This is an optimization exercise on Yosys and OpenROAD, whose aim is small area, not a production implementation.
The RTL was checked by simulation tests, not by an equivalence proof against the original design.
The series may have gaps, and a smaller design here may also do less where the tests do not look.
Power and IR drop assume default switching activity.

$ cat flow/design.v
`timescale 1ns / 1ps
module Alphabet_Map(
    input [11:0] VGA_HORZ_COORD,
    input [11:0] VGA_VERT_COORD,
    input [11:0] VGA_HORZ_BASE,
    input [11:0] VGA_VERT_BASE,
    input [5:0] char,
    output Is_Draw 
    );
    wire [10:0] col = (VGA_HORZ_COORD >> 1) - (VGA_HORZ_BASE >> 1);
    wire [10:0] row = (VGA_VERT_COORD >> 1) - (VGA_VERT_BASE >> 1);
    assign Is_Draw = (((char == 6'b000000) && (( ((row == 4) || (row == 5) || (row == 7)) && ((col == 7) || (col == 8)) ) ||
                                           ( ((row == 5) || (row == 6) || (row == 7) || (row == 8) || (row == 9) || (row == 10)) && ((col == 6) || (col == 9)) ) ||
                                               ( ((row == 6) || (row == 7) || (row == 8) || (row == 9) || (row == 10)) && ((col == 5) || (col == 10)) )) ) ||
                      ((char == 6'b000001) && (( ((row == 4) || (row == 10) || (row == 7)) && ((col == 7) || (col == 8) || (col == 5)  || (col == 6) || (col == 9)) ) ||
                                           ( ((row == 6) || (row == 5) || (row == 8) || (row == 9)) && ((col == 5) || (col == 6) || (col == 9) || (col == 10)) )) ) ||
                      ((char == 6'b000010) && (( ((row == 4) || (row == 10)) && ((col == 7) || (col == 6) || (col == 9) || (col == 8)) ) ||
                                           ( ((row == 5) || (row == 9)) && ((col == 6) || (col == 5) || (col == 10) || (col == 9)) ) ||
                                               ( ((row == 6) || (row == 7) || (row == 8)) && ((col == 5) || (col == 6)) )) ) ||
                      ((char == 6'b000011) && (( ((row == 4) || (row == 10)) && ((col == 7) || (col == 5) || (col == 6) || (col == 8)) ) ||
                                           ( ((row == 5) || (row == 9)) && ((col == 6) || (col == 5) || (col == 8) || (col == 9)) ) ||
                                               ( ((row == 6) || (row == 7) || (row == 8)) && ((col == 5) || (col == 6) || (col == 9) || (col == 10)) )) ) ||
                      ((char == 6'b000100) && (( ((row == 4) || (row == 10)) && ((col == 5) ||(col == 6) || (col == 7) || (col == 8) || (col == 9) || (col == 10)) ) ||
                                           ( ((row == 7)) && ((col == 6) || (col == 8) ||(col == 5) || (col == 7) || (col == 9)) ) ||
                                               ( ((row == 6) || (row == 5) || (row == 8) || (row == 9)) && ((col == 5) || (col == 6)) )) ) ||
                      ((char == 6'b000101) && (( ((row == 4)) && ((col == 7) || (col == 5) || (col == 6) || (col == 9) || (col == 10) || (col == 8)) ) ||
                                           ( ((row == 7)) && ((col == 6) || (col == 5) || (col == 7) || (col == 8) || (col == 9)) ) ||
                                               ( ((row == 6) || (row == 5) || (row == 8) || (row == 9) || (row == 10)) && ((col == 5) || (col == 6)) )) ) ||
                      ((char == 6'b000110) && (( ((row == 4)) && ((col == 7) || (col == 6) || (col == 9) || (col == 8)) ) ||
                                               ( ((row == 5)) && ((col == 6) || (col == 5) || (col == 10) || (col == 9)) ) ||
                                               ( ((row == 6)) && ((col == 6) || (col == 5)) ) ||
                                               ( ((row == 7)) && ((col == 6) || (col == 8) || (col == 5) || (col == 10) || (col == 9)) ) ||
                                               ( ((row == 8)) && ((col == 6) || (col == 5) || (col == 10)) ) ||
                                               ( ((row == 9)) && ((col == 6) || (col == 5) || (col == 7) || (col == 10) || (col == 9)) ) ||
                                               ( ((row == 10)) && ((col == 8) || (col == 6) || (col == 7) || (col == 9) || (col == 10)) )) ) ||
                      ((char == 6'b000111) && (( ((row == 4) || (row == 5) || (row == 10) || (row == 9) || (row == 8)) && ((col == 5) || (col == 6) || (col == 9) || (col == 10)) ) ||
                                           ( ((row == 6) || (row == 7)) && ((col == 5) || (col == 6) || (col == 9) || (col == 8) || (col == 7) || (col == 10)) )) ) ||
                      ((char == 6'b001000) && (( ((row == 4) || (row == 10)) && ((col == 7) || (col == 6) || (col == 9) || (col == 8)) ) ||
                                               ( ((row == 6) || (row == 7) || (row == 8) || (row == 9) || (row == 5)) && ((col == 8) || (col == 7)) )) ) ||
                      ((char == 6'b001001) && (( ((row == 4)) && ((col == 7) || (col == 5) || (col == 6) || (col == 9) || (col == 10) || (col == 8)) ) ||
                                           ( ((row == 5) || (row == 6)) && ((col == 7) || (col == 8)) ) ||
                                               ( ((row == 7) || (row == 8) || (row == 9)) && ((col == 7) || (col == 8) || (col == 5)) ) ||
                                               ( ((row == 10)) && ((col == 5) || (col == 6) || (col == 7) || (col == 8)) )) ) ||
                      ((char == 6'b001010) && (( ((row == 4) || (row == 10)) && ((col == 5) || (col == 6) || (col == 9) || (col == 10)) ) ||
                                               ( ((row == 5) || (row == 9)) && ((col == 6) || (col == 5) || (col == 8) || (col == 9)) ) ||
                                               ( ((row == 6) || (row == 8)) && ((col == 6) || (col == 5) || (col == 8) || (col == 7)) ) ||
                                               ( ((row == 7)) && ((col == 5) || (col == 6) || (col == 7)) )) ) ||
                      ((char == 6'b001011) && (( ((row == 4) || (row == 5) || (row == 7)|| (row == 6) || (row == 8)) && ((col == 5) || (col == 6)) ) ||
                                               ( ((row == 9) || (row == 10)) && ((col == 5) || (col == 6) || (col == 9) || (col == 7) || (col == 8) ||  (col == 10)) )) ) ||
                      ((char == 6'b001100) && (( ((row == 4) || (row == 9) || (row == 10)) && ((col == 4) || (col == 5) || (col == 9) || (col == 10)) ) ||
                                           ( ((row == 5)) && ((col == 6) || (col == 4) || (col == 5) || (col == 9) || (col == 8) || (col == 10)) ) ||
                                               ( ((row == 8)) && ((col == 4) || (col == 5) || (col == 10) || (col == 7) || (col == 9)) ) ||
                                               ( ((row == 6) || (row == 7)) && ((col == 5) || (col == 6) || (col == 4) || (col == 7) || (col == 9) || (col == 8) || (col == 10)) )) ) ||
                      ((char == 6'b001101) && (( ((row == 4) || (row == 10)) && ((col == 4) || (col == 5) || (col == 9) || (col == 10)) ) ||
                                               ( ((row == 5)) && ((col == 4) || (col == 5) || (col == 6) || (col == 9) || (col == 10)) ) ||
                                               ( ((row == 6)) && ((col == 4) || (col == 5) || (col == 6) || (col == 7) || (col == 9) || (col == 10)) ) ||
                                               ( ((row == 7)) && ((col == 4) || (col == 5) || (col == 6) || (col == 7) || (col == 8) ||(col == 9) || (col == 10)) ) ||
                                               ( ((row == 8)) && ((col == 4) || (col == 5) || (col == 7) || (col == 8) ||(col == 9) || (col == 10)) ) ||
                                               ( ((row == 9)) && ((col == 5) || (col == 4) || (col == 9) || (col == 8) || (col == 10)) )) ) ||
                      ((char == 6'b001110) && (( ((row == 4) || (row == 10)) && ((col == 7) || (col == 6) || (col == 9) || (col == 8)) ) ||
                                           ( ((row == 6) || (row == 7) || (row == 8) || (row == 5) || (row == 9)) && ((col == 5) || (col == 6) || (col == 10) || (col == 9)) )) ) ||
                      ((char == 6'b001111) && (( ((row == 4) || (row == 7)) && ((col == 7) || (col == 5) || (col == 6) || (col ==9) || (col == 8)) ) ||
                                               ( ((row == 5) || (row == 6)) && ((col == 6) || (col == 5) || (col == 10) || (col == 9)) ) ||
                                               ( ((row == 8)) && ((col == 6) || (col == 5) || (col == 7) || (col == 8)) ) ||
                                               ( ((row == 9) || (row == 10)) && ((col == 5) || (col == 6)) )) ) ||
                      ((char == 6'b010000) && (( ((row == 4) || (row == 9)) && ((col == 6) || (col == 7) || (col == 8) || (col == 9)) ) ||
                                           ( ((row == 5) || (row == 6) || (row == 7) || (row == 8)) && ((col == 6) || (col == 5) || (col == 10) || (col == 9)) ) ||
                                               ( ((row == 10)) && ((col == 9) || (col == 8) || (col == 10)) )) ) ||
                      ((char == 6'b010001) && (( ((row == 4) || (row == 7)) && ((col == 7) || (col == 5) || (col == 6) || (col ==9) || (col == 8)) ) ||
                                               ( ((row == 5) || (row == 6)) && ((col == 6) || (col == 5) || (col == 10) || (col == 9)) ) ||
                                               ( ((row == 8)) && ((col == 6) || (col == 5) || (col == 7) || (col == 8)) ) ||
                                               ( ((row == 9) || (row == 10)) && ((col == 5) || (col == 6) || (col == 9) || (col == 10)) )) ) ||
                      ((char == 6'b010010) && (( ((row == 4) || (row == 10)) && ((col == 6) || (col == 7) || (col == 8) || (col == 9)) ) ||
                                           ( ((row == 5) || (row == 9)) && ((col == 6) || (col == 5) || (col == 10) || (col == 9)) ) ||
                                               ( ((row == 6)) && ((col == 6) || (col == 5)) ) ||
                                               ( ((row == 7)) && ((col == 6) || (col == 7) || (col == 8) || (col == 9)) ) ||
                                               ( ((row == 8)) && ((col == 9) || (col == 10)) )) ) ||
                      ((char == 6'b010011) && (( ((row == 4) || (row == 5)) && ((col == 7) || (col == 5) || (col == 6) || (col == 9) || (col == 10) || (col == 8)) ) ||
                                               ( ((row == 6) || (row == 7) || (row == 8) || (row == 9) || (row == 10)) && ((col == 7) || (col == 8)) )) ) ||
                      ((char == 6'b010100) && (( ((row == 4) || (row == 5) || (row == 6) || (row == 7) || (row == 8)) && ((col == 5) || (col == 6) || (col == 9) || (col == 10)) ) ||
                                           ( ((row == 9)) && ((col == 7) || (col == 8) || (col == 5) || (col == 6) || (col == 9) || (col == 10)) ) ||
                                               ( ((row == 10)) && ((col == 7) || (col == 8) || (col == 6) || (col == 9)) )) ) ||
                      ((char == 6'b010101) && (( ((row == 4) || (row == 5) || (row == 6) || (row == 7)) && ((col == 5) || (col == 6) || (col == 9) || (col == 10)) ) ||
                                               ( ((row == 8)) && ((col == 7) || (col == 8) || (col == 5) || (col == 6) || (col == 9) || (col == 10)) ) ||
                                               ( ((row == 9)) && ((col == 6) || (col == 7) || (col == 8) || (col == 9)) ) ||
                                               ( ((row == 10)) && ((col == 7) || (col == 8)) )) ) ||
                      ((char == 6'b010110) && (( ((row == 4)) && ((col == 4) || (col == 5) || (col == 9) || (col == 10)) ) ||
                                               ( ((row == 5) || (row == 6) || (row == 7)) && ((col == 4) || (col == 5) || (col == 7) || (col == 9) || (col == 10)) ) ||
                                               ( ((row == 8)) && ((col == 4) || (col == 5) || (col == 6) || (col == 7) || (col == 8) || (col == 9) || (col == 10)) ) ||
                                           ( ((row == 9)) && ((col == 6) || (col == 5) || (col == 7) || (col == 8) || (col == 9)) ) ||
                                               ( ((row == 10)) && ((col == 5) || (col == 6) || (col == 8) || (col == 9)) )) ) ||
                      ((char == 6'b010111) && (( ((row == 4) || (row == 10) || (row == 5) || (row == 9)) && ((col == 6) || (col == 5) || (col == 9) || (col == 10)) ) ||
                                               ( ((row == 6) || (row == 8)) && ((col == 6) || (col == 7) || (col == 8) || (col == 9)) ) ||
                                               ( ((row == 7)) && ((col == 7) || (col == 8)) )) ) ||
                      ((char == 6'b011000) && (( ((row == 4) || (row == 5) || (row == 6)) && ((col == 5) || (col == 6) || (col == 9) || (col == 10)) ) ||
                                               ( ((row == 7)) && ((col == 6) || (col == 7) || (col == 8) || (col == 9)) ) ||
                                               ( ((row == 8) || (row == 9) || (row == 10)) && ((col == 7) || (col == 8)) )) ) ||
                      ((char == 6'b011001) && (( ((row == 4) || (row == 10)) && ((col == 7) || (col == 5) || (col == 6) || (col == 9) || (col == 10) || (col == 8)) ) ||
                                           ( ((row == 5) || (row == 9)) && ((col == 6) || (col == 5) || (col == 10) || (col == 9)) ) ||
                                               ( ((row == 6)) && ((col == 8) || (col == 9)) ) ||
                                               ( ((row == 7)) && ((col == 7) || (col == 8)) ) ||
                                               ( ((row == 8)) && ((col == 7) || (col == 6)) )) ) ||
                      ((char == 6'b011010) && (( ((row == 4) || (row == 10)) && ((col == 7) || (col == 6) || (col == 9) || (col == 8)) ) || 
                                               ( ((row == 6)) && ((col == 8)) ) ||
                                               ( ((row == 7)) && ((col == 7)) ) ||
                                           ( ((row == 6) || (row == 7) || (row == 8) || (row == 9) || (row == 5)) && ((col == 5) || (col == 6) || (col == 9) || (col == 10)) )) ) ||
                      ((char == 6'b011011) && (( ((row == 6)) && ((col == 6) || (col == 7) || (col == 8)) ) ||
                                               ( ((row == 5) || (row == 4) || (row == 7) || (row == 8) || (row == 9) || (row == 10)) && ((col == 7) || (col == 8)) ) ||
                                               ( ((row == 10)) && ((col == 7) || (col == 5) || (col == 6) || (col == 9) || (col == 10) || (col == 8)) )) ) ||
                      ((char == 6'b011100) && (( ((row == 4)) && ((col == 6) || (col == 7) || (col == 8) || (col == 9)) ) ||
                                           ( ((row == 5)) && ((col == 5) || (col == 6) || (col == 9) || (col == 10)) ) ||
                                               ( ((row == 6)) && ((col == 9) || (col == 10)) ) ||
                                               ( ((row == 7)) && ((col == 9) || (col == 8)) ) ||
                                               ( ((row == 8)) && ((col == 7) || (col == 6)) ) ||
                                               ( ((row == 9)) && ((col == 5) || (col == 6)) ) ||
                                               ( ((row == 10)) && ((col == 7) || (col == 5) || (col == 6) || (col == 9) || (col == 10) || (col == 8)) )) ) ||
                      ((char == 6'b011101) && (( ((row == 4) || (row == 10)) && ((col == 6) || (col == 7) || (col == 8) || (col == 9)) ) ||
                                               ( ((row == 5) || (row == 9)) && ((col == 5) || (col == 6) || (col == 9) || (col == 10)) ) ||
                                               ( ((row == 6) || (row == 8)) && ((col == 9) || (col == 10)) ) ||
                                               ( ((row == 7)) && ((col == 7) || (col == 8) || (col == 9)) )) ) ||
                      ((char == 6'b011110) && (( ((row == 4) || (row == 9) || (row == 10)) && ((col == 9) || (col == 8)) ) ||
                                               ( ((row == 5)) && ((col == 9) || (col == 8) || (col == 7)) ) ||
                                               ( ((row == 6)) && ((col == 9) || (col == 8) || (col == 7) || (col == 6)) ) ||
                                               ( ((row == 7)) && ((col == 4) || (col == 5) || (col == 8) || (col == 9)) ) ||
                                               ( ((row == 8)) && ((col == 5) || (col == 4) || (col == 6) || (col == 7) || (col == 8) || (col == 9) || (col == 10)) )) ) ||
                      ((char == 6'b011111) && (( ((row == 4)) && ((col == 5) || (col == 6) || (col == 7) || (col == 8) || (col == 9) || (col == 10)) ) ||
                                           ( ((row == 5)) && ((col == 6) || (col == 5)) ) ||
                                               ( ((row == 6)) && ((col == 6) || (col == 5) || (col == 7) || (col == 8) || (col == 9)) ) ||
                                               ( ((row == 7) || (row == 8)) && ((col == 9) || (col == 10)) ) ||
                                               ( ((row == 9)) && ((col == 6) || (col == 5) || (col == 9) || (col == 10)) ) ||
                                               ( ((row == 10)) && ((col == 6) || (col == 7) || (col == 8) || (col == 9)) )) ) ||
                      ((char == 6'b100000) && (( ((row == 4) || (row == 10)) && ((col == 7) || (col == 6) || (col == 9) || (col == 8)) ) ||
                                               ( ((row == 5) || (row == 8) || (row == 9)) && ((col == 6) || (col == 5) || (col == 10) || (col == 9)) ) ||
                                               ( ((row == 6)) && ((col == 7) || (col == 6) || (col == 5)) ) ||
                                               ( ((row == 7)) && ((col == 5) || (col == 6) || (col == 7) || (col == 8) || (col == 9)) )) ) ||
                      ((char == 6'b100001) && (( ((row == 4)) && ((col == 7) || (col == 5) || (col == 6) || (col == 9) || (col == 10) || (col == 8)) ) ||
                                               ( ((row == 5)) && ((col == 5) || (col == 6) || (col == 9) || (col == 10)) ) ||
                                               ( ((row == 6)) && ((col == 8) || (col == 9)) ) ||
                                               ( ((row == 7) || (row == 8) || (row == 9) || (row == 10)) && ((col == 7) || (col == 8)) )) ) ||
                      ((char == 6'b100010) && (( ((row == 4) || (row == 10) || (row == 7)) && ((col == 7) || (col == 6) || (col == 9) || (col == 8)) ) ||
                                               ( ((row == 6) || (row == 5) || (row == 8) || (row == 9)) && ((col == 5) || (col == 6) || (col == 9) || (col == 10)) )) ) ||
                      ((char == 6'b100011) && (( ((row == 4) || (row == 10)) && ((col == 7) || (col == 6) || (col == 9) || (col == 8)) ) ||
                                           ( ((row == 5) || (row == 6) || (row == 9)) && ((col == 5) || (col == 6) || (col == 9) || (col == 10)) ) ||
                                               ( ((row == 7)) && ((col == 7) || (col == 8) || (col == 6) || (col == 9) || (col == 10)) ) ||
                                               ( ((row == 8)) && ((col == 9) || (col == 10)) )) )) ? 1'b1 : 1'b0;
endmodule
`timescale 1ns / 1ps
module OnOff_Dis(
    input on,
    output [11:0] horz_coor,
    output [5:0] char
    );
    assign horz_coor = on ? 12'd1120 : 12'd1135;
    assign char = on ? 6'b1101 : 6'b101;
endmodule
`timescale 1ns / 1ps
module Digit_Display(
    input [3:0] number,
    output [5:0] display
    );
    assign display[5:0] = (number != 0) ? 
                          (number != 1) ? 
                          (number != 2) ? 
                          (number != 3) ? 
                          (number != 4) ? 
                          (number != 5) ? 
                          (number != 6) ? 
                          (number != 7) ? 
                          (number != 8) ? 6'b100011 : 6'b100010: 6'b100001 : 6'b100000 : 6'b011111 : 6'b011110 : 6'b011101 : 6'b011100 : 6'b011011 : 6'b011010;
endmodule
`timescale 1ns / 1ps
module Draw_Menu(
    input [11:0] VGA_HORZ_COORD,
    input [11:0] VGA_VERT_COORD,
    input Menu_Sw,
    input [23:0] Clock_Time, 
    input Axis_On,
    input Grid_On,
    input Tick_On,
    input Wave_On,
    output Condition_For_Menu_Box,
    output Condition_For_Menu_Border,
    output Condition_For_Menu_Text
    );
    assign Condition_For_Menu_Box = (VGA_HORZ_COORD >= 1040) & (VGA_VERT_COORD >= 640) & Menu_Sw;
    assign Condition_For_Menu_Border = Menu_Sw & ( ((VGA_HORZ_COORD >= 1040) & (VGA_HORZ_COORD <= 1042) & (VGA_VERT_COORD >= 640)) |
                                       ((VGA_VERT_COORD >= 640) & (VGA_VERT_COORD <= 642) & (VGA_HORZ_COORD >= 1040)) );
    wire [55:0] a;
    Alphabet_Map letter1(VGA_HORZ_COORD, VGA_VERT_COORD, 12'd1110, 12'd640, 6'b1100, a[0]);
    Alphabet_Map letter2(VGA_HORZ_COORD, VGA_VERT_COORD, 12'd1130, 12'd640, 6'b100, a[1]);
    Alphabet_Map letter3(VGA_HORZ_COORD, VGA_VERT_COORD, 12'd1150, 12'd640, 6'b1101, a[2]);
    Alphabet_Map letter4(VGA_HORZ_COORD, VGA_VERT_COORD, 12'd1170, 12'd640, 6'b10100, a[3]);
    Alphabet_Map letter5(VGA_HORZ_COORD, VGA_VERT_COORD, 12'd1105, 12'd688, 6'b1110, a[4]);
    wire [11:0] Coor_For_Axis;
    wire [5:0] Char_Axis;
    OnOff_Dis d1(Axis_On, Coor_For_Axis, Char_Axis);
    Alphabet_Map letter6(VGA_HORZ_COORD, VGA_VERT_COORD, 12'd1120, 12'd688, Char_Axis, a[5]);
    Alphabet_Map letter6A(VGA_HORZ_COORD, VGA_VERT_COORD, Coor_For_Axis, 12'd688, Char_Axis, a[45]);
    Alphabet_Map letter7(VGA_HORZ_COORD, VGA_VERT_COORD, 12'd1160, 12'd688, 6'b0000, a[6]);
    Alphabet_Map letter8(VGA_HORZ_COORD, VGA_VERT_COORD, 12'd1175, 12'd688, 6'b10111, a[7]);
    Alphabet_Map letter9(VGA_HORZ_COORD, VGA_VERT_COORD, 12'd1190, 12'd688, 6'b1000, a[8]);
    Alphabet_Map letter10(VGA_HORZ_COORD, VGA_VERT_COORD, 12'd1205, 12'd688, 6'b10010, a[9]);
    Alphabet_Map letter11(VGA_HORZ_COORD, VGA_VERT_COORD, 12'd1105, 12'd712, 6'b1110, a[10]);
    wire [11:0] Coor_For_Grid;
    wire [5:0] Char_Grid;
    OnOff_Dis d2(Grid_On, Coor_For_Grid, Char_Grid);
    Alphabet_Map letter12(VGA_HORZ_COORD, VGA_VERT_COORD, 12'd1120, 12'd712, Char_Grid, a[11]);
    Alphabet_Map letter12A(VGA_HORZ_COORD, VGA_VERT_COORD, Coor_For_Grid, 12'd712, Char_Grid, a[46]);
    Alphabet_Map letter13(VGA_HORZ_COORD, VGA_VERT_COORD, 12'd1160, 12'd712, 6'b110, a[12]);
    Alphabet_Map letter14(VGA_HORZ_COORD, VGA_VERT_COORD, 12'd1175, 12'd712, 6'b10001, a[13]);
    Alphabet_Map letter15(VGA_HORZ_COORD, VGA_VERT_COORD, 12'd1190, 12'd712, 6'b1000, a[14]);
    Alphabet_Map letter16(VGA_HORZ_COORD, VGA_VERT_COORD, 12'd1205, 12'd712, 6'b11, a[15]);
    Alphabet_Map letter17(VGA_HORZ_COORD, VGA_VERT_COORD, 12'd1105, 12'd736, 6'b1110, a[16]);
    wire [11:0] Coor_For_Tick;
    wire [5:0] Char_Tick;
    OnOff_Dis d3(Tick_On, Coor_For_Tick, Char_Tick);
    Alphabet_Map letter18(VGA_HORZ_COORD, VGA_VERT_COORD, 12'd1120, 12'd736, Char_Tick, a[17]);
    Alphabet_Map letter18A(VGA_HORZ_COORD, VGA_VERT_COORD, Coor_For_Tick, 12'd736, Char_Tick, a[47]);
    Alphabet_Map letter19(VGA_HORZ_COORD, VGA_VERT_COORD, 12'd1160, 12'd736, 6'b10011, a[18]);
    Alphabet_Map letter20(VGA_HORZ_COORD, VGA_VERT_COORD, 12'd1175, 12'd736, 6'b1000, a[19]);
    Alphabet_Map letter21(VGA_HORZ_COORD, VGA_VERT_COORD, 12'd1190, 12'd736, 6'b10, a[20]);
    Alphabet_Map letter22(VGA_HORZ_COORD, VGA_VERT_COORD, 12'd1205, 12'd736, 6'b1010, a[21]);
    Alphabet_Map letter23(VGA_HORZ_COORD, VGA_VERT_COORD, 12'd1105, 12'd760, 6'b1110, a[22]);
    wire [11:0] Coor_For_Wave;
    wire [5:0] Char_Wave;
    OnOff_Dis d4(Wave_On, Coor_For_Wave, Char_Wave);
    Alphabet_Map letter24(VGA_HORZ_COORD, VGA_VERT_COORD, 12'd1120, 12'd760, Char_Wave, a[23]);
    Alphabet_Map letter24A(VGA_HORZ_COORD, VGA_VERT_COORD, Coor_For_Wave, 12'd760, Char_Wave, a[48]);
    Alphabet_Map letter25(VGA_HORZ_COORD, VGA_VERT_COORD, 12'd1160, 12'd760, 6'b10110, a[24]);
    Alphabet_Map letter26(VGA_HORZ_COORD, VGA_VERT_COORD, 12'd1175, 12'd760, 6'b0, a[25]);
    Alphabet_Map letter27(VGA_HORZ_COORD, VGA_VERT_COORD, 12'd1190, 12'd760, 6'b10101, a[26]);
    Alphabet_Map letter28(VGA_HORZ_COORD, VGA_VERT_COORD, 12'd1205, 12'd760, 6'b100, a[27]);
    Alphabet_Map letter48(VGA_HORZ_COORD, VGA_VERT_COORD, 12'd1105, 12'd784, 6'b1110, a[49]);
    Alphabet_Map letter49(VGA_HORZ_COORD, VGA_VERT_COORD, 12'd1120, 12'd784, 6'b1101, a[50]);
    Alphabet_Map letter51(VGA_HORZ_COORD, VGA_VERT_COORD, 12'd1160, 12'd784, 6'b1000, a[52]);
    Alphabet_Map letter52(VGA_HORZ_COORD, VGA_VERT_COORD, 12'd1175, 12'd784, 6'b1100, a[53]);
    Alphabet_Map letter53(VGA_HORZ_COORD, VGA_VERT_COORD, 12'd1190, 12'd784, 6'b1, a[54]);
    Alphabet_Map letter54(VGA_HORZ_COORD, VGA_VERT_COORD, 12'd1205, 12'd784, 6'b0, a[51]);
    Alphabet_Map letter29(VGA_HORZ_COORD, VGA_VERT_COORD, 12'd1040, 12'd960, 6'b100, a[28]);
    Alphabet_Map letter30(VGA_HORZ_COORD, VGA_VERT_COORD, 12'd1055, 12'd960, 6'b100, a[29]);
    Alphabet_Map letter31(VGA_HORZ_COORD, VGA_VERT_COORD, 12'd1070, 12'd960, 6'b011100, a[30]);
    Alphabet_Map letter32(VGA_HORZ_COORD, VGA_VERT_COORD, 12'd1085, 12'd960, 6'b011010, a[31]);
    Alphabet_Map letter33(VGA_HORZ_COORD, VGA_VERT_COORD, 12'd1100, 12'd960, 6'b011100, a[32]);
    Alphabet_Map letter34(VGA_HORZ_COORD, VGA_VERT_COORD, 12'd1115, 12'd960, 6'b100000, a[33]);
    Alphabet_Map letter35(VGA_HORZ_COORD, VGA_VERT_COORD, 12'd1145, 12'd960, 6'b001111, a[34]);
    Alphabet_Map letter36(VGA_HORZ_COORD, VGA_VERT_COORD, 12'd1160, 12'd960, 6'b010001, a[35]);
    Alphabet_Map letter37(VGA_HORZ_COORD, VGA_VERT_COORD, 12'd1175, 12'd960, 6'b001110, a[36]);
    Alphabet_Map letter38(VGA_HORZ_COORD, VGA_VERT_COORD, 12'd1190, 12'd960, 6'b001001, a[37]);
    Alphabet_Map letter39(VGA_HORZ_COORD, VGA_VERT_COORD, 12'd1205, 12'd960, 6'b100, a[38]);
    Alphabet_Map letter40(VGA_HORZ_COORD, VGA_VERT_COORD, 12'd1220, 12'd960, 6'b10, a[39]);
    Alphabet_Map letter41(VGA_HORZ_COORD, VGA_VERT_COORD, 12'd1235, 12'd960, 6'b010011, a[40]);
    Alphabet_Map letter42(VGA_HORZ_COORD, VGA_VERT_COORD, 12'd1040, 12'd984, Clock_Time[23:18], a[41]);
    Alphabet_Map letter43(VGA_HORZ_COORD, VGA_VERT_COORD, 12'd1055, 12'd984, Clock_Time[17:12], a[42]);
    Alphabet_Map letter44(VGA_HORZ_COORD, VGA_VERT_COORD, 12'd1085, 12'd984, Clock_Time[11:6], a[43]);
    Alphabet_Map letter45(VGA_HORZ_COORD, VGA_VERT_COORD, 12'd1100, 12'd984, Clock_Time[5:0], a[44]);
    assign Condition_For_Menu_Text = (a[0] | a[1] | a[2] | a[3] | a[4] | a[5] | a[6] | a[7] | a[8] | a[9] | a[10] | a[11] | a[12] | a[13] | a[14] | a[15] | a[16] | a[17] | a[18] | a[19] | a[20] | a[21] | a[22] | a[23] | a[24] | a[25] | a[26] | a[27] | a[28] | a[29] | a[30] | a[31] | a[32] | a[33] | a[34] | a[35]
    | a[36] | a[37] | a[38] | a[39] | a[40] | a[41] | a[42] | a[43] | a[44] | a[45] | a[46] | a[47] | a[48] | a[49] | a[50] | a[51] | a[52] | a[53] | a[54]) & Menu_Sw;
endmodule
`timescale 1ns / 1ps
module Scrolling_Display(
    input [11:0] VGA_HORZ_COORD,
    input [11:0] VGA_VERT_COORD,
    input [3:0] vol,
    input Scrolling_Sw,
    input clk,
    input rst,
    input step,
    output Condition_For_Text1,
    output Condition_For_Text2
    );
    reg [11:0] base_horz;
    reg [11:0] base_horz2;
    always @ (posedge clk)
    begin
    if (rst)
        begin
        base_horz <= 640;
        base_horz2 <= 3700;
        end
    else if (step)
        begin
        base_horz <= (base_horz == 2999) ? 640 : base_horz - 1;
        base_horz2 <= (base_horz2 == 2999) ? 640 : base_horz2 - 1;
        end
    end   
    wire [18:0] d;
    Alphabet_Map letter0(VGA_HORZ_COORD, VGA_VERT_COORD, base_horz, 12'd6, 6'b0, d[0]);
    Alphabet_Map letter1(VGA_HORZ_COORD, VGA_VERT_COORD, base_horz + 15, 12'd6, 6'b10100, d[1]);
    Alphabet_Map letter2(VGA_HORZ_COORD, VGA_VERT_COORD, base_horz + 30, 12'd6, 6'b11, d[2]);
    Alphabet_Map letter3(VGA_HORZ_COORD, VGA_VERT_COORD, base_horz + 45, 12'd6, 6'b1000, d[3]);
    Alphabet_Map letter4(VGA_HORZ_COORD, VGA_VERT_COORD, base_horz + 60, 12'd6, 6'b1110, d[4]);
    Alphabet_Map letter5(VGA_HORZ_COORD, VGA_VERT_COORD, base_horz + 90, 12'd6, 6'b10101, d[5]);
    Alphabet_Map letter6(VGA_HORZ_COORD, VGA_VERT_COORD, base_horz + 105, 12'd6, 6'b1000, d[6]);
    Alphabet_Map letter7(VGA_HORZ_COORD, VGA_VERT_COORD, base_horz + 120, 12'd6, 6'b10010, d[7]);
    Alphabet_Map letter8(VGA_HORZ_COORD, VGA_VERT_COORD, base_horz + 135, 12'd6, 6'b10100, d[8]);
    Alphabet_Map letter9(VGA_HORZ_COORD, VGA_VERT_COORD, base_horz + 150, 12'd6, 6'b0, d[9]);
    Alphabet_Map letter10(VGA_HORZ_COORD, VGA_VERT_COORD, base_horz + 165, 12'd6, 6'b1011, d[10]);
    Alphabet_Map letter11(VGA_HORZ_COORD, VGA_VERT_COORD, base_horz + 180, 12'd6, 6'b1000, d[11]);
    Alphabet_Map letter12(VGA_HORZ_COORD, VGA_VERT_COORD, base_horz + 195, 12'd6, 6'b11001, d[12]);
    Alphabet_Map letter13(VGA_HORZ_COORD, VGA_VERT_COORD, base_horz + 210, 12'd6, 6'b100, d[13]);
    Alphabet_Map letter14(VGA_HORZ_COORD, VGA_VERT_COORD, base_horz + 225, 12'd6, 6'b10001, d[14]);
    Alphabet_Map letter15(VGA_HORZ_COORD, VGA_VERT_COORD, base_horz + 255, 12'd6, 6'b11100, d[15]);
    Alphabet_Map letter16(VGA_HORZ_COORD, VGA_VERT_COORD, base_horz + 270, 12'd6, 6'b11010, d[16]);
    Alphabet_Map letter17(VGA_HORZ_COORD, VGA_VERT_COORD, base_horz + 285, 12'd6, 6'b11011, d[17]);
    Alphabet_Map letter18(VGA_HORZ_COORD, VGA_VERT_COORD, base_horz + 300, 12'd6, 6'b100011, d[18]);
    assign Condition_For_Text1 = Scrolling_Sw & (d[0] | d[1] | d[2] | d[3] | d[4] | d[5] | d[6] | d[7] | d[8] | d[9] | d[10] | d[11] | d[12] | d[13] |
                              d[14] | d[15] | d[16] | d[17] | d[18]);
    wire [14:0] e;
    Alphabet_Map etter0(VGA_HORZ_COORD, VGA_VERT_COORD, base_horz2, 12'd64, 6'b0, e[0]);
    Alphabet_Map etter1(VGA_HORZ_COORD, VGA_VERT_COORD, base_horz2 + 15, 12'd64, 6'b10100, e[1]);
    Alphabet_Map etter2(VGA_HORZ_COORD, VGA_VERT_COORD, base_horz2 + 30, 12'd64, 6'b11, e[2]);
    Alphabet_Map etter3(VGA_HORZ_COORD, VGA_VERT_COORD, base_horz2 + 45, 12'd64, 6'b1000, e[3]);
    Alphabet_Map etter4(VGA_HORZ_COORD, VGA_VERT_COORD, base_horz2 + 60, 12'd64, 6'b1110, e[4]);
    Alphabet_Map etter5(VGA_HORZ_COORD, VGA_VERT_COORD, base_horz2 + 90, 12'd64, 6'b10101, e[5]);
    Alphabet_Map etter6(VGA_HORZ_COORD, VGA_VERT_COORD, base_horz2 + 105, 12'd64, 6'b1110, e[6]);
    Alphabet_Map etter7(VGA_HORZ_COORD, VGA_VERT_COORD, base_horz2 + 120, 12'd64, 6'b1011, e[7]);
    Alphabet_Map etter8(VGA_HORZ_COORD, VGA_VERT_COORD, base_horz2 + 135, 12'd64, 6'b10100, e[8]);
    Alphabet_Map etter9(VGA_HORZ_COORD, VGA_VERT_COORD, base_horz2 + 150, 12'd64, 6'b1100, e[9]);
    Alphabet_Map etter10(VGA_HORZ_COORD, VGA_VERT_COORD, base_horz2 + 165, 12'd64, 6'b100, e[10]);
    Alphabet_Map etter11(VGA_HORZ_COORD, VGA_VERT_COORD, base_horz2 + 195, 12'd64, 6'b1000, e[11]);
    Alphabet_Map etter12(VGA_HORZ_COORD, VGA_VERT_COORD, base_horz2 + 210, 12'd64, 6'b10010, e[12]);
    wire [11:0] number;
    Digit_Display d1(vol / 10, number[5:0]);
    Digit_Display d2(vol % 10, number[11:6]);
    Alphabet_Map etter13(VGA_HORZ_COORD, VGA_VERT_COORD, base_horz2 + 240, 12'd64, number[5:0] , e[13]);
    Alphabet_Map etter14(VGA_HORZ_COORD, VGA_VERT_COORD, base_horz2 + 255, 12'd64, number[11:6], e[14]);
    assign Condition_For_Text2 = Scrolling_Sw & (e[0] | e[1] | e[2] | e[3] | e[4] | e[5] | e[6] | e[7] | e[8] | e[9] | e[10] | e[11] | e[12] | e[13] |
                                  e[14]);
endmodule
`timescale 1ns / 1ps
module Draw_Background(
    input [11:0] VGA_HORZ_COORD,
    input [11:0] VGA_VERT_COORD,
    input CLK_VGA,
    input [1:0] Color_Scheme,
    input Axis_On,  
    input Grid_On,  
    input Tick_On,  
    input Condition_For_Menu_Box,  
    input Condition_For_Menu_Border,  
    input Condition_For_Menu_Text,  
    input Condition_For_Cursor,  
    input Condition_For_Cursor_Menu,  
    input Condition_For_Cursor_Border,  
    input Condition_For_Cursor_Text1,  
    input Condition_For_Cursor_Text2,  
    input Condition_For_Scroll_Text1,  
    input Condition_For_Scroll_Text2,  
    output [3:0] VGA_Red_Grid,
    output [3:0] VGA_Green_Grid,
    output [3:0] VGA_Blue_Grid
    );
    wire Condition_For_Axis = ((VGA_HORZ_COORD == 640) || (VGA_VERT_COORD == 512)) & Axis_On;
    wire Condition_For_Grid = ((VGA_HORZ_COORD % 80 == 0) || (VGA_VERT_COORD % 64 == 0)) & Grid_On;
    wire Condition_For_Ticks = (((VGA_VERT_COORD > 502 &&  VGA_VERT_COORD < 522 && (VGA_HORZ_COORD % 20 == 0)) || 
            (VGA_HORZ_COORD > 634 && VGA_HORZ_COORD < 646 && (VGA_VERT_COORD % 16 == 0))) | ((VGA_VERT_COORD % 16 == 0) && (VGA_HORZ_COORD % 80 == 0)) || 
                ((VGA_VERT_COORD % 64 == 0) && (VGA_HORZ_COORD % 20 == 0))) & Tick_On  ;     
    reg [11:0] colorHack;
    always @(posedge CLK_VGA)
    begin
    if (Condition_For_Cursor)
        begin
        colorHack = 12'hFFF;
        end
    else if (Condition_For_Cursor_Border | Condition_For_Menu_Border)
        begin
        case (Color_Scheme)
            0: colorHack = 12'hC00;  
            1: colorHack = 12'h00C;  
            2: colorHack = 12'h0C0;  
            3: colorHack = 12'hCC0;  
        endcase
        end
    else if (Condition_For_Menu_Text | Condition_For_Cursor_Text1 | Condition_For_Cursor_Text2)
        begin
        case (Color_Scheme)
            0: colorHack = 12'h9F6;  
            1: colorHack = 12'hCFC;  
            2: colorHack = 12'hFC9;  
            3: colorHack = 12'hF39;  
        endcase
        end
    else if (Condition_For_Menu_Box | Condition_For_Cursor_Menu)
        begin
        case (Color_Scheme)
            0: colorHack = 12'h600;  
            1: colorHack = 12'h606;  
            2: colorHack = 12'h060;  
            3: colorHack = 12'h633;  
        endcase
        end
    else if (Condition_For_Scroll_Text1)
        begin
        case (Color_Scheme)
            0: colorHack = 12'hC0C;  
            1: colorHack = 12'h99F;  
            2: colorHack = 12'h0CC;  
            3: colorHack = 12'hF90;  
        endcase
        end
    else if (Condition_For_Scroll_Text2)
        begin
        case (Color_Scheme)
            0: colorHack = 12'h33F;  
            1: colorHack = 12'h3FC;  
            2: colorHack = 12'h0CF;  
            3: colorHack = 12'hFF3;  
        endcase
        end
    else if (Condition_For_Axis)
        begin
        case (Color_Scheme)
            0: colorHack = 12'h0F0;  
            1: colorHack = 12'hFF0;  
            2: colorHack = 12'hF00;  
            3: colorHack = 12'h00F;  
        endcase
        end
    else if (Condition_For_Ticks)
        begin
        case (Color_Scheme)
            0: colorHack = 12'hFFC;  
            1: colorHack = 12'hFF9;  
            2: colorHack = 12'hCFF;  
            3: colorHack = 12'hF9F;  
        endcase
        end
    else if (Condition_For_Grid)
        begin
        case (Color_Scheme)
            0: colorHack = 12'h00F;  
            1: colorHack = 12'hF00;  
            2: colorHack = 12'hFF0;  
            3: colorHack = 12'h0F0;  
        endcase
        end
    else
        begin
        colorHack = 12'h000;
        end
    end
    assign VGA_Red_Grid = colorHack[11:8];
    assign VGA_Green_Grid = colorHack[7:4];
    assign VGA_Blue_Grid = colorHack[3:0];
endmodule
`timescale 1ns / 1ps
module Scope_Overlay(
    input clk,
    input rst,
    input [11:0] VGA_HORZ_COORD,
    input [11:0] VGA_VERT_COORD,
    input [1:0] Color_Scheme,
    input Axis_On,
    input Grid_On,
    input Tick_On,
    input Wave_On,
    input Menu_Sw,
    input [23:0] Clock_Time,
    input [3:0] vol,
    input Scrolling_Sw,
    input scroll_step,
    input Condition_For_Cursor,
    input Condition_For_Cursor_Menu,
    input Condition_For_Cursor_Border,
    input Condition_For_Cursor_Text1,
    input Condition_For_Cursor_Text2,
    output [3:0] VGA_Red_Grid,
    output [3:0] VGA_Green_Grid,
    output [3:0] VGA_Blue_Grid
    );
    wire Condition_For_Menu_Box;
    wire Condition_For_Menu_Border;
    wire Condition_For_Menu_Text;
    wire Condition_For_Scroll_Text1;
    wire Condition_For_Scroll_Text2;
    Scrolling_Display scroll(VGA_HORZ_COORD, VGA_VERT_COORD, vol, Scrolling_Sw, clk, rst, scroll_step,
        Condition_For_Scroll_Text1, Condition_For_Scroll_Text2);
    Draw_Menu normal_menu(VGA_HORZ_COORD, VGA_VERT_COORD, Menu_Sw, Clock_Time,
        Axis_On, Grid_On, Tick_On, Wave_On,
        Condition_For_Menu_Box, Condition_For_Menu_Border, Condition_For_Menu_Text);
    Draw_Background draw_back(VGA_HORZ_COORD, VGA_VERT_COORD, clk,
        Color_Scheme, Axis_On, Grid_On, Tick_On,
        Condition_For_Menu_Box, Condition_For_Menu_Border, Condition_For_Menu_Text,
        Condition_For_Cursor, Condition_For_Cursor_Menu, Condition_For_Cursor_Border,
        Condition_For_Cursor_Text1, Condition_For_Cursor_Text2, Condition_For_Scroll_Text1, Condition_For_Scroll_Text2,
        VGA_Red_Grid, VGA_Green_Grid, VGA_Blue_Grid);
endmodule
$ cat flow/run.sh
#!/bin/bash
# synth_recipe.tcl (not shown) runs the flow's synth.tcl, then flattens the netlist and writes it again
# the make line also repeats each setting of config.mk as NAME=value (left out here)
make -C /OpenROAD-flow-scripts/flow DESIGN_CONFIG=/design/flow/config.mk WORK_HOME=/design/flow/orfs CLKGATE_MAP_FILE= SYNTH_SCRIPT=/design/flow/synth_recipe.tcl finish
$ cat flow/config.mk
export PLATFORM = sky130hd
export DESIGN_NAME = Scope_Overlay
export DESIGN_NICKNAME = Scope_Overlay
export VERILOG_FILES = /design/flow/design.v
export SDC_FILE = /design/flow/constraint.sdc
export NUM_CORES = 4
export LEC_CHECK = 0
export CAP_MARGIN = 20
export CORE_MARGIN = 2
export CORE_UTILIZATION = 40
export SLEW_MARGIN = 20
$ cat flow/constraint.sdc
create_clock -name core_clock -period 12.0 [get_ports {clk}]
set_input_delay 2.4000 -clock core_clock [delete_from_list [all_inputs] [get_ports {clk}]]
set_output_delay 2.4000 -clock core_clock [all_outputs]
set_load 0.01 [all_outputs]
**Run 1: placed standard cells**

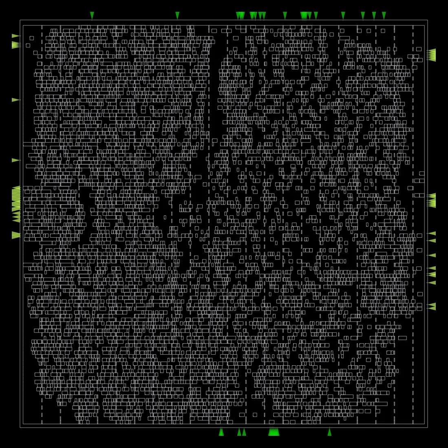
Final Util: 43.2%
register share of the cell area: 1.88%
Cell Count, Final, Fillers Out: 6687
Seq cells: 36
CORE AREA: 88500 um2

**Run 1: routed clock nets over the placement**

(1.5 px per um)
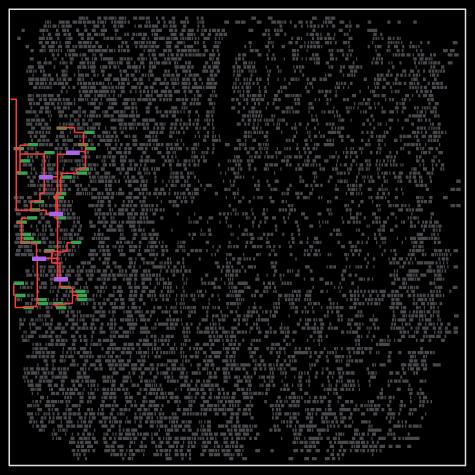
[flip-flops] green | count: 36
[clock wires] red | length: 659 um
[clock-net drivers] purple | count: 5
routed clock nets: 6
flops lie: left middle
Setup Skew: 0.00474 ns
clock network latency to the later pin of the worst-skew pair: 0.29 ns
clock group total power: 0.153 mW
power share of the clock group: 4.8%

**Run 1: sequential cells colored by instance or generate block**

(1.5 px per um)
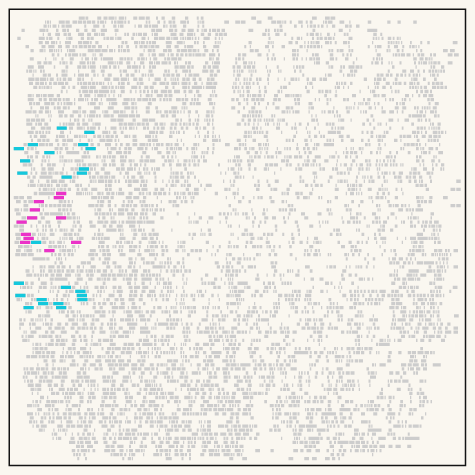
[scroll] cyan | sequential cells: 24 | where: left middle
[draw_back] magenta | sequential cells: 12 | where: left middle
area enclosed by the die boundary: 91900 um2

==> flow_summary_export.csv, run 1 <==
group,metric,value,unit
die,top_level_ports,80,
setup_path,crit_required,12.21,ns
global_route,grt_max_degree,110,
global_route,grt_util_met1,53.9,%
cts,cts-htree-levels,2,
cts,postCtsResizedCells,0,
detailed_routing,route.vias.total,45900,
cts,clkSlewWorstSetupHoldPaths,0.06,ns
pwr,share_of_total_power_in_combinational_logic,90.7,%
sta,final.period_utilization,88.6,%
detailed_routing,drt-pass1-iter-count,6,
sta,worst-slew-pin-transition,1.33,ns
yosys,yosysWarnings,36,
sta,timing.hold.ws,0.699,ns
cells_and_area,num-nets-final,5969,
yosys,synth_area,35800,um2
yosys,syn-instance-count,5597,
global_route,global_route.usage.total,39.8,%
global_route,gr-max-usage-layer,"met2",
run_status,status,"finished clean",
global_route,overflow,0,
yosys,synth.net_count,6047,
global_route,grt_antenna_before_repair,6,
cts,post_cts_buffers,0,
setup_path,cp.buffers_inverters,2,
cts,cts.sink_count,36,
pwr,ir_drop,0.0000683,V
setup_path,path_class,"in -> reg",
pwr,share_seq_of_total_power,4.5,%
sta,rsz0062_at_grt,"false",
setup_path,worst_path_largest_cell_delay,0.61,ns
sta,finalSetupViolations,0,
setup_path,critPathTopFamily,"compound AO/OA/AOI/OAI gates",
detailed_routing,dr.first_iter.drc_count,6205,
detailed_routing,drt_drc_violations_left,0,
cts,clock-root-buffer,"sky130_fd_sc_hd__clkbuf_16",
yosys,top_cell_type_by_total_area_after_synthesis,"sky130_fd_sc_hd__ha_1",
die,die_y,303,um
detailed_routing,wl_per_cell,28.6,um
run,maxCapViolCount,0,
sta,max-slew-margin-rel,10.8,%
yosys,synth.ff_latch_count,36,
cts,clock_buffers_created_by_tritoncts,5,
sta,final.setup.tns,0,ns
cts,ctsHoldBuffers,0,
sta,max_clock_freq,94.1,MHz
cells_and_area,most_frequent_cells_in_the_layout,"sky130_fd_sc_hd__nor2_1 (560), sky130_fd_sc_hd__a21oi_1 (556), sky130_fd_sc_hd__nand2_1 (542)",
detailed_routing,routed_via_density,6.86,
global_route,wire_length_of_the_first_global_routing_pass,279,mm
sta,slew_violations,0,
die,placementRows,109,
global_route,globalRouteMet2Util,60.6,%
detailed_routing,wirelength,192,mm
yosys,synth_top_area_share,12.6,%
worst_hold_path,hold_class,"reg -> reg",
pwr,p_per_cell_area,83.5,nW/um2
pwr,switchingPower,1.87,mW
yosys,post_synth.cell_area_avg,6.40,um2
setup_path,worst-endpoint-arrival,10.84,ns
place,gpl.final_weighted_congestion,1.09,
setup_path,crit_path_start_kind,"input pin",
yosys,share_of_the_yosys_chip_area_belonging_to_registers,2.01,%
setup_path,timing.critical_path.to_type,"flop",
global_route,grt.met3_usage,7.79,%
die,die_x,303,um
cells_and_area,leading_cell_type_in_the_layout_fill_and_taps_excluded,"sky130_fd_sc_hd__nor2_1",
setup_path,crit_fanout,15,
place,port-buffer-count,79,
cts,clock_tree.buffer_depth,2,
sta,timing_hold_violations_final,0,
yosys,synth_top_flop_cell,"sky130_fd_sc_hd__dfxtp_1",
yosys,synth-edff-count,0,
cells_and_area,drive_above_1_share,5.29,%
pwr,power.internal,1.33,mW
detailed_routing,drt.antenna.violating_nets,0,
place,dp_hpwl,144,mm
global_route,via_count_of_the_first_global_routing_pass,41700,
die,initial_core_util,40.5,%
sta,final_period_minus_worst_setup_slack,10.63,ns
setup_path,cp_slowest_cell,"sky130_fd_sc_hd__o31a_1",
pwr,leakage,14.1,nW
cts,tritoncts_clock_tree,"done",
yosys,share_of_flip_flops_with_an_asynchronous_set_or_reset,0,%
yosys,synth.area.top_cells,"sky130_fd_sc_hd__ha_1 (13%), sky130_fd_sc_hd__xnor2_1 (12%), sky130_fd_sc_hd__a21oi_1 (7.8%)",
pwr,power.share.switching,58.4,%
cells_and_area,filler_cell_count,9526,
cells_and_area,area.growth.synth_to_final,6.87,%
yosys,post_synth_num_cell_types,108,
run 1: cells by family (layout without fill, tap and decap cells):
| kind of cell | count (synthesis) | after routing | synth area share [%] |
|---|---|---|---|
| other | 0 | 2 | 0 |
| AO/OA/AOI/OAI | 2027 | 2027 | 36.4 |
| flip-flops | 36 | 36 | 2.01 |
| XOR/XNOR | 598 | 598 | 14.6 |
| adder cells (fa/ha/maj) | 386 | 386 | 13.9 |
| AND/OR/NAND/NOR | 1977 | 1977 | 26.3 |
| multiplexers | 29 | 29 | 0.849 |
| buffers and inverters | 544 | 467 | 5.86 |
run 1: synthesized netlist by cell type (22+ instances only):
cell and instances:
sky130_fd_sc_hd__buf_1 47, sky130_fd_sc_hd__or3_1 30, sky130_fd_sc_hd__nor2_1 561, sky130_fd_sc_hd__or2_2 31
sky130_fd_sc_hd__a211oi_1 54, sky130_fd_sc_hd__a21o_1 148, sky130_fd_sc_hd__nand2b_1 75, sky130_fd_sc_hd__o21a_1 59
sky130_fd_sc_hd__a221oi_1 26, sky130_fd_sc_hd__o221ai_1 42, sky130_fd_sc_hd__o311ai_0 22, sky130_fd_sc_hd__o2111ai_1 35
sky130_fd_sc_hd__o21ai_0 440, sky130_fd_sc_hd__or4_1 29, sky130_fd_sc_hd__o21bai_1 70, sky130_fd_sc_hd__o31ai_1 37
sky130_fd_sc_hd__nor4_1 60, sky130_fd_sc_hd__nand3_1 153, sky130_fd_sc_hd__nand4_1 72, sky130_fd_sc_hd__o211ai_1 43
sky130_fd_sc_hd__nor2b_1 78, sky130_fd_sc_hd__a21boi_0 29, sky130_fd_sc_hd__a22oi_1 38, sky130_fd_sc_hd__and3_1 30
sky130_fd_sc_hd__dfxtp_1 36, sky130_fd_sc_hd__nor3_1 206, sky130_fd_sc_hd__xor2_1 109, sky130_fd_sc_hd__nand2_1 542
sky130_fd_sc_hd__o22ai_1 103, sky130_fd_sc_hd__xnor2_1 488, sky130_fd_sc_hd__ha_1 362, sky130_fd_sc_hd__a31oi_1 106
sky130_fd_sc_hd__clkbuf_1 271, sky130_fd_sc_hd__a21oi_1 556, sky130_fd_sc_hd__and2_1 31, sky130_fd_sc_hd__inv_1 194
run 1: cell type report:
cell class / count / area (um2) / area share, %
multi-input combinational: 5017 / 33100 / 86.4
timing repair buffer: 250 / 2080 / 5.43
tap: 1165 / 1460 / 3.81
inverter: 209 / 785 / 2.05
sequential: 36 / 721 / 1.88
clock buffer: 6 / 129 / 0.337
clock inverter: 2 / 35.0 / 0.0915
antenna: 2 / 5.00 / 0.0131
run 1: path summary, 6_finish.rpt:
| kind | startpoint | endpoint | slack [ns] | cells after the start |
|---|---|---|---|---|
| setup / recovery | VGA_HORZ_COORD[3] | draw_back.colorHack[6] | 1.37 | 25 |
| hold reg to reg | scroll.base_horz2[0] | scroll.base_horz2[0] | 0.70 | 2 |
| hold / removal | scroll.base_horz2[0] | scroll.base_horz2[0] | 0.70 | 2 |
| setup reg to reg | scroll.base_horz2[4] | draw_back.colorHack[1] | 3.71 | 26 |
run 1: worst min-delay path, cell delays in order (launching register included):
cell and delay [ns]:
sky130_fd_sc_hd__dfxtp_1 0.42, sky130_fd_sc_hd__a21oi_1 0.19, sky130_fd_sc_hd__nor2_1 0.04
run 1: per-stage QoR:
stage | cells | cell area [um2] | power (mW) | worst slack (ns) | utilization [%]
after floorplan | 5597 | 35800 | 2.27 | 1.58 | -
after global placement | 6676 | 38100 | 2.93 | 1.30 | 43.0
after detailed placement | 6676 | 38100 | 2.96 | 1.30 | 43.0
after CTS | 6684 | 38200 | 3.12 | 1.56 | 43.2
after global routing | 6686 | 38300 | 3.46 | 0.810 | 43.2
final | 6687 | 38300 | 3.20 | 1.37 | 43.2
run 1: state kept, by name, summed over array words and instances (netlist names):
name / count
draw_back.colorHack: 12
scroll.base_horz: 12
scroll.base_horz2: 12
run 1: layer usage:
metal,part of all wire [%],up-vias,routed length (um)
met5,0.023,-,44
met4,5.6,6,10700
met3,11,618,21800
met2,42,3055,80200
met1,41,21600,78900
li1,-,20600,-
run 1: power by group through the flow:
stage	sequential, mW	combinational (mW)	clock [mW]
after global placement	0.147	2.78	0
final	0.145	2.90	0.153
after CTS	0.144	2.83	0.155
after detailed placement	0.146	2.81	0
after global routing	0.145	3.15	0.158
after floorplan	0.143	2.13	0
--- run 2 (changed files replaced; the others as in run 1) ---
removed: flow/run.sh
==> flow/design.v <==
`timescale 1ns / 1ps
module Scope_Overlay(
    input clk,
    input rst,
    input [11:0] VGA_HORZ_COORD,
    input [11:0] VGA_VERT_COORD,
    input [1:0] Color_Scheme,
    input Axis_On,
    input Grid_On,
    input Tick_On,
    input Wave_On,
    input Menu_Sw,
    input [23:0] Clock_Time,
    input [3:0] vol,
    input Scrolling_Sw,
    input scroll_step,
    input Condition_For_Cursor,
    input Condition_For_Cursor_Menu,
    input Condition_For_Cursor_Border,
    input Condition_For_Cursor_Text1,
    input Condition_For_Cursor_Text2,
    output [3:0] VGA_Red_Grid,
    output [3:0] VGA_Green_Grid,
    output [3:0] VGA_Blue_Grid
    );
    wire [11:0] X = VGA_HORZ_COORD;
    wire [11:0] Y = VGA_VERT_COORD;
    wire [10:0] b = Y[11:1];
    reg [10:0] R;
    always @(posedge clk)
        if (rst | (scroll_step & (R == 11'd0))) R <= 11'd1737;
        else if (scroll_step) R <= R - 11'd1;
    wire flag = (R >= 11'd1036);
    wire [3:0] region0;
    wire [2:0] r;
    reg [6:0] rowdec_t;
    always @*
        case (b[8:0])
            9'd7: rowdec_t = 7'd8;
            9'd8: rowdec_t = 7'd9;
            9'd9: rowdec_t = 7'd10;
            9'd10: rowdec_t = 7'd11;
            9'd11: rowdec_t = 7'd12;
            9'd12: rowdec_t = 7'd13;
            9'd13: rowdec_t = 7'd14;
            9'd36: rowdec_t = 7'd16;
            9'd37: rowdec_t = 7'd17;
            9'd38: rowdec_t = 7'd18;
            9'd39: rowdec_t = 7'd19;
            9'd40: rowdec_t = 7'd20;
            9'd41: rowdec_t = 7'd21;
            9'd42: rowdec_t = 7'd22;
            9'd324: rowdec_t = 7'd24;
            9'd325: rowdec_t = 7'd25;
            9'd326: rowdec_t = 7'd26;
            9'd327: rowdec_t = 7'd27;
            9'd328: rowdec_t = 7'd28;
            9'd329: rowdec_t = 7'd29;
            9'd330: rowdec_t = 7'd30;
            9'd348: rowdec_t = 7'd32;
            9'd349: rowdec_t = 7'd33;
            9'd350: rowdec_t = 7'd34;
            9'd351: rowdec_t = 7'd35;
            9'd352: rowdec_t = 7'd36;
            9'd353: rowdec_t = 7'd37;
            9'd354: rowdec_t = 7'd38;
            9'd360: rowdec_t = 7'd40;
            9'd361: rowdec_t = 7'd41;
            9'd362: rowdec_t = 7'd42;
            9'd363: rowdec_t = 7'd43;
            9'd364: rowdec_t = 7'd44;
            9'd365: rowdec_t = 7'd45;
            9'd366: rowdec_t = 7'd46;
            9'd372: rowdec_t = 7'd48;
            9'd373: rowdec_t = 7'd49;
            9'd374: rowdec_t = 7'd50;
            9'd375: rowdec_t = 7'd51;
            9'd376: rowdec_t = 7'd52;
            9'd377: rowdec_t = 7'd53;
            9'd378: rowdec_t = 7'd54;
            9'd384: rowdec_t = 7'd56;
            9'd385: rowdec_t = 7'd57;
            9'd386: rowdec_t = 7'd58;
            9'd387: rowdec_t = 7'd59;
            9'd388: rowdec_t = 7'd60;
            9'd389: rowdec_t = 7'd61;
            9'd390: rowdec_t = 7'd62;
            9'd396: rowdec_t = 7'd64;
            9'd397: rowdec_t = 7'd65;
            9'd398: rowdec_t = 7'd66;
            9'd399: rowdec_t = 7'd67;
            9'd400: rowdec_t = 7'd68;
            9'd401: rowdec_t = 7'd69;
            9'd402: rowdec_t = 7'd70;
            9'd484: rowdec_t = 7'd72;
            9'd485: rowdec_t = 7'd73;
            9'd486: rowdec_t = 7'd74;
            9'd487: rowdec_t = 7'd75;
            9'd488: rowdec_t = 7'd76;
            9'd489: rowdec_t = 7'd77;
            9'd490: rowdec_t = 7'd78;
            9'd496: rowdec_t = 7'd80;
            9'd497: rowdec_t = 7'd81;
            9'd498: rowdec_t = 7'd82;
            9'd499: rowdec_t = 7'd83;
            9'd500: rowdec_t = 7'd84;
            9'd501: rowdec_t = 7'd85;
            9'd502: rowdec_t = 7'd86;
            default: rowdec_t = 7'd0;
        endcase
    assign {region0, r} = rowdec_t;
    wire [3:0] region = (b[10:9] == 2'd0) ? region0 : 4'd0;
    wire ban = (region == 4'd1) | (region == 4'd2);
    wire xsel = (X >= 12'd1160);
    wire sw = (region == 4'd4) ? Axis_On : (region == 4'd5) ? Grid_On : (region == 4'd6) ? Tick_On : Wave_On;
    wire [11:0] Km;
    reg [11:0] Km_t;
    always @*
        case ({region, xsel})
            5'd0: Km_t = 12'd3049;
            5'd1: Km_t = 12'd3049;
            5'd2: Km_t = 12'd3049;
            5'd3: Km_t = 12'd3049;
            5'd4: Km_t = 12'd3049;
            5'd5: Km_t = 12'd3049;
            5'd6: Km_t = 12'd2979;
            5'd7: Km_t = 12'd2979;
            5'd8: Km_t = 12'd2984;
            5'd9: Km_t = 12'd2929;
            5'd10: Km_t = 12'd2984;
            5'd11: Km_t = 12'd2929;
            5'd12: Km_t = 12'd2984;
            5'd13: Km_t = 12'd2929;
            5'd14: Km_t = 12'd2984;
            5'd15: Km_t = 12'd2929;
            5'd16: Km_t = 12'd2984;
            5'd17: Km_t = 12'd2929;
            5'd18: Km_t = 12'd3049;
            5'd19: Km_t = 12'd3049;
            5'd20: Km_t = 12'd3049;
            5'd21: Km_t = 12'd3049;
            5'd22: Km_t = 12'd3049;
            5'd23: Km_t = 12'd3049;
            5'd24: Km_t = 12'd3049;
            5'd25: Km_t = 12'd3049;
            5'd26: Km_t = 12'd3049;
            5'd27: Km_t = 12'd3049;
            5'd28: Km_t = 12'd3049;
            5'd29: Km_t = 12'd3049;
            5'd30: Km_t = 12'd3049;
            5'd31: Km_t = 12'd3049;
            default: Km_t = 12'd0;
        endcase
    assign Km = Km_t;
    wire [11:0] Kb = (region == 4'd2) ? (flag ? 12'd2127 : 12'd389) : 12'd1091;
    wire [11:0] T = ban ? ({1'b1, ~R} + Kb) : Km;
    wire [11:0] P = {X[11:1], 1'b0} + T;
    wire pwin = (P[11:9] == 3'd0);
    wire [4:0] hi = P[8:4];
    wire [5:0] s = hi + P[3:0];
    wire [1:0] d = (s >= 6'd45) ? 2'd3 : (s >= 6'd30) ? 2'd2 : (s >= 6'd15) ? 2'd1 : 2'd0;
    wire [3:0] m = s - {d, 4'd0} + {4'd0, d};
    wire [5:0] k = hi + d;
    wire [9:0] ctab;    
    reg [9:0] ctab_t;
    always @*
        case ({region, xsel, sw, k})
            12'd256: ctab_t = 10'd512;
            12'd257: ctab_t = 10'd532;
            12'd258: ctab_t = 10'd515;
            12'd259: ctab_t = 10'd520;
            12'd260: ctab_t = 10'd526;
            12'd262: ctab_t = 10'd533;
            12'd263: ctab_t = 10'd520;
            12'd264: ctab_t = 10'd530;
            12'd265: ctab_t = 10'd532;
            12'd266: ctab_t = 10'd512;
            12'd267: ctab_t = 10'd523;
            12'd268: ctab_t = 10'd520;
            12'd269: ctab_t = 10'd537;
            12'd270: ctab_t = 10'd516;
            12'd271: ctab_t = 10'd529;
            12'd273: ctab_t = 10'd540;
            12'd274: ctab_t = 10'd538;
            12'd275: ctab_t = 10'd539;
            12'd276: ctab_t = 10'd547;
            12'd320: ctab_t = 10'd512;
            12'd321: ctab_t = 10'd532;
            12'd322: ctab_t = 10'd515;
            12'd323: ctab_t = 10'd520;
            12'd324: ctab_t = 10'd526;
            12'd326: ctab_t = 10'd533;
            12'd327: ctab_t = 10'd520;
            12'd328: ctab_t = 10'd530;
            12'd329: ctab_t = 10'd532;
            12'd330: ctab_t = 10'd512;
            12'd331: ctab_t = 10'd523;
            12'd332: ctab_t = 10'd520;
            12'd333: ctab_t = 10'd537;
            12'd334: ctab_t = 10'd516;
            12'd335: ctab_t = 10'd529;
            12'd337: ctab_t = 10'd540;
            12'd338: ctab_t = 10'd538;
            12'd339: ctab_t = 10'd539;
            12'd340: ctab_t = 10'd547;
            12'd384: ctab_t = 10'd512;
            12'd385: ctab_t = 10'd532;
            12'd386: ctab_t = 10'd515;
            12'd387: ctab_t = 10'd520;
            12'd388: ctab_t = 10'd526;
            12'd390: ctab_t = 10'd533;
            12'd391: ctab_t = 10'd520;
            12'd392: ctab_t = 10'd530;
            12'd393: ctab_t = 10'd532;
            12'd394: ctab_t = 10'd512;
            12'd395: ctab_t = 10'd523;
            12'd396: ctab_t = 10'd520;
            12'd397: ctab_t = 10'd537;
            12'd398: ctab_t = 10'd516;
            12'd399: ctab_t = 10'd529;
            12'd401: ctab_t = 10'd540;
            12'd402: ctab_t = 10'd538;
            12'd403: ctab_t = 10'd539;
            12'd404: ctab_t = 10'd547;
            12'd448: ctab_t = 10'd512;
            12'd449: ctab_t = 10'd532;
            12'd450: ctab_t = 10'd515;
            12'd451: ctab_t = 10'd520;
            12'd452: ctab_t = 10'd526;
            12'd454: ctab_t = 10'd533;
            12'd455: ctab_t = 10'd520;
            12'd456: ctab_t = 10'd530;
            12'd457: ctab_t = 10'd532;
            12'd458: ctab_t = 10'd512;
            12'd459: ctab_t = 10'd523;
            12'd460: ctab_t = 10'd520;
            12'd461: ctab_t = 10'd537;
            12'd462: ctab_t = 10'd516;
            12'd463: ctab_t = 10'd529;
            12'd465: ctab_t = 10'd540;
            12'd466: ctab_t = 10'd538;
            12'd467: ctab_t = 10'd539;
            12'd468: ctab_t = 10'd547;
            12'd512: ctab_t = 10'd512;
            12'd513: ctab_t = 10'd532;
            12'd514: ctab_t = 10'd515;
            12'd515: ctab_t = 10'd520;
            12'd516: ctab_t = 10'd526;
            12'd518: ctab_t = 10'd533;
            12'd519: ctab_t = 10'd526;
            12'd520: ctab_t = 10'd523;
            12'd521: ctab_t = 10'd532;
            12'd522: ctab_t = 10'd524;
            12'd523: ctab_t = 10'd516;
            12'd525: ctab_t = 10'd520;
            12'd526: ctab_t = 10'd530;
            12'd528: ctab_t = 10'd832;
            12'd529: ctab_t = 10'd896;
            12'd576: ctab_t = 10'd512;
            12'd577: ctab_t = 10'd532;
            12'd578: ctab_t = 10'd515;
            12'd579: ctab_t = 10'd520;
            12'd580: ctab_t = 10'd526;
            12'd582: ctab_t = 10'd533;
            12'd583: ctab_t = 10'd526;
            12'd584: ctab_t = 10'd523;
            12'd585: ctab_t = 10'd532;
            12'd586: ctab_t = 10'd524;
            12'd587: ctab_t = 10'd516;
            12'd589: ctab_t = 10'd520;
            12'd590: ctab_t = 10'd530;
            12'd592: ctab_t = 10'd832;
            12'd593: ctab_t = 10'd896;
            12'd640: ctab_t = 10'd512;
            12'd641: ctab_t = 10'd532;
            12'd642: ctab_t = 10'd515;
            12'd643: ctab_t = 10'd520;
            12'd644: ctab_t = 10'd526;
            12'd646: ctab_t = 10'd533;
            12'd647: ctab_t = 10'd526;
            12'd648: ctab_t = 10'd523;
            12'd649: ctab_t = 10'd532;
            12'd650: ctab_t = 10'd524;
            12'd651: ctab_t = 10'd516;
            12'd653: ctab_t = 10'd520;
            12'd654: ctab_t = 10'd530;
            12'd656: ctab_t = 10'd832;
            12'd657: ctab_t = 10'd896;
            12'd704: ctab_t = 10'd512;
            12'd705: ctab_t = 10'd532;
            12'd706: ctab_t = 10'd515;
            12'd707: ctab_t = 10'd520;
            12'd708: ctab_t = 10'd526;
            12'd710: ctab_t = 10'd533;
            12'd711: ctab_t = 10'd526;
            12'd712: ctab_t = 10'd523;
            12'd713: ctab_t = 10'd532;
            12'd714: ctab_t = 10'd524;
            12'd715: ctab_t = 10'd516;
            12'd717: ctab_t = 10'd520;
            12'd718: ctab_t = 10'd530;
            12'd720: ctab_t = 10'd832;
            12'd721: ctab_t = 10'd896;
            12'd1024: ctab_t = 10'd526;
            12'd1025: ctab_t = 10'd517;
            12'd1026: ctab_t = 10'd517;
            12'd1088: ctab_t = 10'd526;
            12'd1089: ctab_t = 10'd525;
            12'd1152: ctab_t = 10'd512;
            12'd1153: ctab_t = 10'd535;
            12'd1154: ctab_t = 10'd520;
            12'd1155: ctab_t = 10'd530;
            12'd1216: ctab_t = 10'd512;
            12'd1217: ctab_t = 10'd535;
            12'd1218: ctab_t = 10'd520;
            12'd1219: ctab_t = 10'd530;
            12'd1280: ctab_t = 10'd526;
            12'd1281: ctab_t = 10'd517;
            12'd1282: ctab_t = 10'd517;
            12'd1344: ctab_t = 10'd526;
            12'd1345: ctab_t = 10'd525;
            12'd1408: ctab_t = 10'd518;
            12'd1409: ctab_t = 10'd529;
            12'd1410: ctab_t = 10'd520;
            12'd1411: ctab_t = 10'd515;
            12'd1472: ctab_t = 10'd518;
            12'd1473: ctab_t = 10'd529;
            12'd1474: ctab_t = 10'd520;
            12'd1475: ctab_t = 10'd515;
            12'd1536: ctab_t = 10'd526;
            12'd1537: ctab_t = 10'd517;
            12'd1538: ctab_t = 10'd517;
            12'd1600: ctab_t = 10'd526;
            12'd1601: ctab_t = 10'd525;
            12'd1664: ctab_t = 10'd531;
            12'd1665: ctab_t = 10'd520;
            12'd1666: ctab_t = 10'd514;
            12'd1667: ctab_t = 10'd522;
            12'd1728: ctab_t = 10'd531;
            12'd1729: ctab_t = 10'd520;
            12'd1730: ctab_t = 10'd514;
            12'd1731: ctab_t = 10'd522;
            12'd1792: ctab_t = 10'd526;
            12'd1793: ctab_t = 10'd517;
            12'd1794: ctab_t = 10'd517;
            12'd1856: ctab_t = 10'd526;
            12'd1857: ctab_t = 10'd525;
            12'd1920: ctab_t = 10'd534;
            12'd1921: ctab_t = 10'd512;
            12'd1922: ctab_t = 10'd533;
            12'd1923: ctab_t = 10'd516;
            12'd1984: ctab_t = 10'd534;
            12'd1985: ctab_t = 10'd512;
            12'd1986: ctab_t = 10'd533;
            12'd1987: ctab_t = 10'd516;
            12'd2048: ctab_t = 10'd526;
            12'd2049: ctab_t = 10'd525;
            12'd2112: ctab_t = 10'd526;
            12'd2113: ctab_t = 10'd525;
            12'd2176: ctab_t = 10'd520;
            12'd2177: ctab_t = 10'd524;
            12'd2178: ctab_t = 10'd513;
            12'd2179: ctab_t = 10'd512;
            12'd2240: ctab_t = 10'd520;
            12'd2241: ctab_t = 10'd524;
            12'd2242: ctab_t = 10'd513;
            12'd2243: ctab_t = 10'd512;
            12'd2304: ctab_t = 10'd516;
            12'd2305: ctab_t = 10'd516;
            12'd2306: ctab_t = 10'd540;
            12'd2307: ctab_t = 10'd538;
            12'd2308: ctab_t = 10'd540;
            12'd2309: ctab_t = 10'd544;
            12'd2311: ctab_t = 10'd527;
            12'd2312: ctab_t = 10'd529;
            12'd2313: ctab_t = 10'd526;
            12'd2314: ctab_t = 10'd521;
            12'd2315: ctab_t = 10'd516;
            12'd2316: ctab_t = 10'd514;
            12'd2317: ctab_t = 10'd531;
            12'd2368: ctab_t = 10'd516;
            12'd2369: ctab_t = 10'd516;
            12'd2370: ctab_t = 10'd540;
            12'd2371: ctab_t = 10'd538;
            12'd2372: ctab_t = 10'd540;
            12'd2373: ctab_t = 10'd544;
            12'd2375: ctab_t = 10'd527;
            12'd2376: ctab_t = 10'd529;
            12'd2377: ctab_t = 10'd526;
            12'd2378: ctab_t = 10'd521;
            12'd2379: ctab_t = 10'd516;
            12'd2380: ctab_t = 10'd514;
            12'd2381: ctab_t = 10'd531;
            12'd2432: ctab_t = 10'd516;
            12'd2433: ctab_t = 10'd516;
            12'd2434: ctab_t = 10'd540;
            12'd2435: ctab_t = 10'd538;
            12'd2436: ctab_t = 10'd540;
            12'd2437: ctab_t = 10'd544;
            12'd2439: ctab_t = 10'd527;
            12'd2440: ctab_t = 10'd529;
            12'd2441: ctab_t = 10'd526;
            12'd2442: ctab_t = 10'd521;
            12'd2443: ctab_t = 10'd516;
            12'd2444: ctab_t = 10'd514;
            12'd2445: ctab_t = 10'd531;
            12'd2496: ctab_t = 10'd516;
            12'd2497: ctab_t = 10'd516;
            12'd2498: ctab_t = 10'd540;
            12'd2499: ctab_t = 10'd538;
            12'd2500: ctab_t = 10'd540;
            12'd2501: ctab_t = 10'd544;
            12'd2503: ctab_t = 10'd527;
            12'd2504: ctab_t = 10'd529;
            12'd2505: ctab_t = 10'd526;
            12'd2506: ctab_t = 10'd521;
            12'd2507: ctab_t = 10'd516;
            12'd2508: ctab_t = 10'd514;
            12'd2509: ctab_t = 10'd531;
            12'd2560: ctab_t = 10'd576;
            12'd2561: ctab_t = 10'd640;
            12'd2563: ctab_t = 10'd704;
            12'd2564: ctab_t = 10'd768;
            12'd2624: ctab_t = 10'd576;
            12'd2625: ctab_t = 10'd640;
            12'd2627: ctab_t = 10'd704;
            12'd2628: ctab_t = 10'd768;
            12'd2688: ctab_t = 10'd576;
            12'd2689: ctab_t = 10'd640;
            12'd2691: ctab_t = 10'd704;
            12'd2692: ctab_t = 10'd768;
            12'd2752: ctab_t = 10'd576;
            12'd2753: ctab_t = 10'd640;
            12'd2755: ctab_t = 10'd704;
            12'd2756: ctab_t = 10'd768;
            default: ctab_t = 10'd0;
        endcase
    assign ctab = ctab_t;
    wire [9:0] l0;      
    reg [9:0] l0_t;
    always @*
        case (P[6:0])
            7'd0: l0_t = 10'd524;
            7'd1: l0_t = 10'd524;
            7'd2: l0_t = 10'd588;
            7'd3: l0_t = 10'd588;
            7'd4: l0_t = 10'd652;
            7'd5: l0_t = 10'd652;
            7'd6: l0_t = 10'd716;
            7'd7: l0_t = 10'd716;
            7'd8: l0_t = 10'd780;
            7'd9: l0_t = 10'd780;
            7'd10: l0_t = 10'd844;
            7'd11: l0_t = 10'd844;
            7'd12: l0_t = 10'd908;
            7'd13: l0_t = 10'd908;
            7'd20: l0_t = 10'd516;
            7'd21: l0_t = 10'd516;
            7'd22: l0_t = 10'd580;
            7'd23: l0_t = 10'd580;
            7'd24: l0_t = 10'd644;
            7'd25: l0_t = 10'd644;
            7'd26: l0_t = 10'd708;
            7'd27: l0_t = 10'd708;
            7'd28: l0_t = 10'd772;
            7'd29: l0_t = 10'd772;
            7'd30: l0_t = 10'd836;
            7'd31: l0_t = 10'd836;
            7'd32: l0_t = 10'd900;
            7'd33: l0_t = 10'd900;
            7'd40: l0_t = 10'd525;
            7'd41: l0_t = 10'd525;
            7'd42: l0_t = 10'd589;
            7'd43: l0_t = 10'd589;
            7'd44: l0_t = 10'd653;
            7'd45: l0_t = 10'd653;
            7'd46: l0_t = 10'd717;
            7'd47: l0_t = 10'd717;
            7'd48: l0_t = 10'd781;
            7'd49: l0_t = 10'd781;
            7'd50: l0_t = 10'd845;
            7'd51: l0_t = 10'd845;
            7'd52: l0_t = 10'd909;
            7'd53: l0_t = 10'd909;
            7'd60: l0_t = 10'd532;
            7'd61: l0_t = 10'd532;
            7'd62: l0_t = 10'd596;
            7'd63: l0_t = 10'd596;
            7'd64: l0_t = 10'd660;
            7'd65: l0_t = 10'd660;
            7'd66: l0_t = 10'd724;
            7'd67: l0_t = 10'd724;
            7'd68: l0_t = 10'd788;
            7'd69: l0_t = 10'd788;
            7'd70: l0_t = 10'd852;
            7'd71: l0_t = 10'd852;
            7'd72: l0_t = 10'd916;
            7'd73: l0_t = 10'd916;
            default: l0_t = 10'd0;
        endcase
    assign l0 = l0_t;
    wire isl0 = (region == 4'd3);
    wire ten = (vol >= 4'd10);
    wire [3:0] unit = ten ? vol - 4'd10 : vol;
    wire [2:0] sp = ctab[8:6];
    wire [5:0] code = isl0 ? l0[5:0] :
                      (sp == 3'd1) ? Clock_Time[23:18] : (sp == 3'd2) ? Clock_Time[17:12] :
                      (sp == 3'd3) ? Clock_Time[11:6] : (sp == 3'd4) ? Clock_Time[5:0] :
                      (sp == 3'd5) ? {5'b01101, ten} : (sp == 3'd6) ? 6'd26 + unit : ctab[5:0];
    wire [2:0] c = isl0 ? l0[8:6] : m[3:1];
    wire tv = pwin & (isl0 ? (l0[9] & (P[8:7] == 2'd0)) : (ctab[9] & (m != 4'd14)));
    wire [7:0] frow;
    reg [7:0] frow_t;
    always @*
        case ({code, r})
            9'd0: frow_t = 8'd24;
            9'd1: frow_t = 8'd60;
            9'd2: frow_t = 8'd230;
            9'd3: frow_t = 8'd254;
            9'd4: frow_t = 8'd230;
            9'd5: frow_t = 8'd230;
            9'd6: frow_t = 8'd230;
            9'd7: frow_t = 8'd230;
            9'd8: frow_t = 8'd62;
            9'd9: frow_t = 8'd230;
            9'd10: frow_t = 8'd230;
            9'd11: frow_t = 8'd62;
            9'd12: frow_t = 8'd230;
            9'd13: frow_t = 8'd230;
            9'd14: frow_t = 8'd62;
            9'd15: frow_t = 8'd62;
            9'd16: frow_t = 8'd60;
            9'd17: frow_t = 8'd230;
            9'd18: frow_t = 8'd6;
            9'd19: frow_t = 8'd6;
            9'd20: frow_t = 8'd6;
            9'd21: frow_t = 8'd230;
            9'd22: frow_t = 8'd60;
            9'd23: frow_t = 8'd60;
            9'd24: frow_t = 8'd30;
            9'd25: frow_t = 8'd54;
            9'd26: frow_t = 8'd230;
            9'd27: frow_t = 8'd230;
            9'd28: frow_t = 8'd230;
            9'd29: frow_t = 8'd54;
            9'd30: frow_t = 8'd30;
            9'd31: frow_t = 8'd30;
            9'd32: frow_t = 8'd254;
            9'd33: frow_t = 8'd6;
            9'd34: frow_t = 8'd6;
            9'd35: frow_t = 8'd62;
            9'd36: frow_t = 8'd6;
            9'd37: frow_t = 8'd6;
            9'd38: frow_t = 8'd254;
            9'd39: frow_t = 8'd254;
            9'd40: frow_t = 8'd254;
            9'd41: frow_t = 8'd6;
            9'd42: frow_t = 8'd6;
            9'd43: frow_t = 8'd62;
            9'd44: frow_t = 8'd6;
            9'd45: frow_t = 8'd6;
            9'd46: frow_t = 8'd6;
            9'd47: frow_t = 8'd6;
            9'd48: frow_t = 8'd60;
            9'd49: frow_t = 8'd230;
            9'd50: frow_t = 8'd6;
            9'd51: frow_t = 8'd246;
            9'd52: frow_t = 8'd198;
            9'd53: frow_t = 8'd238;
            9'd54: frow_t = 8'd252;
            9'd55: frow_t = 8'd252;
            9'd56: frow_t = 8'd230;
            9'd57: frow_t = 8'd230;
            9'd58: frow_t = 8'd254;
            9'd59: frow_t = 8'd254;
            9'd60: frow_t = 8'd230;
            9'd61: frow_t = 8'd230;
            9'd62: frow_t = 8'd230;
            9'd63: frow_t = 8'd230;
            9'd64: frow_t = 8'd60;
            9'd65: frow_t = 8'd24;
            9'd66: frow_t = 8'd24;
            9'd67: frow_t = 8'd24;
            9'd68: frow_t = 8'd24;
            9'd69: frow_t = 8'd24;
            9'd70: frow_t = 8'd60;
            9'd71: frow_t = 8'd60;
            9'd72: frow_t = 8'd254;
            9'd73: frow_t = 8'd24;
            9'd74: frow_t = 8'd24;
            9'd75: frow_t = 8'd26;
            9'd76: frow_t = 8'd26;
            9'd77: frow_t = 8'd26;
            9'd78: frow_t = 8'd30;
            9'd79: frow_t = 8'd30;
            9'd80: frow_t = 8'd230;
            9'd81: frow_t = 8'd54;
            9'd82: frow_t = 8'd30;
            9'd83: frow_t = 8'd14;
            9'd84: frow_t = 8'd30;
            9'd85: frow_t = 8'd54;
            9'd86: frow_t = 8'd230;
            9'd87: frow_t = 8'd230;
            9'd88: frow_t = 8'd6;
            9'd89: frow_t = 8'd6;
            9'd90: frow_t = 8'd6;
            9'd91: frow_t = 8'd6;
            9'd92: frow_t = 8'd6;
            9'd93: frow_t = 8'd254;
            9'd94: frow_t = 8'd254;
            9'd95: frow_t = 8'd254;
            9'd96: frow_t = 8'd227;
            9'd97: frow_t = 8'd247;
            9'd98: frow_t = 8'd255;
            9'd99: frow_t = 8'd255;
            9'd100: frow_t = 8'd235;
            9'd101: frow_t = 8'd227;
            9'd102: frow_t = 8'd227;
            9'd103: frow_t = 8'd227;
            9'd104: frow_t = 8'd227;
            9'd105: frow_t = 8'd231;
            9'd106: frow_t = 8'd239;
            9'd107: frow_t = 8'd255;
            9'd108: frow_t = 8'd251;
            9'd109: frow_t = 8'd243;
            9'd110: frow_t = 8'd227;
            9'd111: frow_t = 8'd227;
            9'd112: frow_t = 8'd60;
            9'd113: frow_t = 8'd230;
            9'd114: frow_t = 8'd230;
            9'd115: frow_t = 8'd230;
            9'd116: frow_t = 8'd230;
            9'd117: frow_t = 8'd230;
            9'd118: frow_t = 8'd60;
            9'd119: frow_t = 8'd60;
            9'd120: frow_t = 8'd62;
            9'd121: frow_t = 8'd230;
            9'd122: frow_t = 8'd230;
            9'd123: frow_t = 8'd62;
            9'd124: frow_t = 8'd30;
            9'd125: frow_t = 8'd6;
            9'd126: frow_t = 8'd6;
            9'd127: frow_t = 8'd6;
            9'd128: frow_t = 8'd60;
            9'd129: frow_t = 8'd230;
            9'd130: frow_t = 8'd230;
            9'd131: frow_t = 8'd230;
            9'd132: frow_t = 8'd230;
            9'd133: frow_t = 8'd60;
            9'd134: frow_t = 8'd240;
            9'd135: frow_t = 8'd240;
            9'd136: frow_t = 8'd62;
            9'd137: frow_t = 8'd230;
            9'd138: frow_t = 8'd230;
            9'd139: frow_t = 8'd62;
            9'd140: frow_t = 8'd30;
            9'd141: frow_t = 8'd230;
            9'd142: frow_t = 8'd230;
            9'd143: frow_t = 8'd230;
            9'd144: frow_t = 8'd60;
            9'd145: frow_t = 8'd230;
            9'd146: frow_t = 8'd6;
            9'd147: frow_t = 8'd60;
            9'd148: frow_t = 8'd224;
            9'd149: frow_t = 8'd230;
            9'd150: frow_t = 8'd60;
            9'd151: frow_t = 8'd60;
            9'd152: frow_t = 8'd254;
            9'd153: frow_t = 8'd254;
            9'd154: frow_t = 8'd24;
            9'd155: frow_t = 8'd24;
            9'd156: frow_t = 8'd24;
            9'd157: frow_t = 8'd24;
            9'd158: frow_t = 8'd24;
            9'd159: frow_t = 8'd24;
            9'd160: frow_t = 8'd230;
            9'd161: frow_t = 8'd230;
            9'd162: frow_t = 8'd230;
            9'd163: frow_t = 8'd230;
            9'd164: frow_t = 8'd230;
            9'd165: frow_t = 8'd254;
            9'd166: frow_t = 8'd60;
            9'd167: frow_t = 8'd60;
            9'd168: frow_t = 8'd230;
            9'd169: frow_t = 8'd230;
            9'd170: frow_t = 8'd230;
            9'd171: frow_t = 8'd230;
            9'd172: frow_t = 8'd254;
            9'd173: frow_t = 8'd60;
            9'd174: frow_t = 8'd24;
            9'd175: frow_t = 8'd24;
            9'd176: frow_t = 8'd227;
            9'd177: frow_t = 8'd235;
            9'd178: frow_t = 8'd235;
            9'd179: frow_t = 8'd235;
            9'd180: frow_t = 8'd255;
            9'd181: frow_t = 8'd62;
            9'd182: frow_t = 8'd54;
            9'd183: frow_t = 8'd54;
            9'd184: frow_t = 8'd230;
            9'd185: frow_t = 8'd230;
            9'd186: frow_t = 8'd60;
            9'd187: frow_t = 8'd24;
            9'd188: frow_t = 8'd60;
            9'd189: frow_t = 8'd230;
            9'd190: frow_t = 8'd230;
            9'd191: frow_t = 8'd230;
            9'd192: frow_t = 8'd230;
            9'd193: frow_t = 8'd230;
            9'd194: frow_t = 8'd230;
            9'd195: frow_t = 8'd60;
            9'd196: frow_t = 8'd24;
            9'd197: frow_t = 8'd24;
            9'd198: frow_t = 8'd24;
            9'd199: frow_t = 8'd24;
            9'd200: frow_t = 8'd254;
            9'd201: frow_t = 8'd230;
            9'd202: frow_t = 8'd48;
            9'd203: frow_t = 8'd24;
            9'd204: frow_t = 8'd12;
            9'd205: frow_t = 8'd230;
            9'd206: frow_t = 8'd254;
            9'd207: frow_t = 8'd254;
            9'd208: frow_t = 8'd60;
            9'd209: frow_t = 8'd230;
            9'd210: frow_t = 8'd246;
            9'd211: frow_t = 8'd238;
            9'd212: frow_t = 8'd230;
            9'd213: frow_t = 8'd230;
            9'd214: frow_t = 8'd60;
            9'd215: frow_t = 8'd60;
            9'd216: frow_t = 8'd24;
            9'd217: frow_t = 8'd24;
            9'd218: frow_t = 8'd28;
            9'd219: frow_t = 8'd24;
            9'd220: frow_t = 8'd24;
            9'd221: frow_t = 8'd24;
            9'd222: frow_t = 8'd254;
            9'd223: frow_t = 8'd254;
            9'd224: frow_t = 8'd60;
            9'd225: frow_t = 8'd230;
            9'd226: frow_t = 8'd224;
            9'd227: frow_t = 8'd48;
            9'd228: frow_t = 8'd12;
            9'd229: frow_t = 8'd6;
            9'd230: frow_t = 8'd254;
            9'd231: frow_t = 8'd254;
            9'd232: frow_t = 8'd60;
            9'd233: frow_t = 8'd230;
            9'd234: frow_t = 8'd224;
            9'd235: frow_t = 8'd56;
            9'd236: frow_t = 8'd224;
            9'd237: frow_t = 8'd230;
            9'd238: frow_t = 8'd60;
            9'd239: frow_t = 8'd60;
            9'd240: frow_t = 8'd48;
            9'd241: frow_t = 8'd56;
            9'd242: frow_t = 8'd60;
            9'd243: frow_t = 8'd51;
            9'd244: frow_t = 8'd255;
            9'd245: frow_t = 8'd48;
            9'd246: frow_t = 8'd48;
            9'd247: frow_t = 8'd48;
            9'd248: frow_t = 8'd254;
            9'd249: frow_t = 8'd6;
            9'd250: frow_t = 8'd62;
            9'd251: frow_t = 8'd224;
            9'd252: frow_t = 8'd224;
            9'd253: frow_t = 8'd230;
            9'd254: frow_t = 8'd60;
            9'd255: frow_t = 8'd60;
            9'd256: frow_t = 8'd60;
            9'd257: frow_t = 8'd230;
            9'd258: frow_t = 8'd14;
            9'd259: frow_t = 8'd62;
            9'd260: frow_t = 8'd230;
            9'd261: frow_t = 8'd230;
            9'd262: frow_t = 8'd60;
            9'd263: frow_t = 8'd60;
            9'd264: frow_t = 8'd254;
            9'd265: frow_t = 8'd230;
            9'd266: frow_t = 8'd48;
            9'd267: frow_t = 8'd24;
            9'd268: frow_t = 8'd24;
            9'd269: frow_t = 8'd24;
            9'd270: frow_t = 8'd24;
            9'd271: frow_t = 8'd24;
            9'd272: frow_t = 8'd60;
            9'd273: frow_t = 8'd230;
            9'd274: frow_t = 8'd230;
            9'd275: frow_t = 8'd60;
            9'd276: frow_t = 8'd230;
            9'd277: frow_t = 8'd230;
            9'd278: frow_t = 8'd60;
            9'd279: frow_t = 8'd60;
            9'd280: frow_t = 8'd60;
            9'd281: frow_t = 8'd230;
            9'd282: frow_t = 8'd230;
            9'd283: frow_t = 8'd252;
            9'd284: frow_t = 8'd224;
            9'd285: frow_t = 8'd230;
            9'd286: frow_t = 8'd60;
            9'd287: frow_t = 8'd60;
            default: frow_t = 8'd0;
        endcase
    assign frow = frow_t;
    wire pix = frow[c] & tv;
    wire t_b1 = pix & (region == 4'd1) & Scrolling_Sw;
    wire t_b2 = pix & (region == 4'd2) & Scrolling_Sw;
    wire t_menu = pix & ~ban & Menu_Sw;
    wire x20 = (X[1:0] == 2'd0) & ((X[11:2] % 10'd5) == 10'd0);
    wire x80 = x20 & (X[3:2] == 2'd0);
    wire y16 = (Y[3:0] == 4'd0);
    wire y64 = y16 & (Y[5:4] == 2'd0);
    wire c_axis = ((X == 12'd640) | (Y == 12'd512)) & Axis_On;
    wire c_grid = (x80 | y64) & Grid_On;
    wire c_tick = (((Y > 12'd502) & (Y < 12'd522) & x20) | ((X > 12'd634) & (X < 12'd646) & y16) |
                   (y16 & x80) | (y64 & x20)) & Tick_On;
    wire inbox = (X >= 12'd1040) & (Y >= 12'd640) & Menu_Sw;
    wire c_bord = inbox & ((X <= 12'd1042) | (Y <= 12'd642));
    reg [11:0] col;
    always @(posedge clk)
        if (Condition_For_Cursor) col <= 12'hFFF;
        else if (Condition_For_Cursor_Border | c_bord)
            case (Color_Scheme) 0: col <= 12'hC00; 1: col <= 12'h00C; 2: col <= 12'h0C0; 3: col <= 12'hCC0; endcase
        else if (t_menu | Condition_For_Cursor_Text1 | Condition_For_Cursor_Text2)
            case (Color_Scheme) 0: col <= 12'h9F6; 1: col <= 12'hCFC; 2: col <= 12'hFC9; 3: col <= 12'hF39; endcase
        else if (inbox | Condition_For_Cursor_Menu)
            case (Color_Scheme) 0: col <= 12'h600; 1: col <= 12'h606; 2: col <= 12'h060; 3: col <= 12'h633; endcase
        else if (t_b1)
            case (Color_Scheme) 0: col <= 12'hC0C; 1: col <= 12'h99F; 2: col <= 12'h0CC; 3: col <= 12'hF90; endcase
        else if (t_b2)
            case (Color_Scheme) 0: col <= 12'h33F; 1: col <= 12'h3FC; 2: col <= 12'h0CF; 3: col <= 12'hFF3; endcase
        else if (c_axis)
            case (Color_Scheme) 0: col <= 12'h0F0; 1: col <= 12'hFF0; 2: col <= 12'hF00; 3: col <= 12'h00F; endcase
        else if (c_tick)
            case (Color_Scheme) 0: col <= 12'hFFC; 1: col <= 12'hFF9; 2: col <= 12'hCFF; 3: col <= 12'hF9F; endcase
        else if (c_grid)
            case (Color_Scheme) 0: col <= 12'h00F; 1: col <= 12'hF00; 2: col <= 12'hFF0; 3: col <= 12'h0F0; endcase
        else col <= 12'h000;
    assign VGA_Red_Grid = col[11:8];
    assign VGA_Green_Grid = col[7:4];
    assign VGA_Blue_Grid = col[3:0];
endmodule
==> flow/flow/run.sh <==
#!/bin/bash
# Own layout flow: the standard ORFS flow, with one change in synthesis:
# the ABC script maps for area after a deeper logic optimisation (&deepsyn),
# and Yosys's full/half-adder extraction is skipped so that ABC sees all logic.
# Registers, names, flattening and renaming are those of the standard synthesis.
set -euo pipefail
W=$(pwd)
mkdir -p "$W/own_scripts"
cp -r "$FLOW_HOME/scripts/." "$W/own_scripts/"
cp "$W/flow/abc_area.script" "$W/own_scripts/abc_area.script"
bash "$W/standard.sh" finish SCRIPTS_DIR="$W/own_scripts" ADDER_MAP_FILE= > "$W/orfs_make.log" 2>&1
==> flow/flow/abc_area.script <==
strash
&get -n
&deepsyn -T 120
&put
dch
map -a
topo
==> flow/standard.sh <==
#!/bin/bash
# synth_recipe.tcl (not shown) runs the flow's synth.tcl, then flattens the netlist and writes it again
# the make line also repeats each setting of config.mk as NAME=value (left out here)
make -C /OpenROAD-flow-scripts/flow DESIGN_CONFIG=/design/flow/config.mk WORK_HOME=/design/flow/orfs CLKGATE_MAP_FILE= SYNTH_SCRIPT=/design/flow/synth_recipe.tcl "${@:-finish}"
==> flow/config.mk <==
export PLATFORM = sky130hd
export DESIGN_NAME = Scope_Overlay
export DESIGN_NICKNAME = Scope_Overlay
export VERILOG_FILES = /design/flow/design.v
export SDC_FILE = /design/flow/constraint.sdc
export NUM_CORES = 4
export LEC_CHECK = 0
export ABC_AREA = 1
export CAP_MARGIN = 20
export CORE_MARGIN = 2
export CORE_UTILIZATION = 55
export SLEW_MARGIN = 20
==> run 2 against run 1 <==
The run now fails in clock tree synthesis (4_1_cts). Synthesized cell count is 78% lower. Synthesized area fell by 83%.
==> flow_summary_export.csv, run 2 <==
group,metric,value,unit
yosys,xor_and_xnor_area_share_after_synthesis,1.76,%
yosys,synth_compound_gate_area_share,30.3,%
yosys,synth.net_count,1287,
run_status,stop_stage,"clock tree synthesis (4_1_cts)",
die,initial_core_util,55.8,%
yosys,synth.ff_latch_count,23,
place,port-buffer-count,79,
yosys,post_synth_num_cell_types,45,
place,dp_hpwl,25.1,mm
cts,clock-root-buffer,"sky130_fd_sc_hd__clkbuf_8",
yosys,synth_adder_area_share,0,%
die,die_y,108,um
die,placementRows,38,
yosys,share_of_the_yosys_chip_area_belonging_to_registers,7.71,%
cts,clock_tree.buffer_depth,2,
yosys,synth_commonest_cells,"sky130_fd_sc_hd__nor2_1 (300), sky130_fd_sc_hd__clkinv_1 (243), sky130_fd_sc_hd__nand2_1 (194), sky130_fd_sc_hd__o21ai_0 (90), sky130_fd_sc_hd__a21oi_1 (86)",
yosys,syn-instance-count,1219,
cts,cts.sink_count,23,
cts,post_cts_buffers,105,
cts,postCtsResizedCells,143,
yosys,synth_area,5970,um2
die,top_level_ports,80,
yosys,synth_top_family_by_area,"simple AND/OR/NAND/NOR gates",
yosys,synth_top_area_share,18.9,%
cts,cts-htree-levels,1,
yosys,synth_top_flop_cell,"sky130_fd_sc_hd__dfxtp_1",
cts,ctsHoldBuffers,0,
yosys,synthSimpleGateAreaFrac,45.0,%
place,gpl.final_weighted_congestion,1.29,
yosys,post_synth.cell_area_avg,4.90,um2
run_status,status,"aborted with a tool error",
yosys,synth.area.top_cells,"sky130_fd_sc_hd__nor2_1 (19%), sky130_fd_sc_hd__clkinv_1 (15%), sky130_fd_sc_hd__nand2_1 (12%)",
yosys,yosysWarnings,1,
yosys,top_cell_type_by_total_area_after_synthesis,"sky130_fd_sc_hd__nor2_1",
cts,clock_buffers_created_by_tritoncts,3,
run_status,run.stop_error,"[ERROR DPL-0038] Utilization greater than 100%, impossible to legalize",
die,die_x,108,um
yosys,synth-edff-count,0,
place,placed_cells_incl_taps,1739,
place,post_place_instance_area,9680,um2
yosys,synth.most_common_cell,"sky130_fd_sc_hd__nor2_1",
yosys,share_of_flip_flops_with_an_asynchronous_set_or_reset,0,%
yosys,post_synth_mux_area_share,0,%
run 2: cell count changes after synthesis, moves of 98 or more:
cell,previous run,this run
sky130_fd_sc_hd__a21oi_1,556,86
sky130_fd_sc_hd__a21o_1,148,0
sky130_fd_sc_hd__inv_1,194,0
sky130_fd_sc_hd__clkbuf_1,271,0
sky130_fd_sc_hd__ha_1,362,0
sky130_fd_sc_hd__nand2_1,542,194
sky130_fd_sc_hd__xnor2_1,488,1
sky130_fd_sc_hd__o21ai_0,440,90
sky130_fd_sc_hd__nor3_1,206,41
sky130_fd_sc_hd__clkinv_1,9,243
sky130_fd_sc_hd__xor2_1,109,11
sky130_fd_sc_hd__nor2_1,561,300
run 2: cell families after synthesis:
group,Yosys count
DFF,23
xor gates and xnor gates,12
buffers and inverters,243
and+or+nand+nor,647
AOI/OAI and AO/OA,294
run 2: worst max-delay path by stage:
stage / startpoint / endpoint / depth (start not counted)
floorplan: VGA_VERT_COORD[1] / col[2] / 94
global placement: VGA_VERT_COORD[1] / col[8] / 92
detailed placement: VGA_VERT_COORD[1] / col[8] / 93
run 2: power by group through the flow:
stage                     sequential (mW)  clock [mW]  combinational (mW)
after global placement             0.0841           0               0.515
after floorplan                    0.0856           0               0.275
after detailed placement           0.0843           0               0.530
run 2: through the flow:
stage	power (mW)	TNS, ns	hold slack, ns	setup slack, ns
global placement	0.600	-20.29	0.483	-1.82
floorplan	0.361	-7.63	0.462	-0.819
detailed placement	0.614	-27.78	0.490	-2.49
--- run 3 (changed files replaced; the others as in run 2) ---
==> flow/design.v <==
`timescale 1ns / 1ps
module Scope_Overlay(
    input clk,
    input rst,
    input [11:0] VGA_HORZ_COORD,
    input [11:0] VGA_VERT_COORD,
    input [1:0] Color_Scheme,
    input Axis_On,
    input Grid_On,
    input Tick_On,
    input Wave_On,
    input Menu_Sw,
    input [23:0] Clock_Time,
    input [3:0] vol,
    input Scrolling_Sw,
    input scroll_step,
    input Condition_For_Cursor,
    input Condition_For_Cursor_Menu,
    input Condition_For_Cursor_Border,
    input Condition_For_Cursor_Text1,
    input Condition_For_Cursor_Text2,
    output [3:0] VGA_Red_Grid,
    output [3:0] VGA_Green_Grid,
    output [3:0] VGA_Blue_Grid
    );
    wire [11:0] X = VGA_HORZ_COORD;
    wire [11:0] Y = VGA_VERT_COORD;
    wire [10:0] b = Y[11:1];
    reg [11:0] S;
    always @(posedge clk)
        if (rst | (scroll_step & (S == 12'd1090))) S <= 12'd3449;
        else if (scroll_step) S <= S + 12'd1;
    wire flag = S[11] | (S <= 12'd54);
    wire [11:0] S2 = S + (flag ? 12'd1036 : 12'd3394);
    wire [3:0] region0;
    wire [2:0] r;
    reg [6:0] rowdec_t;
    always @*
        case (b[8:0])
            9'd7: rowdec_t = 7'd8;
            9'd8: rowdec_t = 7'd9;
            9'd9: rowdec_t = 7'd10;
            9'd10: rowdec_t = 7'd11;
            9'd11: rowdec_t = 7'd12;
            9'd12: rowdec_t = 7'd13;
            9'd13: rowdec_t = 7'd14;
            9'd36: rowdec_t = 7'd16;
            9'd37: rowdec_t = 7'd17;
            9'd38: rowdec_t = 7'd18;
            9'd39: rowdec_t = 7'd19;
            9'd40: rowdec_t = 7'd20;
            9'd41: rowdec_t = 7'd21;
            9'd42: rowdec_t = 7'd22;
            9'd324: rowdec_t = 7'd24;
            9'd325: rowdec_t = 7'd25;
            9'd326: rowdec_t = 7'd26;
            9'd327: rowdec_t = 7'd27;
            9'd328: rowdec_t = 7'd28;
            9'd329: rowdec_t = 7'd29;
            9'd330: rowdec_t = 7'd30;
            9'd348: rowdec_t = 7'd32;
            9'd349: rowdec_t = 7'd33;
            9'd350: rowdec_t = 7'd34;
            9'd351: rowdec_t = 7'd35;
            9'd352: rowdec_t = 7'd36;
            9'd353: rowdec_t = 7'd37;
            9'd354: rowdec_t = 7'd38;
            9'd360: rowdec_t = 7'd40;
            9'd361: rowdec_t = 7'd41;
            9'd362: rowdec_t = 7'd42;
            9'd363: rowdec_t = 7'd43;
            9'd364: rowdec_t = 7'd44;
            9'd365: rowdec_t = 7'd45;
            9'd366: rowdec_t = 7'd46;
            9'd372: rowdec_t = 7'd48;
            9'd373: rowdec_t = 7'd49;
            9'd374: rowdec_t = 7'd50;
            9'd375: rowdec_t = 7'd51;
            9'd376: rowdec_t = 7'd52;
            9'd377: rowdec_t = 7'd53;
            9'd378: rowdec_t = 7'd54;
            9'd384: rowdec_t = 7'd56;
            9'd385: rowdec_t = 7'd57;
            9'd386: rowdec_t = 7'd58;
            9'd387: rowdec_t = 7'd59;
            9'd388: rowdec_t = 7'd60;
            9'd389: rowdec_t = 7'd61;
            9'd390: rowdec_t = 7'd62;
            9'd396: rowdec_t = 7'd64;
            9'd397: rowdec_t = 7'd65;
            9'd398: rowdec_t = 7'd66;
            9'd399: rowdec_t = 7'd67;
            9'd400: rowdec_t = 7'd68;
            9'd401: rowdec_t = 7'd69;
            9'd402: rowdec_t = 7'd70;
            9'd484: rowdec_t = 7'd72;
            9'd485: rowdec_t = 7'd73;
            9'd486: rowdec_t = 7'd74;
            9'd487: rowdec_t = 7'd75;
            9'd488: rowdec_t = 7'd76;
            9'd489: rowdec_t = 7'd77;
            9'd490: rowdec_t = 7'd78;
            9'd496: rowdec_t = 7'd80;
            9'd497: rowdec_t = 7'd81;
            9'd498: rowdec_t = 7'd82;
            9'd499: rowdec_t = 7'd83;
            9'd500: rowdec_t = 7'd84;
            9'd501: rowdec_t = 7'd85;
            9'd502: rowdec_t = 7'd86;
            default: rowdec_t = 7'd0;
        endcase
    assign {region0, r} = rowdec_t;
    wire [3:0] region = (b[10:9] == 2'd0) ? region0 : 4'd0;
    wire ban = (region == 4'd1) | (region == 4'd2);
    wire xsel = (X >= 12'd1160);
    wire sw = (region == 4'd4) ? Axis_On : (region == 4'd5) ? Grid_On : (region == 4'd6) ? Tick_On : Wave_On;
    wire [11:0] T = b[8] ? ((b[7:6] == 2'b11) ? 12'd3049 : (b[7:4] == 4'b0100) ? 12'd2979 :
                            xsel ? 12'd2929 : 12'd2984) :
                   b[5] ? S2 : S;
    wire [11:0] P = {X[11:1], 1'b0} + T;
    wire pwin = (P[11:9] == 3'd0);
    wire [4:0] hi = P[8:4];
    wire [5:0] s = hi + P[3:0];
    wire [1:0] d = (s >= 6'd45) ? 2'd3 : (s >= 6'd30) ? 2'd2 : (s >= 6'd15) ? 2'd1 : 2'd0;
    wire [3:0] m = s - {d, 4'd0} + {4'd0, d};
    wire [9:0] ctab;    
    reg [9:0] ctab_t;
    always @*
        case ({region, xsel, sw, hi, d})
            13'd512: ctab_t = 10'd512;
            13'd513: ctab_t = 10'd532;
            13'd514: ctab_t = 10'd515;
            13'd515: ctab_t = 10'd520;
            13'd516: ctab_t = 10'd532;
            13'd517: ctab_t = 10'd515;
            13'd518: ctab_t = 10'd520;
            13'd519: ctab_t = 10'd526;
            13'd520: ctab_t = 10'd515;
            13'd521: ctab_t = 10'd520;
            13'd522: ctab_t = 10'd526;
            13'd524: ctab_t = 10'd520;
            13'd525: ctab_t = 10'd526;
            13'd527: ctab_t = 10'd533;
            13'd528: ctab_t = 10'd526;
            13'd530: ctab_t = 10'd533;
            13'd531: ctab_t = 10'd520;
            13'd533: ctab_t = 10'd533;
            13'd534: ctab_t = 10'd520;
            13'd535: ctab_t = 10'd530;
            13'd536: ctab_t = 10'd533;
            13'd537: ctab_t = 10'd520;
            13'd538: ctab_t = 10'd530;
            13'd539: ctab_t = 10'd532;
            13'd540: ctab_t = 10'd520;
            13'd541: ctab_t = 10'd530;
            13'd542: ctab_t = 10'd532;
            13'd543: ctab_t = 10'd512;
            13'd544: ctab_t = 10'd530;
            13'd545: ctab_t = 10'd532;
            13'd546: ctab_t = 10'd512;
            13'd547: ctab_t = 10'd523;
            13'd548: ctab_t = 10'd532;
            13'd549: ctab_t = 10'd512;
            13'd550: ctab_t = 10'd523;
            13'd551: ctab_t = 10'd520;
            13'd552: ctab_t = 10'd512;
            13'd553: ctab_t = 10'd523;
            13'd554: ctab_t = 10'd520;
            13'd555: ctab_t = 10'd537;
            13'd556: ctab_t = 10'd523;
            13'd557: ctab_t = 10'd520;
            13'd558: ctab_t = 10'd537;
            13'd559: ctab_t = 10'd516;
            13'd560: ctab_t = 10'd520;
            13'd561: ctab_t = 10'd537;
            13'd562: ctab_t = 10'd516;
            13'd563: ctab_t = 10'd529;
            13'd564: ctab_t = 10'd537;
            13'd565: ctab_t = 10'd516;
            13'd566: ctab_t = 10'd529;
            13'd568: ctab_t = 10'd516;
            13'd569: ctab_t = 10'd529;
            13'd571: ctab_t = 10'd540;
            13'd572: ctab_t = 10'd529;
            13'd574: ctab_t = 10'd540;
            13'd575: ctab_t = 10'd538;
            13'd577: ctab_t = 10'd540;
            13'd578: ctab_t = 10'd538;
            13'd579: ctab_t = 10'd539;
            13'd580: ctab_t = 10'd540;
            13'd581: ctab_t = 10'd538;
            13'd582: ctab_t = 10'd539;
            13'd583: ctab_t = 10'd547;
            13'd584: ctab_t = 10'd538;
            13'd585: ctab_t = 10'd539;
            13'd586: ctab_t = 10'd547;
            13'd588: ctab_t = 10'd539;
            13'd589: ctab_t = 10'd547;
            13'd592: ctab_t = 10'd547;
            13'd640: ctab_t = 10'd512;
            13'd641: ctab_t = 10'd532;
            13'd642: ctab_t = 10'd515;
            13'd643: ctab_t = 10'd520;
            13'd644: ctab_t = 10'd532;
            13'd645: ctab_t = 10'd515;
            13'd646: ctab_t = 10'd520;
            13'd647: ctab_t = 10'd526;
            13'd648: ctab_t = 10'd515;
            13'd649: ctab_t = 10'd520;
            13'd650: ctab_t = 10'd526;
            13'd652: ctab_t = 10'd520;
            13'd653: ctab_t = 10'd526;
            13'd655: ctab_t = 10'd533;
            13'd656: ctab_t = 10'd526;
            13'd658: ctab_t = 10'd533;
            13'd659: ctab_t = 10'd520;
            13'd661: ctab_t = 10'd533;
            13'd662: ctab_t = 10'd520;
            13'd663: ctab_t = 10'd530;
            13'd664: ctab_t = 10'd533;
            13'd665: ctab_t = 10'd520;
            13'd666: ctab_t = 10'd530;
            13'd667: ctab_t = 10'd532;
            13'd668: ctab_t = 10'd520;
            13'd669: ctab_t = 10'd530;
            13'd670: ctab_t = 10'd532;
            13'd671: ctab_t = 10'd512;
            13'd672: ctab_t = 10'd530;
            13'd673: ctab_t = 10'd532;
            13'd674: ctab_t = 10'd512;
            13'd675: ctab_t = 10'd523;
            13'd676: ctab_t = 10'd532;
            13'd677: ctab_t = 10'd512;
            13'd678: ctab_t = 10'd523;
            13'd679: ctab_t = 10'd520;
            13'd680: ctab_t = 10'd512;
            13'd681: ctab_t = 10'd523;
            13'd682: ctab_t = 10'd520;
            13'd683: ctab_t = 10'd537;
            13'd684: ctab_t = 10'd523;
            13'd685: ctab_t = 10'd520;
            13'd686: ctab_t = 10'd537;
            13'd687: ctab_t = 10'd516;
            13'd688: ctab_t = 10'd520;
            13'd689: ctab_t = 10'd537;
            13'd690: ctab_t = 10'd516;
            13'd691: ctab_t = 10'd529;
            13'd692: ctab_t = 10'd537;
            13'd693: ctab_t = 10'd516;
            13'd694: ctab_t = 10'd529;
            13'd696: ctab_t = 10'd516;
            13'd697: ctab_t = 10'd529;
            13'd699: ctab_t = 10'd540;
            13'd700: ctab_t = 10'd529;
            13'd702: ctab_t = 10'd540;
            13'd703: ctab_t = 10'd538;
            13'd705: ctab_t = 10'd540;
            13'd706: ctab_t = 10'd538;
            13'd707: ctab_t = 10'd539;
            13'd708: ctab_t = 10'd540;
            13'd709: ctab_t = 10'd538;
            13'd710: ctab_t = 10'd539;
            13'd711: ctab_t = 10'd547;
            13'd712: ctab_t = 10'd538;
            13'd713: ctab_t = 10'd539;
            13'd714: ctab_t = 10'd547;
            13'd716: ctab_t = 10'd539;
            13'd717: ctab_t = 10'd547;
            13'd720: ctab_t = 10'd547;
            13'd768: ctab_t = 10'd512;
            13'd769: ctab_t = 10'd532;
            13'd770: ctab_t = 10'd515;
            13'd771: ctab_t = 10'd520;
            13'd772: ctab_t = 10'd532;
            13'd773: ctab_t = 10'd515;
            13'd774: ctab_t = 10'd520;
            13'd775: ctab_t = 10'd526;
            13'd776: ctab_t = 10'd515;
            13'd777: ctab_t = 10'd520;
            13'd778: ctab_t = 10'd526;
            13'd780: ctab_t = 10'd520;
            13'd781: ctab_t = 10'd526;
            13'd783: ctab_t = 10'd533;
            13'd784: ctab_t = 10'd526;
            13'd786: ctab_t = 10'd533;
            13'd787: ctab_t = 10'd520;
            13'd789: ctab_t = 10'd533;
            13'd790: ctab_t = 10'd520;
            13'd791: ctab_t = 10'd530;
            13'd792: ctab_t = 10'd533;
            13'd793: ctab_t = 10'd520;
            13'd794: ctab_t = 10'd530;
            13'd795: ctab_t = 10'd532;
            13'd796: ctab_t = 10'd520;
            13'd797: ctab_t = 10'd530;
            13'd798: ctab_t = 10'd532;
            13'd799: ctab_t = 10'd512;
            13'd800: ctab_t = 10'd530;
            13'd801: ctab_t = 10'd532;
            13'd802: ctab_t = 10'd512;
            13'd803: ctab_t = 10'd523;
            13'd804: ctab_t = 10'd532;
            13'd805: ctab_t = 10'd512;
            13'd806: ctab_t = 10'd523;
            13'd807: ctab_t = 10'd520;
            13'd808: ctab_t = 10'd512;
            13'd809: ctab_t = 10'd523;
            13'd810: ctab_t = 10'd520;
            13'd811: ctab_t = 10'd537;
            13'd812: ctab_t = 10'd523;
            13'd813: ctab_t = 10'd520;
            13'd814: ctab_t = 10'd537;
            13'd815: ctab_t = 10'd516;
            13'd816: ctab_t = 10'd520;
            13'd817: ctab_t = 10'd537;
            13'd818: ctab_t = 10'd516;
            13'd819: ctab_t = 10'd529;
            13'd820: ctab_t = 10'd537;
            13'd821: ctab_t = 10'd516;
            13'd822: ctab_t = 10'd529;
            13'd824: ctab_t = 10'd516;
            13'd825: ctab_t = 10'd529;
            13'd827: ctab_t = 10'd540;
            13'd828: ctab_t = 10'd529;
            13'd830: ctab_t = 10'd540;
            13'd831: ctab_t = 10'd538;
            13'd833: ctab_t = 10'd540;
            13'd834: ctab_t = 10'd538;
            13'd835: ctab_t = 10'd539;
            13'd836: ctab_t = 10'd540;
            13'd837: ctab_t = 10'd538;
            13'd838: ctab_t = 10'd539;
            13'd839: ctab_t = 10'd547;
            13'd840: ctab_t = 10'd538;
            13'd841: ctab_t = 10'd539;
            13'd842: ctab_t = 10'd547;
            13'd844: ctab_t = 10'd539;
            13'd845: ctab_t = 10'd547;
            13'd848: ctab_t = 10'd547;
            13'd896: ctab_t = 10'd512;
            13'd897: ctab_t = 10'd532;
            13'd898: ctab_t = 10'd515;
            13'd899: ctab_t = 10'd520;
            13'd900: ctab_t = 10'd532;
            13'd901: ctab_t = 10'd515;
            13'd902: ctab_t = 10'd520;
            13'd903: ctab_t = 10'd526;
            13'd904: ctab_t = 10'd515;
            13'd905: ctab_t = 10'd520;
            13'd906: ctab_t = 10'd526;
            13'd908: ctab_t = 10'd520;
            13'd909: ctab_t = 10'd526;
            13'd911: ctab_t = 10'd533;
            13'd912: ctab_t = 10'd526;
            13'd914: ctab_t = 10'd533;
            13'd915: ctab_t = 10'd520;
            13'd917: ctab_t = 10'd533;
            13'd918: ctab_t = 10'd520;
            13'd919: ctab_t = 10'd530;
            13'd920: ctab_t = 10'd533;
            13'd921: ctab_t = 10'd520;
            13'd922: ctab_t = 10'd530;
            13'd923: ctab_t = 10'd532;
            13'd924: ctab_t = 10'd520;
            13'd925: ctab_t = 10'd530;
            13'd926: ctab_t = 10'd532;
            13'd927: ctab_t = 10'd512;
            13'd928: ctab_t = 10'd530;
            13'd929: ctab_t = 10'd532;
            13'd930: ctab_t = 10'd512;
            13'd931: ctab_t = 10'd523;
            13'd932: ctab_t = 10'd532;
            13'd933: ctab_t = 10'd512;
            13'd934: ctab_t = 10'd523;
            13'd935: ctab_t = 10'd520;
            13'd936: ctab_t = 10'd512;
            13'd937: ctab_t = 10'd523;
            13'd938: ctab_t = 10'd520;
            13'd939: ctab_t = 10'd537;
            13'd940: ctab_t = 10'd523;
            13'd941: ctab_t = 10'd520;
            13'd942: ctab_t = 10'd537;
            13'd943: ctab_t = 10'd516;
            13'd944: ctab_t = 10'd520;
            13'd945: ctab_t = 10'd537;
            13'd946: ctab_t = 10'd516;
            13'd947: ctab_t = 10'd529;
            13'd948: ctab_t = 10'd537;
            13'd949: ctab_t = 10'd516;
            13'd950: ctab_t = 10'd529;
            13'd952: ctab_t = 10'd516;
            13'd953: ctab_t = 10'd529;
            13'd955: ctab_t = 10'd540;
            13'd956: ctab_t = 10'd529;
            13'd958: ctab_t = 10'd540;
            13'd959: ctab_t = 10'd538;
            13'd961: ctab_t = 10'd540;
            13'd962: ctab_t = 10'd538;
            13'd963: ctab_t = 10'd539;
            13'd964: ctab_t = 10'd540;
            13'd965: ctab_t = 10'd538;
            13'd966: ctab_t = 10'd539;
            13'd967: ctab_t = 10'd547;
            13'd968: ctab_t = 10'd538;
            13'd969: ctab_t = 10'd539;
            13'd970: ctab_t = 10'd547;
            13'd972: ctab_t = 10'd539;
            13'd973: ctab_t = 10'd547;
            13'd976: ctab_t = 10'd547;
            13'd1024: ctab_t = 10'd512;
            13'd1025: ctab_t = 10'd532;
            13'd1026: ctab_t = 10'd515;
            13'd1027: ctab_t = 10'd520;
            13'd1028: ctab_t = 10'd532;
            13'd1029: ctab_t = 10'd515;
            13'd1030: ctab_t = 10'd520;
            13'd1031: ctab_t = 10'd526;
            13'd1032: ctab_t = 10'd515;
            13'd1033: ctab_t = 10'd520;
            13'd1034: ctab_t = 10'd526;
            13'd1036: ctab_t = 10'd520;
            13'd1037: ctab_t = 10'd526;
            13'd1039: ctab_t = 10'd533;
            13'd1040: ctab_t = 10'd526;
            13'd1042: ctab_t = 10'd533;
            13'd1043: ctab_t = 10'd526;
            13'd1045: ctab_t = 10'd533;
            13'd1046: ctab_t = 10'd526;
            13'd1047: ctab_t = 10'd523;
            13'd1048: ctab_t = 10'd533;
            13'd1049: ctab_t = 10'd526;
            13'd1050: ctab_t = 10'd523;
            13'd1051: ctab_t = 10'd532;
            13'd1052: ctab_t = 10'd526;
            13'd1053: ctab_t = 10'd523;
            13'd1054: ctab_t = 10'd532;
            13'd1055: ctab_t = 10'd524;
            13'd1056: ctab_t = 10'd523;
            13'd1057: ctab_t = 10'd532;
            13'd1058: ctab_t = 10'd524;
            13'd1059: ctab_t = 10'd516;
            13'd1060: ctab_t = 10'd532;
            13'd1061: ctab_t = 10'd524;
            13'd1062: ctab_t = 10'd516;
            13'd1064: ctab_t = 10'd524;
            13'd1065: ctab_t = 10'd516;
            13'd1067: ctab_t = 10'd520;
            13'd1068: ctab_t = 10'd516;
            13'd1070: ctab_t = 10'd520;
            13'd1071: ctab_t = 10'd530;
            13'd1073: ctab_t = 10'd520;
            13'd1074: ctab_t = 10'd530;
            13'd1076: ctab_t = 10'd520;
            13'd1077: ctab_t = 10'd530;
            13'd1079: ctab_t = 10'd832;
            13'd1080: ctab_t = 10'd530;
            13'd1082: ctab_t = 10'd832;
            13'd1083: ctab_t = 10'd896;
            13'd1085: ctab_t = 10'd832;
            13'd1086: ctab_t = 10'd896;
            13'd1088: ctab_t = 10'd832;
            13'd1089: ctab_t = 10'd896;
            13'd1092: ctab_t = 10'd896;
            13'd1152: ctab_t = 10'd512;
            13'd1153: ctab_t = 10'd532;
            13'd1154: ctab_t = 10'd515;
            13'd1155: ctab_t = 10'd520;
            13'd1156: ctab_t = 10'd532;
            13'd1157: ctab_t = 10'd515;
            13'd1158: ctab_t = 10'd520;
            13'd1159: ctab_t = 10'd526;
            13'd1160: ctab_t = 10'd515;
            13'd1161: ctab_t = 10'd520;
            13'd1162: ctab_t = 10'd526;
            13'd1164: ctab_t = 10'd520;
            13'd1165: ctab_t = 10'd526;
            13'd1167: ctab_t = 10'd533;
            13'd1168: ctab_t = 10'd526;
            13'd1170: ctab_t = 10'd533;
            13'd1171: ctab_t = 10'd526;
            13'd1173: ctab_t = 10'd533;
            13'd1174: ctab_t = 10'd526;
            13'd1175: ctab_t = 10'd523;
            13'd1176: ctab_t = 10'd533;
            13'd1177: ctab_t = 10'd526;
            13'd1178: ctab_t = 10'd523;
            13'd1179: ctab_t = 10'd532;
            13'd1180: ctab_t = 10'd526;
            13'd1181: ctab_t = 10'd523;
            13'd1182: ctab_t = 10'd532;
            13'd1183: ctab_t = 10'd524;
            13'd1184: ctab_t = 10'd523;
            13'd1185: ctab_t = 10'd532;
            13'd1186: ctab_t = 10'd524;
            13'd1187: ctab_t = 10'd516;
            13'd1188: ctab_t = 10'd532;
            13'd1189: ctab_t = 10'd524;
            13'd1190: ctab_t = 10'd516;
            13'd1192: ctab_t = 10'd524;
            13'd1193: ctab_t = 10'd516;
            13'd1195: ctab_t = 10'd520;
            13'd1196: ctab_t = 10'd516;
            13'd1198: ctab_t = 10'd520;
            13'd1199: ctab_t = 10'd530;
            13'd1201: ctab_t = 10'd520;
            13'd1202: ctab_t = 10'd530;
            13'd1204: ctab_t = 10'd520;
            13'd1205: ctab_t = 10'd530;
            13'd1207: ctab_t = 10'd832;
            13'd1208: ctab_t = 10'd530;
            13'd1210: ctab_t = 10'd832;
            13'd1211: ctab_t = 10'd896;
            13'd1213: ctab_t = 10'd832;
            13'd1214: ctab_t = 10'd896;
            13'd1216: ctab_t = 10'd832;
            13'd1217: ctab_t = 10'd896;
            13'd1220: ctab_t = 10'd896;
            13'd1280: ctab_t = 10'd512;
            13'd1281: ctab_t = 10'd532;
            13'd1282: ctab_t = 10'd515;
            13'd1283: ctab_t = 10'd520;
            13'd1284: ctab_t = 10'd532;
            13'd1285: ctab_t = 10'd515;
            13'd1286: ctab_t = 10'd520;
            13'd1287: ctab_t = 10'd526;
            13'd1288: ctab_t = 10'd515;
            13'd1289: ctab_t = 10'd520;
            13'd1290: ctab_t = 10'd526;
            13'd1292: ctab_t = 10'd520;
            13'd1293: ctab_t = 10'd526;
            13'd1295: ctab_t = 10'd533;
            13'd1296: ctab_t = 10'd526;
            13'd1298: ctab_t = 10'd533;
            13'd1299: ctab_t = 10'd526;
            13'd1301: ctab_t = 10'd533;
            13'd1302: ctab_t = 10'd526;
            13'd1303: ctab_t = 10'd523;
            13'd1304: ctab_t = 10'd533;
            13'd1305: ctab_t = 10'd526;
            13'd1306: ctab_t = 10'd523;
            13'd1307: ctab_t = 10'd532;
            13'd1308: ctab_t = 10'd526;
            13'd1309: ctab_t = 10'd523;
            13'd1310: ctab_t = 10'd532;
            13'd1311: ctab_t = 10'd524;
            13'd1312: ctab_t = 10'd523;
            13'd1313: ctab_t = 10'd532;
            13'd1314: ctab_t = 10'd524;
            13'd1315: ctab_t = 10'd516;
            13'd1316: ctab_t = 10'd532;
            13'd1317: ctab_t = 10'd524;
            13'd1318: ctab_t = 10'd516;
            13'd1320: ctab_t = 10'd524;
            13'd1321: ctab_t = 10'd516;
            13'd1323: ctab_t = 10'd520;
            13'd1324: ctab_t = 10'd516;
            13'd1326: ctab_t = 10'd520;
            13'd1327: ctab_t = 10'd530;
            13'd1329: ctab_t = 10'd520;
            13'd1330: ctab_t = 10'd530;
            13'd1332: ctab_t = 10'd520;
            13'd1333: ctab_t = 10'd530;
            13'd1335: ctab_t = 10'd832;
            13'd1336: ctab_t = 10'd530;
            13'd1338: ctab_t = 10'd832;
            13'd1339: ctab_t = 10'd896;
            13'd1341: ctab_t = 10'd832;
            13'd1342: ctab_t = 10'd896;
            13'd1344: ctab_t = 10'd832;
            13'd1345: ctab_t = 10'd896;
            13'd1348: ctab_t = 10'd896;
            13'd1408: ctab_t = 10'd512;
            13'd1409: ctab_t = 10'd532;
            13'd1410: ctab_t = 10'd515;
            13'd1411: ctab_t = 10'd520;
            13'd1412: ctab_t = 10'd532;
            13'd1413: ctab_t = 10'd515;
            13'd1414: ctab_t = 10'd520;
            13'd1415: ctab_t = 10'd526;
            13'd1416: ctab_t = 10'd515;
            13'd1417: ctab_t = 10'd520;
            13'd1418: ctab_t = 10'd526;
            13'd1420: ctab_t = 10'd520;
            13'd1421: ctab_t = 10'd526;
            13'd1423: ctab_t = 10'd533;
            13'd1424: ctab_t = 10'd526;
            13'd1426: ctab_t = 10'd533;
            13'd1427: ctab_t = 10'd526;
            13'd1429: ctab_t = 10'd533;
            13'd1430: ctab_t = 10'd526;
            13'd1431: ctab_t = 10'd523;
            13'd1432: ctab_t = 10'd533;
            13'd1433: ctab_t = 10'd526;
            13'd1434: ctab_t = 10'd523;
            13'd1435: ctab_t = 10'd532;
            13'd1436: ctab_t = 10'd526;
            13'd1437: ctab_t = 10'd523;
            13'd1438: ctab_t = 10'd532;
            13'd1439: ctab_t = 10'd524;
            13'd1440: ctab_t = 10'd523;
            13'd1441: ctab_t = 10'd532;
            13'd1442: ctab_t = 10'd524;
            13'd1443: ctab_t = 10'd516;
            13'd1444: ctab_t = 10'd532;
            13'd1445: ctab_t = 10'd524;
            13'd1446: ctab_t = 10'd516;
            13'd1448: ctab_t = 10'd524;
            13'd1449: ctab_t = 10'd516;
            13'd1451: ctab_t = 10'd520;
            13'd1452: ctab_t = 10'd516;
            13'd1454: ctab_t = 10'd520;
            13'd1455: ctab_t = 10'd530;
            13'd1457: ctab_t = 10'd520;
            13'd1458: ctab_t = 10'd530;
            13'd1460: ctab_t = 10'd520;
            13'd1461: ctab_t = 10'd530;
            13'd1463: ctab_t = 10'd832;
            13'd1464: ctab_t = 10'd530;
            13'd1466: ctab_t = 10'd832;
            13'd1467: ctab_t = 10'd896;
            13'd1469: ctab_t = 10'd832;
            13'd1470: ctab_t = 10'd896;
            13'd1472: ctab_t = 10'd832;
            13'd1473: ctab_t = 10'd896;
            13'd1476: ctab_t = 10'd896;
            13'd2048: ctab_t = 10'd526;
            13'd2049: ctab_t = 10'd517;
            13'd2050: ctab_t = 10'd517;
            13'd2052: ctab_t = 10'd517;
            13'd2053: ctab_t = 10'd517;
            13'd2056: ctab_t = 10'd517;
            13'd2176: ctab_t = 10'd526;
            13'd2177: ctab_t = 10'd525;
            13'd2180: ctab_t = 10'd525;
            13'd2304: ctab_t = 10'd512;
            13'd2305: ctab_t = 10'd535;
            13'd2306: ctab_t = 10'd520;
            13'd2307: ctab_t = 10'd530;
            13'd2308: ctab_t = 10'd535;
            13'd2309: ctab_t = 10'd520;
            13'd2310: ctab_t = 10'd530;
            13'd2312: ctab_t = 10'd520;
            13'd2313: ctab_t = 10'd530;
            13'd2316: ctab_t = 10'd530;
            13'd2432: ctab_t = 10'd512;
            13'd2433: ctab_t = 10'd535;
            13'd2434: ctab_t = 10'd520;
            13'd2435: ctab_t = 10'd530;
            13'd2436: ctab_t = 10'd535;
            13'd2437: ctab_t = 10'd520;
            13'd2438: ctab_t = 10'd530;
            13'd2440: ctab_t = 10'd520;
            13'd2441: ctab_t = 10'd530;
            13'd2444: ctab_t = 10'd530;
            13'd2560: ctab_t = 10'd526;
            13'd2561: ctab_t = 10'd517;
            13'd2562: ctab_t = 10'd517;
            13'd2564: ctab_t = 10'd517;
            13'd2565: ctab_t = 10'd517;
            13'd2568: ctab_t = 10'd517;
            13'd2688: ctab_t = 10'd526;
            13'd2689: ctab_t = 10'd525;
            13'd2692: ctab_t = 10'd525;
            13'd2816: ctab_t = 10'd518;
            13'd2817: ctab_t = 10'd529;
            13'd2818: ctab_t = 10'd520;
            13'd2819: ctab_t = 10'd515;
            13'd2820: ctab_t = 10'd529;
            13'd2821: ctab_t = 10'd520;
            13'd2822: ctab_t = 10'd515;
            13'd2824: ctab_t = 10'd520;
            13'd2825: ctab_t = 10'd515;
            13'd2828: ctab_t = 10'd515;
            13'd2944: ctab_t = 10'd518;
            13'd2945: ctab_t = 10'd529;
            13'd2946: ctab_t = 10'd520;
            13'd2947: ctab_t = 10'd515;
            13'd2948: ctab_t = 10'd529;
            13'd2949: ctab_t = 10'd520;
            13'd2950: ctab_t = 10'd515;
            13'd2952: ctab_t = 10'd520;
            13'd2953: ctab_t = 10'd515;
            13'd2956: ctab_t = 10'd515;
            13'd3072: ctab_t = 10'd526;
            13'd3073: ctab_t = 10'd517;
            13'd3074: ctab_t = 10'd517;
            13'd3076: ctab_t = 10'd517;
            13'd3077: ctab_t = 10'd517;
            13'd3080: ctab_t = 10'd517;
            13'd3200: ctab_t = 10'd526;
            13'd3201: ctab_t = 10'd525;
            13'd3204: ctab_t = 10'd525;
            13'd3328: ctab_t = 10'd531;
            13'd3329: ctab_t = 10'd520;
            13'd3330: ctab_t = 10'd514;
            13'd3331: ctab_t = 10'd522;
            13'd3332: ctab_t = 10'd520;
            13'd3333: ctab_t = 10'd514;
            13'd3334: ctab_t = 10'd522;
            13'd3336: ctab_t = 10'd514;
            13'd3337: ctab_t = 10'd522;
            13'd3340: ctab_t = 10'd522;
            13'd3456: ctab_t = 10'd531;
            13'd3457: ctab_t = 10'd520;
            13'd3458: ctab_t = 10'd514;
            13'd3459: ctab_t = 10'd522;
            13'd3460: ctab_t = 10'd520;
            13'd3461: ctab_t = 10'd514;
            13'd3462: ctab_t = 10'd522;
            13'd3464: ctab_t = 10'd514;
            13'd3465: ctab_t = 10'd522;
            13'd3468: ctab_t = 10'd522;
            13'd3584: ctab_t = 10'd526;
            13'd3585: ctab_t = 10'd517;
            13'd3586: ctab_t = 10'd517;
            13'd3588: ctab_t = 10'd517;
            13'd3589: ctab_t = 10'd517;
            13'd3592: ctab_t = 10'd517;
            13'd3712: ctab_t = 10'd526;
            13'd3713: ctab_t = 10'd525;
            13'd3716: ctab_t = 10'd525;
            13'd3840: ctab_t = 10'd534;
            13'd3841: ctab_t = 10'd512;
            13'd3842: ctab_t = 10'd533;
            13'd3843: ctab_t = 10'd516;
            13'd3844: ctab_t = 10'd512;
            13'd3845: ctab_t = 10'd533;
            13'd3846: ctab_t = 10'd516;
            13'd3848: ctab_t = 10'd533;
            13'd3849: ctab_t = 10'd516;
            13'd3852: ctab_t = 10'd516;
            13'd3968: ctab_t = 10'd534;
            13'd3969: ctab_t = 10'd512;
            13'd3970: ctab_t = 10'd533;
            13'd3971: ctab_t = 10'd516;
            13'd3972: ctab_t = 10'd512;
            13'd3973: ctab_t = 10'd533;
            13'd3974: ctab_t = 10'd516;
            13'd3976: ctab_t = 10'd533;
            13'd3977: ctab_t = 10'd516;
            13'd3980: ctab_t = 10'd516;
            13'd4096: ctab_t = 10'd526;
            13'd4097: ctab_t = 10'd525;
            13'd4100: ctab_t = 10'd525;
            13'd4224: ctab_t = 10'd526;
            13'd4225: ctab_t = 10'd525;
            13'd4228: ctab_t = 10'd525;
            13'd4352: ctab_t = 10'd520;
            13'd4353: ctab_t = 10'd524;
            13'd4354: ctab_t = 10'd513;
            13'd4355: ctab_t = 10'd512;
            13'd4356: ctab_t = 10'd524;
            13'd4357: ctab_t = 10'd513;
            13'd4358: ctab_t = 10'd512;
            13'd4360: ctab_t = 10'd513;
            13'd4361: ctab_t = 10'd512;
            13'd4364: ctab_t = 10'd512;
            13'd4480: ctab_t = 10'd520;
            13'd4481: ctab_t = 10'd524;
            13'd4482: ctab_t = 10'd513;
            13'd4483: ctab_t = 10'd512;
            13'd4484: ctab_t = 10'd524;
            13'd4485: ctab_t = 10'd513;
            13'd4486: ctab_t = 10'd512;
            13'd4488: ctab_t = 10'd513;
            13'd4489: ctab_t = 10'd512;
            13'd4492: ctab_t = 10'd512;
            13'd4608: ctab_t = 10'd516;
            13'd4609: ctab_t = 10'd516;
            13'd4610: ctab_t = 10'd540;
            13'd4611: ctab_t = 10'd538;
            13'd4612: ctab_t = 10'd516;
            13'd4613: ctab_t = 10'd540;
            13'd4614: ctab_t = 10'd538;
            13'd4615: ctab_t = 10'd540;
            13'd4616: ctab_t = 10'd540;
            13'd4617: ctab_t = 10'd538;
            13'd4618: ctab_t = 10'd540;
            13'd4619: ctab_t = 10'd544;
            13'd4620: ctab_t = 10'd538;
            13'd4621: ctab_t = 10'd540;
            13'd4622: ctab_t = 10'd544;
            13'd4624: ctab_t = 10'd540;
            13'd4625: ctab_t = 10'd544;
            13'd4627: ctab_t = 10'd527;
            13'd4628: ctab_t = 10'd544;
            13'd4630: ctab_t = 10'd527;
            13'd4631: ctab_t = 10'd529;
            13'd4633: ctab_t = 10'd527;
            13'd4634: ctab_t = 10'd529;
            13'd4635: ctab_t = 10'd526;
            13'd4636: ctab_t = 10'd527;
            13'd4637: ctab_t = 10'd529;
            13'd4638: ctab_t = 10'd526;
            13'd4639: ctab_t = 10'd521;
            13'd4640: ctab_t = 10'd529;
            13'd4641: ctab_t = 10'd526;
            13'd4642: ctab_t = 10'd521;
            13'd4643: ctab_t = 10'd516;
            13'd4644: ctab_t = 10'd526;
            13'd4645: ctab_t = 10'd521;
            13'd4646: ctab_t = 10'd516;
            13'd4647: ctab_t = 10'd514;
            13'd4648: ctab_t = 10'd521;
            13'd4649: ctab_t = 10'd516;
            13'd4650: ctab_t = 10'd514;
            13'd4651: ctab_t = 10'd531;
            13'd4652: ctab_t = 10'd516;
            13'd4653: ctab_t = 10'd514;
            13'd4654: ctab_t = 10'd531;
            13'd4656: ctab_t = 10'd514;
            13'd4657: ctab_t = 10'd531;
            13'd4660: ctab_t = 10'd531;
            13'd4736: ctab_t = 10'd516;
            13'd4737: ctab_t = 10'd516;
            13'd4738: ctab_t = 10'd540;
            13'd4739: ctab_t = 10'd538;
            13'd4740: ctab_t = 10'd516;
            13'd4741: ctab_t = 10'd540;
            13'd4742: ctab_t = 10'd538;
            13'd4743: ctab_t = 10'd540;
            13'd4744: ctab_t = 10'd540;
            13'd4745: ctab_t = 10'd538;
            13'd4746: ctab_t = 10'd540;
            13'd4747: ctab_t = 10'd544;
            13'd4748: ctab_t = 10'd538;
            13'd4749: ctab_t = 10'd540;
            13'd4750: ctab_t = 10'd544;
            13'd4752: ctab_t = 10'd540;
            13'd4753: ctab_t = 10'd544;
            13'd4755: ctab_t = 10'd527;
            13'd4756: ctab_t = 10'd544;
            13'd4758: ctab_t = 10'd527;
            13'd4759: ctab_t = 10'd529;
            13'd4761: ctab_t = 10'd527;
            13'd4762: ctab_t = 10'd529;
            13'd4763: ctab_t = 10'd526;
            13'd4764: ctab_t = 10'd527;
            13'd4765: ctab_t = 10'd529;
            13'd4766: ctab_t = 10'd526;
            13'd4767: ctab_t = 10'd521;
            13'd4768: ctab_t = 10'd529;
            13'd4769: ctab_t = 10'd526;
            13'd4770: ctab_t = 10'd521;
            13'd4771: ctab_t = 10'd516;
            13'd4772: ctab_t = 10'd526;
            13'd4773: ctab_t = 10'd521;
            13'd4774: ctab_t = 10'd516;
            13'd4775: ctab_t = 10'd514;
            13'd4776: ctab_t = 10'd521;
            13'd4777: ctab_t = 10'd516;
            13'd4778: ctab_t = 10'd514;
            13'd4779: ctab_t = 10'd531;
            13'd4780: ctab_t = 10'd516;
            13'd4781: ctab_t = 10'd514;
            13'd4782: ctab_t = 10'd531;
            13'd4784: ctab_t = 10'd514;
            13'd4785: ctab_t = 10'd531;
            13'd4788: ctab_t = 10'd531;
            13'd4864: ctab_t = 10'd516;
            13'd4865: ctab_t = 10'd516;
            13'd4866: ctab_t = 10'd540;
            13'd4867: ctab_t = 10'd538;
            13'd4868: ctab_t = 10'd516;
            13'd4869: ctab_t = 10'd540;
            13'd4870: ctab_t = 10'd538;
            13'd4871: ctab_t = 10'd540;
            13'd4872: ctab_t = 10'd540;
            13'd4873: ctab_t = 10'd538;
            13'd4874: ctab_t = 10'd540;
            13'd4875: ctab_t = 10'd544;
            13'd4876: ctab_t = 10'd538;
            13'd4877: ctab_t = 10'd540;
            13'd4878: ctab_t = 10'd544;
            13'd4880: ctab_t = 10'd540;
            13'd4881: ctab_t = 10'd544;
            13'd4883: ctab_t = 10'd527;
            13'd4884: ctab_t = 10'd544;
            13'd4886: ctab_t = 10'd527;
            13'd4887: ctab_t = 10'd529;
            13'd4889: ctab_t = 10'd527;
            13'd4890: ctab_t = 10'd529;
            13'd4891: ctab_t = 10'd526;
            13'd4892: ctab_t = 10'd527;
            13'd4893: ctab_t = 10'd529;
            13'd4894: ctab_t = 10'd526;
            13'd4895: ctab_t = 10'd521;
            13'd4896: ctab_t = 10'd529;
            13'd4897: ctab_t = 10'd526;
            13'd4898: ctab_t = 10'd521;
            13'd4899: ctab_t = 10'd516;
            13'd4900: ctab_t = 10'd526;
            13'd4901: ctab_t = 10'd521;
            13'd4902: ctab_t = 10'd516;
            13'd4903: ctab_t = 10'd514;
            13'd4904: ctab_t = 10'd521;
            13'd4905: ctab_t = 10'd516;
            13'd4906: ctab_t = 10'd514;
            13'd4907: ctab_t = 10'd531;
            13'd4908: ctab_t = 10'd516;
            13'd4909: ctab_t = 10'd514;
            13'd4910: ctab_t = 10'd531;
            13'd4912: ctab_t = 10'd514;
            13'd4913: ctab_t = 10'd531;
            13'd4916: ctab_t = 10'd531;
            13'd4992: ctab_t = 10'd516;
            13'd4993: ctab_t = 10'd516;
            13'd4994: ctab_t = 10'd540;
            13'd4995: ctab_t = 10'd538;
            13'd4996: ctab_t = 10'd516;
            13'd4997: ctab_t = 10'd540;
            13'd4998: ctab_t = 10'd538;
            13'd4999: ctab_t = 10'd540;
            13'd5000: ctab_t = 10'd540;
            13'd5001: ctab_t = 10'd538;
            13'd5002: ctab_t = 10'd540;
            13'd5003: ctab_t = 10'd544;
            13'd5004: ctab_t = 10'd538;
            13'd5005: ctab_t = 10'd540;
            13'd5006: ctab_t = 10'd544;
            13'd5008: ctab_t = 10'd540;
            13'd5009: ctab_t = 10'd544;
            13'd5011: ctab_t = 10'd527;
            13'd5012: ctab_t = 10'd544;
            13'd5014: ctab_t = 10'd527;
            13'd5015: ctab_t = 10'd529;
            13'd5017: ctab_t = 10'd527;
            13'd5018: ctab_t = 10'd529;
            13'd5019: ctab_t = 10'd526;
            13'd5020: ctab_t = 10'd527;
            13'd5021: ctab_t = 10'd529;
            13'd5022: ctab_t = 10'd526;
            13'd5023: ctab_t = 10'd521;
            13'd5024: ctab_t = 10'd529;
            13'd5025: ctab_t = 10'd526;
            13'd5026: ctab_t = 10'd521;
            13'd5027: ctab_t = 10'd516;
            13'd5028: ctab_t = 10'd526;
            13'd5029: ctab_t = 10'd521;
            13'd5030: ctab_t = 10'd516;
            13'd5031: ctab_t = 10'd514;
            13'd5032: ctab_t = 10'd521;
            13'd5033: ctab_t = 10'd516;
            13'd5034: ctab_t = 10'd514;
            13'd5035: ctab_t = 10'd531;
            13'd5036: ctab_t = 10'd516;
            13'd5037: ctab_t = 10'd514;
            13'd5038: ctab_t = 10'd531;
            13'd5040: ctab_t = 10'd514;
            13'd5041: ctab_t = 10'd531;
            13'd5044: ctab_t = 10'd531;
            13'd5120: ctab_t = 10'd576;
            13'd5121: ctab_t = 10'd640;
            13'd5123: ctab_t = 10'd704;
            13'd5124: ctab_t = 10'd640;
            13'd5126: ctab_t = 10'd704;
            13'd5127: ctab_t = 10'd768;
            13'd5129: ctab_t = 10'd704;
            13'd5130: ctab_t = 10'd768;
            13'd5132: ctab_t = 10'd704;
            13'd5133: ctab_t = 10'd768;
            13'd5136: ctab_t = 10'd768;
            13'd5248: ctab_t = 10'd576;
            13'd5249: ctab_t = 10'd640;
            13'd5251: ctab_t = 10'd704;
            13'd5252: ctab_t = 10'd640;
            13'd5254: ctab_t = 10'd704;
            13'd5255: ctab_t = 10'd768;
            13'd5257: ctab_t = 10'd704;
            13'd5258: ctab_t = 10'd768;
            13'd5260: ctab_t = 10'd704;
            13'd5261: ctab_t = 10'd768;
            13'd5264: ctab_t = 10'd768;
            13'd5376: ctab_t = 10'd576;
            13'd5377: ctab_t = 10'd640;
            13'd5379: ctab_t = 10'd704;
            13'd5380: ctab_t = 10'd640;
            13'd5382: ctab_t = 10'd704;
            13'd5383: ctab_t = 10'd768;
            13'd5385: ctab_t = 10'd704;
            13'd5386: ctab_t = 10'd768;
            13'd5388: ctab_t = 10'd704;
            13'd5389: ctab_t = 10'd768;
            13'd5392: ctab_t = 10'd768;
            13'd5504: ctab_t = 10'd576;
            13'd5505: ctab_t = 10'd640;
            13'd5507: ctab_t = 10'd704;
            13'd5508: ctab_t = 10'd640;
            13'd5510: ctab_t = 10'd704;
            13'd5511: ctab_t = 10'd768;
            13'd5513: ctab_t = 10'd704;
            13'd5514: ctab_t = 10'd768;
            13'd5516: ctab_t = 10'd704;
            13'd5517: ctab_t = 10'd768;
            13'd5520: ctab_t = 10'd768;
            default: ctab_t = 10'd0;
        endcase
    assign ctab = ctab_t;
    wire [9:0] l0;      
    reg [9:0] l0_t;
    always @*
        case (P[6:0])
            7'd0: l0_t = 10'd524;
            7'd1: l0_t = 10'd524;
            7'd2: l0_t = 10'd588;
            7'd3: l0_t = 10'd588;
            7'd4: l0_t = 10'd652;
            7'd5: l0_t = 10'd652;
            7'd6: l0_t = 10'd716;
            7'd7: l0_t = 10'd716;
            7'd8: l0_t = 10'd780;
            7'd9: l0_t = 10'd780;
            7'd10: l0_t = 10'd844;
            7'd11: l0_t = 10'd844;
            7'd12: l0_t = 10'd908;
            7'd13: l0_t = 10'd908;
            7'd20: l0_t = 10'd516;
            7'd21: l0_t = 10'd516;
            7'd22: l0_t = 10'd580;
            7'd23: l0_t = 10'd580;
            7'd24: l0_t = 10'd644;
            7'd25: l0_t = 10'd644;
            7'd26: l0_t = 10'd708;
            7'd27: l0_t = 10'd708;
            7'd28: l0_t = 10'd772;
            7'd29: l0_t = 10'd772;
            7'd30: l0_t = 10'd836;
            7'd31: l0_t = 10'd836;
            7'd32: l0_t = 10'd900;
            7'd33: l0_t = 10'd900;
            7'd40: l0_t = 10'd525;
            7'd41: l0_t = 10'd525;
            7'd42: l0_t = 10'd589;
            7'd43: l0_t = 10'd589;
            7'd44: l0_t = 10'd653;
            7'd45: l0_t = 10'd653;
            7'd46: l0_t = 10'd717;
            7'd47: l0_t = 10'd717;
            7'd48: l0_t = 10'd781;
            7'd49: l0_t = 10'd781;
            7'd50: l0_t = 10'd845;
            7'd51: l0_t = 10'd845;
            7'd52: l0_t = 10'd909;
            7'd53: l0_t = 10'd909;
            7'd60: l0_t = 10'd532;
            7'd61: l0_t = 10'd532;
            7'd62: l0_t = 10'd596;
            7'd63: l0_t = 10'd596;
            7'd64: l0_t = 10'd660;
            7'd65: l0_t = 10'd660;
            7'd66: l0_t = 10'd724;
            7'd67: l0_t = 10'd724;
            7'd68: l0_t = 10'd788;
            7'd69: l0_t = 10'd788;
            7'd70: l0_t = 10'd852;
            7'd71: l0_t = 10'd852;
            7'd72: l0_t = 10'd916;
            7'd73: l0_t = 10'd916;
            default: l0_t = 10'd0;
        endcase
    assign l0 = l0_t;
    wire isl0 = (region == 4'd3);
    wire ten = (vol >= 4'd10);
    wire [3:0] unit = ten ? vol - 4'd10 : vol;
    wire [2:0] sp = ctab[8:6];
    wire [5:0] code = isl0 ? l0[5:0] :
                      (sp == 3'd1) ? Clock_Time[23:18] : (sp == 3'd2) ? Clock_Time[17:12] :
                      (sp == 3'd3) ? Clock_Time[11:6] : (sp == 3'd4) ? Clock_Time[5:0] :
                      (sp == 3'd5) ? {5'b01101, ten} : (sp == 3'd6) ? 6'd26 + unit : ctab[5:0];
    wire [2:0] c = isl0 ? l0[8:6] : m[3:1];
    wire tv = pwin & (isl0 ? (l0[9] & (P[8:7] == 2'd0)) : (ctab[9] & (m != 4'd14)));
    wire [7:0] frow;
    reg [7:0] frow_t;
    always @*
        case ({code, r})
            9'd0: frow_t = 8'd24;
            9'd1: frow_t = 8'd60;
            9'd2: frow_t = 8'd230;
            9'd3: frow_t = 8'd254;
            9'd4: frow_t = 8'd230;
            9'd5: frow_t = 8'd230;
            9'd6: frow_t = 8'd230;
            9'd7: frow_t = 8'd230;
            9'd8: frow_t = 8'd62;
            9'd9: frow_t = 8'd230;
            9'd10: frow_t = 8'd230;
            9'd11: frow_t = 8'd62;
            9'd12: frow_t = 8'd230;
            9'd13: frow_t = 8'd230;
            9'd14: frow_t = 8'd62;
            9'd15: frow_t = 8'd62;
            9'd16: frow_t = 8'd60;
            9'd17: frow_t = 8'd230;
            9'd18: frow_t = 8'd6;
            9'd19: frow_t = 8'd6;
            9'd20: frow_t = 8'd6;
            9'd21: frow_t = 8'd230;
            9'd22: frow_t = 8'd60;
            9'd23: frow_t = 8'd60;
            9'd24: frow_t = 8'd30;
            9'd25: frow_t = 8'd54;
            9'd26: frow_t = 8'd230;
            9'd27: frow_t = 8'd230;
            9'd28: frow_t = 8'd230;
            9'd29: frow_t = 8'd54;
            9'd30: frow_t = 8'd30;
            9'd31: frow_t = 8'd30;
            9'd32: frow_t = 8'd254;
            9'd33: frow_t = 8'd6;
            9'd34: frow_t = 8'd6;
            9'd35: frow_t = 8'd62;
            9'd36: frow_t = 8'd6;
            9'd37: frow_t = 8'd6;
            9'd38: frow_t = 8'd254;
            9'd39: frow_t = 8'd254;
            9'd40: frow_t = 8'd254;
            9'd41: frow_t = 8'd6;
            9'd42: frow_t = 8'd6;
            9'd43: frow_t = 8'd62;
            9'd44: frow_t = 8'd6;
            9'd45: frow_t = 8'd6;
            9'd46: frow_t = 8'd6;
            9'd47: frow_t = 8'd6;
            9'd48: frow_t = 8'd60;
            9'd49: frow_t = 8'd230;
            9'd50: frow_t = 8'd6;
            9'd51: frow_t = 8'd246;
            9'd52: frow_t = 8'd198;
            9'd53: frow_t = 8'd238;
            9'd54: frow_t = 8'd252;
            9'd55: frow_t = 8'd252;
            9'd56: frow_t = 8'd230;
            9'd57: frow_t = 8'd230;
            9'd58: frow_t = 8'd254;
            9'd59: frow_t = 8'd254;
            9'd60: frow_t = 8'd230;
            9'd61: frow_t = 8'd230;
            9'd62: frow_t = 8'd230;
            9'd63: frow_t = 8'd230;
            9'd64: frow_t = 8'd60;
            9'd65: frow_t = 8'd24;
            9'd66: frow_t = 8'd24;
            9'd67: frow_t = 8'd24;
            9'd68: frow_t = 8'd24;
            9'd69: frow_t = 8'd24;
            9'd70: frow_t = 8'd60;
            9'd71: frow_t = 8'd60;
            9'd72: frow_t = 8'd254;
            9'd73: frow_t = 8'd24;
            9'd74: frow_t = 8'd24;
            9'd75: frow_t = 8'd26;
            9'd76: frow_t = 8'd26;
            9'd77: frow_t = 8'd26;
            9'd78: frow_t = 8'd30;
            9'd79: frow_t = 8'd30;
            9'd80: frow_t = 8'd230;
            9'd81: frow_t = 8'd54;
            9'd82: frow_t = 8'd30;
            9'd83: frow_t = 8'd14;
            9'd84: frow_t = 8'd30;
            9'd85: frow_t = 8'd54;
            9'd86: frow_t = 8'd230;
            9'd87: frow_t = 8'd230;
            9'd88: frow_t = 8'd6;
            9'd89: frow_t = 8'd6;
            9'd90: frow_t = 8'd6;
            9'd91: frow_t = 8'd6;
            9'd92: frow_t = 8'd6;
            9'd93: frow_t = 8'd254;
            9'd94: frow_t = 8'd254;
            9'd95: frow_t = 8'd254;
            9'd96: frow_t = 8'd227;
            9'd97: frow_t = 8'd247;
            9'd98: frow_t = 8'd255;
            9'd99: frow_t = 8'd255;
            9'd100: frow_t = 8'd235;
            9'd101: frow_t = 8'd227;
            9'd102: frow_t = 8'd227;
            9'd103: frow_t = 8'd227;
            9'd104: frow_t = 8'd227;
            9'd105: frow_t = 8'd231;
            9'd106: frow_t = 8'd239;
            9'd107: frow_t = 8'd255;
            9'd108: frow_t = 8'd251;
            9'd109: frow_t = 8'd243;
            9'd110: frow_t = 8'd227;
            9'd111: frow_t = 8'd227;
            9'd112: frow_t = 8'd60;
            9'd113: frow_t = 8'd230;
            9'd114: frow_t = 8'd230;
            9'd115: frow_t = 8'd230;
            9'd116: frow_t = 8'd230;
            9'd117: frow_t = 8'd230;
            9'd118: frow_t = 8'd60;
            9'd119: frow_t = 8'd60;
            9'd120: frow_t = 8'd62;
            9'd121: frow_t = 8'd230;
            9'd122: frow_t = 8'd230;
            9'd123: frow_t = 8'd62;
            9'd124: frow_t = 8'd30;
            9'd125: frow_t = 8'd6;
            9'd126: frow_t = 8'd6;
            9'd127: frow_t = 8'd6;
            9'd128: frow_t = 8'd60;
            9'd129: frow_t = 8'd230;
            9'd130: frow_t = 8'd230;
            9'd131: frow_t = 8'd230;
            9'd132: frow_t = 8'd230;
            9'd133: frow_t = 8'd60;
            9'd134: frow_t = 8'd240;
            9'd135: frow_t = 8'd240;
            9'd136: frow_t = 8'd62;
            9'd137: frow_t = 8'd230;
            9'd138: frow_t = 8'd230;
            9'd139: frow_t = 8'd62;
            9'd140: frow_t = 8'd30;
            9'd141: frow_t = 8'd230;
            9'd142: frow_t = 8'd230;
            9'd143: frow_t = 8'd230;
            9'd144: frow_t = 8'd60;
            9'd145: frow_t = 8'd230;
            9'd146: frow_t = 8'd6;
            9'd147: frow_t = 8'd60;
            9'd148: frow_t = 8'd224;
            9'd149: frow_t = 8'd230;
            9'd150: frow_t = 8'd60;
            9'd151: frow_t = 8'd60;
            9'd152: frow_t = 8'd254;
            9'd153: frow_t = 8'd254;
            9'd154: frow_t = 8'd24;
            9'd155: frow_t = 8'd24;
            9'd156: frow_t = 8'd24;
            9'd157: frow_t = 8'd24;
            9'd158: frow_t = 8'd24;
            9'd159: frow_t = 8'd24;
            9'd160: frow_t = 8'd230;
            9'd161: frow_t = 8'd230;
            9'd162: frow_t = 8'd230;
            9'd163: frow_t = 8'd230;
            9'd164: frow_t = 8'd230;
            9'd165: frow_t = 8'd254;
            9'd166: frow_t = 8'd60;
            9'd167: frow_t = 8'd60;
            9'd168: frow_t = 8'd230;
            9'd169: frow_t = 8'd230;
            9'd170: frow_t = 8'd230;
            9'd171: frow_t = 8'd230;
            9'd172: frow_t = 8'd254;
            9'd173: frow_t = 8'd60;
            9'd174: frow_t = 8'd24;
            9'd175: frow_t = 8'd24;
            9'd176: frow_t = 8'd227;
            9'd177: frow_t = 8'd235;
            9'd178: frow_t = 8'd235;
            9'd179: frow_t = 8'd235;
            9'd180: frow_t = 8'd255;
            9'd181: frow_t = 8'd62;
            9'd182: frow_t = 8'd54;
            9'd183: frow_t = 8'd54;
            9'd184: frow_t = 8'd230;
            9'd185: frow_t = 8'd230;
            9'd186: frow_t = 8'd60;
            9'd187: frow_t = 8'd24;
            9'd188: frow_t = 8'd60;
            9'd189: frow_t = 8'd230;
            9'd190: frow_t = 8'd230;
            9'd191: frow_t = 8'd230;
            9'd192: frow_t = 8'd230;
            9'd193: frow_t = 8'd230;
            9'd194: frow_t = 8'd230;
            9'd195: frow_t = 8'd60;
            9'd196: frow_t = 8'd24;
            9'd197: frow_t = 8'd24;
            9'd198: frow_t = 8'd24;
            9'd199: frow_t = 8'd24;
            9'd200: frow_t = 8'd254;
            9'd201: frow_t = 8'd230;
            9'd202: frow_t = 8'd48;
            9'd203: frow_t = 8'd24;
            9'd204: frow_t = 8'd12;
            9'd205: frow_t = 8'd230;
            9'd206: frow_t = 8'd254;
            9'd207: frow_t = 8'd254;
            9'd208: frow_t = 8'd60;
            9'd209: frow_t = 8'd230;
            9'd210: frow_t = 8'd246;
            9'd211: frow_t = 8'd238;
            9'd212: frow_t = 8'd230;
            9'd213: frow_t = 8'd230;
            9'd214: frow_t = 8'd60;
            9'd215: frow_t = 8'd60;
            9'd216: frow_t = 8'd24;
            9'd217: frow_t = 8'd24;
            9'd218: frow_t = 8'd28;
            9'd219: frow_t = 8'd24;
            9'd220: frow_t = 8'd24;
            9'd221: frow_t = 8'd24;
            9'd222: frow_t = 8'd254;
            9'd223: frow_t = 8'd254;
            9'd224: frow_t = 8'd60;
            9'd225: frow_t = 8'd230;
            9'd226: frow_t = 8'd224;
            9'd227: frow_t = 8'd48;
            9'd228: frow_t = 8'd12;
            9'd229: frow_t = 8'd6;
            9'd230: frow_t = 8'd254;
            9'd231: frow_t = 8'd254;
            9'd232: frow_t = 8'd60;
            9'd233: frow_t = 8'd230;
            9'd234: frow_t = 8'd224;
            9'd235: frow_t = 8'd56;
            9'd236: frow_t = 8'd224;
            9'd237: frow_t = 8'd230;
            9'd238: frow_t = 8'd60;
            9'd239: frow_t = 8'd60;
            9'd240: frow_t = 8'd48;
            9'd241: frow_t = 8'd56;
            9'd242: frow_t = 8'd60;
            9'd243: frow_t = 8'd51;
            9'd244: frow_t = 8'd255;
            9'd245: frow_t = 8'd48;
            9'd246: frow_t = 8'd48;
            9'd247: frow_t = 8'd48;
            9'd248: frow_t = 8'd254;
            9'd249: frow_t = 8'd6;
            9'd250: frow_t = 8'd62;
            9'd251: frow_t = 8'd224;
            9'd252: frow_t = 8'd224;
            9'd253: frow_t = 8'd230;
            9'd254: frow_t = 8'd60;
            9'd255: frow_t = 8'd60;
            9'd256: frow_t = 8'd60;
            9'd257: frow_t = 8'd230;
            9'd258: frow_t = 8'd14;
            9'd259: frow_t = 8'd62;
            9'd260: frow_t = 8'd230;
            9'd261: frow_t = 8'd230;
            9'd262: frow_t = 8'd60;
            9'd263: frow_t = 8'd60;
            9'd264: frow_t = 8'd254;
            9'd265: frow_t = 8'd230;
            9'd266: frow_t = 8'd48;
            9'd267: frow_t = 8'd24;
            9'd268: frow_t = 8'd24;
            9'd269: frow_t = 8'd24;
            9'd270: frow_t = 8'd24;
            9'd271: frow_t = 8'd24;
            9'd272: frow_t = 8'd60;
            9'd273: frow_t = 8'd230;
            9'd274: frow_t = 8'd230;
            9'd275: frow_t = 8'd60;
            9'd276: frow_t = 8'd230;
            9'd277: frow_t = 8'd230;
            9'd278: frow_t = 8'd60;
            9'd279: frow_t = 8'd60;
            9'd280: frow_t = 8'd60;
            9'd281: frow_t = 8'd230;
            9'd282: frow_t = 8'd230;
            9'd283: frow_t = 8'd252;
            9'd284: frow_t = 8'd224;
            9'd285: frow_t = 8'd230;
            9'd286: frow_t = 8'd60;
            9'd287: frow_t = 8'd60;
            default: frow_t = 8'd0;
        endcase
    assign frow = frow_t;
    wire pix = frow[c] & tv;
    wire t_b1 = pix & (region == 4'd1) & Scrolling_Sw;
    wire t_b2 = pix & (region == 4'd2) & Scrolling_Sw;
    wire t_menu = pix & ~ban & Menu_Sw;
    wire [5:0] x5s = X[5:2] + X[9:6] + X[11:10];    
    wire x20 = (X[1:0] == 2'd0) & ((x5s == 6'd0) | (x5s == 6'd5) | (x5s == 6'd10) | (x5s == 6'd15) |
                                   (x5s == 6'd20) | (x5s == 6'd25) | (x5s == 6'd30));
    wire x80 = x20 & (X[3:2] == 2'd0);
    wire y16 = (Y[3:0] == 4'd0);
    wire y64 = y16 & (Y[5:4] == 2'd0);
    wire c_axis = ((X == 12'd640) | (Y == 12'd512)) & Axis_On;
    wire c_grid = (x80 | y64) & Grid_On;
    wire c_tick = (((Y > 12'd502) & (Y < 12'd522) & x20) | ((X > 12'd634) & (X < 12'd646) & y16) |
                   (y16 & x80) | (y64 & x20)) & Tick_On;
    wire inbox = (X >= 12'd1040) & (Y >= 12'd640) & Menu_Sw;
    wire c_bord = inbox & ((X <= 12'd1042) | (Y <= 12'd642));
    reg [11:0] col;
    always @(posedge clk)
        if (Condition_For_Cursor) col <= 12'hFFF;
        else if (Condition_For_Cursor_Border | c_bord)
            case (Color_Scheme) 0: col <= 12'hC00; 1: col <= 12'h00C; 2: col <= 12'h0C0; 3: col <= 12'hCC0; endcase
        else if (t_menu | Condition_For_Cursor_Text1 | Condition_For_Cursor_Text2)
            case (Color_Scheme) 0: col <= 12'h9F6; 1: col <= 12'hCFC; 2: col <= 12'hFC9; 3: col <= 12'hF39; endcase
        else if (inbox | Condition_For_Cursor_Menu)
            case (Color_Scheme) 0: col <= 12'h600; 1: col <= 12'h606; 2: col <= 12'h060; 3: col <= 12'h633; endcase
        else if (t_b1)
            case (Color_Scheme) 0: col <= 12'hC0C; 1: col <= 12'h99F; 2: col <= 12'h0CC; 3: col <= 12'hF90; endcase
        else if (t_b2)
            case (Color_Scheme) 0: col <= 12'h33F; 1: col <= 12'h3FC; 2: col <= 12'h0CF; 3: col <= 12'hFF3; endcase
        else if (c_axis)
            case (Color_Scheme) 0: col <= 12'h0F0; 1: col <= 12'hFF0; 2: col <= 12'hF00; 3: col <= 12'h00F; endcase
        else if (c_tick)
            case (Color_Scheme) 0: col <= 12'hFFC; 1: col <= 12'hFF9; 2: col <= 12'hCFF; 3: col <= 12'hF9F; endcase
        else if (c_grid)
            case (Color_Scheme) 0: col <= 12'h00F; 1: col <= 12'hF00; 2: col <= 12'hFF0; 3: col <= 12'h0F0; endcase
        else col <= 12'h000;
    assign VGA_Red_Grid = col[11:8];
    assign VGA_Green_Grid = col[7:4];
    assign VGA_Blue_Grid = col[3:0];
endmodule
==> flow/flow/run.sh <==
#!/bin/bash
# Own layout flow: the standard ORFS flow with two changes.
# 1. Synthesis: the ABC script runs a deeper logic optimisation (&deepsyn) and
#    maps with a delay target, and Yosys's adder extraction is skipped so that
#    ABC sees all of the logic. Registers, names, flattening and renaming are
#    those of the standard synthesis.
# 2. Port buffers are sky130_fd_sc_hd__buf_1 cells.
set -euo pipefail
W=$(pwd)
mkdir -p "$W/own_scripts"
cp -r "$FLOW_HOME/scripts/." "$W/own_scripts/"
cp "$W/flow/abc_area.script" "$W/own_scripts/abc_area.script"
bash "$W/standard.sh" finish SCRIPTS_DIR="$W/own_scripts" ADDER_MAP_FILE= \
    BUFFER_PORTS_ARGS="-buffer_cell sky130_fd_sc_hd__buf_1" > "$W/orfs_make.log" 2>&1
==> flow/flow/abc_area.script <==
strash
&get -n
&deepsyn -T 60
&put
dch
map -D 7000
topo
==> flow/config.mk <==
export PLATFORM = sky130hd
export DESIGN_NAME = Scope_Overlay
export DESIGN_NICKNAME = Scope_Overlay
export VERILOG_FILES = /design/flow/design.v
export SDC_FILE = /design/flow/constraint.sdc
export NUM_CORES = 4
export LEC_CHECK = 0
export ABC_AREA = 1
export CAP_MARGIN = 20
export CORE_MARGIN = 2
export CORE_UTILIZATION = 55
export GPL_TIMING_DRIVEN = 0
export SLEW_MARGIN = 20
**Run 3: cell density map**

(4 px per um) The die is cut into 10 by 10 equal tiles; dark blue is low, red is high, 0 to 100% covered.
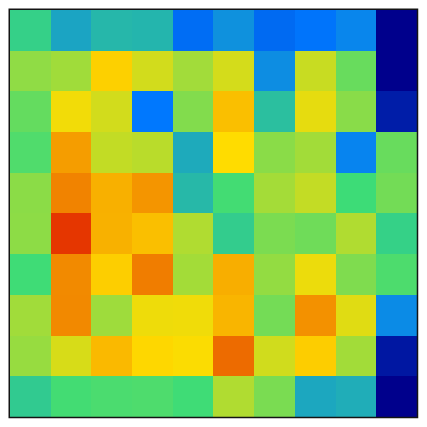
tiles over 75% full: 21%
mean over tiles: 57%
nearly empty tiles: 3.0%
emptiest ninth of the die: top right

**Run 3: routed clock nets over the placement**

(4 px per um)
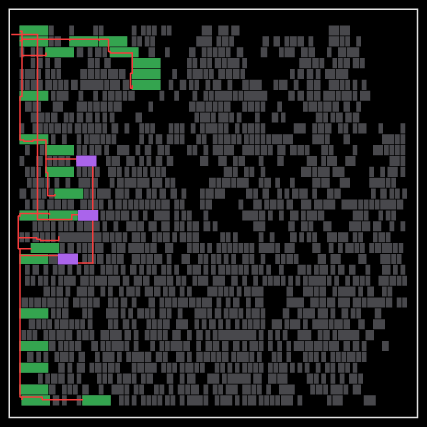
[clock-net drivers] purple | count: 3
[flip-flops] green | count: 24
[clock wires] red | length: 321 um
routed clock nets: 4

==> run 3 against run 2 <==
Now clean on timing, DRC and antenna. Synthesized area decreased by 12%. Synthesized cell count decreased by 14%.
==> flow_summary_export.csv, run 3 <==
group,metric,value,unit
run_status,status,"finished clean",
yosys,synth.ff_latch_count,24,
yosys,synth_area,5250,um2
pwr,switchingPower,0.264,mW
pwr,pwr-share-clk,14.5,%
yosys,synth_top_area_share,15.7,%
cells_and_area,leading_cell_type_in_the_layout_fill_and_taps_excluded,"sky130_fd_sc_hd__nor2_1",
detailed_routing,drt_drc_violations_left,0,
detailed_routing,wl_per_cell,16.0,um
setup_path,setup.worst_path.start,"VGA_VERT_COORD[9]",
run,maxCapViolCount,0,
cts,cts.sink_count,24,
yosys,yosysWarnings,1,
setup_path,crit_path_start_kind,"input pin",
cts,clock-root-buffer,"sky130_fd_sc_hd__clkbuf_8",
sta,timing_hold_violations_final,0,
die,initial_core_util,56.8,%
yosys,syn-instance-count,1043,
cts,ctsHoldBuffers,0,
yosys,post_synth.cell_area_avg,5.03,um2
die,top_level_ports,80,
cts,clock_buffers_created_by_tritoncts,3,
sta,final.setup.tns,0,ns
detailed_routing,wirelength,20.3,mm
die,placementRows,35,
cts,clkLatencyLatePin,0.28,ns
yosys,synth_commonest_cells,"sky130_fd_sc_hd__nor2_1 (220), sky130_fd_sc_hd__clkinv_1 (194), sky130_fd_sc_hd__nand2_1 (192), sky130_fd_sc_hd__a21oi_1 (87), sky130_fd_sc_hd__o21ai_0 (79)",
place,gpl.final_weighted_congestion,1.07,
cts,tritoncts_clock_tree,"done",
cells_and_area,num-nets-final,1210,
yosys,synth-edff-count,0,
yosys,share_of_flip_flops_with_an_asynchronous_set_or_reset,0,%
cells_and_area,n_antenna_cell,0,
sta,slew_violations,0,
yosys,top_cell_type_by_total_area_after_synthesis,"sky130_fd_sc_hd__nor2_1",
yosys,synth.area.top_cells,"sky130_fd_sc_hd__nor2_1 (16%), sky130_fd_sc_hd__clkinv_1 (14%), sky130_fd_sc_hd__nand2_1 (14%)",
cells_and_area,drive_above_1_share,7.80,%
cts,cts-htree-levels,1,
pwr,ir_drop,0.0000832,V
worst_hold_path,hold_class,"reg -> reg",
yosys,synth.net_count,1111,
setup_path,crit_required,12.17,ns
die,die_x,102,um
cts,clkSlewWorstSetupHoldPaths,0.09,ns
cells_and_area,area.growth.synth_to_final,16.1,%
sta,final_period_minus_worst_setup_slack,11.42,ns
sta,worst-slew-pin-transition,1.02,ns
setup_path,worst_path_most_repeated_cell,"sky130_fd_sc_hd__nand2_1",
place,port-buffer-count,79,
yosys,post_synth_num_cell_types,38,
setup_path,worst_path_largest_cell_delay,0.37,ns
pwr,power.internal,0.231,mW
sta,max_clock_freq,87.5,MHz
setup_path,path_class,"in -> reg",
setup_path,cp.buffers_inverters,9,
die,core_area,9240,um2
yosys,synth_top_flop_cell,"sky130_fd_sc_hd__dfxtp_1",
die,die_y,102,um
pwr,p_per_cell_area,81.2,nW/um2
yosys,synth.most_common_cell,"sky130_fd_sc_hd__nor2_1",
cts,clock_tree.buffer_depth,2,
sta,timing.clock.skew,0.00556,ns
global_route,via_count_of_the_first_global_routing_pass,6787,
yosys,share_of_the_yosys_chip_area_belonging_to_registers,9.16,%
setup_path,crit_fanout,17,
pwr,leakage,2.31,nW
place,dp_hpwl,15.8,mm
detailed_routing,dr.first_iter.drc_count,795,
**Run 3: the metal 2 layer**

(6 px per um)
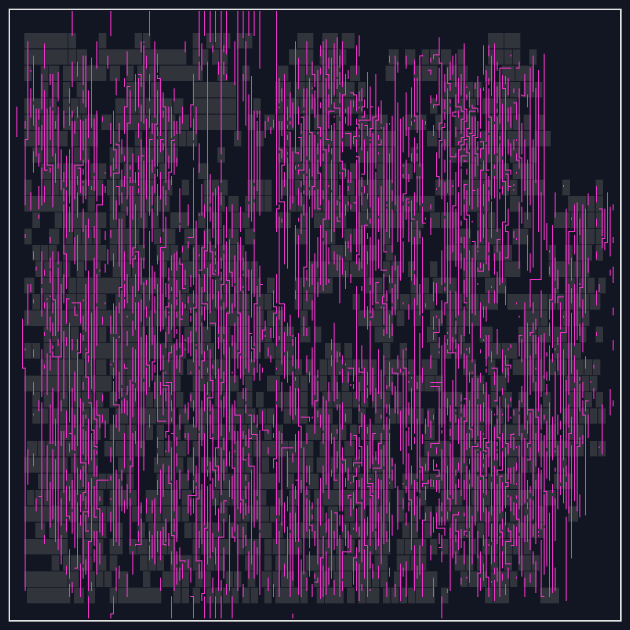
share of all routed wire: 43%
wire length on this layer: 8790 um
nets with wire on the layer: 1036
main direction: vertical
longest straight run: 37.1 um

## run 3: cell types whose count changed after synthesis, sizes merged, moves of 5 or more
cell,change
nand3,-24
nor2,-80
clkinv,-49
o21ai,-11
nor3,-9
a31oi,-6
a2111oi,-5
a22oi,+6
## run 3: worst paths after layout
kind	end	slack, ns	depth (start not counted)
worst max register to register	col[9]	2.05	64
worst min register to register	S[11]	0.54	1
worst min-delay path	S[11]	0.54	1
worst max-delay path	col[9]	0.58	62
## run 3: kinds of logic after synthesis
family | after synthesis | share of synthesized area, %
AND/OR/NAND/NOR | 535 | 42.4
XOR/XNOR | 16 | 2.67
AO/OA/AOI/OAI | 274 | 31.9
flip-flops | 24 | 9.16
buffers and inverters | 194 | 13.9
## run 3: what timing repair did
item                       4_1_cts  5_1_grt
gates resized for setup         19       47
gates cloned                     0        1
pin swaps                        1        3
buffers inserted                 1       13
setup endpoints to repair       12       12
## run 3: layer usage
layer,part of all wire [%],vias up,GRT usage (%)
met5,0,-,0
met4,5.0,0,15.0
met3,12,116,4.62
met2,43,585,61.6
met1,40,3390,50.3
li1,-,3763,-
## run 3: final cells by class
type | instances | area, um2
Tap cell | 129 | 161
Clock buffer | 3 | 41.3
Fill cell | 943 | 3150
Multi-Input combinational cell | 826 | 4220
Clock inverter | 1 | 30.0
Timing Repair Buffer | 93 | 408
Inverter | 194 | 748
Sequential cell | 24 | 480
## run 3: power by group through the flow
stage	Combinational [mW]	Sequential, mW	Clock (mW)
3_5_place_dp	0.292	0.0879	0
5_1_grt	0.367	0.0866	0.0744
3_3_place_gp	0.295	0.0879	0
6_report	0.337	0.0861	0.0716
4_1_cts	0.297	0.0861	0.0727
2_1_floorplan	0.211	0.0895	0
## run 3: metrics by stage
step,power (mW),setup slack (ns),area (um2),instances
after floorplan,0.301,0.986,5250,1043
after global placement,0.383,-2.62,5710,1251
after detailed placement,0.380,-2.39,5710,1251
after CTS,0.456,0.0317,5840,1256
after global routing,0.528,-0.119,6090,1270
final,0.495,0.576,6090,1270
==> run 3 -> run 4 <==
==> flow/flow/abc_area.script (replaced) <==
strash
dc2
&get -n
&deepsyn -T 300
&dch
&nf -R 1000
&put
topo
**Run 4: the metal 2 layer**

(6 px per um)
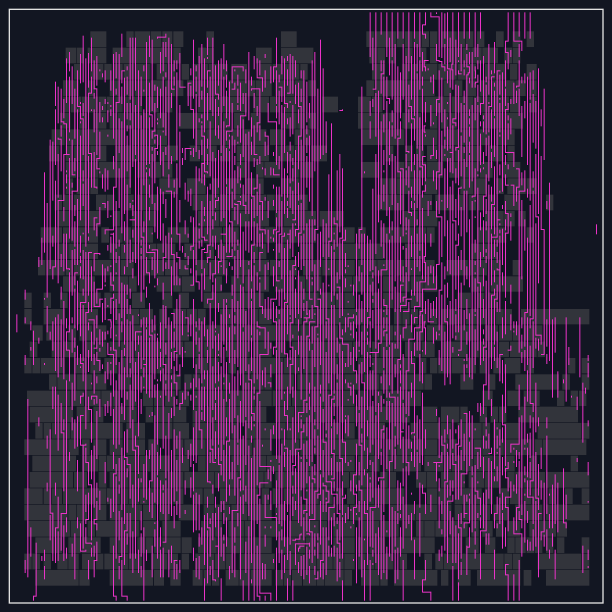
total routed wirelength: 22.4 mm
via count: 7819

**Run 4: close-up of the layout**

Window x 54 to 94, y 5 to 45 um. Cells in gray, sequential cells in the stronger gray; small squares are vias.
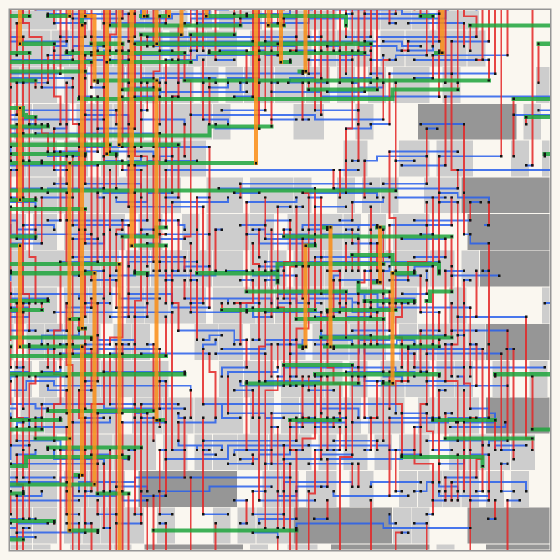
[M4] orange
[M3] green
[M2] red
[M1] blue
netlist names of flops here include: col (9)
sequential cells in the window: 9
cells with their middle in the window: 205
most frequent: nand2_1 (38), nor2_1 (29), o21ai_0 (14)

==> run 4 against run 3 <==
Now fails the layout checks on setup timing. Sequential cell count unchanged. Non-clock buffer count up 31. Clock skew up 0.0016 ns. Global-route usage up 3.8 points. Highest routed layer unchanged.
==> flow_summary_export.csv, run 4 <==
group,metric,value,unit
pwr,power.share.switching,57.3,%
pwr,share_seq_of_total_power,10.5,%
setup_path,cp_slowest_cell,"sky130_fd_sc_hd__nor4_2",
worst_hold_path,timing.hold.worst.start,"S[11]",
setup_path,crit_required,12.20,ns
yosys,synth.most_common_cell,"sky130_fd_sc_hd__nand2_1",
worst_hold_path,hold_class,"reg -> reg",
die,die_y,98.7,um
yosys,synth.area.top_cells,"sky130_fd_sc_hd__nand2_1 (10%), sky130_fd_sc_hd__nor2_1 (10%), sky130_fd_sc_hd__dfxtp_1 (9.7%)",
yosys,post_synth_num_cell_types,57,
cells_and_area,n_antenna_cell,0,
yosys,post_synth.cell_area_avg,5.92,um2
cts,clock-root-buffer,"sky130_fd_sc_hd__clkbuf_8",
die,dieArea,9740,um2
pwr,switchingPower,0.473,mW
yosys,share_of_the_yosys_chip_area_belonging_to_registers,9.74,%
die,die_x,98.7,um
sta,final.period_utilization,100,%
sta,worst_case_setup_margin_in_the_final_layout,-0.0327,ns
detailed_routing,drt_drc_violations_left,0,
detailed_routing,drt-pass1-iter-count,9,
cts,tritoncts_clock_tree,"done",
cts,clock_buffers_created_by_tritoncts,3,
detailed_routing,drt.antenna.violating_nets,0,
place,gpl.final_weighted_congestion,1.04,
setup_path,crit_path_start_kind,"input pin",
yosys,synth.net_count,902,
yosys,syn-instance-count,834,
sta,max-slew-margin-rel,21.4,%
cts,clock_tree.buffer_depth,2,
cells_and_area,most_frequent_cells_in_the_layout,"sky130_fd_sc_hd__nand2_1 (132), sky130_fd_sc_hd__nor2_1 (126), sky130_fd_sc_hd__a21oi_1 (77)",
global_route,global_route.usage.total,41.5,%
global_route,via_count_of_the_first_global_routing_pass,6925,
sta,timing.clock.skew,0.00715,ns
yosys,xor_and_xnor_area_share_after_synthesis,8.88,%
sta,slew_violations,0,
place,post_place_worst_slack,-3.23,ns
global_route,grt_max_degree,25,
cells_and_area,area.growth.synth_to_final,27.1,%
pwr,leakage,2.23,nW
sta,worst-slew-pin-transition,1.18,ns
setup_path,crit_fanout,8,
global_route,wire_length_of_the_first_global_routing_pass,33.8,mm
yosys,synth_top_family_by_area,"simple AND/OR/NAND/NOR gates",
setup_path,path_class,"in -> reg",
cells_and_area,filler_cell_count,704,
die,placementRows,34,
cts,clkLatencyLatePin,0.28,ns
worst_hold_path,worstHoldPathCells,2,
cts,cts-htree-levels,1,
yosys,synth-edff-count,0,
detailed_routing,wl_per_cell,20.9,um
sta,final_period_minus_worst_setup_slack,12.03,ns
place,port-buffer-count,79,
cts,clkSlewWorstSetupHoldPaths,0.08,ns
cts,ctsHoldBuffers,0,
pwr,pwr-share-clk,5.8,%
yosys,synth.ff_latch_count,24,
setup_path,timing.critical_path.to_type,"flop",
setup_path,rrSetupSlack,1.58,ns
yosys,yosysWarnings,1,
setup_path,worst_path_largest_cell_delay,0.44,ns
pwr,power.total,0.826,mW
detailed_routing,routed_via_density,7.31,
setup_path,worst-endpoint-arrival,12.23,ns
yosys,synthSimpleGateAreaFrac,41.0,%
run,maxCapViolCount,0,
pwr,p_per_cell_area,132,nW/um2
yosys,synth_compound_gate_area_share,36.8,%
setup_path,r2r_start,"S[0]",
cells_and_area,drive_above_1_share,13.2,%
sta,timing_hold_violations_final,0,
global_route,overflow,0,
detailed_routing,dr.first_iter.drc_count,1247,
yosys,top_cell_type_by_total_area_after_synthesis,"sky130_fd_sc_hd__nand2_1",
setup_path,worst_r2r_path_depth,52,
cts,cts.sink_count,24,
sta,max_clock_freq,83.1,MHz
run_status,violations,"setup timing",
die,top_level_ports,80,
pwr,share_of_total_power_in_combinational_logic,83.7,%
yosys,share_of_flip_flops_with_an_asynchronous_set_or_reset,0,%
yosys,synth_area,4930,um2
yosys,synth_commonest_cells,"sky130_fd_sc_hd__nand2_1 (137), sky130_fd_sc_hd__nor2_1 (133), sky130_fd_sc_hd__a21oi_1 (87), sky130_fd_sc_hd__o21ai_0 (69), sky130_fd_sc_hd__nor3_1 (33)",
pwr,ir_drop,0.0000740,V
global_route,grt_antenna_before_repair,0,
setup_path,worst_reg2reg_endpoint,"col[10]",
cells_and_area,leading_cell_type_in_the_layout_fill_and_taps_excluded,"sky130_fd_sc_hd__nand2_1",
sta,finalSetupViolations,1,
worst_hold_path,worst_hold_endpoint,"S[11]",
yosys,synth_adder_area_share,1.22,%
place,dp_hpwl,15.0,mm
cells_and_area,num-nets-final,1032,
yosys,post_synth_mux_area_share,0.203,%
yosys,synth_top_flop_cell,"sky130_fd_sc_hd__dfxtp_1",
run_status,status,"complete, but fails checks",
yosys,synth_top_area_share,10.4,%
pwr,power.internal,0.353,mW
**Run 4: cell density map**

(4 px per um) The die is cut into 10 by 10 equal tiles; dark blue is low, red is high, 0 to 100% covered.
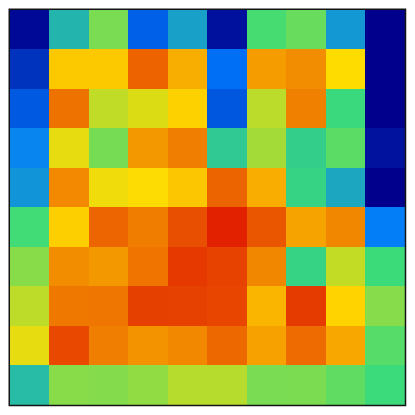
Final Util: 71.9%
CORE AREA: 8720 um2
effective utilization at floorplan: 56.6%

## run 4: layer usage
metal	global-route usage, %	up-vias	routed length [um]
met5	0	-	0
met4	20.5	0	1700
met3	10.9	234	3360
met2	67.2	790	9660
met1	51.0	3430	7640
li1	-	3365	-
## run 4: stage by stage
| stage | instances | TNS, ns | hold slack [ns] | instance area (um2) |
|---|---|---|---|---|
| after floorplan | 834 | 0 | 0.504 | 4940 |
| after global routing | 1070 | -5.04 | 0.580 | 6270 |
| final | 1070 | -0.0327 | 0.553 | 6270 |
| after global placement | 1021 | -37.02 | 0.529 | 5370 |
| after CTS | 1044 | 0 | 0.552 | 5840 |
| after detailed placement | 1023 | -35.41 | 0.541 | 5400 |
## run 4: kinds of logic after synthesis
family | Yosys count
XOR/XNOR | 50
multiplexers | 1
AND/OR/NAND/NOR | 439
adder cells (fa/ha/maj) | 6
flip-flops | 24
buffers and inverters | 29
AO/OA/AOI/OAI | 285
## run 4: how the worst max path moves through the flow
stage / slack [ns] / startpoint / endpoint / depth (start not counted)
after global routing: -0.54 / VGA_HORZ_COORD[6] / col[10] / 53
after floorplan: 0.30 / VGA_VERT_COORD[6] / col[2] / 46
after CTS: 0.003 / VGA_VERT_COORD[6] / col[2] / 50
final: -0.03 / VGA_HORZ_COORD[6] / col[10] / 52
after detailed placement: -3.23 / VGA_VERT_COORD[6] / col[2] / 48
after global placement: -3.34 / VGA_VERT_COORD[6] / col[2] / 49
## run 4: final cells by class
cell class                 count  area, um2  share of cell area [%]
inverter                      29        109                    1.74
sequential                    24        480                    7.66
tap                          108        135                    2.16
clock buffer                   3       41.3                   0.659
timing repair buffer         124        661                    10.5
multi-input combinational    782       4840                    77.3
## run 4: repair_timing
| action | CTS | global route |
|---|---|---|
| gates resized for setup | 59 | 58 |
| setup endpoints to repair | 12 | 12 |
| cloned | 1 | 0 |
| buffers inserted | 17 | 25 |
| pin swaps | 10 | 13 |
## run 4: worst max-delay path, delay by kind of cell
kind            cells  cell delay [ns]
fa+ha+maj           1             0.38
compound gates     21             3.60
xor+xnor            3             0.80
buf+inv             6             1.11
simple gates       21             3.93
## run 4: power by group through the flow
stage | Clock (mW) | Sequential, mW | Combinational (mW)
after detailed placement | 0 | 0.0883 | 0.511
final | 0.0480 | 0.0865 | 0.692
after global routing | 0.0494 | 0.0870 | 0.721
after CTS | 0.0471 | 0.0864 | 0.559
after floorplan | 0 | 0.0897 | 0.365
after global placement | 0 | 0.0882 | 0.510
==> run 4 -> run 5 <==
--- a/flow/flow/run.sh
+++ b/flow/flow/run.sh
@@ -1,6 +1,6 @@
 #!/bin/bash
 # Own layout flow: the standard ORFS flow with two changes.
-# 1. Synthesis: the ABC script runs a deeper logic optimisation (&deepsyn) and
+# 1. Synthesis: the ABC script runs a deeper logic optimisation (dc2, &deepsyn) and
 #    maps with a delay target, and Yosys's adder extraction is skipped so that
 #    ABC sees all of the logic. Registers, names, flattening and renaming are
 #    those of the standard synthesis.
==> flow/flow/abc_area.script (replaced) <==
strash
dc2
&get -n
&deepsyn -T 300
&put
dch
map -D 6500
topo
**Run 5: cell density map**

(4 px per um) The die is cut into 10 by 10 equal tiles; dark blue is low, red is high, 0 to 100% covered.
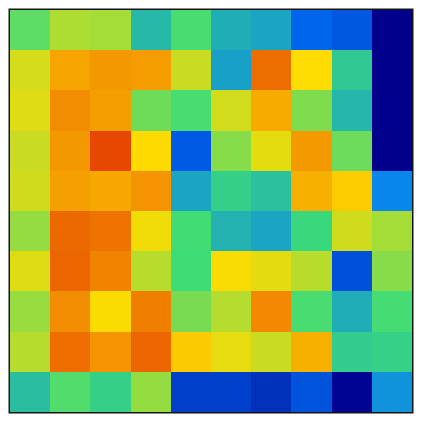
tiles over 75% full: 28%
mean over tiles: 58%
fullest tile: 92%
nearly empty tiles: 5.0%
emptiest ninth of the die: top right

**Run 5: the metal 2 layer**

(6 px per um)
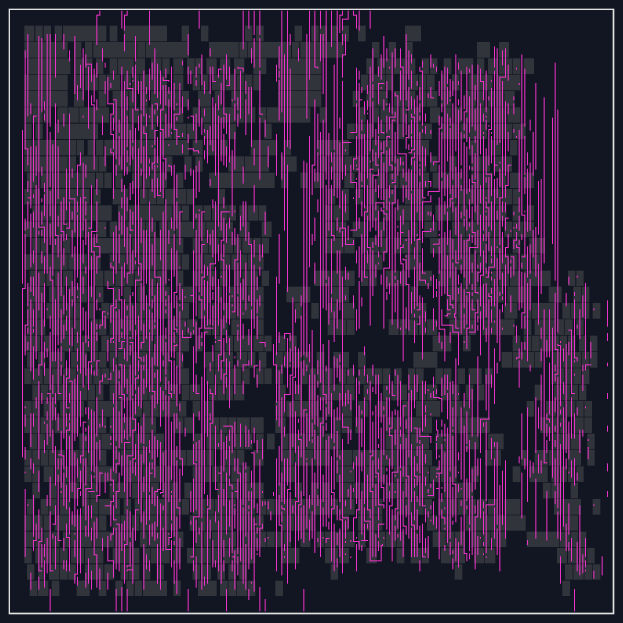
via count: 7771
total routed wirelength: 20.4 mm

==> run 5 against run 4 <==
Now clean on timing, DRC and antenna. Combinational power decreased by 43%. Routed wire length decreased by 8.8%. Largest cell class unchanged. Global-route usage decreased by 3.5 points. First-iteration DRC count decreased by 38%. Clock skew decreased by 0.0017 ns. Critical endpoint is now col[1]. Synthesized area increased by 3.8%. Synthesized cell count increased by 21%. Sequential power decreased by 0.5%.
==> flow_summary_export.csv, run 5 <==
group,metric,value,unit
cells_and_area,drive_above_1_share,8.18,%
sta,timing_hold_violations_final,0,
cts,cts-htree-levels,1,
cells_and_area,multi_input_area,4250,um2
yosys,synth-edff-count,0,
setup_path,path_class,"in -> reg",
setup_path,worst_r2r_path_depth,53,
detailed_routing,routed_via_density,6.42,
yosys,share_of_flip_flops_with_an_asynchronous_set_or_reset,0,%
detailed_routing,wl_per_cell,16.8,um
place,gpl.final_weighted_congestion,1.07,
global_route,overflow,0,
yosys,synth_top_family_by_area,"simple AND/OR/NAND/NOR gates",
yosys,synth.most_common_cell,"sky130_fd_sc_hd__nor2_1",
yosys,post_synth_mux_area_share,0,%
cells_and_area,filler_cell_count,876,
place,dp_hpwl,15.9,mm
die,placementRows,35,
setup_path,cp_slowest_cell,"sky130_fd_sc_hd__or2_2",
die,core_area,9150,um2
yosys,synth_area,5120,um2
cells_and_area,seq_area,480,um2
cts,clock-root-buffer,"sky130_fd_sc_hd__clkbuf_8",
yosys,synth_top_flop_cell,"sky130_fd_sc_hd__dfxtp_1",
setup_path,rrSetupSlack,1.83,ns
sta,slew_violations,0,
cells_and_area,area.growth.synth_to_final,16.5,%
run,maxCapViolCount,0,
cts,clock_buffers_created_by_tritoncts,3,
worst_hold_path,worstHoldPathCells,2,
yosys,yosysWarnings,1,
sta,final_period_minus_worst_setup_slack,11.55,ns
yosys,share_of_the_yosys_chip_area_belonging_to_registers,9.39,%
setup_path,r2r_start,"S[8]",
setup_path,worst_path_largest_cell_delay,0.33,ns
yosys,post_synth_num_cell_types,41,
die,die_x,100,um
cells_and_area,leading_cell_type_in_the_layout_fill_and_taps_excluded,"sky130_fd_sc_hd__nor2_1",
sta,max-slew-margin-rel,31.4,%
die,initial_core_util,55.9,%
setup_path,crit_path_start_kind,"input pin",
sta,max_clock_freq,86.6,MHz
pwr,p_per_cell_area,92.8,nW/um2
yosys,synth_commonest_cells,"sky130_fd_sc_hd__nor2_1 (222), sky130_fd_sc_hd__nand2_1 (183), sky130_fd_sc_hd__clkinv_1 (165), sky130_fd_sc_hd__o21ai_0 (89), sky130_fd_sc_hd__a21oi_1 (67)",
die,die_y,100,um
yosys,synth.area.top_cells,"sky130_fd_sc_hd__nor2_1 (16%), sky130_fd_sc_hd__nand2_1 (13%), sky130_fd_sc_hd__clkinv_1 (12%)",
detailed_routing,drt_drc_violations_left,0,
yosys,synthSimpleGateAreaFrac,43.6,%
sta,worst-slew-pin-transition,1.03,ns
sta,finalSetupViolations,0,
yosys,top_cell_type_by_total_area_after_synthesis,"sky130_fd_sc_hd__nor2_1",
setup_path,critPathTopFamily,"simple AND/OR/NAND/NOR gates",
place,placed_cells_incl_taps,1197,
global_route,wire_length_of_the_first_global_routing_pass,31.4,mm
die,dieArea,10100,um2
yosys,synth_top_area_share,16.3,%
setup_path,worst_reg2reg_endpoint,"col[1]",
worst_hold_path,hold_class,"reg -> reg",
worst_hold_path,timing.hold.worst.start,"S[7]",
cts,clkSlewWorstSetupHoldPaths,0.09,ns
cts,ctsHoldBuffers,0,
detailed_routing,drt-pass1-iter-count,6,
yosys,syn-instance-count,1006,
setup_path,cp.buffers_inverters,9,
cells_and_area,num-nets-final,1169,
sta,timing.hold.ws,0.541,ns
setup_path,crit_fanout,12,
place,port-buffer-count,79,
pwr,power.total,0.554,mW
cells_and_area,n_antenna_cell,0,
detailed_routing,dr.first_iter.drc_count,772,
sta,final.period_utilization,96.3,%
setup_path,worst-endpoint-arrival,11.75,ns
yosys,synth_compound_gate_area_share,32.6,%
pwr,ir_drop,0.0000749,V
die,top_level_ports,80,
yosys,synth_adder_area_share,0,%
yosys,synth.ff_latch_count,24,
yosys,synth.net_count,1074,
global_route,via_count_of_the_first_global_routing_pass,6686,
yosys,xor_and_xnor_area_share_after_synthesis,2.40,%
global_route,grt_antenna_before_repair,0,
global_route,global_route.usage.total,38.0,%
sta,timing.clock.skew,0.00543,ns
worst_hold_path,worst_hold_endpoint,"S[7]",
pwr,leakage,2.16,nW
cells_and_area,final_cells,1211,
cts,clock_tree.buffer_depth,2,
setup_path,timing.critical_path.to_type,"flop",
run_status,status,"finished clean",
cts,tritoncts_clock_tree,"done",
setup_path,worst_path_most_repeated_cell,"sky130_fd_sc_hd__nand2_1",
yosys,post_synth.cell_area_avg,5.09,um2
setup_path,crit_required,12.20,ns
cells_and_area,most_frequent_cells_in_the_layout,"sky130_fd_sc_hd__nor2_1 (207), sky130_fd_sc_hd__nand2_1 (178), sky130_fd_sc_hd__clkinv_1 (156)",
detailed_routing,drt.antenna.violating_nets,0,
global_route,grt_max_degree,15,
cts,clkLatencyLatePin,0.28,ns
cts,cts.sink_count,24,
**Run 5: close-up of the layout**

Window x 55 to 95, y 5 to 45 um. Cells in gray, sequential cells in the stronger gray; small squares are vias.
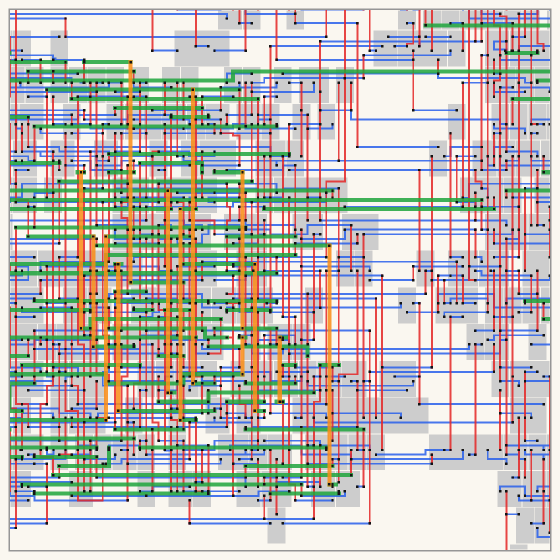
[M1] blue
[M4] orange
[M3] green
[M2] red
most frequent: nand2_1 (28), nor2_1 (27), clkinv_1 (24)
cells with their middle in the window: 176
sequential cells in the window: 0

run 5: changes by cell type after synthesis, moves of 10 or more:
| cell | delta |
|---|---|
| sky130_fd_sc_hd__xnor2_1 | -29 |
| sky130_fd_sc_hd__o21ai_0 | +20 |
| sky130_fd_sc_hd__or3_1 | -10 |
| sky130_fd_sc_hd__nand3_1 | +31 |
| sky130_fd_sc_hd__and2_0 | -25 |
| sky130_fd_sc_hd__a31oi_1 | +10 |
| sky130_fd_sc_hd__a21oi_1 | -20 |
| sky130_fd_sc_hd__or2_0 | -11 |
| sky130_fd_sc_hd__clkinv_1 | +136 |
| sky130_fd_sc_hd__nand2b_1 | -15 |
| sky130_fd_sc_hd__nor2_1 | +89 |
| sky130_fd_sc_hd__nand2_1 | +46 |
| sky130_fd_sc_hd__and3_1 | -10 |
run 5: tightest hold or removal path, stage by stage, from the launching register on:
cell and delay (ns):
sky130_fd_sc_hd__dfxtp_1 0.34, sky130_fd_sc_hd__a21oi_1 0.11, sky130_fd_sc_hd__nor3_1 0.05
run 5: logic make-up after synthesis:
kind of cell | after synthesis
and+or+nand+nor | 532
buffers and inverters | 165
AOI/OAI and AO/OA | 271
DFF | 24
xor gates and xnor gates | 14
run 5: through the flow:
step | cell area (um2) | setup TNS [ns] | utilization (%) | setup WS [ns]
2_1_floorplan | 5120 | 0 | - | 0.697
3_3_place_gp | 5550 | -33.13 | 60.7 | -3.08
3_5_place_dp | 5560 | -22.86 | 60.8 | -2.19
4_1_cts | 5710 | 0 | 62.3 | 0.0481
5_1_grt | 5960 | -0.249 | 65.1 | -0.120
6_report | 5960 | 0 | 65.1 | 0.447
run 5: cell type report:
type | count | share of cell area [%]
multi-input cells | 817 | 71.2
inverters | 165 | 10.7
flip-flops and latches | 24 | 8.06
repair buffers | 90 | 6.51
well taps | 111 | 2.33
clock buffers | 3 | 0.693
clock inverters | 1 | 0.504
run 5: worst max path at each step:
stage	to	slack (ns)	cells past startpoint	start
after floorplan	col[1]	0.70	57	VGA_VERT_COORD[8]
final	col[1]	0.45	52	VGA_HORZ_COORD[7]
after global placement	col[1]	-3.08	55	VGA_VERT_COORD[6]
after CTS	col[1]	0.05	57	VGA_VERT_COORD[9]
after detailed placement	col[1]	-2.19	58	VGA_VERT_COORD[6]
after global routing	col[1]	-0.12	55	VGA_VERT_COORD[9]
run 5: power breakdown:
part           total (mW)  switching (mW)  internal [mW]
combinational       0.394           0.277          0.117
clock              0.0734          0.0286         0.0448
sequential         0.0861         0.00230         0.0838
run 5: per-layer routing:
layer | global-route usage [%] | vias up | wire (um)
met5 | 0 | - | 0
met4 | 16.1 | 0 | 1080
met3 | 7.28 | 138 | 2550
met2 | 61.7 | 667 | 8890
met1 | 49.3 | 3297 | 7870
li1 | - | 3669 | -
run 5: timing repair:
item | 4_1_cts | 5_1_grt
gates resized for setup | 25 | 57
endpoints found under the setup margin | 12 | 12
gates cloned | 0 | 0
pin swaps | 1 | 2
setup buffers | 1 | 9
endpoints found under the hold margin | 0 | 0
==> run 5 -> run 6 <==
--- a/flow/design.v
+++ b/flow/design.v
@@ -1380,26 +1380,57 @@
                    (y16 & x80) | (y64 & x20)) & Tick_On;
     wire inbox = (X >= 12'd1040) & (Y >= 12'd640) & Menu_Sw;
     wire c_bord = inbox & ((X <= 12'd1042) | (Y <= 12'd642));
+    reg [3:0] cls;
+    reg [1:0] cs;
+    always @(posedge clk) begin
+        cs <= Color_Scheme;
+        cls <= Condition_For_Cursor ? 4'd1 :
+               (Condition_For_Cursor_Border | c_bord) ? 4'd2 :
+               (t_menu | Condition_For_Cursor_Text1 | Condition_For_Cursor_Text2) ? 4'd3 :
+               (inbox | Condition_For_Cursor_Menu) ? 4'd4 :
+               t_b1 ? 4'd5 : t_b2 ? 4'd6 : c_axis ? 4'd7 : c_tick ? 4'd8 : c_grid ? 4'd9 : 4'd0;
+    end
     reg [11:0] col;
-    always @(posedge clk)
-        if (Condition_For_Cursor) col <= 12'hFFF;
-        else if (Condition_For_Cursor_Border | c_bord)
-            case (Color_Scheme) 0: col <= 12'hC00; 1: col <= 12'h00C; 2: col <= 12'h0C0; 3: col <= 12'hCC0; endcase
-        else if (t_menu | Condition_For_Cursor_Text1 | Condition_For_Cursor_Text2)
-            case (Color_Scheme) 0: col <= 12'h9F6; 1: col <= 12'hCFC; 2: col <= 12'hFC9; 3: col <= 12'hF39; endcase
-        else if (inbox | Condition_For_Cursor_Menu)
-            case (Color_Scheme) 0: col <= 12'h600; 1: col <= 12'h606; 2: col <= 12'h060; 3: col <= 12'h633; endcase
-        else if (t_b1)
-            case (Color_Scheme) 0: col <= 12'hC0C; 1: col <= 12'h99F; 2: col <= 12'h0CC; 3: col <= 12'hF90; endcase
-        else if (t_b2)
-            case (Color_Scheme) 0: col <= 12'h33F; 1: col <= 12'h3FC; 2: col <= 12'h0CF; 3: col <= 12'hFF3; endcase
-        else if (c_axis)
-            case (Color_Scheme) 0: col <= 12'h0F0; 1: col <= 12'hFF0; 2: col <= 12'hF00; 3: col <= 12'h00F; endcase
-        else if (c_tick)
-            case (Color_Scheme) 0: col <= 12'hFFC; 1: col <= 12'hFF9; 2: col <= 12'hCFF; 3: col <= 12'hF9F; endcase
-        else if (c_grid)
-            case (Color_Scheme) 0: col <= 12'h00F; 1: col <= 12'hF00; 2: col <= 12'hFF0; 3: col <= 12'h0F0; endcase
-        else col <= 12'h000;
+    always @*
+        case ({cls, cs})
+            6'd4: col = 12'hFFF;
+            6'd5: col = 12'hFFF;
+            6'd6: col = 12'hFFF;
+            6'd7: col = 12'hFFF;
+            6'd8: col = 12'hC00;
+            6'd9: col = 12'h00C;
+            6'd10: col = 12'h0C0;
+            6'd11: col = 12'hCC0;
+            6'd12: col = 12'h9F6;
+            6'd13: col = 12'hCFC;
+            6'd14: col = 12'hFC9;
+            6'd15: col = 12'hF39;
+            6'd16: col = 12'h600;
+            6'd17: col = 12'h606;
+            6'd18: col = 12'h060;
+            6'd19: col = 12'h633;
+            6'd20: col = 12'hC0C;
+            6'd21: col = 12'h99F;
+            6'd22: col = 12'h0CC;
+            6'd23: col = 12'hF90;
+            6'd24: col = 12'h33F;
+            6'd25: col = 12'h3FC;
+            6'd26: col = 12'h0CF;
+            6'd27: col = 12'hFF3;
+            6'd28: col = 12'h0F0;
+            6'd29: col = 12'hFF0;
+            6'd30: col = 12'hF00;
+            6'd31: col = 12'h00F;
+            6'd32: col = 12'hFFC;
+            6'd33: col = 12'hFF9;
+            6'd34: col = 12'hCFF;
+            6'd35: col = 12'hF9F;
+            6'd36: col = 12'h00F;
+            6'd37: col = 12'hF00;
+            6'd38: col = 12'hFF0;
+            6'd39: col = 12'h0F0;
+            default: col = 12'h000;
+        endcase
     assign VGA_Red_Grid = col[11:8];
     assign VGA_Green_Grid = col[7:4];
     assign VGA_Blue_Grid = col[3:0];
**Run 6: routed clock nets over the placement**

(4 px per um)
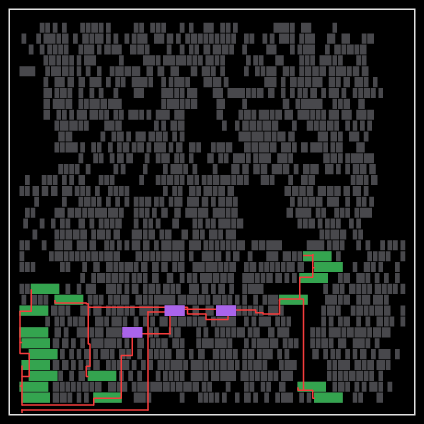
[clock-net drivers] purple | count: 3
[flip-flops] green | count: 18
[clock wires] red | length: 319 um
routed clock nets: 4

**Run 6: close-up of the layout**

Window x 56 to 96, y 5 to 45 um. Cells in gray, sequential cells in the stronger gray; small squares are vias.
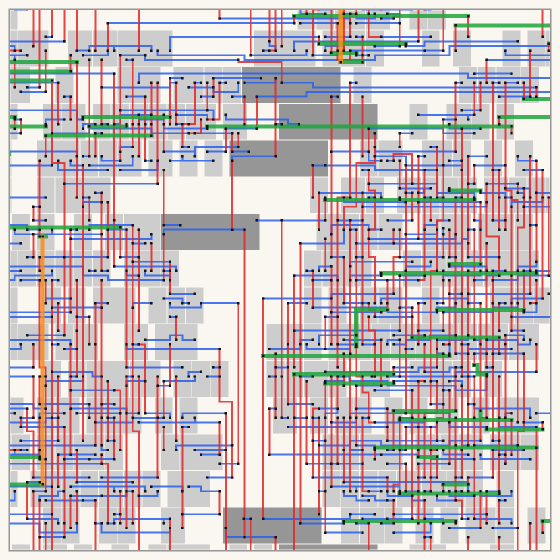
[M4] orange
[M2] red
[M1] blue
[M3] green
sequential cells in the window: 5
cells with their middle in the window: 205
netlist names of flops here include: cls (4), cs (1)
most frequent: clkinv_1 (47), nor2_1 (44), nand2_1 (31)

==> run 6 against run 5 <==
Register-to-register slack barely moved. Synthesized area rose by 1.1%. Clock skew grew 0.0097 ns. Routed wire length shrank 4.5%. First-iteration DRC count grew 11%. Synthesized cell count is 2.7% higher. Clock power is 28% lower. Critical path type unchanged. Critical endpoint is now cls[3]. Largest cell class unchanged. Largest power group unchanged. Highest routed layer unchanged.
==> flow_summary_export.csv, run 6 <==
group,metric,value,unit
detailed_routing,route.vias.total,7743,
detailed_routing,wirelength,19.5,mm
sta,final.setup.tns,0,ns
die,initial_core_util,56.3,%
yosys,synth_commonest_cells,"sky130_fd_sc_hd__nor2_1 (226), sky130_fd_sc_hd__clkinv_1 (191), sky130_fd_sc_hd__nand2_1 (172), sky130_fd_sc_hd__o21ai_0 (93), sky130_fd_sc_hd__a21oi_1 (72)",
cells_and_area,leading_cell_type_in_the_layout_fill_and_taps_excluded,"sky130_fd_sc_hd__nor2_1",
pwr,ir_drop,0.0000485,V
pwr,p_per_cell_area,107,nW/um2
global_route,grt_antenna_before_repair,0,
detailed_routing,drt-pass1-iter-count,6,
place,port-buffer-count,79,
pwr,leakage,2.07,nW
yosys,syn-instance-count,1033,
setup_path,crit_path_start_kind,"input pin",
worst_hold_path,hold_class,"reg -> reg",
sta,worst_case_setup_margin_in_the_final_layout,0.647,ns
yosys,synth.ff_latch_count,18,
yosys,post_synth_num_cell_types,41,
sta,worst-slew-pin-transition,1.09,ns
global_route,grt_max_degree,15,
cells_and_area,largest_reg_flops,12,
worst_hold_path,worstHoldPathCells,2,
global_route,global_route.usage.total,37.5,%
yosys,synth.area.top_cells,"sky130_fd_sc_hd__nor2_1 (16%), sky130_fd_sc_hd__clkinv_1 (14%), sky130_fd_sc_hd__nand2_1 (12%)",
die,die_x,101,um
detailed_routing,wl_per_cell,15.8,um
cells_and_area,final_util,63.2,%
cells_and_area,final_cells,1234,
cts,clock-root-buffer,"sky130_fd_sc_hd__clkbuf_8",
cells_and_area,num-nets-final,1192,
sta,slew_violations,0,
yosys,share_of_the_yosys_chip_area_belonging_to_registers,6.96,%
die,core_area,9200,um2
cells_and_area,n_antenna_cell,0,
cts,ctsHoldBuffers,0,
global_route,via_count_of_the_first_global_routing_pass,6591,
place,post_place_worst_slack,-1.73,ns
global_route,overflow,0,
setup_path,path_class,"in -> reg",
run,maxCapViolCount,0,
setup_path,worst_path_most_repeated_cell,"sky130_fd_sc_hd__nor2_1",
yosys,synth_top_area_share,16.4,%
die,top_level_ports,80,
setup_path,crit_fanout,9,
cts,clkLatencyLatePin,0.27,ns
cts,clkSlewWorstSetupHoldPaths,0.09,ns
die,die_y,101,um
sta,final.period_utilization,94.6,%
pwr,share_seq_of_total_power,10.4,%
sta,final_period_minus_worst_setup_slack,11.35,ns
yosys,synth.most_common_cell,"sky130_fd_sc_hd__nor2_1",
setup_path,worst_path_largest_cell_delay,0.34,ns
place,dp_hpwl,15.5,mm
cells_and_area,area.growth.synth_to_final,12.3,%
pwr,power.share.switching,60.7,%
sta,max_clock_freq,88.1,MHz
setup_path,r2r_start,"S[4]",
cells_and_area,largest_register,"S",
setup_path,worst-endpoint-arrival,11.53,ns
pwr,power.internal,0.245,mW
sta,max-slew-margin-rel,26.5,%
setup_path,setup.worst_path.start,"VGA_HORZ_COORD[5]",
sta,finalSetupViolations,0,
detailed_routing,routed_via_density,6.27,
worst_hold_path,timing.hold.worst.start,"S[11]",
global_route,wire_length_of_the_first_global_routing_pass,31.5,mm
die,dieArea,10200,um2
pwr,switchingPower,0.378,mW
yosys,synth_area,5170,um2
setup_path,worst_r2r_path_depth,55,
cells_and_area,drive_above_1_share,4.27,%
setup_path,rrSetupSlack,1.84,ns
cts,cts-htree-levels,1,
setup_path,cp_slowest_cell,"sky130_fd_sc_hd__a311o_2",
pwr,share_of_total_power_in_combinational_logic,81.2,%
yosys,synth_top_flop_cell,"sky130_fd_sc_hd__dfxtp_1",
detailed_routing,drt_drc_violations_left,0,
yosys,synth-edff-count,0,
detailed_routing,dr.first_iter.drc_count,860,
pwr,pwr-share-clk,8.4,%
setup_path,worst_reg2reg_endpoint,"cls[3]",
cts,cts.sink_count,18,
cells_and_area,most_frequent_cells_in_the_layout,"sky130_fd_sc_hd__nor2_1 (218), sky130_fd_sc_hd__clkinv_1 (188), sky130_fd_sc_hd__nand2_1 (170)",
place,gpl.final_weighted_congestion,1.06,
sta,timing.clock.skew,0.0151,ns
place,placed_cells_incl_taps,1223,
run_status,status,"finished clean",
yosys,synth.net_count,1101,
cts,clock_buffers_created_by_tritoncts,3,
detailed_routing,drt.antenna.violating_nets,0,
yosys,post_synth.cell_area_avg,5.01,um2
yosys,yosysWarnings,1,
cts,tritoncts_clock_tree,"done",
sta,timing.hold.ws,0.544,ns
setup_path,crit_required,12.18,ns
yosys,top_cell_type_by_total_area_after_synthesis,"sky130_fd_sc_hd__nor2_1",
yosys,share_of_flip_flops_with_an_asynchronous_set_or_reset,0,%
worst_hold_path,worst_hold_endpoint,"S[11]",
die,placementRows,35,
cells_and_area,filler_cell_count,979,
sta,timing_hold_violations_final,0,
cts,clock_tree.buffer_depth,2,
setup_path,timing.critical_path.to_type,"flop",
**Run 6: cell density map**

(4 px per um) The die is cut into 10 by 10 equal tiles; dark blue is low, red is high, 0 to 100% covered.
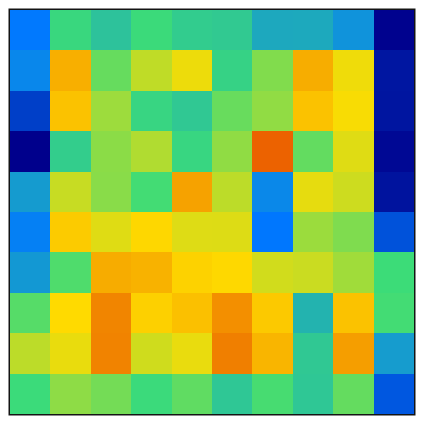
mean over tiles: 56%
nearly empty tiles: 3.0%
tiles over 75% full: 23%
fullest tile: 89%

-- run 6: final cells by class --
type                       instances  area, um2  area share (%)
clock buffer                       4       55.1           0.948
tap                              111        139            2.39
multi-input combinational        824       4170            71.9
inverter                         191        727            12.5
timing repair buffer              86        353            6.07
sequential                        18        360            6.20
-- run 6: worst max-delay path by stage --
| stage | depth (start not counted) | end |
|---|---|---|
| floorplan | 48 | cls[3] |
| global placement | 48 | cls[3] |
| detailed placement | 48 | cls[3] |
| CTS | 53 | cls[3] |
| global route | 55 | cls[3] |
| finish | 56 | cls[3] |
-- run 6: critical path, delay by kind of cell --
family                 cells  cell delay [ns]
and+or+nand+nor           28             4.62
AOI/OAI and AO/OA         18             2.85
buffers and inverters     10             1.71
-- run 6: what timing repair did --
| action | 4_1_cts | 5_1_grt |
|---|---|---|
| buffers inserted | 1 | 6 |
| setup endpoints to repair | 4 | 4 |
| pin swaps | 1 | 1 |
| gates resized for setup | 9 | 22 |
-- run 6: per-stage QoR --
| stage | total power [mW] | area (um2) |
|---|---|---|
| floorplan | 0.405 | 5170 |
| global placement | 0.527 | 5610 |
| detailed placement | 0.521 | 5610 |
| CTS | 0.580 | 5690 |
| global route | 0.674 | 5810 |
| finish | 0.623 | 5810 |
-- run 6: cells by family after synthesis --
| family | after synthesis | share of synthesized area (%) |
|---|---|---|
| AOI/OAI and AO/OA | 285 | 33.9 |
| xor gates and xnor gates | 24 | 4.06 |
| buffers and inverters | 191 | 13.9 |
| DFF | 18 | 6.97 |
| and+or+nand+nor | 515 | 41.3 |
-- run 6: metal layers --
metal / up-vias / track usage, % / part of all wire (%)
met5: - / 0 / 0
met4: 0 / 12.3 / 3.8
met3: 75 / 5.34 / 12
met2: 547 / 58.8 / 43
met1: 3390 / 52.7 / 42
li1: 3731 / - / -
-- run 6: power by group through the flow --
| stage | logic, mW | registers (mW) | clock network [mW] |
|---|---|---|---|
| floorplan | 0.340 | 0.0650 | 0 |
| finish | 0.506 | 0.0646 | 0.0526 |
| global placement | 0.461 | 0.0658 | 0 |
| detailed placement | 0.455 | 0.0658 | 0 |
| global route | 0.553 | 0.0648 | 0.0559 |
| CTS | 0.463 | 0.0644 | 0.0531 |
==> run 6 -> run 7 <==
==> flow/flow/abc_area.script (replaced) <==
strash
dc2
&get -n
&deepsyn -T 600
&put
dch
map -D 6500
topo
**Run 7: the metal 2 layer**

(6 px per um)
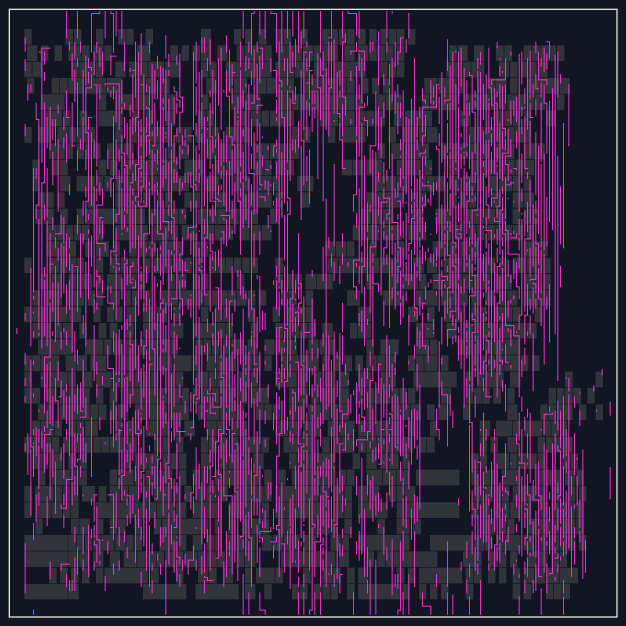
total routed wirelength: 19.7 mm
met2 usage: 60.4%
via count: 7759

**Run 7: placed standard cells**

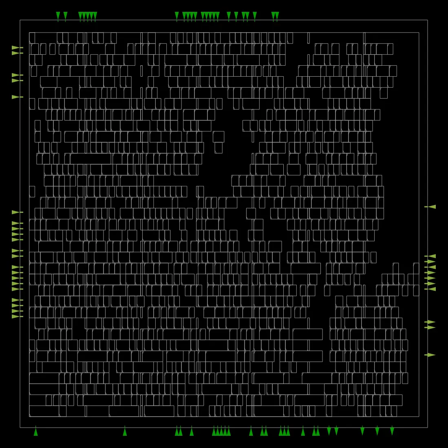
Cell Count, Final, Fillers Out: 1236
Seq cells: 18
standard-cell row count: 35
filler cell count in the final layout: 924
register share of the cell area: 6.12%

==> run 7 against run 6 <==
Combinational power increased by 7.1%. Routed wire length increased by 1.3%. Highest routed layer unchanged. Still clean. Register-to-register slack improved by 0.14 ns. Cell area rose by 1.3%. Global-route usage grew 0.61 points. Critical endpoint is now cls[1]. Largest power group unchanged.
==> flow_summary_export.csv, run 7 <==
group,metric,value,unit
run,maxCapViolCount,0,
yosys,share_of_the_yosys_chip_area_belonging_to_registers,6.96,%
yosys,synth.most_common_cell,"sky130_fd_sc_hd__nor2_1",
cells_and_area,num-nets-final,1194,
yosys,share_of_flip_flops_with_an_asynchronous_set_or_reset,0,%
place,post_place_worst_slack,-1.74,ns
yosys,synth_area,5180,um2
place,dp_hpwl,15.9,mm
worst_hold_path,hold_class,"reg -> reg",
global_route,overflow,0,
cells_and_area,seq_area,360,um2
pwr,leakage,2.10,nW
global_route,wire_length_of_the_first_global_routing_pass,31.7,mm
die,core_area,9200,um2
setup_path,crit_path_start_kind,"input pin",
yosys,post_synth.cell_area_avg,4.99,um2
global_route,grt_max_degree,15,
die,top_level_ports,80,
die,die_x,101,um
setup_path,worst_path_largest_cell_delay,0.37,ns
global_route,global_route.usage.total,38.1,%
sta,timing.clock.skew,0.00321,ns
sta,max_clock_freq,88.7,MHz
detailed_routing,drt.antenna.violating_nets,0,
yosys,syn-instance-count,1038,
pwr,p_per_cell_area,112,nW/um2
cells_and_area,leading_cell_type_in_the_layout_fill_and_taps_excluded,"sky130_fd_sc_hd__nor2_1",
cts,clock-root-buffer,"sky130_fd_sc_hd__clkbuf_8",
cts,clock_tree.buffer_depth,2,
detailed_routing,drt_drc_violations_left,0,
setup_path,rrSetupSlack,1.98,ns
sta,worst_case_setup_margin_in_the_final_layout,0.724,ns
sta,timing_hold_violations_final,0,
cells_and_area,drive_above_1_share,6.13,%
setup_path,worst-endpoint-arrival,11.42,ns
die,die_y,101,um
yosys,synth.net_count,1106,
sta,max-slew-margin-rel,46.3,%
cells_and_area,multi_input_area,4310,um2
cells_and_area,largest_reg_flops,12,
setup_path,worst_r2r_path_depth,56,
yosys,yosysWarnings,1,
yosys,synth.ff_latch_count,18,
setup_path,path_class,"in -> reg",
cts,clkSlewWorstSetupHoldPaths,0.07,ns
cells_and_area,n_antenna_cell,0,
setup_path,crit_required,12.14,ns
detailed_routing,routed_via_density,6.28,
place,gpl.final_weighted_congestion,1.07,
cts,ctsHoldBuffers,0,
cells_and_area,largest_register,"S",
setup_path,cp_slowest_cell,"sky130_fd_sc_hd__a2111oi_0",
detailed_routing,drt-pass1-iter-count,6,
global_route,grt_antenna_before_repair,0,
cts,cts-htree-levels,1,
cts,clock_buffers_created_by_tritoncts,3,
setup_path,critPathTopFamily,"simple AND/OR/NAND/NOR gates",
yosys,synth_top_area_share,17.1,%
run_status,status,"finished clean",
cts,cts.sink_count,18,
pwr,ir_drop,0.0000918,V
**Run 7: routed clock nets over the placement**

(4 px per um)
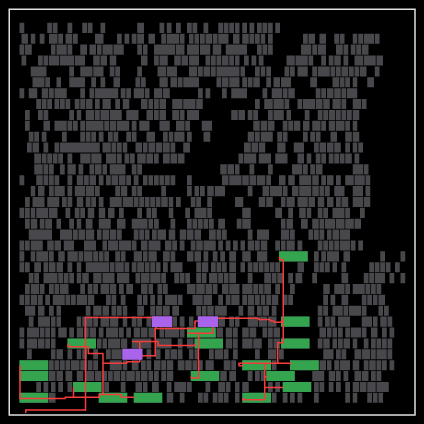
[clock wires] red | length: 289 um
[clock-net drivers] purple | count: 3
[flip-flops] green | count: 18
routed clock nets: 4

==> run 7: metal layers <==
layer	track usage (%)	up-vias	share of wire (%)
met2	60.4	543	43
li1	-	3761	-
met3	4.65	115	11
met4	15.9	0	5.4
met5	0	-	0
met1	52.1	3340	40
==> run 7: how the worst max path moves through the flow <==
stage,from,end,depth (start not counted)
2_1_floorplan,VGA_VERT_COORD[9],cls[1],55
3_3_place_gp,VGA_VERT_COORD[9],cls[0],54
3_5_place_dp,VGA_VERT_COORD[9],cls[0],54
4_1_cts,VGA_VERT_COORD[6],cls[0],53
5_1_grt,VGA_VERT_COORD[9],cls[0],54
6_report,VGA_VERT_COORD[6],cls[1],54
==> run 7: what timing repair did <==
action	4_1_cts	5_1_grt
setup buffers	0	4
cloned	0	0
gates resized for setup	14	45
endpoints found under the setup margin	4	4
pin swaps	0	1
==> run 7: kinds of logic (layout without fill, tap and decap cells) <==
kind of cell	after synthesis	after routing	share of synthesized area [%]
buf+inv	178	265	12.9
flops	18	18	6.96
compound gates	291	291	34.2
xor+xnor	19	19	3.21
simple gates	532	532	42.7
==> run 7: cell type report <==
cell class                      count  share of cell area (%)
Multi-Input combinational cell    842                    73.3
Inverter                          178                    11.7
Sequential cell                    18                    6.12
Timing Repair Buffer               83                    5.59
Tap cell                          111                    2.36
Clock buffer                        4                   0.936
==> run 7: per-stage QoR <==
step | hold slack (ns) | total power [mW] | cells | util (%) | area (um2)
2_1_floorplan | 0.482 | 0.412 | 1038 | - | 5180
3_3_place_gp | 0.515 | 0.551 | 1228 | 61.0 | 5610
3_5_place_dp | 0.548 | 0.543 | 1228 | 61.0 | 5610
4_1_cts | 0.561 | 0.600 | 1232 | 61.9 | 5690
5_1_grt | 0.612 | 0.710 | 1236 | 64.0 | 5880
6_report | 0.565 | 0.659 | 1236 | 64.0 | 5880
==> run 7: worst reg2reg max path: cells and delay by family (launching register included) <==
family	cells	cell delay, ns
compound gates	17	3.64
xor+xnor	2	0.46
buf+inv	1	0.05
flops	1	0.36
simple gates	36	5.36
==> run 7: where the power goes <==
group | leakage [nW] | internal (mW) | total, mW | switching (mW)
Combinational | 1.93 | 0.163 | 0.542 | 0.379
Clock | 0.0288 | 0.0292 | 0.0516 | 0.0224
Sequential | 0.148 | 0.0616 | 0.0650 | 0.00339
Total | 2.10 | 0.253 | 0.659 | 0.405
==> run 7 -> run 8 <==
==> flow/flow/abc_area.script (replaced) <==
strash
dc2
&get -n
&deepsyn -T 300
&put
dch
map -D 6000
topo
**Run 8: cell density map**

(4 px per um) The die is cut into 10 by 10 equal tiles; dark blue is low, red is high, 0 to 100% covered.
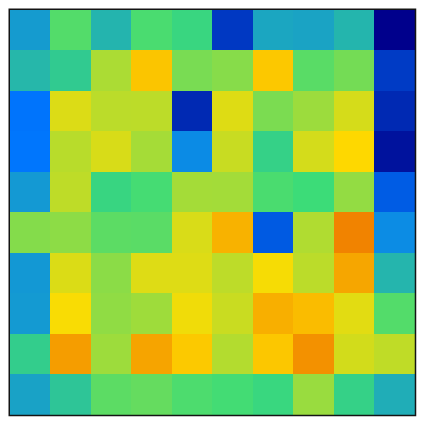
mean over tiles: 55%
fullest tile: 85%
emptiest ninth of the die: top right
tiles over 75% full: 13%
nearly empty tiles: 1.0%

**Run 8: the metal 2 layer**

(6 px per um)
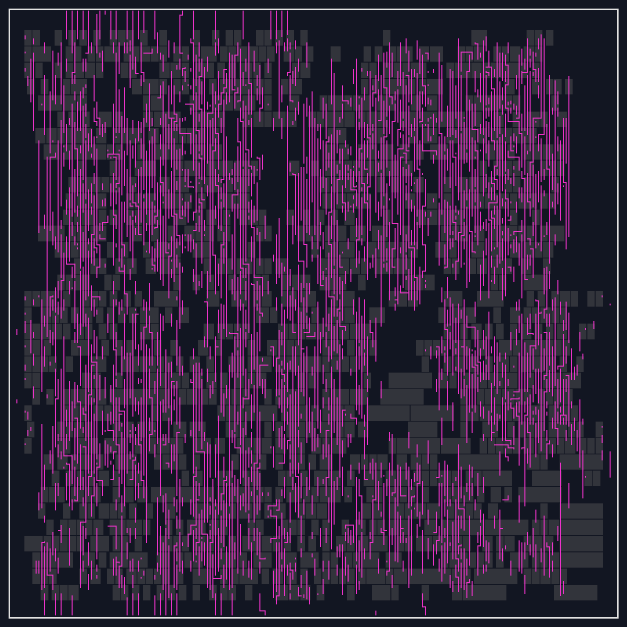
share of all routed wire: 42%
nets with wire on the layer: 984
longest straight run: 35.4 um
main direction: vertical
met2 usage: 57.8%
via count: 7593

==> run 8 against run 7 <==
Synthesized area increased by 0.31%. Via count is 2.1% lower. Sequential share of layout area is 0.13 points higher. Final cell count is the same. Die area up 0.30%. Cell area shrank 2.1%. Worst setup slack gained 0.045 ns. Largest cell class unchanged.
==> flow_summary_export.csv, run 8 <==
group,metric,value,unit
run_status,status,"finished clean",
global_route,global_route.usage.total,37.1,%
cts,ctsHoldBuffers,0,
cts,clock_buffers_created_by_tritoncts,3,
worst_hold_path,timing.hold.worst.start,"S[11]",
detailed_routing,drt_drc_violations_left,0,
setup_path,worst_path_largest_cell_delay,0.53,ns
global_route,overflow,0,
die,placementRows,35,
pwr,leakage,2.07,nW
cells_and_area,layout.cell_area.non_filler,5760,um2
pwr,p_per_cell_area,98.3,nW/um2
cts,cts.sink_count,18,
sta,timing_hold_violations_final,0,
sta,worst_case_setup_margin_in_the_final_layout,0.769,ns
place,dp_hpwl,15.7,mm
yosys,synth_top_flop_cell,"sky130_fd_sc_hd__dfxtp_1",
setup_path,cp.buffers_inverters,9,
setup_path,timing.critical_path.to_type,"flop",
global_route,via_count_of_the_first_global_routing_pass,6764,
yosys,synth.ff_latch_count,18,
yosys,share_of_the_yosys_chip_area_belonging_to_registers,6.94,%
sta,rsz0062_at_grt,"true",
cells_and_area,largest_reg_flops,12,
yosys,post_synth_mux_area_share,0,%
setup_path,critPathTopFamily,"simple AND/OR/NAND/NOR gates",
cts,clkSlewWorstSetupHoldPaths,0.07,ns
cts,clock-root-buffer,"sky130_fd_sc_hd__clkbuf_8",
detailed_routing,dr.first_iter.drc_count,673,
detailed_routing,drt-pass1-iter-count,5,
die,die_y,101,um
pwr,ir_drop,0.0000484,V
yosys,synth.net_count,1109,
place,port-buffer-count,79,
detailed_routing,drt.antenna.violating_nets,0,
die,initial_core_util,56.5,%
die,top_level_ports,80,
yosys,top_cell_type_by_total_area_after_synthesis,"sky130_fd_sc_hd__nor2_1",
global_route,grt_max_degree,16,
cells_and_area,most_frequent_cells_in_the_layout,"sky130_fd_sc_hd__nor2_1 (215), sky130_fd_sc_hd__clkinv_1 (188), sky130_fd_sc_hd__nand2_1 (179)",
yosys,synth.most_common_cell,"sky130_fd_sc_hd__nor2_1",
cells_and_area,n_antenna_cell,0,
sta,final.period_utilization,93.6,%
cts,postCtsResizedCells,0,
detailed_routing,wl_per_cell,15.5,um
cells_and_area,final_cells,1236,
yosys,synth_commonest_cells,"sky130_fd_sc_hd__nor2_1 (226), sky130_fd_sc_hd__clkinv_1 (192), sky130_fd_sc_hd__nand2_1 (182), sky130_fd_sc_hd__o21ai_0 (87), sky130_fd_sc_hd__a21oi_1 (77)",
sta,max_clock_freq,89.0,MHz
detailed_routing,routed_via_density,6.14,
global_route,wire_length_of_the_first_global_routing_pass,31.4,mm
cts,clkLatencyLatePin,0.25,ns
sta,timing.clock.skew,0.00373,ns
sta,finalSetupViolations,0,
setup_path,worst_reg2reg_endpoint,"cls[3]",
place,post_place_worst_slack,0.0838,ns
cts,tritoncts_clock_tree,"done",
yosys,synth_top_area_share,16.3,%
yosys,post_synth_num_cell_types,42,
cells_and_area,leading_cell_type_in_the_layout_fill_and_taps_excluded,"sky130_fd_sc_hd__nor2_1",
cts,post_cts_buffers,0,
setup_path,worst_path_most_repeated_cell,"sky130_fd_sc_hd__nor2_1",
run,maxCapViolCount,0,
sta,worst-slew-pin-transition,0.991,ns
setup_path,path_class,"in -> reg",
setup_path,r2r_start,"S[4]",
die,dieArea,10200,um2
yosys,share_of_flip_flops_with_an_asynchronous_set_or_reset,0,%
cts,cts-htree-levels,1,
cells_and_area,area.growth.synth_to_final,10.9,%
global_route,grt_antenna_before_repair,0,
yosys,synth_top_family_by_area,"simple AND/OR/NAND/NOR gates",
yosys,post_synth.cell_area_avg,4.99,um2
cells_and_area,largest_register,"S",
sta,final_period_minus_worst_setup_slack,11.23,ns
die,die_x,101,um
die,core_area,9200,um2
setup_path,rrSetupSlack,2.19,ns
yosys,xor_and_xnor_area_share_after_synthesis,3.37,%
pwr,power.total,0.566,mW
setup_path,crit_required,12.18,ns
cells_and_area,num-nets-final,1194,
yosys,synth_compound_gate_area_share,33.4,%
place,placed_cells_incl_taps,1232,
worst_hold_path,worst_hold_endpoint,"S[11]",
place,post_place_instance_area,5640,um2
yosys,synthSimpleGateAreaFrac,42.2,%
yosys,yosysWarnings,1,
yosys,synth_area,5190,um2
setup_path,crit_path_start_kind,"input pin",
worst_hold_path,hold_class,"reg -> reg",
place,gpl.final_weighted_congestion,1.09,
yosys,synth.area.top_cells,"sky130_fd_sc_hd__nor2_1 (16%), sky130_fd_sc_hd__clkinv_1 (14%), sky130_fd_sc_hd__nand2_1 (13%)",
yosys,synth-edff-count,0,
yosys,syn-instance-count,1041,
detailed_routing,wirelength,19.1,mm
setup_path,cp_slowest_cell,"sky130_fd_sc_hd__clkinv_1",
setup_path,crit_fanout,13,
worst_hold_path,worstHoldPathCells,2,
sta,max-slew-margin-rel,33.7,%
sta,slew_violations,0,
cells_and_area,drive_above_1_share,4.09,%
cts,clock_tree.buffer_depth,2,
sta,timing.hold.ws,0.517,ns
setup_path,worst_r2r_path_depth,48,
yosys,synth_adder_area_share,0.193,%
setup_path,worst-endpoint-arrival,11.41,ns
**Run 8: placed standard cells**

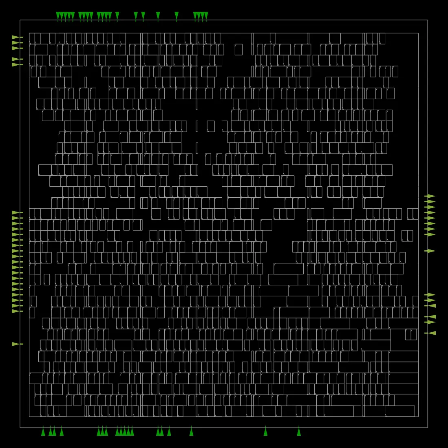
filler cell count in the final layout: 981
Final Util: 62.7%
register share of the cell area: 6.25%
number of well taps: 111

==> run 8: worst reg2reg max path, delay by kind of cell (launching register included) <==
family          cells  cell delay, ns
compound gates     15            3.35
simple gates       25            4.28
flops               1            0.47
buf+inv             8            1.65
==> run 8: logic make-up (layout without fill, tap and decap cells) <==
kind of cell | after synthesis | after routing
and+or+nand+nor | 529 | 529
AOI/OAI and AO/OA | 281 | 281
buffers and inverters | 192 | 276
xor gates and xnor gates | 20 | 20
DFF | 18 | 18
adders and majority gates | 1 | 1
==> run 8: metrics by stage <==
stage	setup TNS, ns	util (%)
6_report	0	62.7
4_1_cts	0	61.9
3_3_place_gp	-2.11	61.2
3_5_place_dp	0	61.3
5_1_grt	-0.0918	62.7
2_1_floorplan	0	-
==> run 8: metal layers <==
metal | global-route usage (%) | vias to the layer above | share of wire [%]
met5 | 0 | - | 0
met4 | 12.6 | 0 | 3.0
met3 | 4.97 | 67 | 12
met2 | 57.8 | 511 | 42
met1 | 52.6 | 3263 | 43
li1 | - | 3752 | -
==> run 8: how the worst max path moves through the flow <==
stage | endpoint | depth (start not counted) | start
2_1_floorplan | cls[0] | 49 | VGA_HORZ_COORD[6]
3_3_place_gp | cls[0] | 48 | VGA_VERT_COORD[6]
3_5_place_dp | cls[0] | 47 | VGA_VERT_COORD[6]
4_1_cts | cls[0] | 47 | VGA_VERT_COORD[6]
5_1_grt | cls[3] | 55 | VGA_VERT_COORD[8]
6_report | cls[3] | 45 | VGA_VERT_COORD[9]
==> run 8: final cells by class <==
class,instances,area [um2]
Multi-Input combinational cell,831,4170
Fill cell,981,3430
Inverter,192,728
Sequential cell,18,360
Timing Repair Buffer,80,305
Tap cell,111,139
Clock buffer,4,55.1
==> run 8: power breakdown <==
group | internal, mW | switching (mW) | total (mW)
clock | 0.0291 | 0.0193 | 0.0484
sequential | 0.0616 | 0.00295 | 0.0646
combinational | 0.137 | 0.316 | 0.453
total | 0.228 | 0.339 | 0.566
==> run 8 -> run 9 <==
--- a/flow/config.mk
+++ b/flow/config.mk
@@ -9,5 +9,5 @@
 export CAP_MARGIN = 20
 export CORE_MARGIN = 2
 export CORE_UTILIZATION = 55
-export GPL_TIMING_DRIVEN = 0
+export GPL_TIMING_DRIVEN = 1
 export SLEW_MARGIN = 20
**Run 9: close-up of the layout**

Window x 56 to 96, y 5 to 45 um. Cells in gray, sequential cells in the stronger gray; small squares are vias.
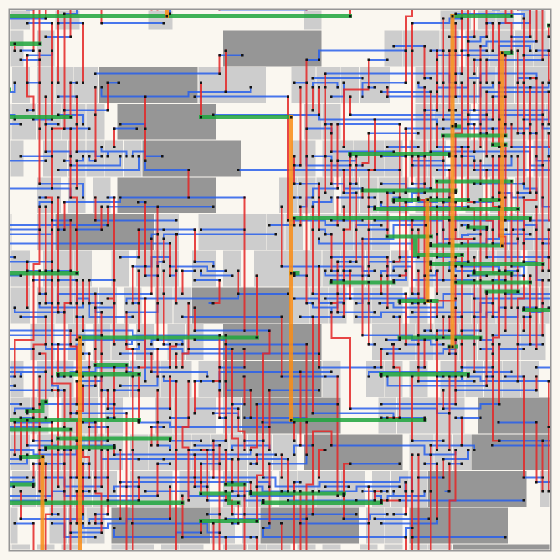
[M3] green
[M1] blue
[M4] orange
[M2] red
netlist names of flops here include: S (11), cls (4), cs (2)
sequential cells in the window: 17
most frequent: clkinv_1 (45), nor2_1 (43), nand2_1 (32)
cells with their middle in the window: 221

**Run 9: placed standard cells**

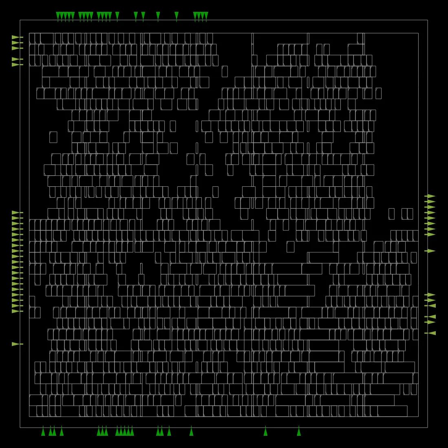
CORE AREA: 9200 um2
Final Util: 62.9%
register share of the cell area: 6.23%

==> run 9 against run 8 <==
First-iteration DRC count rose by 42%. Highest routed layer unchanged. Via count rose by 4.8%. Non-clock buffer count rose by 9. Synthesized cell count did not move. Combinational power barely moved. Final cell count rose by 0.73%.
==> flow_summary_export.csv, run 9 <==
group,metric,value,unit
run_status,status,"finished clean",
cts,clock_buffers_created_by_tritoncts,3,
yosys,synth_area,5190,um2
detailed_routing,routed_via_density,6.39,
sta,worst-slew-pin-transition,0.796,ns
cts,clkSlewWorstSetupHoldPaths,0.07,ns
sta,max_clock_freq,88.9,MHz
die,die_x,101,um
place,gpl.final_weighted_congestion,1.10,
setup_path,worst-endpoint-arrival,11.39,ns
cells_and_area,num-nets-final,1203,
cells_and_area,drive_above_1_share,3.62,%
cts,postCtsResizedCells,0,
yosys,share_of_the_yosys_chip_area_belonging_to_registers,6.94,%
cts,cts.sink_count,18,
cts,tritoncts_clock_tree,"done",
pwr,power.total,0.568,mW
sta,final_period_minus_worst_setup_slack,11.24,ns
sta,slew_violations,0,
setup_path,crit_required,12.14,ns
yosys,synth-edff-count,0,
sta,timing.clock.skew,0.00564,ns
sta,final.period_utilization,93.7,%
detailed_routing,wl_per_cell,16.5,um
die,dieArea,10200,um2
yosys,synth_top_area_share,16.3,%
setup_path,crit_fanout,12,
cells_and_area,leading_cell_type_in_the_layout_fill_and_taps_excluded,"sky130_fd_sc_hd__nor2_1",
setup_path,crit_path_start_kind,"input pin",
yosys,share_of_flip_flops_with_an_asynchronous_set_or_reset,0,%
global_route,global_route.usage.total,38.8,%
yosys,synth.ff_latch_count,18,
setup_path,worst_path_largest_cell_delay,0.43,ns
cells_and_area,area.growth.synth_to_final,11.4,%
yosys,top_cell_type_by_total_area_after_synthesis,"sky130_fd_sc_hd__nor2_1",
cts,cts-htree-levels,1,
global_route,overflow,0,
cells_and_area,most_frequent_cells_in_the_layout,"sky130_fd_sc_hd__nor2_1 (220), sky130_fd_sc_hd__clkinv_1 (191), sky130_fd_sc_hd__nand2_1 (181)",
setup_path,timing.critical_path.to_type,"flop",
pwr,p_per_cell_area,98.2,nW/um2
sta,timing_hold_violations_final,0,
global_route,grt_max_degree,15,
setup_path,path_class,"in -> reg",
setup_path,cp_slowest_cell,"sky130_fd_sc_hd__maj3_1",
yosys,synth_top_flop_cell,"sky130_fd_sc_hd__dfxtp_1",
die,placementRows,35,
die,top_level_ports,80,
yosys,synth.area.top_cells,"sky130_fd_sc_hd__nor2_1 (16%), sky130_fd_sc_hd__clkinv_1 (14%), sky130_fd_sc_hd__nand2_1 (13%)",
yosys,synth.most_common_cell,"sky130_fd_sc_hd__nor2_1",
sta,finalSetupViolations,0,
cells_and_area,largest_register,"S",
global_route,via_count_of_the_first_global_routing_pass,6931,
sta,max-slew-margin-rel,46.3,%
run,maxCapViolCount,0,
place,port-buffer-count,79,
sta,final.setup.tns,0,ns
pwr,ir_drop,0.0000469,V
detailed_routing,route.vias.total,7955,
setup_path,worst_path_most_repeated_cell,"sky130_fd_sc_hd__nand2_1",
yosys,post_synth_num_cell_types,42,
yosys,syn-instance-count,1041,
worst_hold_path,hold_class,"reg -> reg",
global_route,wire_length_of_the_first_global_routing_pass,32.7,mm
global_route,grt_antenna_before_repair,0,
pwr,leakage,2.10,nW
cts,clock_tree.buffer_depth,2,
cells_and_area,filler_cell_count,930,
sta,rsz0062_at_grt,"false",
cells_and_area,largest_reg_flops,12,
cts,clkLatencyLatePin,0.26,ns
detailed_routing,drt.antenna.violating_nets,0,
detailed_routing,dr.first_iter.drc_count,957,
cells_and_area,n_antenna_cell,0,
detailed_routing,drt_drc_violations_left,0,
cts,ctsHoldBuffers,0,
yosys,yosysWarnings,1,
cts,clock-root-buffer,"sky130_fd_sc_hd__clkbuf_8",
detailed_routing,wirelength,20.6,mm
place,dp_hpwl,16.8,mm
yosys,synth_commonest_cells,"sky130_fd_sc_hd__nor2_1 (226), sky130_fd_sc_hd__clkinv_1 (192), sky130_fd_sc_hd__nand2_1 (182), sky130_fd_sc_hd__o21ai_0 (87), sky130_fd_sc_hd__a21oi_1 (77)",
die,die_y,101,um
yosys,post_synth.cell_area_avg,4.99,um2
cts,post_cts_buffers,0,
detailed_routing,drt-pass1-iter-count,7,
yosys,synth.net_count,1109,
**Run 9: cell density map**

(4 px per um) The die is cut into 10 by 10 equal tiles; dark blue is low, red is high, 0 to 100% covered.
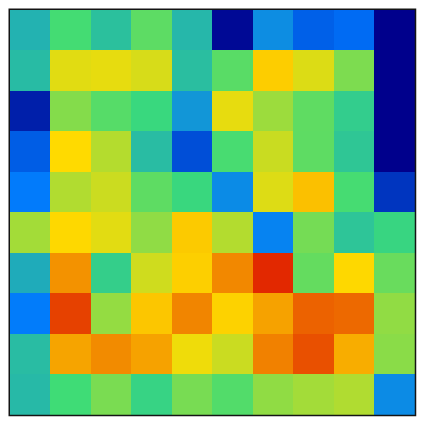
nearly empty tiles: 5.0%
emptiest ninth of the die: top right
fullest tile: 96%
mean over tiles: 55%
tiles over 75% full: 23%
effective utilization at floorplan: 56.5%

-- run 9: cell types whose count changed in the layout (fill, tap and decap cells not counted), sizes merged --
cell | before | now
buf | 79 | 89
clkbuf | 5 | 4
clkinv | 188 | 191
clkinvlp | 2 | 1
inv | 2 | 0
-- run 9: logic make-up after synthesis --
kind of cell	count (synthesis)	synth area share, %
compound gates	281	33.4
xor+xnor	20	3.37
fa+ha+maj	1	0.193
buf+inv	192	13.9
flops	18	6.94
simple gates	529	42.2
-- run 9: metal layers --
layer  wire, um  vias up  part of all wire [%]  track usage (%)
met2       8880      656                    43             62.9
li1           -     3748                     -                -
met3       2610      123                    13             4.28
met4       1060        0                   5.1             16.9
met1       8020     3428                    39             52.2
met5          0        -                     0                0
-- run 9: final timing paths --
path / startpoint / to / slack [ns] / depth (start not counted)
worst max-delay path: VGA_VERT_COORD[8] / cls[0] / 0.76 / 55
worst min register to register: S[11] / S[11] / 0.53 / 2
worst max register to register: S[4] / cls[0] / 2.12 / 52
worst min-delay path: S[11] / S[11] / 0.53 / 2
-- run 9: cell type report --
cell class | instances | area, um2 | area share [%]
Clock buffer | 4 | 55.1 | 0.951
Inverter | 192 | 724 | 12.5
Multi-Input combinational cell | 831 | 4140 | 71.5
Sequential cell | 18 | 360 | 6.23
Tap cell | 111 | 139 | 2.40
Timing Repair Buffer | 89 | 372 | 6.42
-- run 9: where the power goes --
group / leakage [nW] / total, mW / switching [mW] / internal [mW]
sequential: 0.148 / 0.0646 / 0.00294 / 0.0616
combinational: 1.93 / 0.453 / 0.315 / 0.138
clock: 0.0288 / 0.0505 / 0.0213 / 0.0292
total: 2.10 / 0.568 / 0.340 / 0.228
-- run 9: stage by stage --
step | hold slack (ns) | utilization (%) | cell area [um2] | std cells | setup WS, ns
global placement | 0.502 | 62.0 | 5710 | 1241 | 0.656
detailed placement | 0.514 | 62.0 | 5710 | 1241 | 0.686
CTS | 0.531 | 62.6 | 5760 | 1245 | 0.916
global route | 0.576 | 62.9 | 5790 | 1245 | 0.00426
floorplan | 0.485 | - | 5190 | 1041 | 2.22
finish | 0.533 | 62.9 | 5790 | 1245 | 0.755
-- run 9: worst max-delay path, delay by kind of cell --
family	cells	cell delay (ns)
buffers and inverters	7	1.07
AND/OR/NAND/NOR	32	4.60
XOR/XNOR	1	0.10
adder cells (fa/ha/maj)	1	0.43
AO/OA/AOI/OAI	14	2.76
==> run 9 -> run 10 <==
--- a/flow/config.mk
+++ b/flow/config.mk
@@ -8,6 +8,6 @@
 export ABC_AREA = 1
 export CAP_MARGIN = 20
 export CORE_MARGIN = 2
-export CORE_UTILIZATION = 55
-export GPL_TIMING_DRIVEN = 1
+export CORE_UTILIZATION = 62
+export GPL_TIMING_DRIVEN = 0
 export SLEW_MARGIN = 20
**Run 10: placed standard cells**

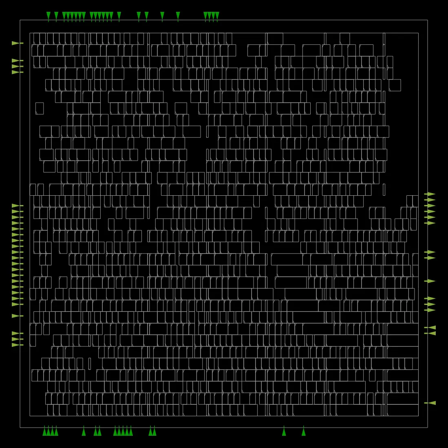
register share of the cell area: 6.25%
Final Util: 70.5%

**Run 10: the metal 2 layer**

(6 px per um)
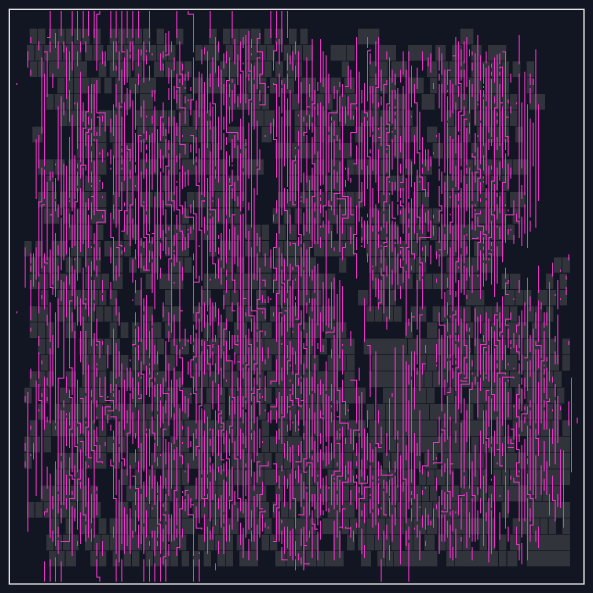
share of all routed wire: 43%
nets with wire on the layer: 1025

==> run 10 against run 9 <==
Power increased by 0.93%. Sequential cell count unchanged. Via count increased by 0.75%. Worst setup slack got worse by 0.039 ns. Fmax decreased by 0.35%. Global-route usage increased by 4.4 points. Cell area decreased by 0.35%. Critical path type unchanged.
==> flow_summary_export.csv, run 10 <==
group,metric,value,unit
cells_and_area,leading_cell_type_in_the_layout_fill_and_taps_excluded,"sky130_fd_sc_hd__nor2_1",
cts,tritoncts_clock_tree,"done",
detailed_routing,wirelength,20.0,mm
setup_path,crit_required,12.12,ns
yosys,share_of_flip_flops_with_an_asynchronous_set_or_reset,0,%
pwr,ir_drop,0.0000442,V
global_route,via_count_of_the_first_global_routing_pass,7169,
sta,timing.hold.ws,0.550,ns
setup_path,timing.critical_path.to_type,"flop",
cells_and_area,final_cells,1232,
setup_path,worst-endpoint-arrival,11.40,ns
yosys,synthSimpleGateAreaFrac,42.2,%
die,top_level_ports,80,
setup_path,crit_path_start_kind,"input pin",
detailed_routing,dr.first_iter.drc_count,979,
sta,timing.clock.skew,0.00409,ns
yosys,synth_area,5190,um2
sta,rsz0062_at_grt,"false",
setup_path,crit_fanout,13,
yosys,synth.net_count,1109,
yosys,yosysWarnings,1,
run_status,status,"finished clean",
cells_and_area,n_antenna_cell,0,
sta,slew_violations,0,
yosys,post_synth_mux_area_share,0,%
cts,cts.sink_count,18,
cts,cts-htree-levels,1,
yosys,synth_top_flop_cell,"sky130_fd_sc_hd__dfxtp_1",
place,gpl.final_weighted_congestion,1.11,
setup_path,worst_path_largest_cell_delay,0.54,ns
sta,finalSetupViolations,0,
place,placed_cells_incl_taps,1226,
cells_and_area,most_frequent_cells_in_the_layout,"sky130_fd_sc_hd__nor2_1 (214), sky130_fd_sc_hd__clkinv_1 (188), sky130_fd_sc_hd__nand2_1 (179)",
setup_path,worst_path_most_repeated_cell,"sky130_fd_sc_hd__nand2_1",
detailed_routing,route.vias.total,8015,
yosys,synth.most_common_cell,"sky130_fd_sc_hd__nor2_1",
sta,worst-slew-pin-transition,1.07,ns
detailed_routing,wl_per_cell,16.2,um
sta,final.setup.tns,0,ns
sta,worst_case_setup_margin_in_the_final_layout,0.716,ns
die,placementRows,33,
sta,final_period_minus_worst_setup_slack,11.28,ns
setup_path,cp_slowest_cell,"sky130_fd_sc_hd__clkinv_1",
cells_and_area,largest_register,"S",
global_route,grt_antenna_before_repair,0,
cells_and_area,layout.cell_area.non_filler,5770,um2
die,initial_core_util,63.5,%
yosys,synth_adder_area_share,0.193,%
cts,clock_tree.buffer_depth,2,
setup_path,cp.buffers_inverters,7,
place,post_place_worst_slack,0.133,ns
pwr,power.total,0.573,mW
cells_and_area,area.growth.synth_to_final,11.0,%
die,core_area,8180,um2
die,dieArea,9130,um2
cts,clock-root-buffer,"sky130_fd_sc_hd__clkbuf_8",
sta,max_clock_freq,88.6,MHz
setup_path,critPathTopFamily,"simple AND/OR/NAND/NOR gates",
setup_path,rrSetupSlack,2.02,ns
cts,clkLatencyLatePin,0.26,ns
yosys,synth_top_area_share,16.3,%
yosys,synth-edff-count,0,
worst_hold_path,hold_class,"reg -> reg",
place,port-buffer-count,79,
cells_and_area,largest_reg_flops,12,
yosys,synth.ff_latch_count,18,
sta,final.period_utilization,94.0,%
yosys,synth_compound_gate_area_share,33.4,%
detailed_routing,drt.antenna.violating_nets,0,
**Run 10: close-up of the layout**

Window x 52 to 92, y 4 to 44 um. Cells in gray, sequential cells in the stronger gray; small squares are vias.
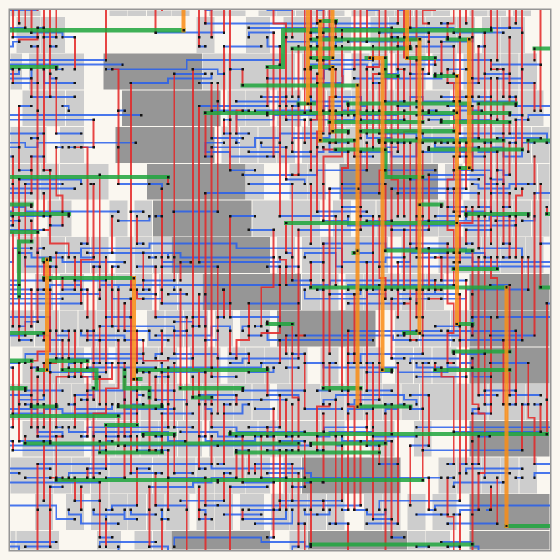
[M1] blue
[M4] orange
[M2] red
[M3] green
sequential cells in the window: 18
netlist names of flops here include: S (12), cls (4), cs (2)
cells with their middle in the window: 233
most frequent: clkinv_1 (45), nor2_1 (43), nand2_1 (28)

-- run 10: worst paths after layout --
kind | from | to | cells past startpoint
hold / removal | S[10] | S[10] | 2
hold reg to reg | S[10] | S[10] | 2
setup reg to reg | S[4] | cls[0] | 49
setup / recovery | VGA_VERT_COORD[9] | cls[0] | 50
-- run 10: layer usage --
layer  share of wire (%)  vias up  GRT usage (%)
met1                  38     3446           55.9
met4                 5.1        0           18.7
met2                  43      673           70.3
met3                  13      141           7.43
li1                    -     3755              -
met5                   0        -              0
-- run 10: kinds of logic (layout without fill, tap and decap cells) --
kind of cell / Yosys count / count (layout)
buffers and inverters: 192 / 278
AO/OA/AOI/OAI: 281 / 281
flip-flops: 18 / 18
adder cells (fa/ha/maj): 1 / 1
XOR/XNOR: 20 / 20
AND/OR/NAND/NOR: 529 / 529
-- run 10: final cells by class --
class                      instances  area, um2
clock buffer                       4       55.1
tap                              105        131
fill                             774       2410
multi-input combinational        831       4170
inverter                         192        728
sequential                        18        360
timing repair buffer              82        320
-- run 10: repair_timing --
action | in CTS | in global routing
resized for setup | 0 | 26
setup endpoints to repair | 0 | 4
endpoints found under the hold margin | 0 | 0
buffers inserted | 0 | 2
hold buffers | 0 | 0
-- run 10: worst register-to-register path, delay by kind of cell (launching register included) --
family / cells / cell delay (ns)
buffers and inverters: 8 / 1.65
AND/OR/NAND/NOR: 24 / 4.13
flip-flops: 1 / 0.49
AO/OA/AOI/OAI: 17 / 3.55
-- run 10: power by group --
| part | switching (mW) | internal [mW] | leakage, nW | total, mW |
|---|---|---|---|---|
| Sequential | 0.00308 | 0.0616 | 0.148 | 0.0647 |
| Clock | 0.0201 | 0.0292 | 0.0288 | 0.0493 |
| Combinational | 0.321 | 0.139 | 1.90 | 0.459 |
--- run 11: outline of the changes from run 10 ---
flow/design.v: 1437 -> 2883 lines; modules unchanged: 0
  Scope_Overlay: edited, 1436 -> 2883 lines
==> flow/run.sh (new file) <==
#!/bin/bash
# synth_recipe.tcl (not shown) runs the flow's synth.tcl, then flattens the netlist and writes it again
# the make line also repeats each setting of config.mk as NAME=value (left out here)
make -C /OpenROAD-flow-scripts/flow DESIGN_CONFIG=/design/flow/config.mk WORK_HOME=/design/flow/orfs CLKGATE_MAP_FILE= SYNTH_SCRIPT=/design/flow/synth_recipe.tcl finish
--- a/flow/config.mk
+++ b/flow/config.mk
@@ -9,5 +9,4 @@
 export CAP_MARGIN = 20
 export CORE_MARGIN = 2
-export CORE_UTILIZATION = 62
-export GPL_TIMING_DRIVEN = 0
+export CORE_UTILIZATION = 55
 export SLEW_MARGIN = 20
removed: flow/flow/run.sh
removed: flow/flow/abc_area.script
removed: flow/standard.sh
**Run 11: the metal 2 layer**

(4 px per um)
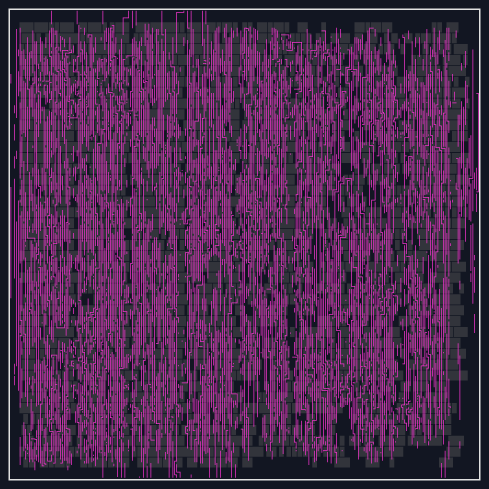
longest straight run: 47.4 um
nets with wire on the layer: 1507
wire length on this layer: 15600 um
main direction: vertical
via count: 11100
total routed wirelength: 35.8 mm
met2 usage: 71.0%

**Run 11: routed clock nets over the placement**

(4 px per um)
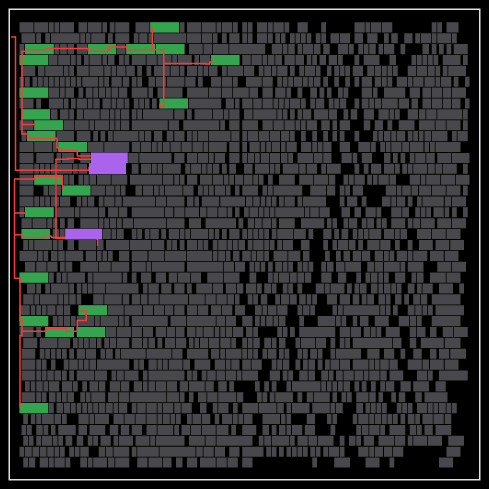
[flip-flops] green | count: 23
[clock wires] red | length: 364 um
[clock-net drivers] purple | count: 3
routed clock nets: 4
power share of the clock group: 8.6%
clock network latency to the later pin of the worst-skew pair: 0.27 ns

==> run 11 against run 10 <==
Now fails the layout checks on setup timing. Core utilization increased by 15 points. Via count up 38%. Sequential power up about 30%. Worst hold slack got worse by 0.035 ns. Clock power grew 56%. Final cell count is 43% higher. Power increased by 56%.
==> flow_summary_export.csv, run 11 <==
group,metric,value,unit
run_status,status,"complete, but fails checks",
run_status,violations,"setup timing",
die,core_area,12600,um2
detailed_routing,dr.first_iter.drc_count,1749,
global_route,global_route.usage.total,42.2,%
cells_and_area,multi_input_area,6430,um2
yosys,synth_adder_area_share,12.9,%
sta,slew_violations,0,
detailed_routing,wl_per_cell,20.3,um
global_route,overflow,0,
place,dp_hpwl,23.5,mm
global_route,grt_antenna_before_repair,0,
sta,max_clock_freq,80.4,MHz
setup_path,r2r_start,"R[5]",
setup_path,endpoint,"VGA_Blue_Grid[0]",
global_route,wire_length_of_the_first_global_routing_pass,45.9,mm
setup_path,worst_path_largest_cell_delay,0.53,ns
cts,clock-root-buffer,"sky130_fd_sc_hd__clkbuf_16",
run,maxCapViolCount,0,
setup_path,crit_fanout,7,
setup_path,worst_reg2reg_endpoint,"VGA_Blue_Grid[0]",
yosys,synth.most_common_cell,"sky130_fd_sc_hd__nand2_1",
detailed_routing,drt.antenna.violating_nets,0,
sta,max-slew-margin-rel,29.3,%
yosys,yosysWarnings,1,
cts,tritoncts_clock_tree,"done",
yosys,synth.area.top_cells,"sky130_fd_sc_hd__nand2_1 (20%), sky130_fd_sc_hd__inv_1 (11%), sky130_fd_sc_hd__ha_1 (9.8%)",
sta,worst-slew-pin-transition,1.05,ns
yosys,synth_top_flop_cell,"sky130_fd_sc_hd__dfxtp_1",
detailed_routing,drt_drc_violations_left,0,
sta,final.period_utilization,104,%
die,initial_core_util,56.1,%
pwr,power.total,0.896,mW
yosys,synth_commonest_cells,"sky130_fd_sc_hd__nand2_1 (373), sky130_fd_sc_hd__inv_1 (198), sky130_fd_sc_hd__nor2_1 (168), sky130_fd_sc_hd__nand3_1 (128), sky130_fd_sc_hd__ha_1 (55)",
place,post_place_instance_area,9370,um2
sta,worst_case_setup_margin_in_the_final_layout,-0.434,ns
pwr,power.share.switching,52.4,%
cells_and_area,layout.cell_area.non_filler,10700,um2
yosys,synth.ff_latch_count,23,
yosys,synth_top_area_share,19.9,%
yosys,synth-edff-count,0,
yosys,share_of_the_yosys_chip_area_belonging_to_registers,6.53,%
yosys,post_synth_mux_area_share,0,%
sta,final_period_minus_worst_setup_slack,12.43,ns
cells_and_area,largest_register,"R",
die,placementRows,41,
cells_and_area,n_antenna_cell,0,
yosys,synth_area,7050,um2
cells_and_area,num-nets-final,1726,
yosys,post_synth_num_cell_types,57,
cells_and_area,leading_cell_type_in_the_layout_fill_and_taps_excluded,"sky130_fd_sc_hd__nand2_1",
cells_and_area,seq_area,460,um2
global_route,via_count_of_the_first_global_routing_pass,9506,
pwr,share_of_total_power_in_combinational_logic,82.0,%
setup_path,rrSetupSlack,2.05,ns
setup_path,setup.worst_path.start,"VGA_VERT_COORD[9]",
pwr,switchingPower,0.470,mW
cells_and_area,largest_reg_flops,11,
die,dieArea,13700,um2
yosys,synth.net_count,1425,
worst_hold_path,hold_class,"reg -> reg",
die,top_level_ports,80,
pwr,leakage,5.62,nW
setup_path,timing.critical_path.to_type,"flop",
setup_path,worst_path_most_repeated_cell,"sky130_fd_sc_hd__buf_4",
pwr,ir_drop,0.000106,V
sta,rsz0062_at_grt,"true",
setup_path,path_class,"in -> reg",
yosys,synthSimpleGateAreaFrac,53.9,%
setup_path,crit_required,12.14,ns
pwr,power.internal,0.426,mW
yosys,share_of_flip_flops_with_an_asynchronous_set_or_reset,0,%
cts,cts-htree-levels,1,
sta,timing_hold_violations_final,0,
yosys,syn-instance-count,1291,
global_route,grt_max_degree,17,
cells_and_area,area.growth.synth_to_final,52.1,%
place,gpl.final_weighted_congestion,1.05,
cells_and_area,drive_above_1_share,31.4,%
yosys,synth_compound_gate_area_share,12.5,%
setup_path,worst-endpoint-arrival,12.58,ns
sta,timing.hold.ws,0.515,ns
die,die_x,117,um
cts,clock_tree.buffer_depth,2,
yosys,xor_and_xnor_area_share_after_synthesis,0.497,%
setup_path,worst_r2r_path_depth,60,
die,die_y,117,um
place,port-buffer-count,79,
yosys,post_synth.cell_area_avg,5.46,um2
pwr,share_seq_of_total_power,9.4,%
sta,timing.clock.skew,0.00463,ns
detailed_routing,drt-pass1-iter-count,8,
detailed_routing,routed_via_density,6.29,
setup_path,cp_slowest_cell,"sky130_fd_sc_hd__fa_2",
cells_and_area,most_frequent_cells_in_the_layout,"sky130_fd_sc_hd__nand2_1 (339), sky130_fd_sc_hd__buf_4 (218), sky130_fd_sc_hd__inv_1 (175)",
cts,clkSlewWorstSetupHoldPaths,0.07,ns
sta,finalSetupViolations,12,
cts,clock_buffers_created_by_tritoncts,3,
pwr,p_per_cell_area,83.5,nW/um2
cts,cts.sink_count,23,
yosys,top_cell_type_by_total_area_after_synthesis,"sky130_fd_sc_hd__nand2_1",
setup_path,crit_path_start_kind,"input pin",
cells_and_area,filler_cell_count,778,
**Run 11: close-up of the layout**

Window x 68 to 108, y 9 to 49 um. Cells in gray, sequential cells in the stronger gray; small squares are vias.
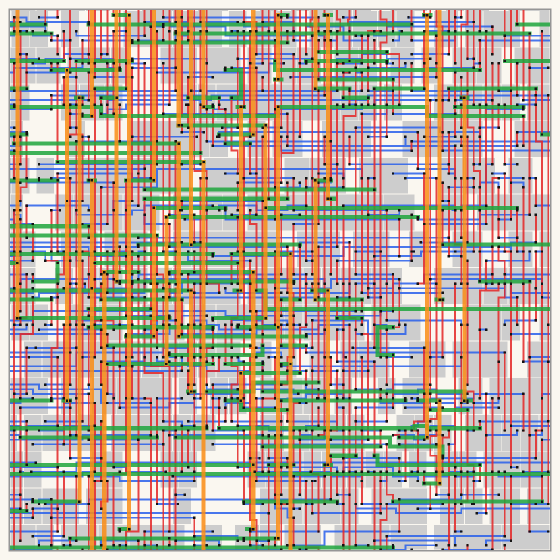
[M3] green
[M1] blue
[M2] red
[M4] orange
cells with their middle in the window: 212
sequential cells in the window: 0
most frequent: nand2_1 (62), nand3_1 (29), buf_4 (22)

## run 11: cell type report
cell class	instances	area share [%]
Multi-Input combinational cell	1033	59.9
Sequential cell	23	4.29
Timing Repair Buffer	316	25.1
Inverter	215	7.87
Tap cell	172	2.01
Clock buffer	3	0.700
Clock inverter	1	0.0467
## run 11: worst max-delay path, delay by kind of cell
kind            cells  cell delay [ns]
fa+ha+maj          13             4.12
compound gates      6             0.85
simple gates       27             3.10
buf+inv            19             2.05
## run 11: kinds of logic after synthesis
kind of cell,count (synthesis)
buffers and inverters,236
flip-flops,23
XOR/XNOR,4
adder cells (fa/ha/maj),66
AO/OA/AOI/OAI,144
AND/OR/NAND/NOR,818
## run 11: metrics by stage
| step | cells | TNS (ns) | util, % | worst slack (ns) |
|---|---|---|---|---|
| CTS | 1737 | -4.51 | 77.7 | -0.418 |
| floorplan | 1291 | 0 | - | 0.00348 |
| global route | 1763 | -8.05 | 85.3 | -0.757 |
| detailed placement | 1710 | -10.50 | 74.6 | -0.933 |
| finish | 1763 | -3.99 | 85.3 | -0.434 |
| global placement | 1710 | -7.98 | 74.6 | -0.724 |
## run 11: repair_timing
| action | CTS | global route |
|---|---|---|
| setup endpoints to repair | 12 | 12 |
| resized for setup | 40 | 224 |
| gates cloned | 1 | 3 |
| setup buffers | 22 | 24 |
| pin swaps | 33 | 104 |
| hold buffers | 0 | 0 |
## run 11: per-layer routing
metal  part of all wire [%]  global-route usage, %  up-vias
met5                      0                      0        -
met4                    9.6                   23.0        0
met3                     14                   6.80      396
met2                     43                   71.0     1120
met1                     33                   51.6     4802
li1                       -                      -     4765
## run 11: power groups by stage
stage / combinational (mW) / sequential, mW / clock [mW]
2_1_floorplan: 0.341 / 0.0862 / 0
3_3_place_gp: 0.571 / 0.0850 / 0
3_5_place_dp: 0.581 / 0.0854 / 0
4_1_cts: 0.608 / 0.0838 / 0.0750
5_1_grt: 0.779 / 0.0846 / 0.0781
6_report: 0.735 / 0.0844 / 0.0767
## run 11: worst min path at each step
stage | from | to | cells past startpoint
after global routing | R[7] | R[7] | 2
final | R[3] | R[3] | 2
after detailed placement | R[1] | R[1] | 2
after floorplan | R[1] | R[1] | 2
after CTS | R[7] | R[7] | 2
after global placement | R[3] | R[3] | 2

## static timing again, ports no longer ideal
In the flow no input, the clock included, has a driving cell. The finished layouts below were timed again as built, in two steps.
Step 1 (the two cells are an assumption about what drives the block):
set clk [get_ports {clk}]
set_driving_cell -lib_cell sky130_fd_sc_hd__clkbuf_16 $clk
set_driving_cell -lib_cell sky130_fd_sc_hd__buf_2 [delete_from_list [all_inputs] $clk]
Step 2 also shifts input and output timing later by t, the mid clock arrival at the registers, as if the neighbouring blocks saw the same clock.
a / b / c = ideal / step 1 / step 2; a / b = the first two.
run	shift t [ns]	setup WS [ns]	slew at the worst register clock pin (ns)
run 1	0.326	1.371 / 1.385 / 1.060	0.06 / 0.06
run 3	0.302	0.576 / 0.582 / 0.280	0.09 / 0.09
run 4	0.300	-0.033 / -0.050 / -0.351	0.08 / 0.08
run 5	0.306	0.447 / 0.451 / 0.144	0.09 / 0.09
run 6	0.285	0.647 / 0.651 / 0.365	0.09 / 0.09
run 7	0.283	0.724 / 0.730 / 0.446	0.07 / 0.07
run 8	0.271	0.769 / 0.769 / 0.498	0.07 / 0.07
run 9	0.281	0.755 / 0.757 / 0.476	0.07 / 0.07
run 10	0.279	0.716 / 0.717 / 0.438	0.07 / 0.07
run 11	0.295	-0.434 / -0.437 / -0.733	0.07 / 0.07
For run 4, which loses most, drivers alone change the setup slack by -0.017 ns; drivers and shift together by -0.318 ns.
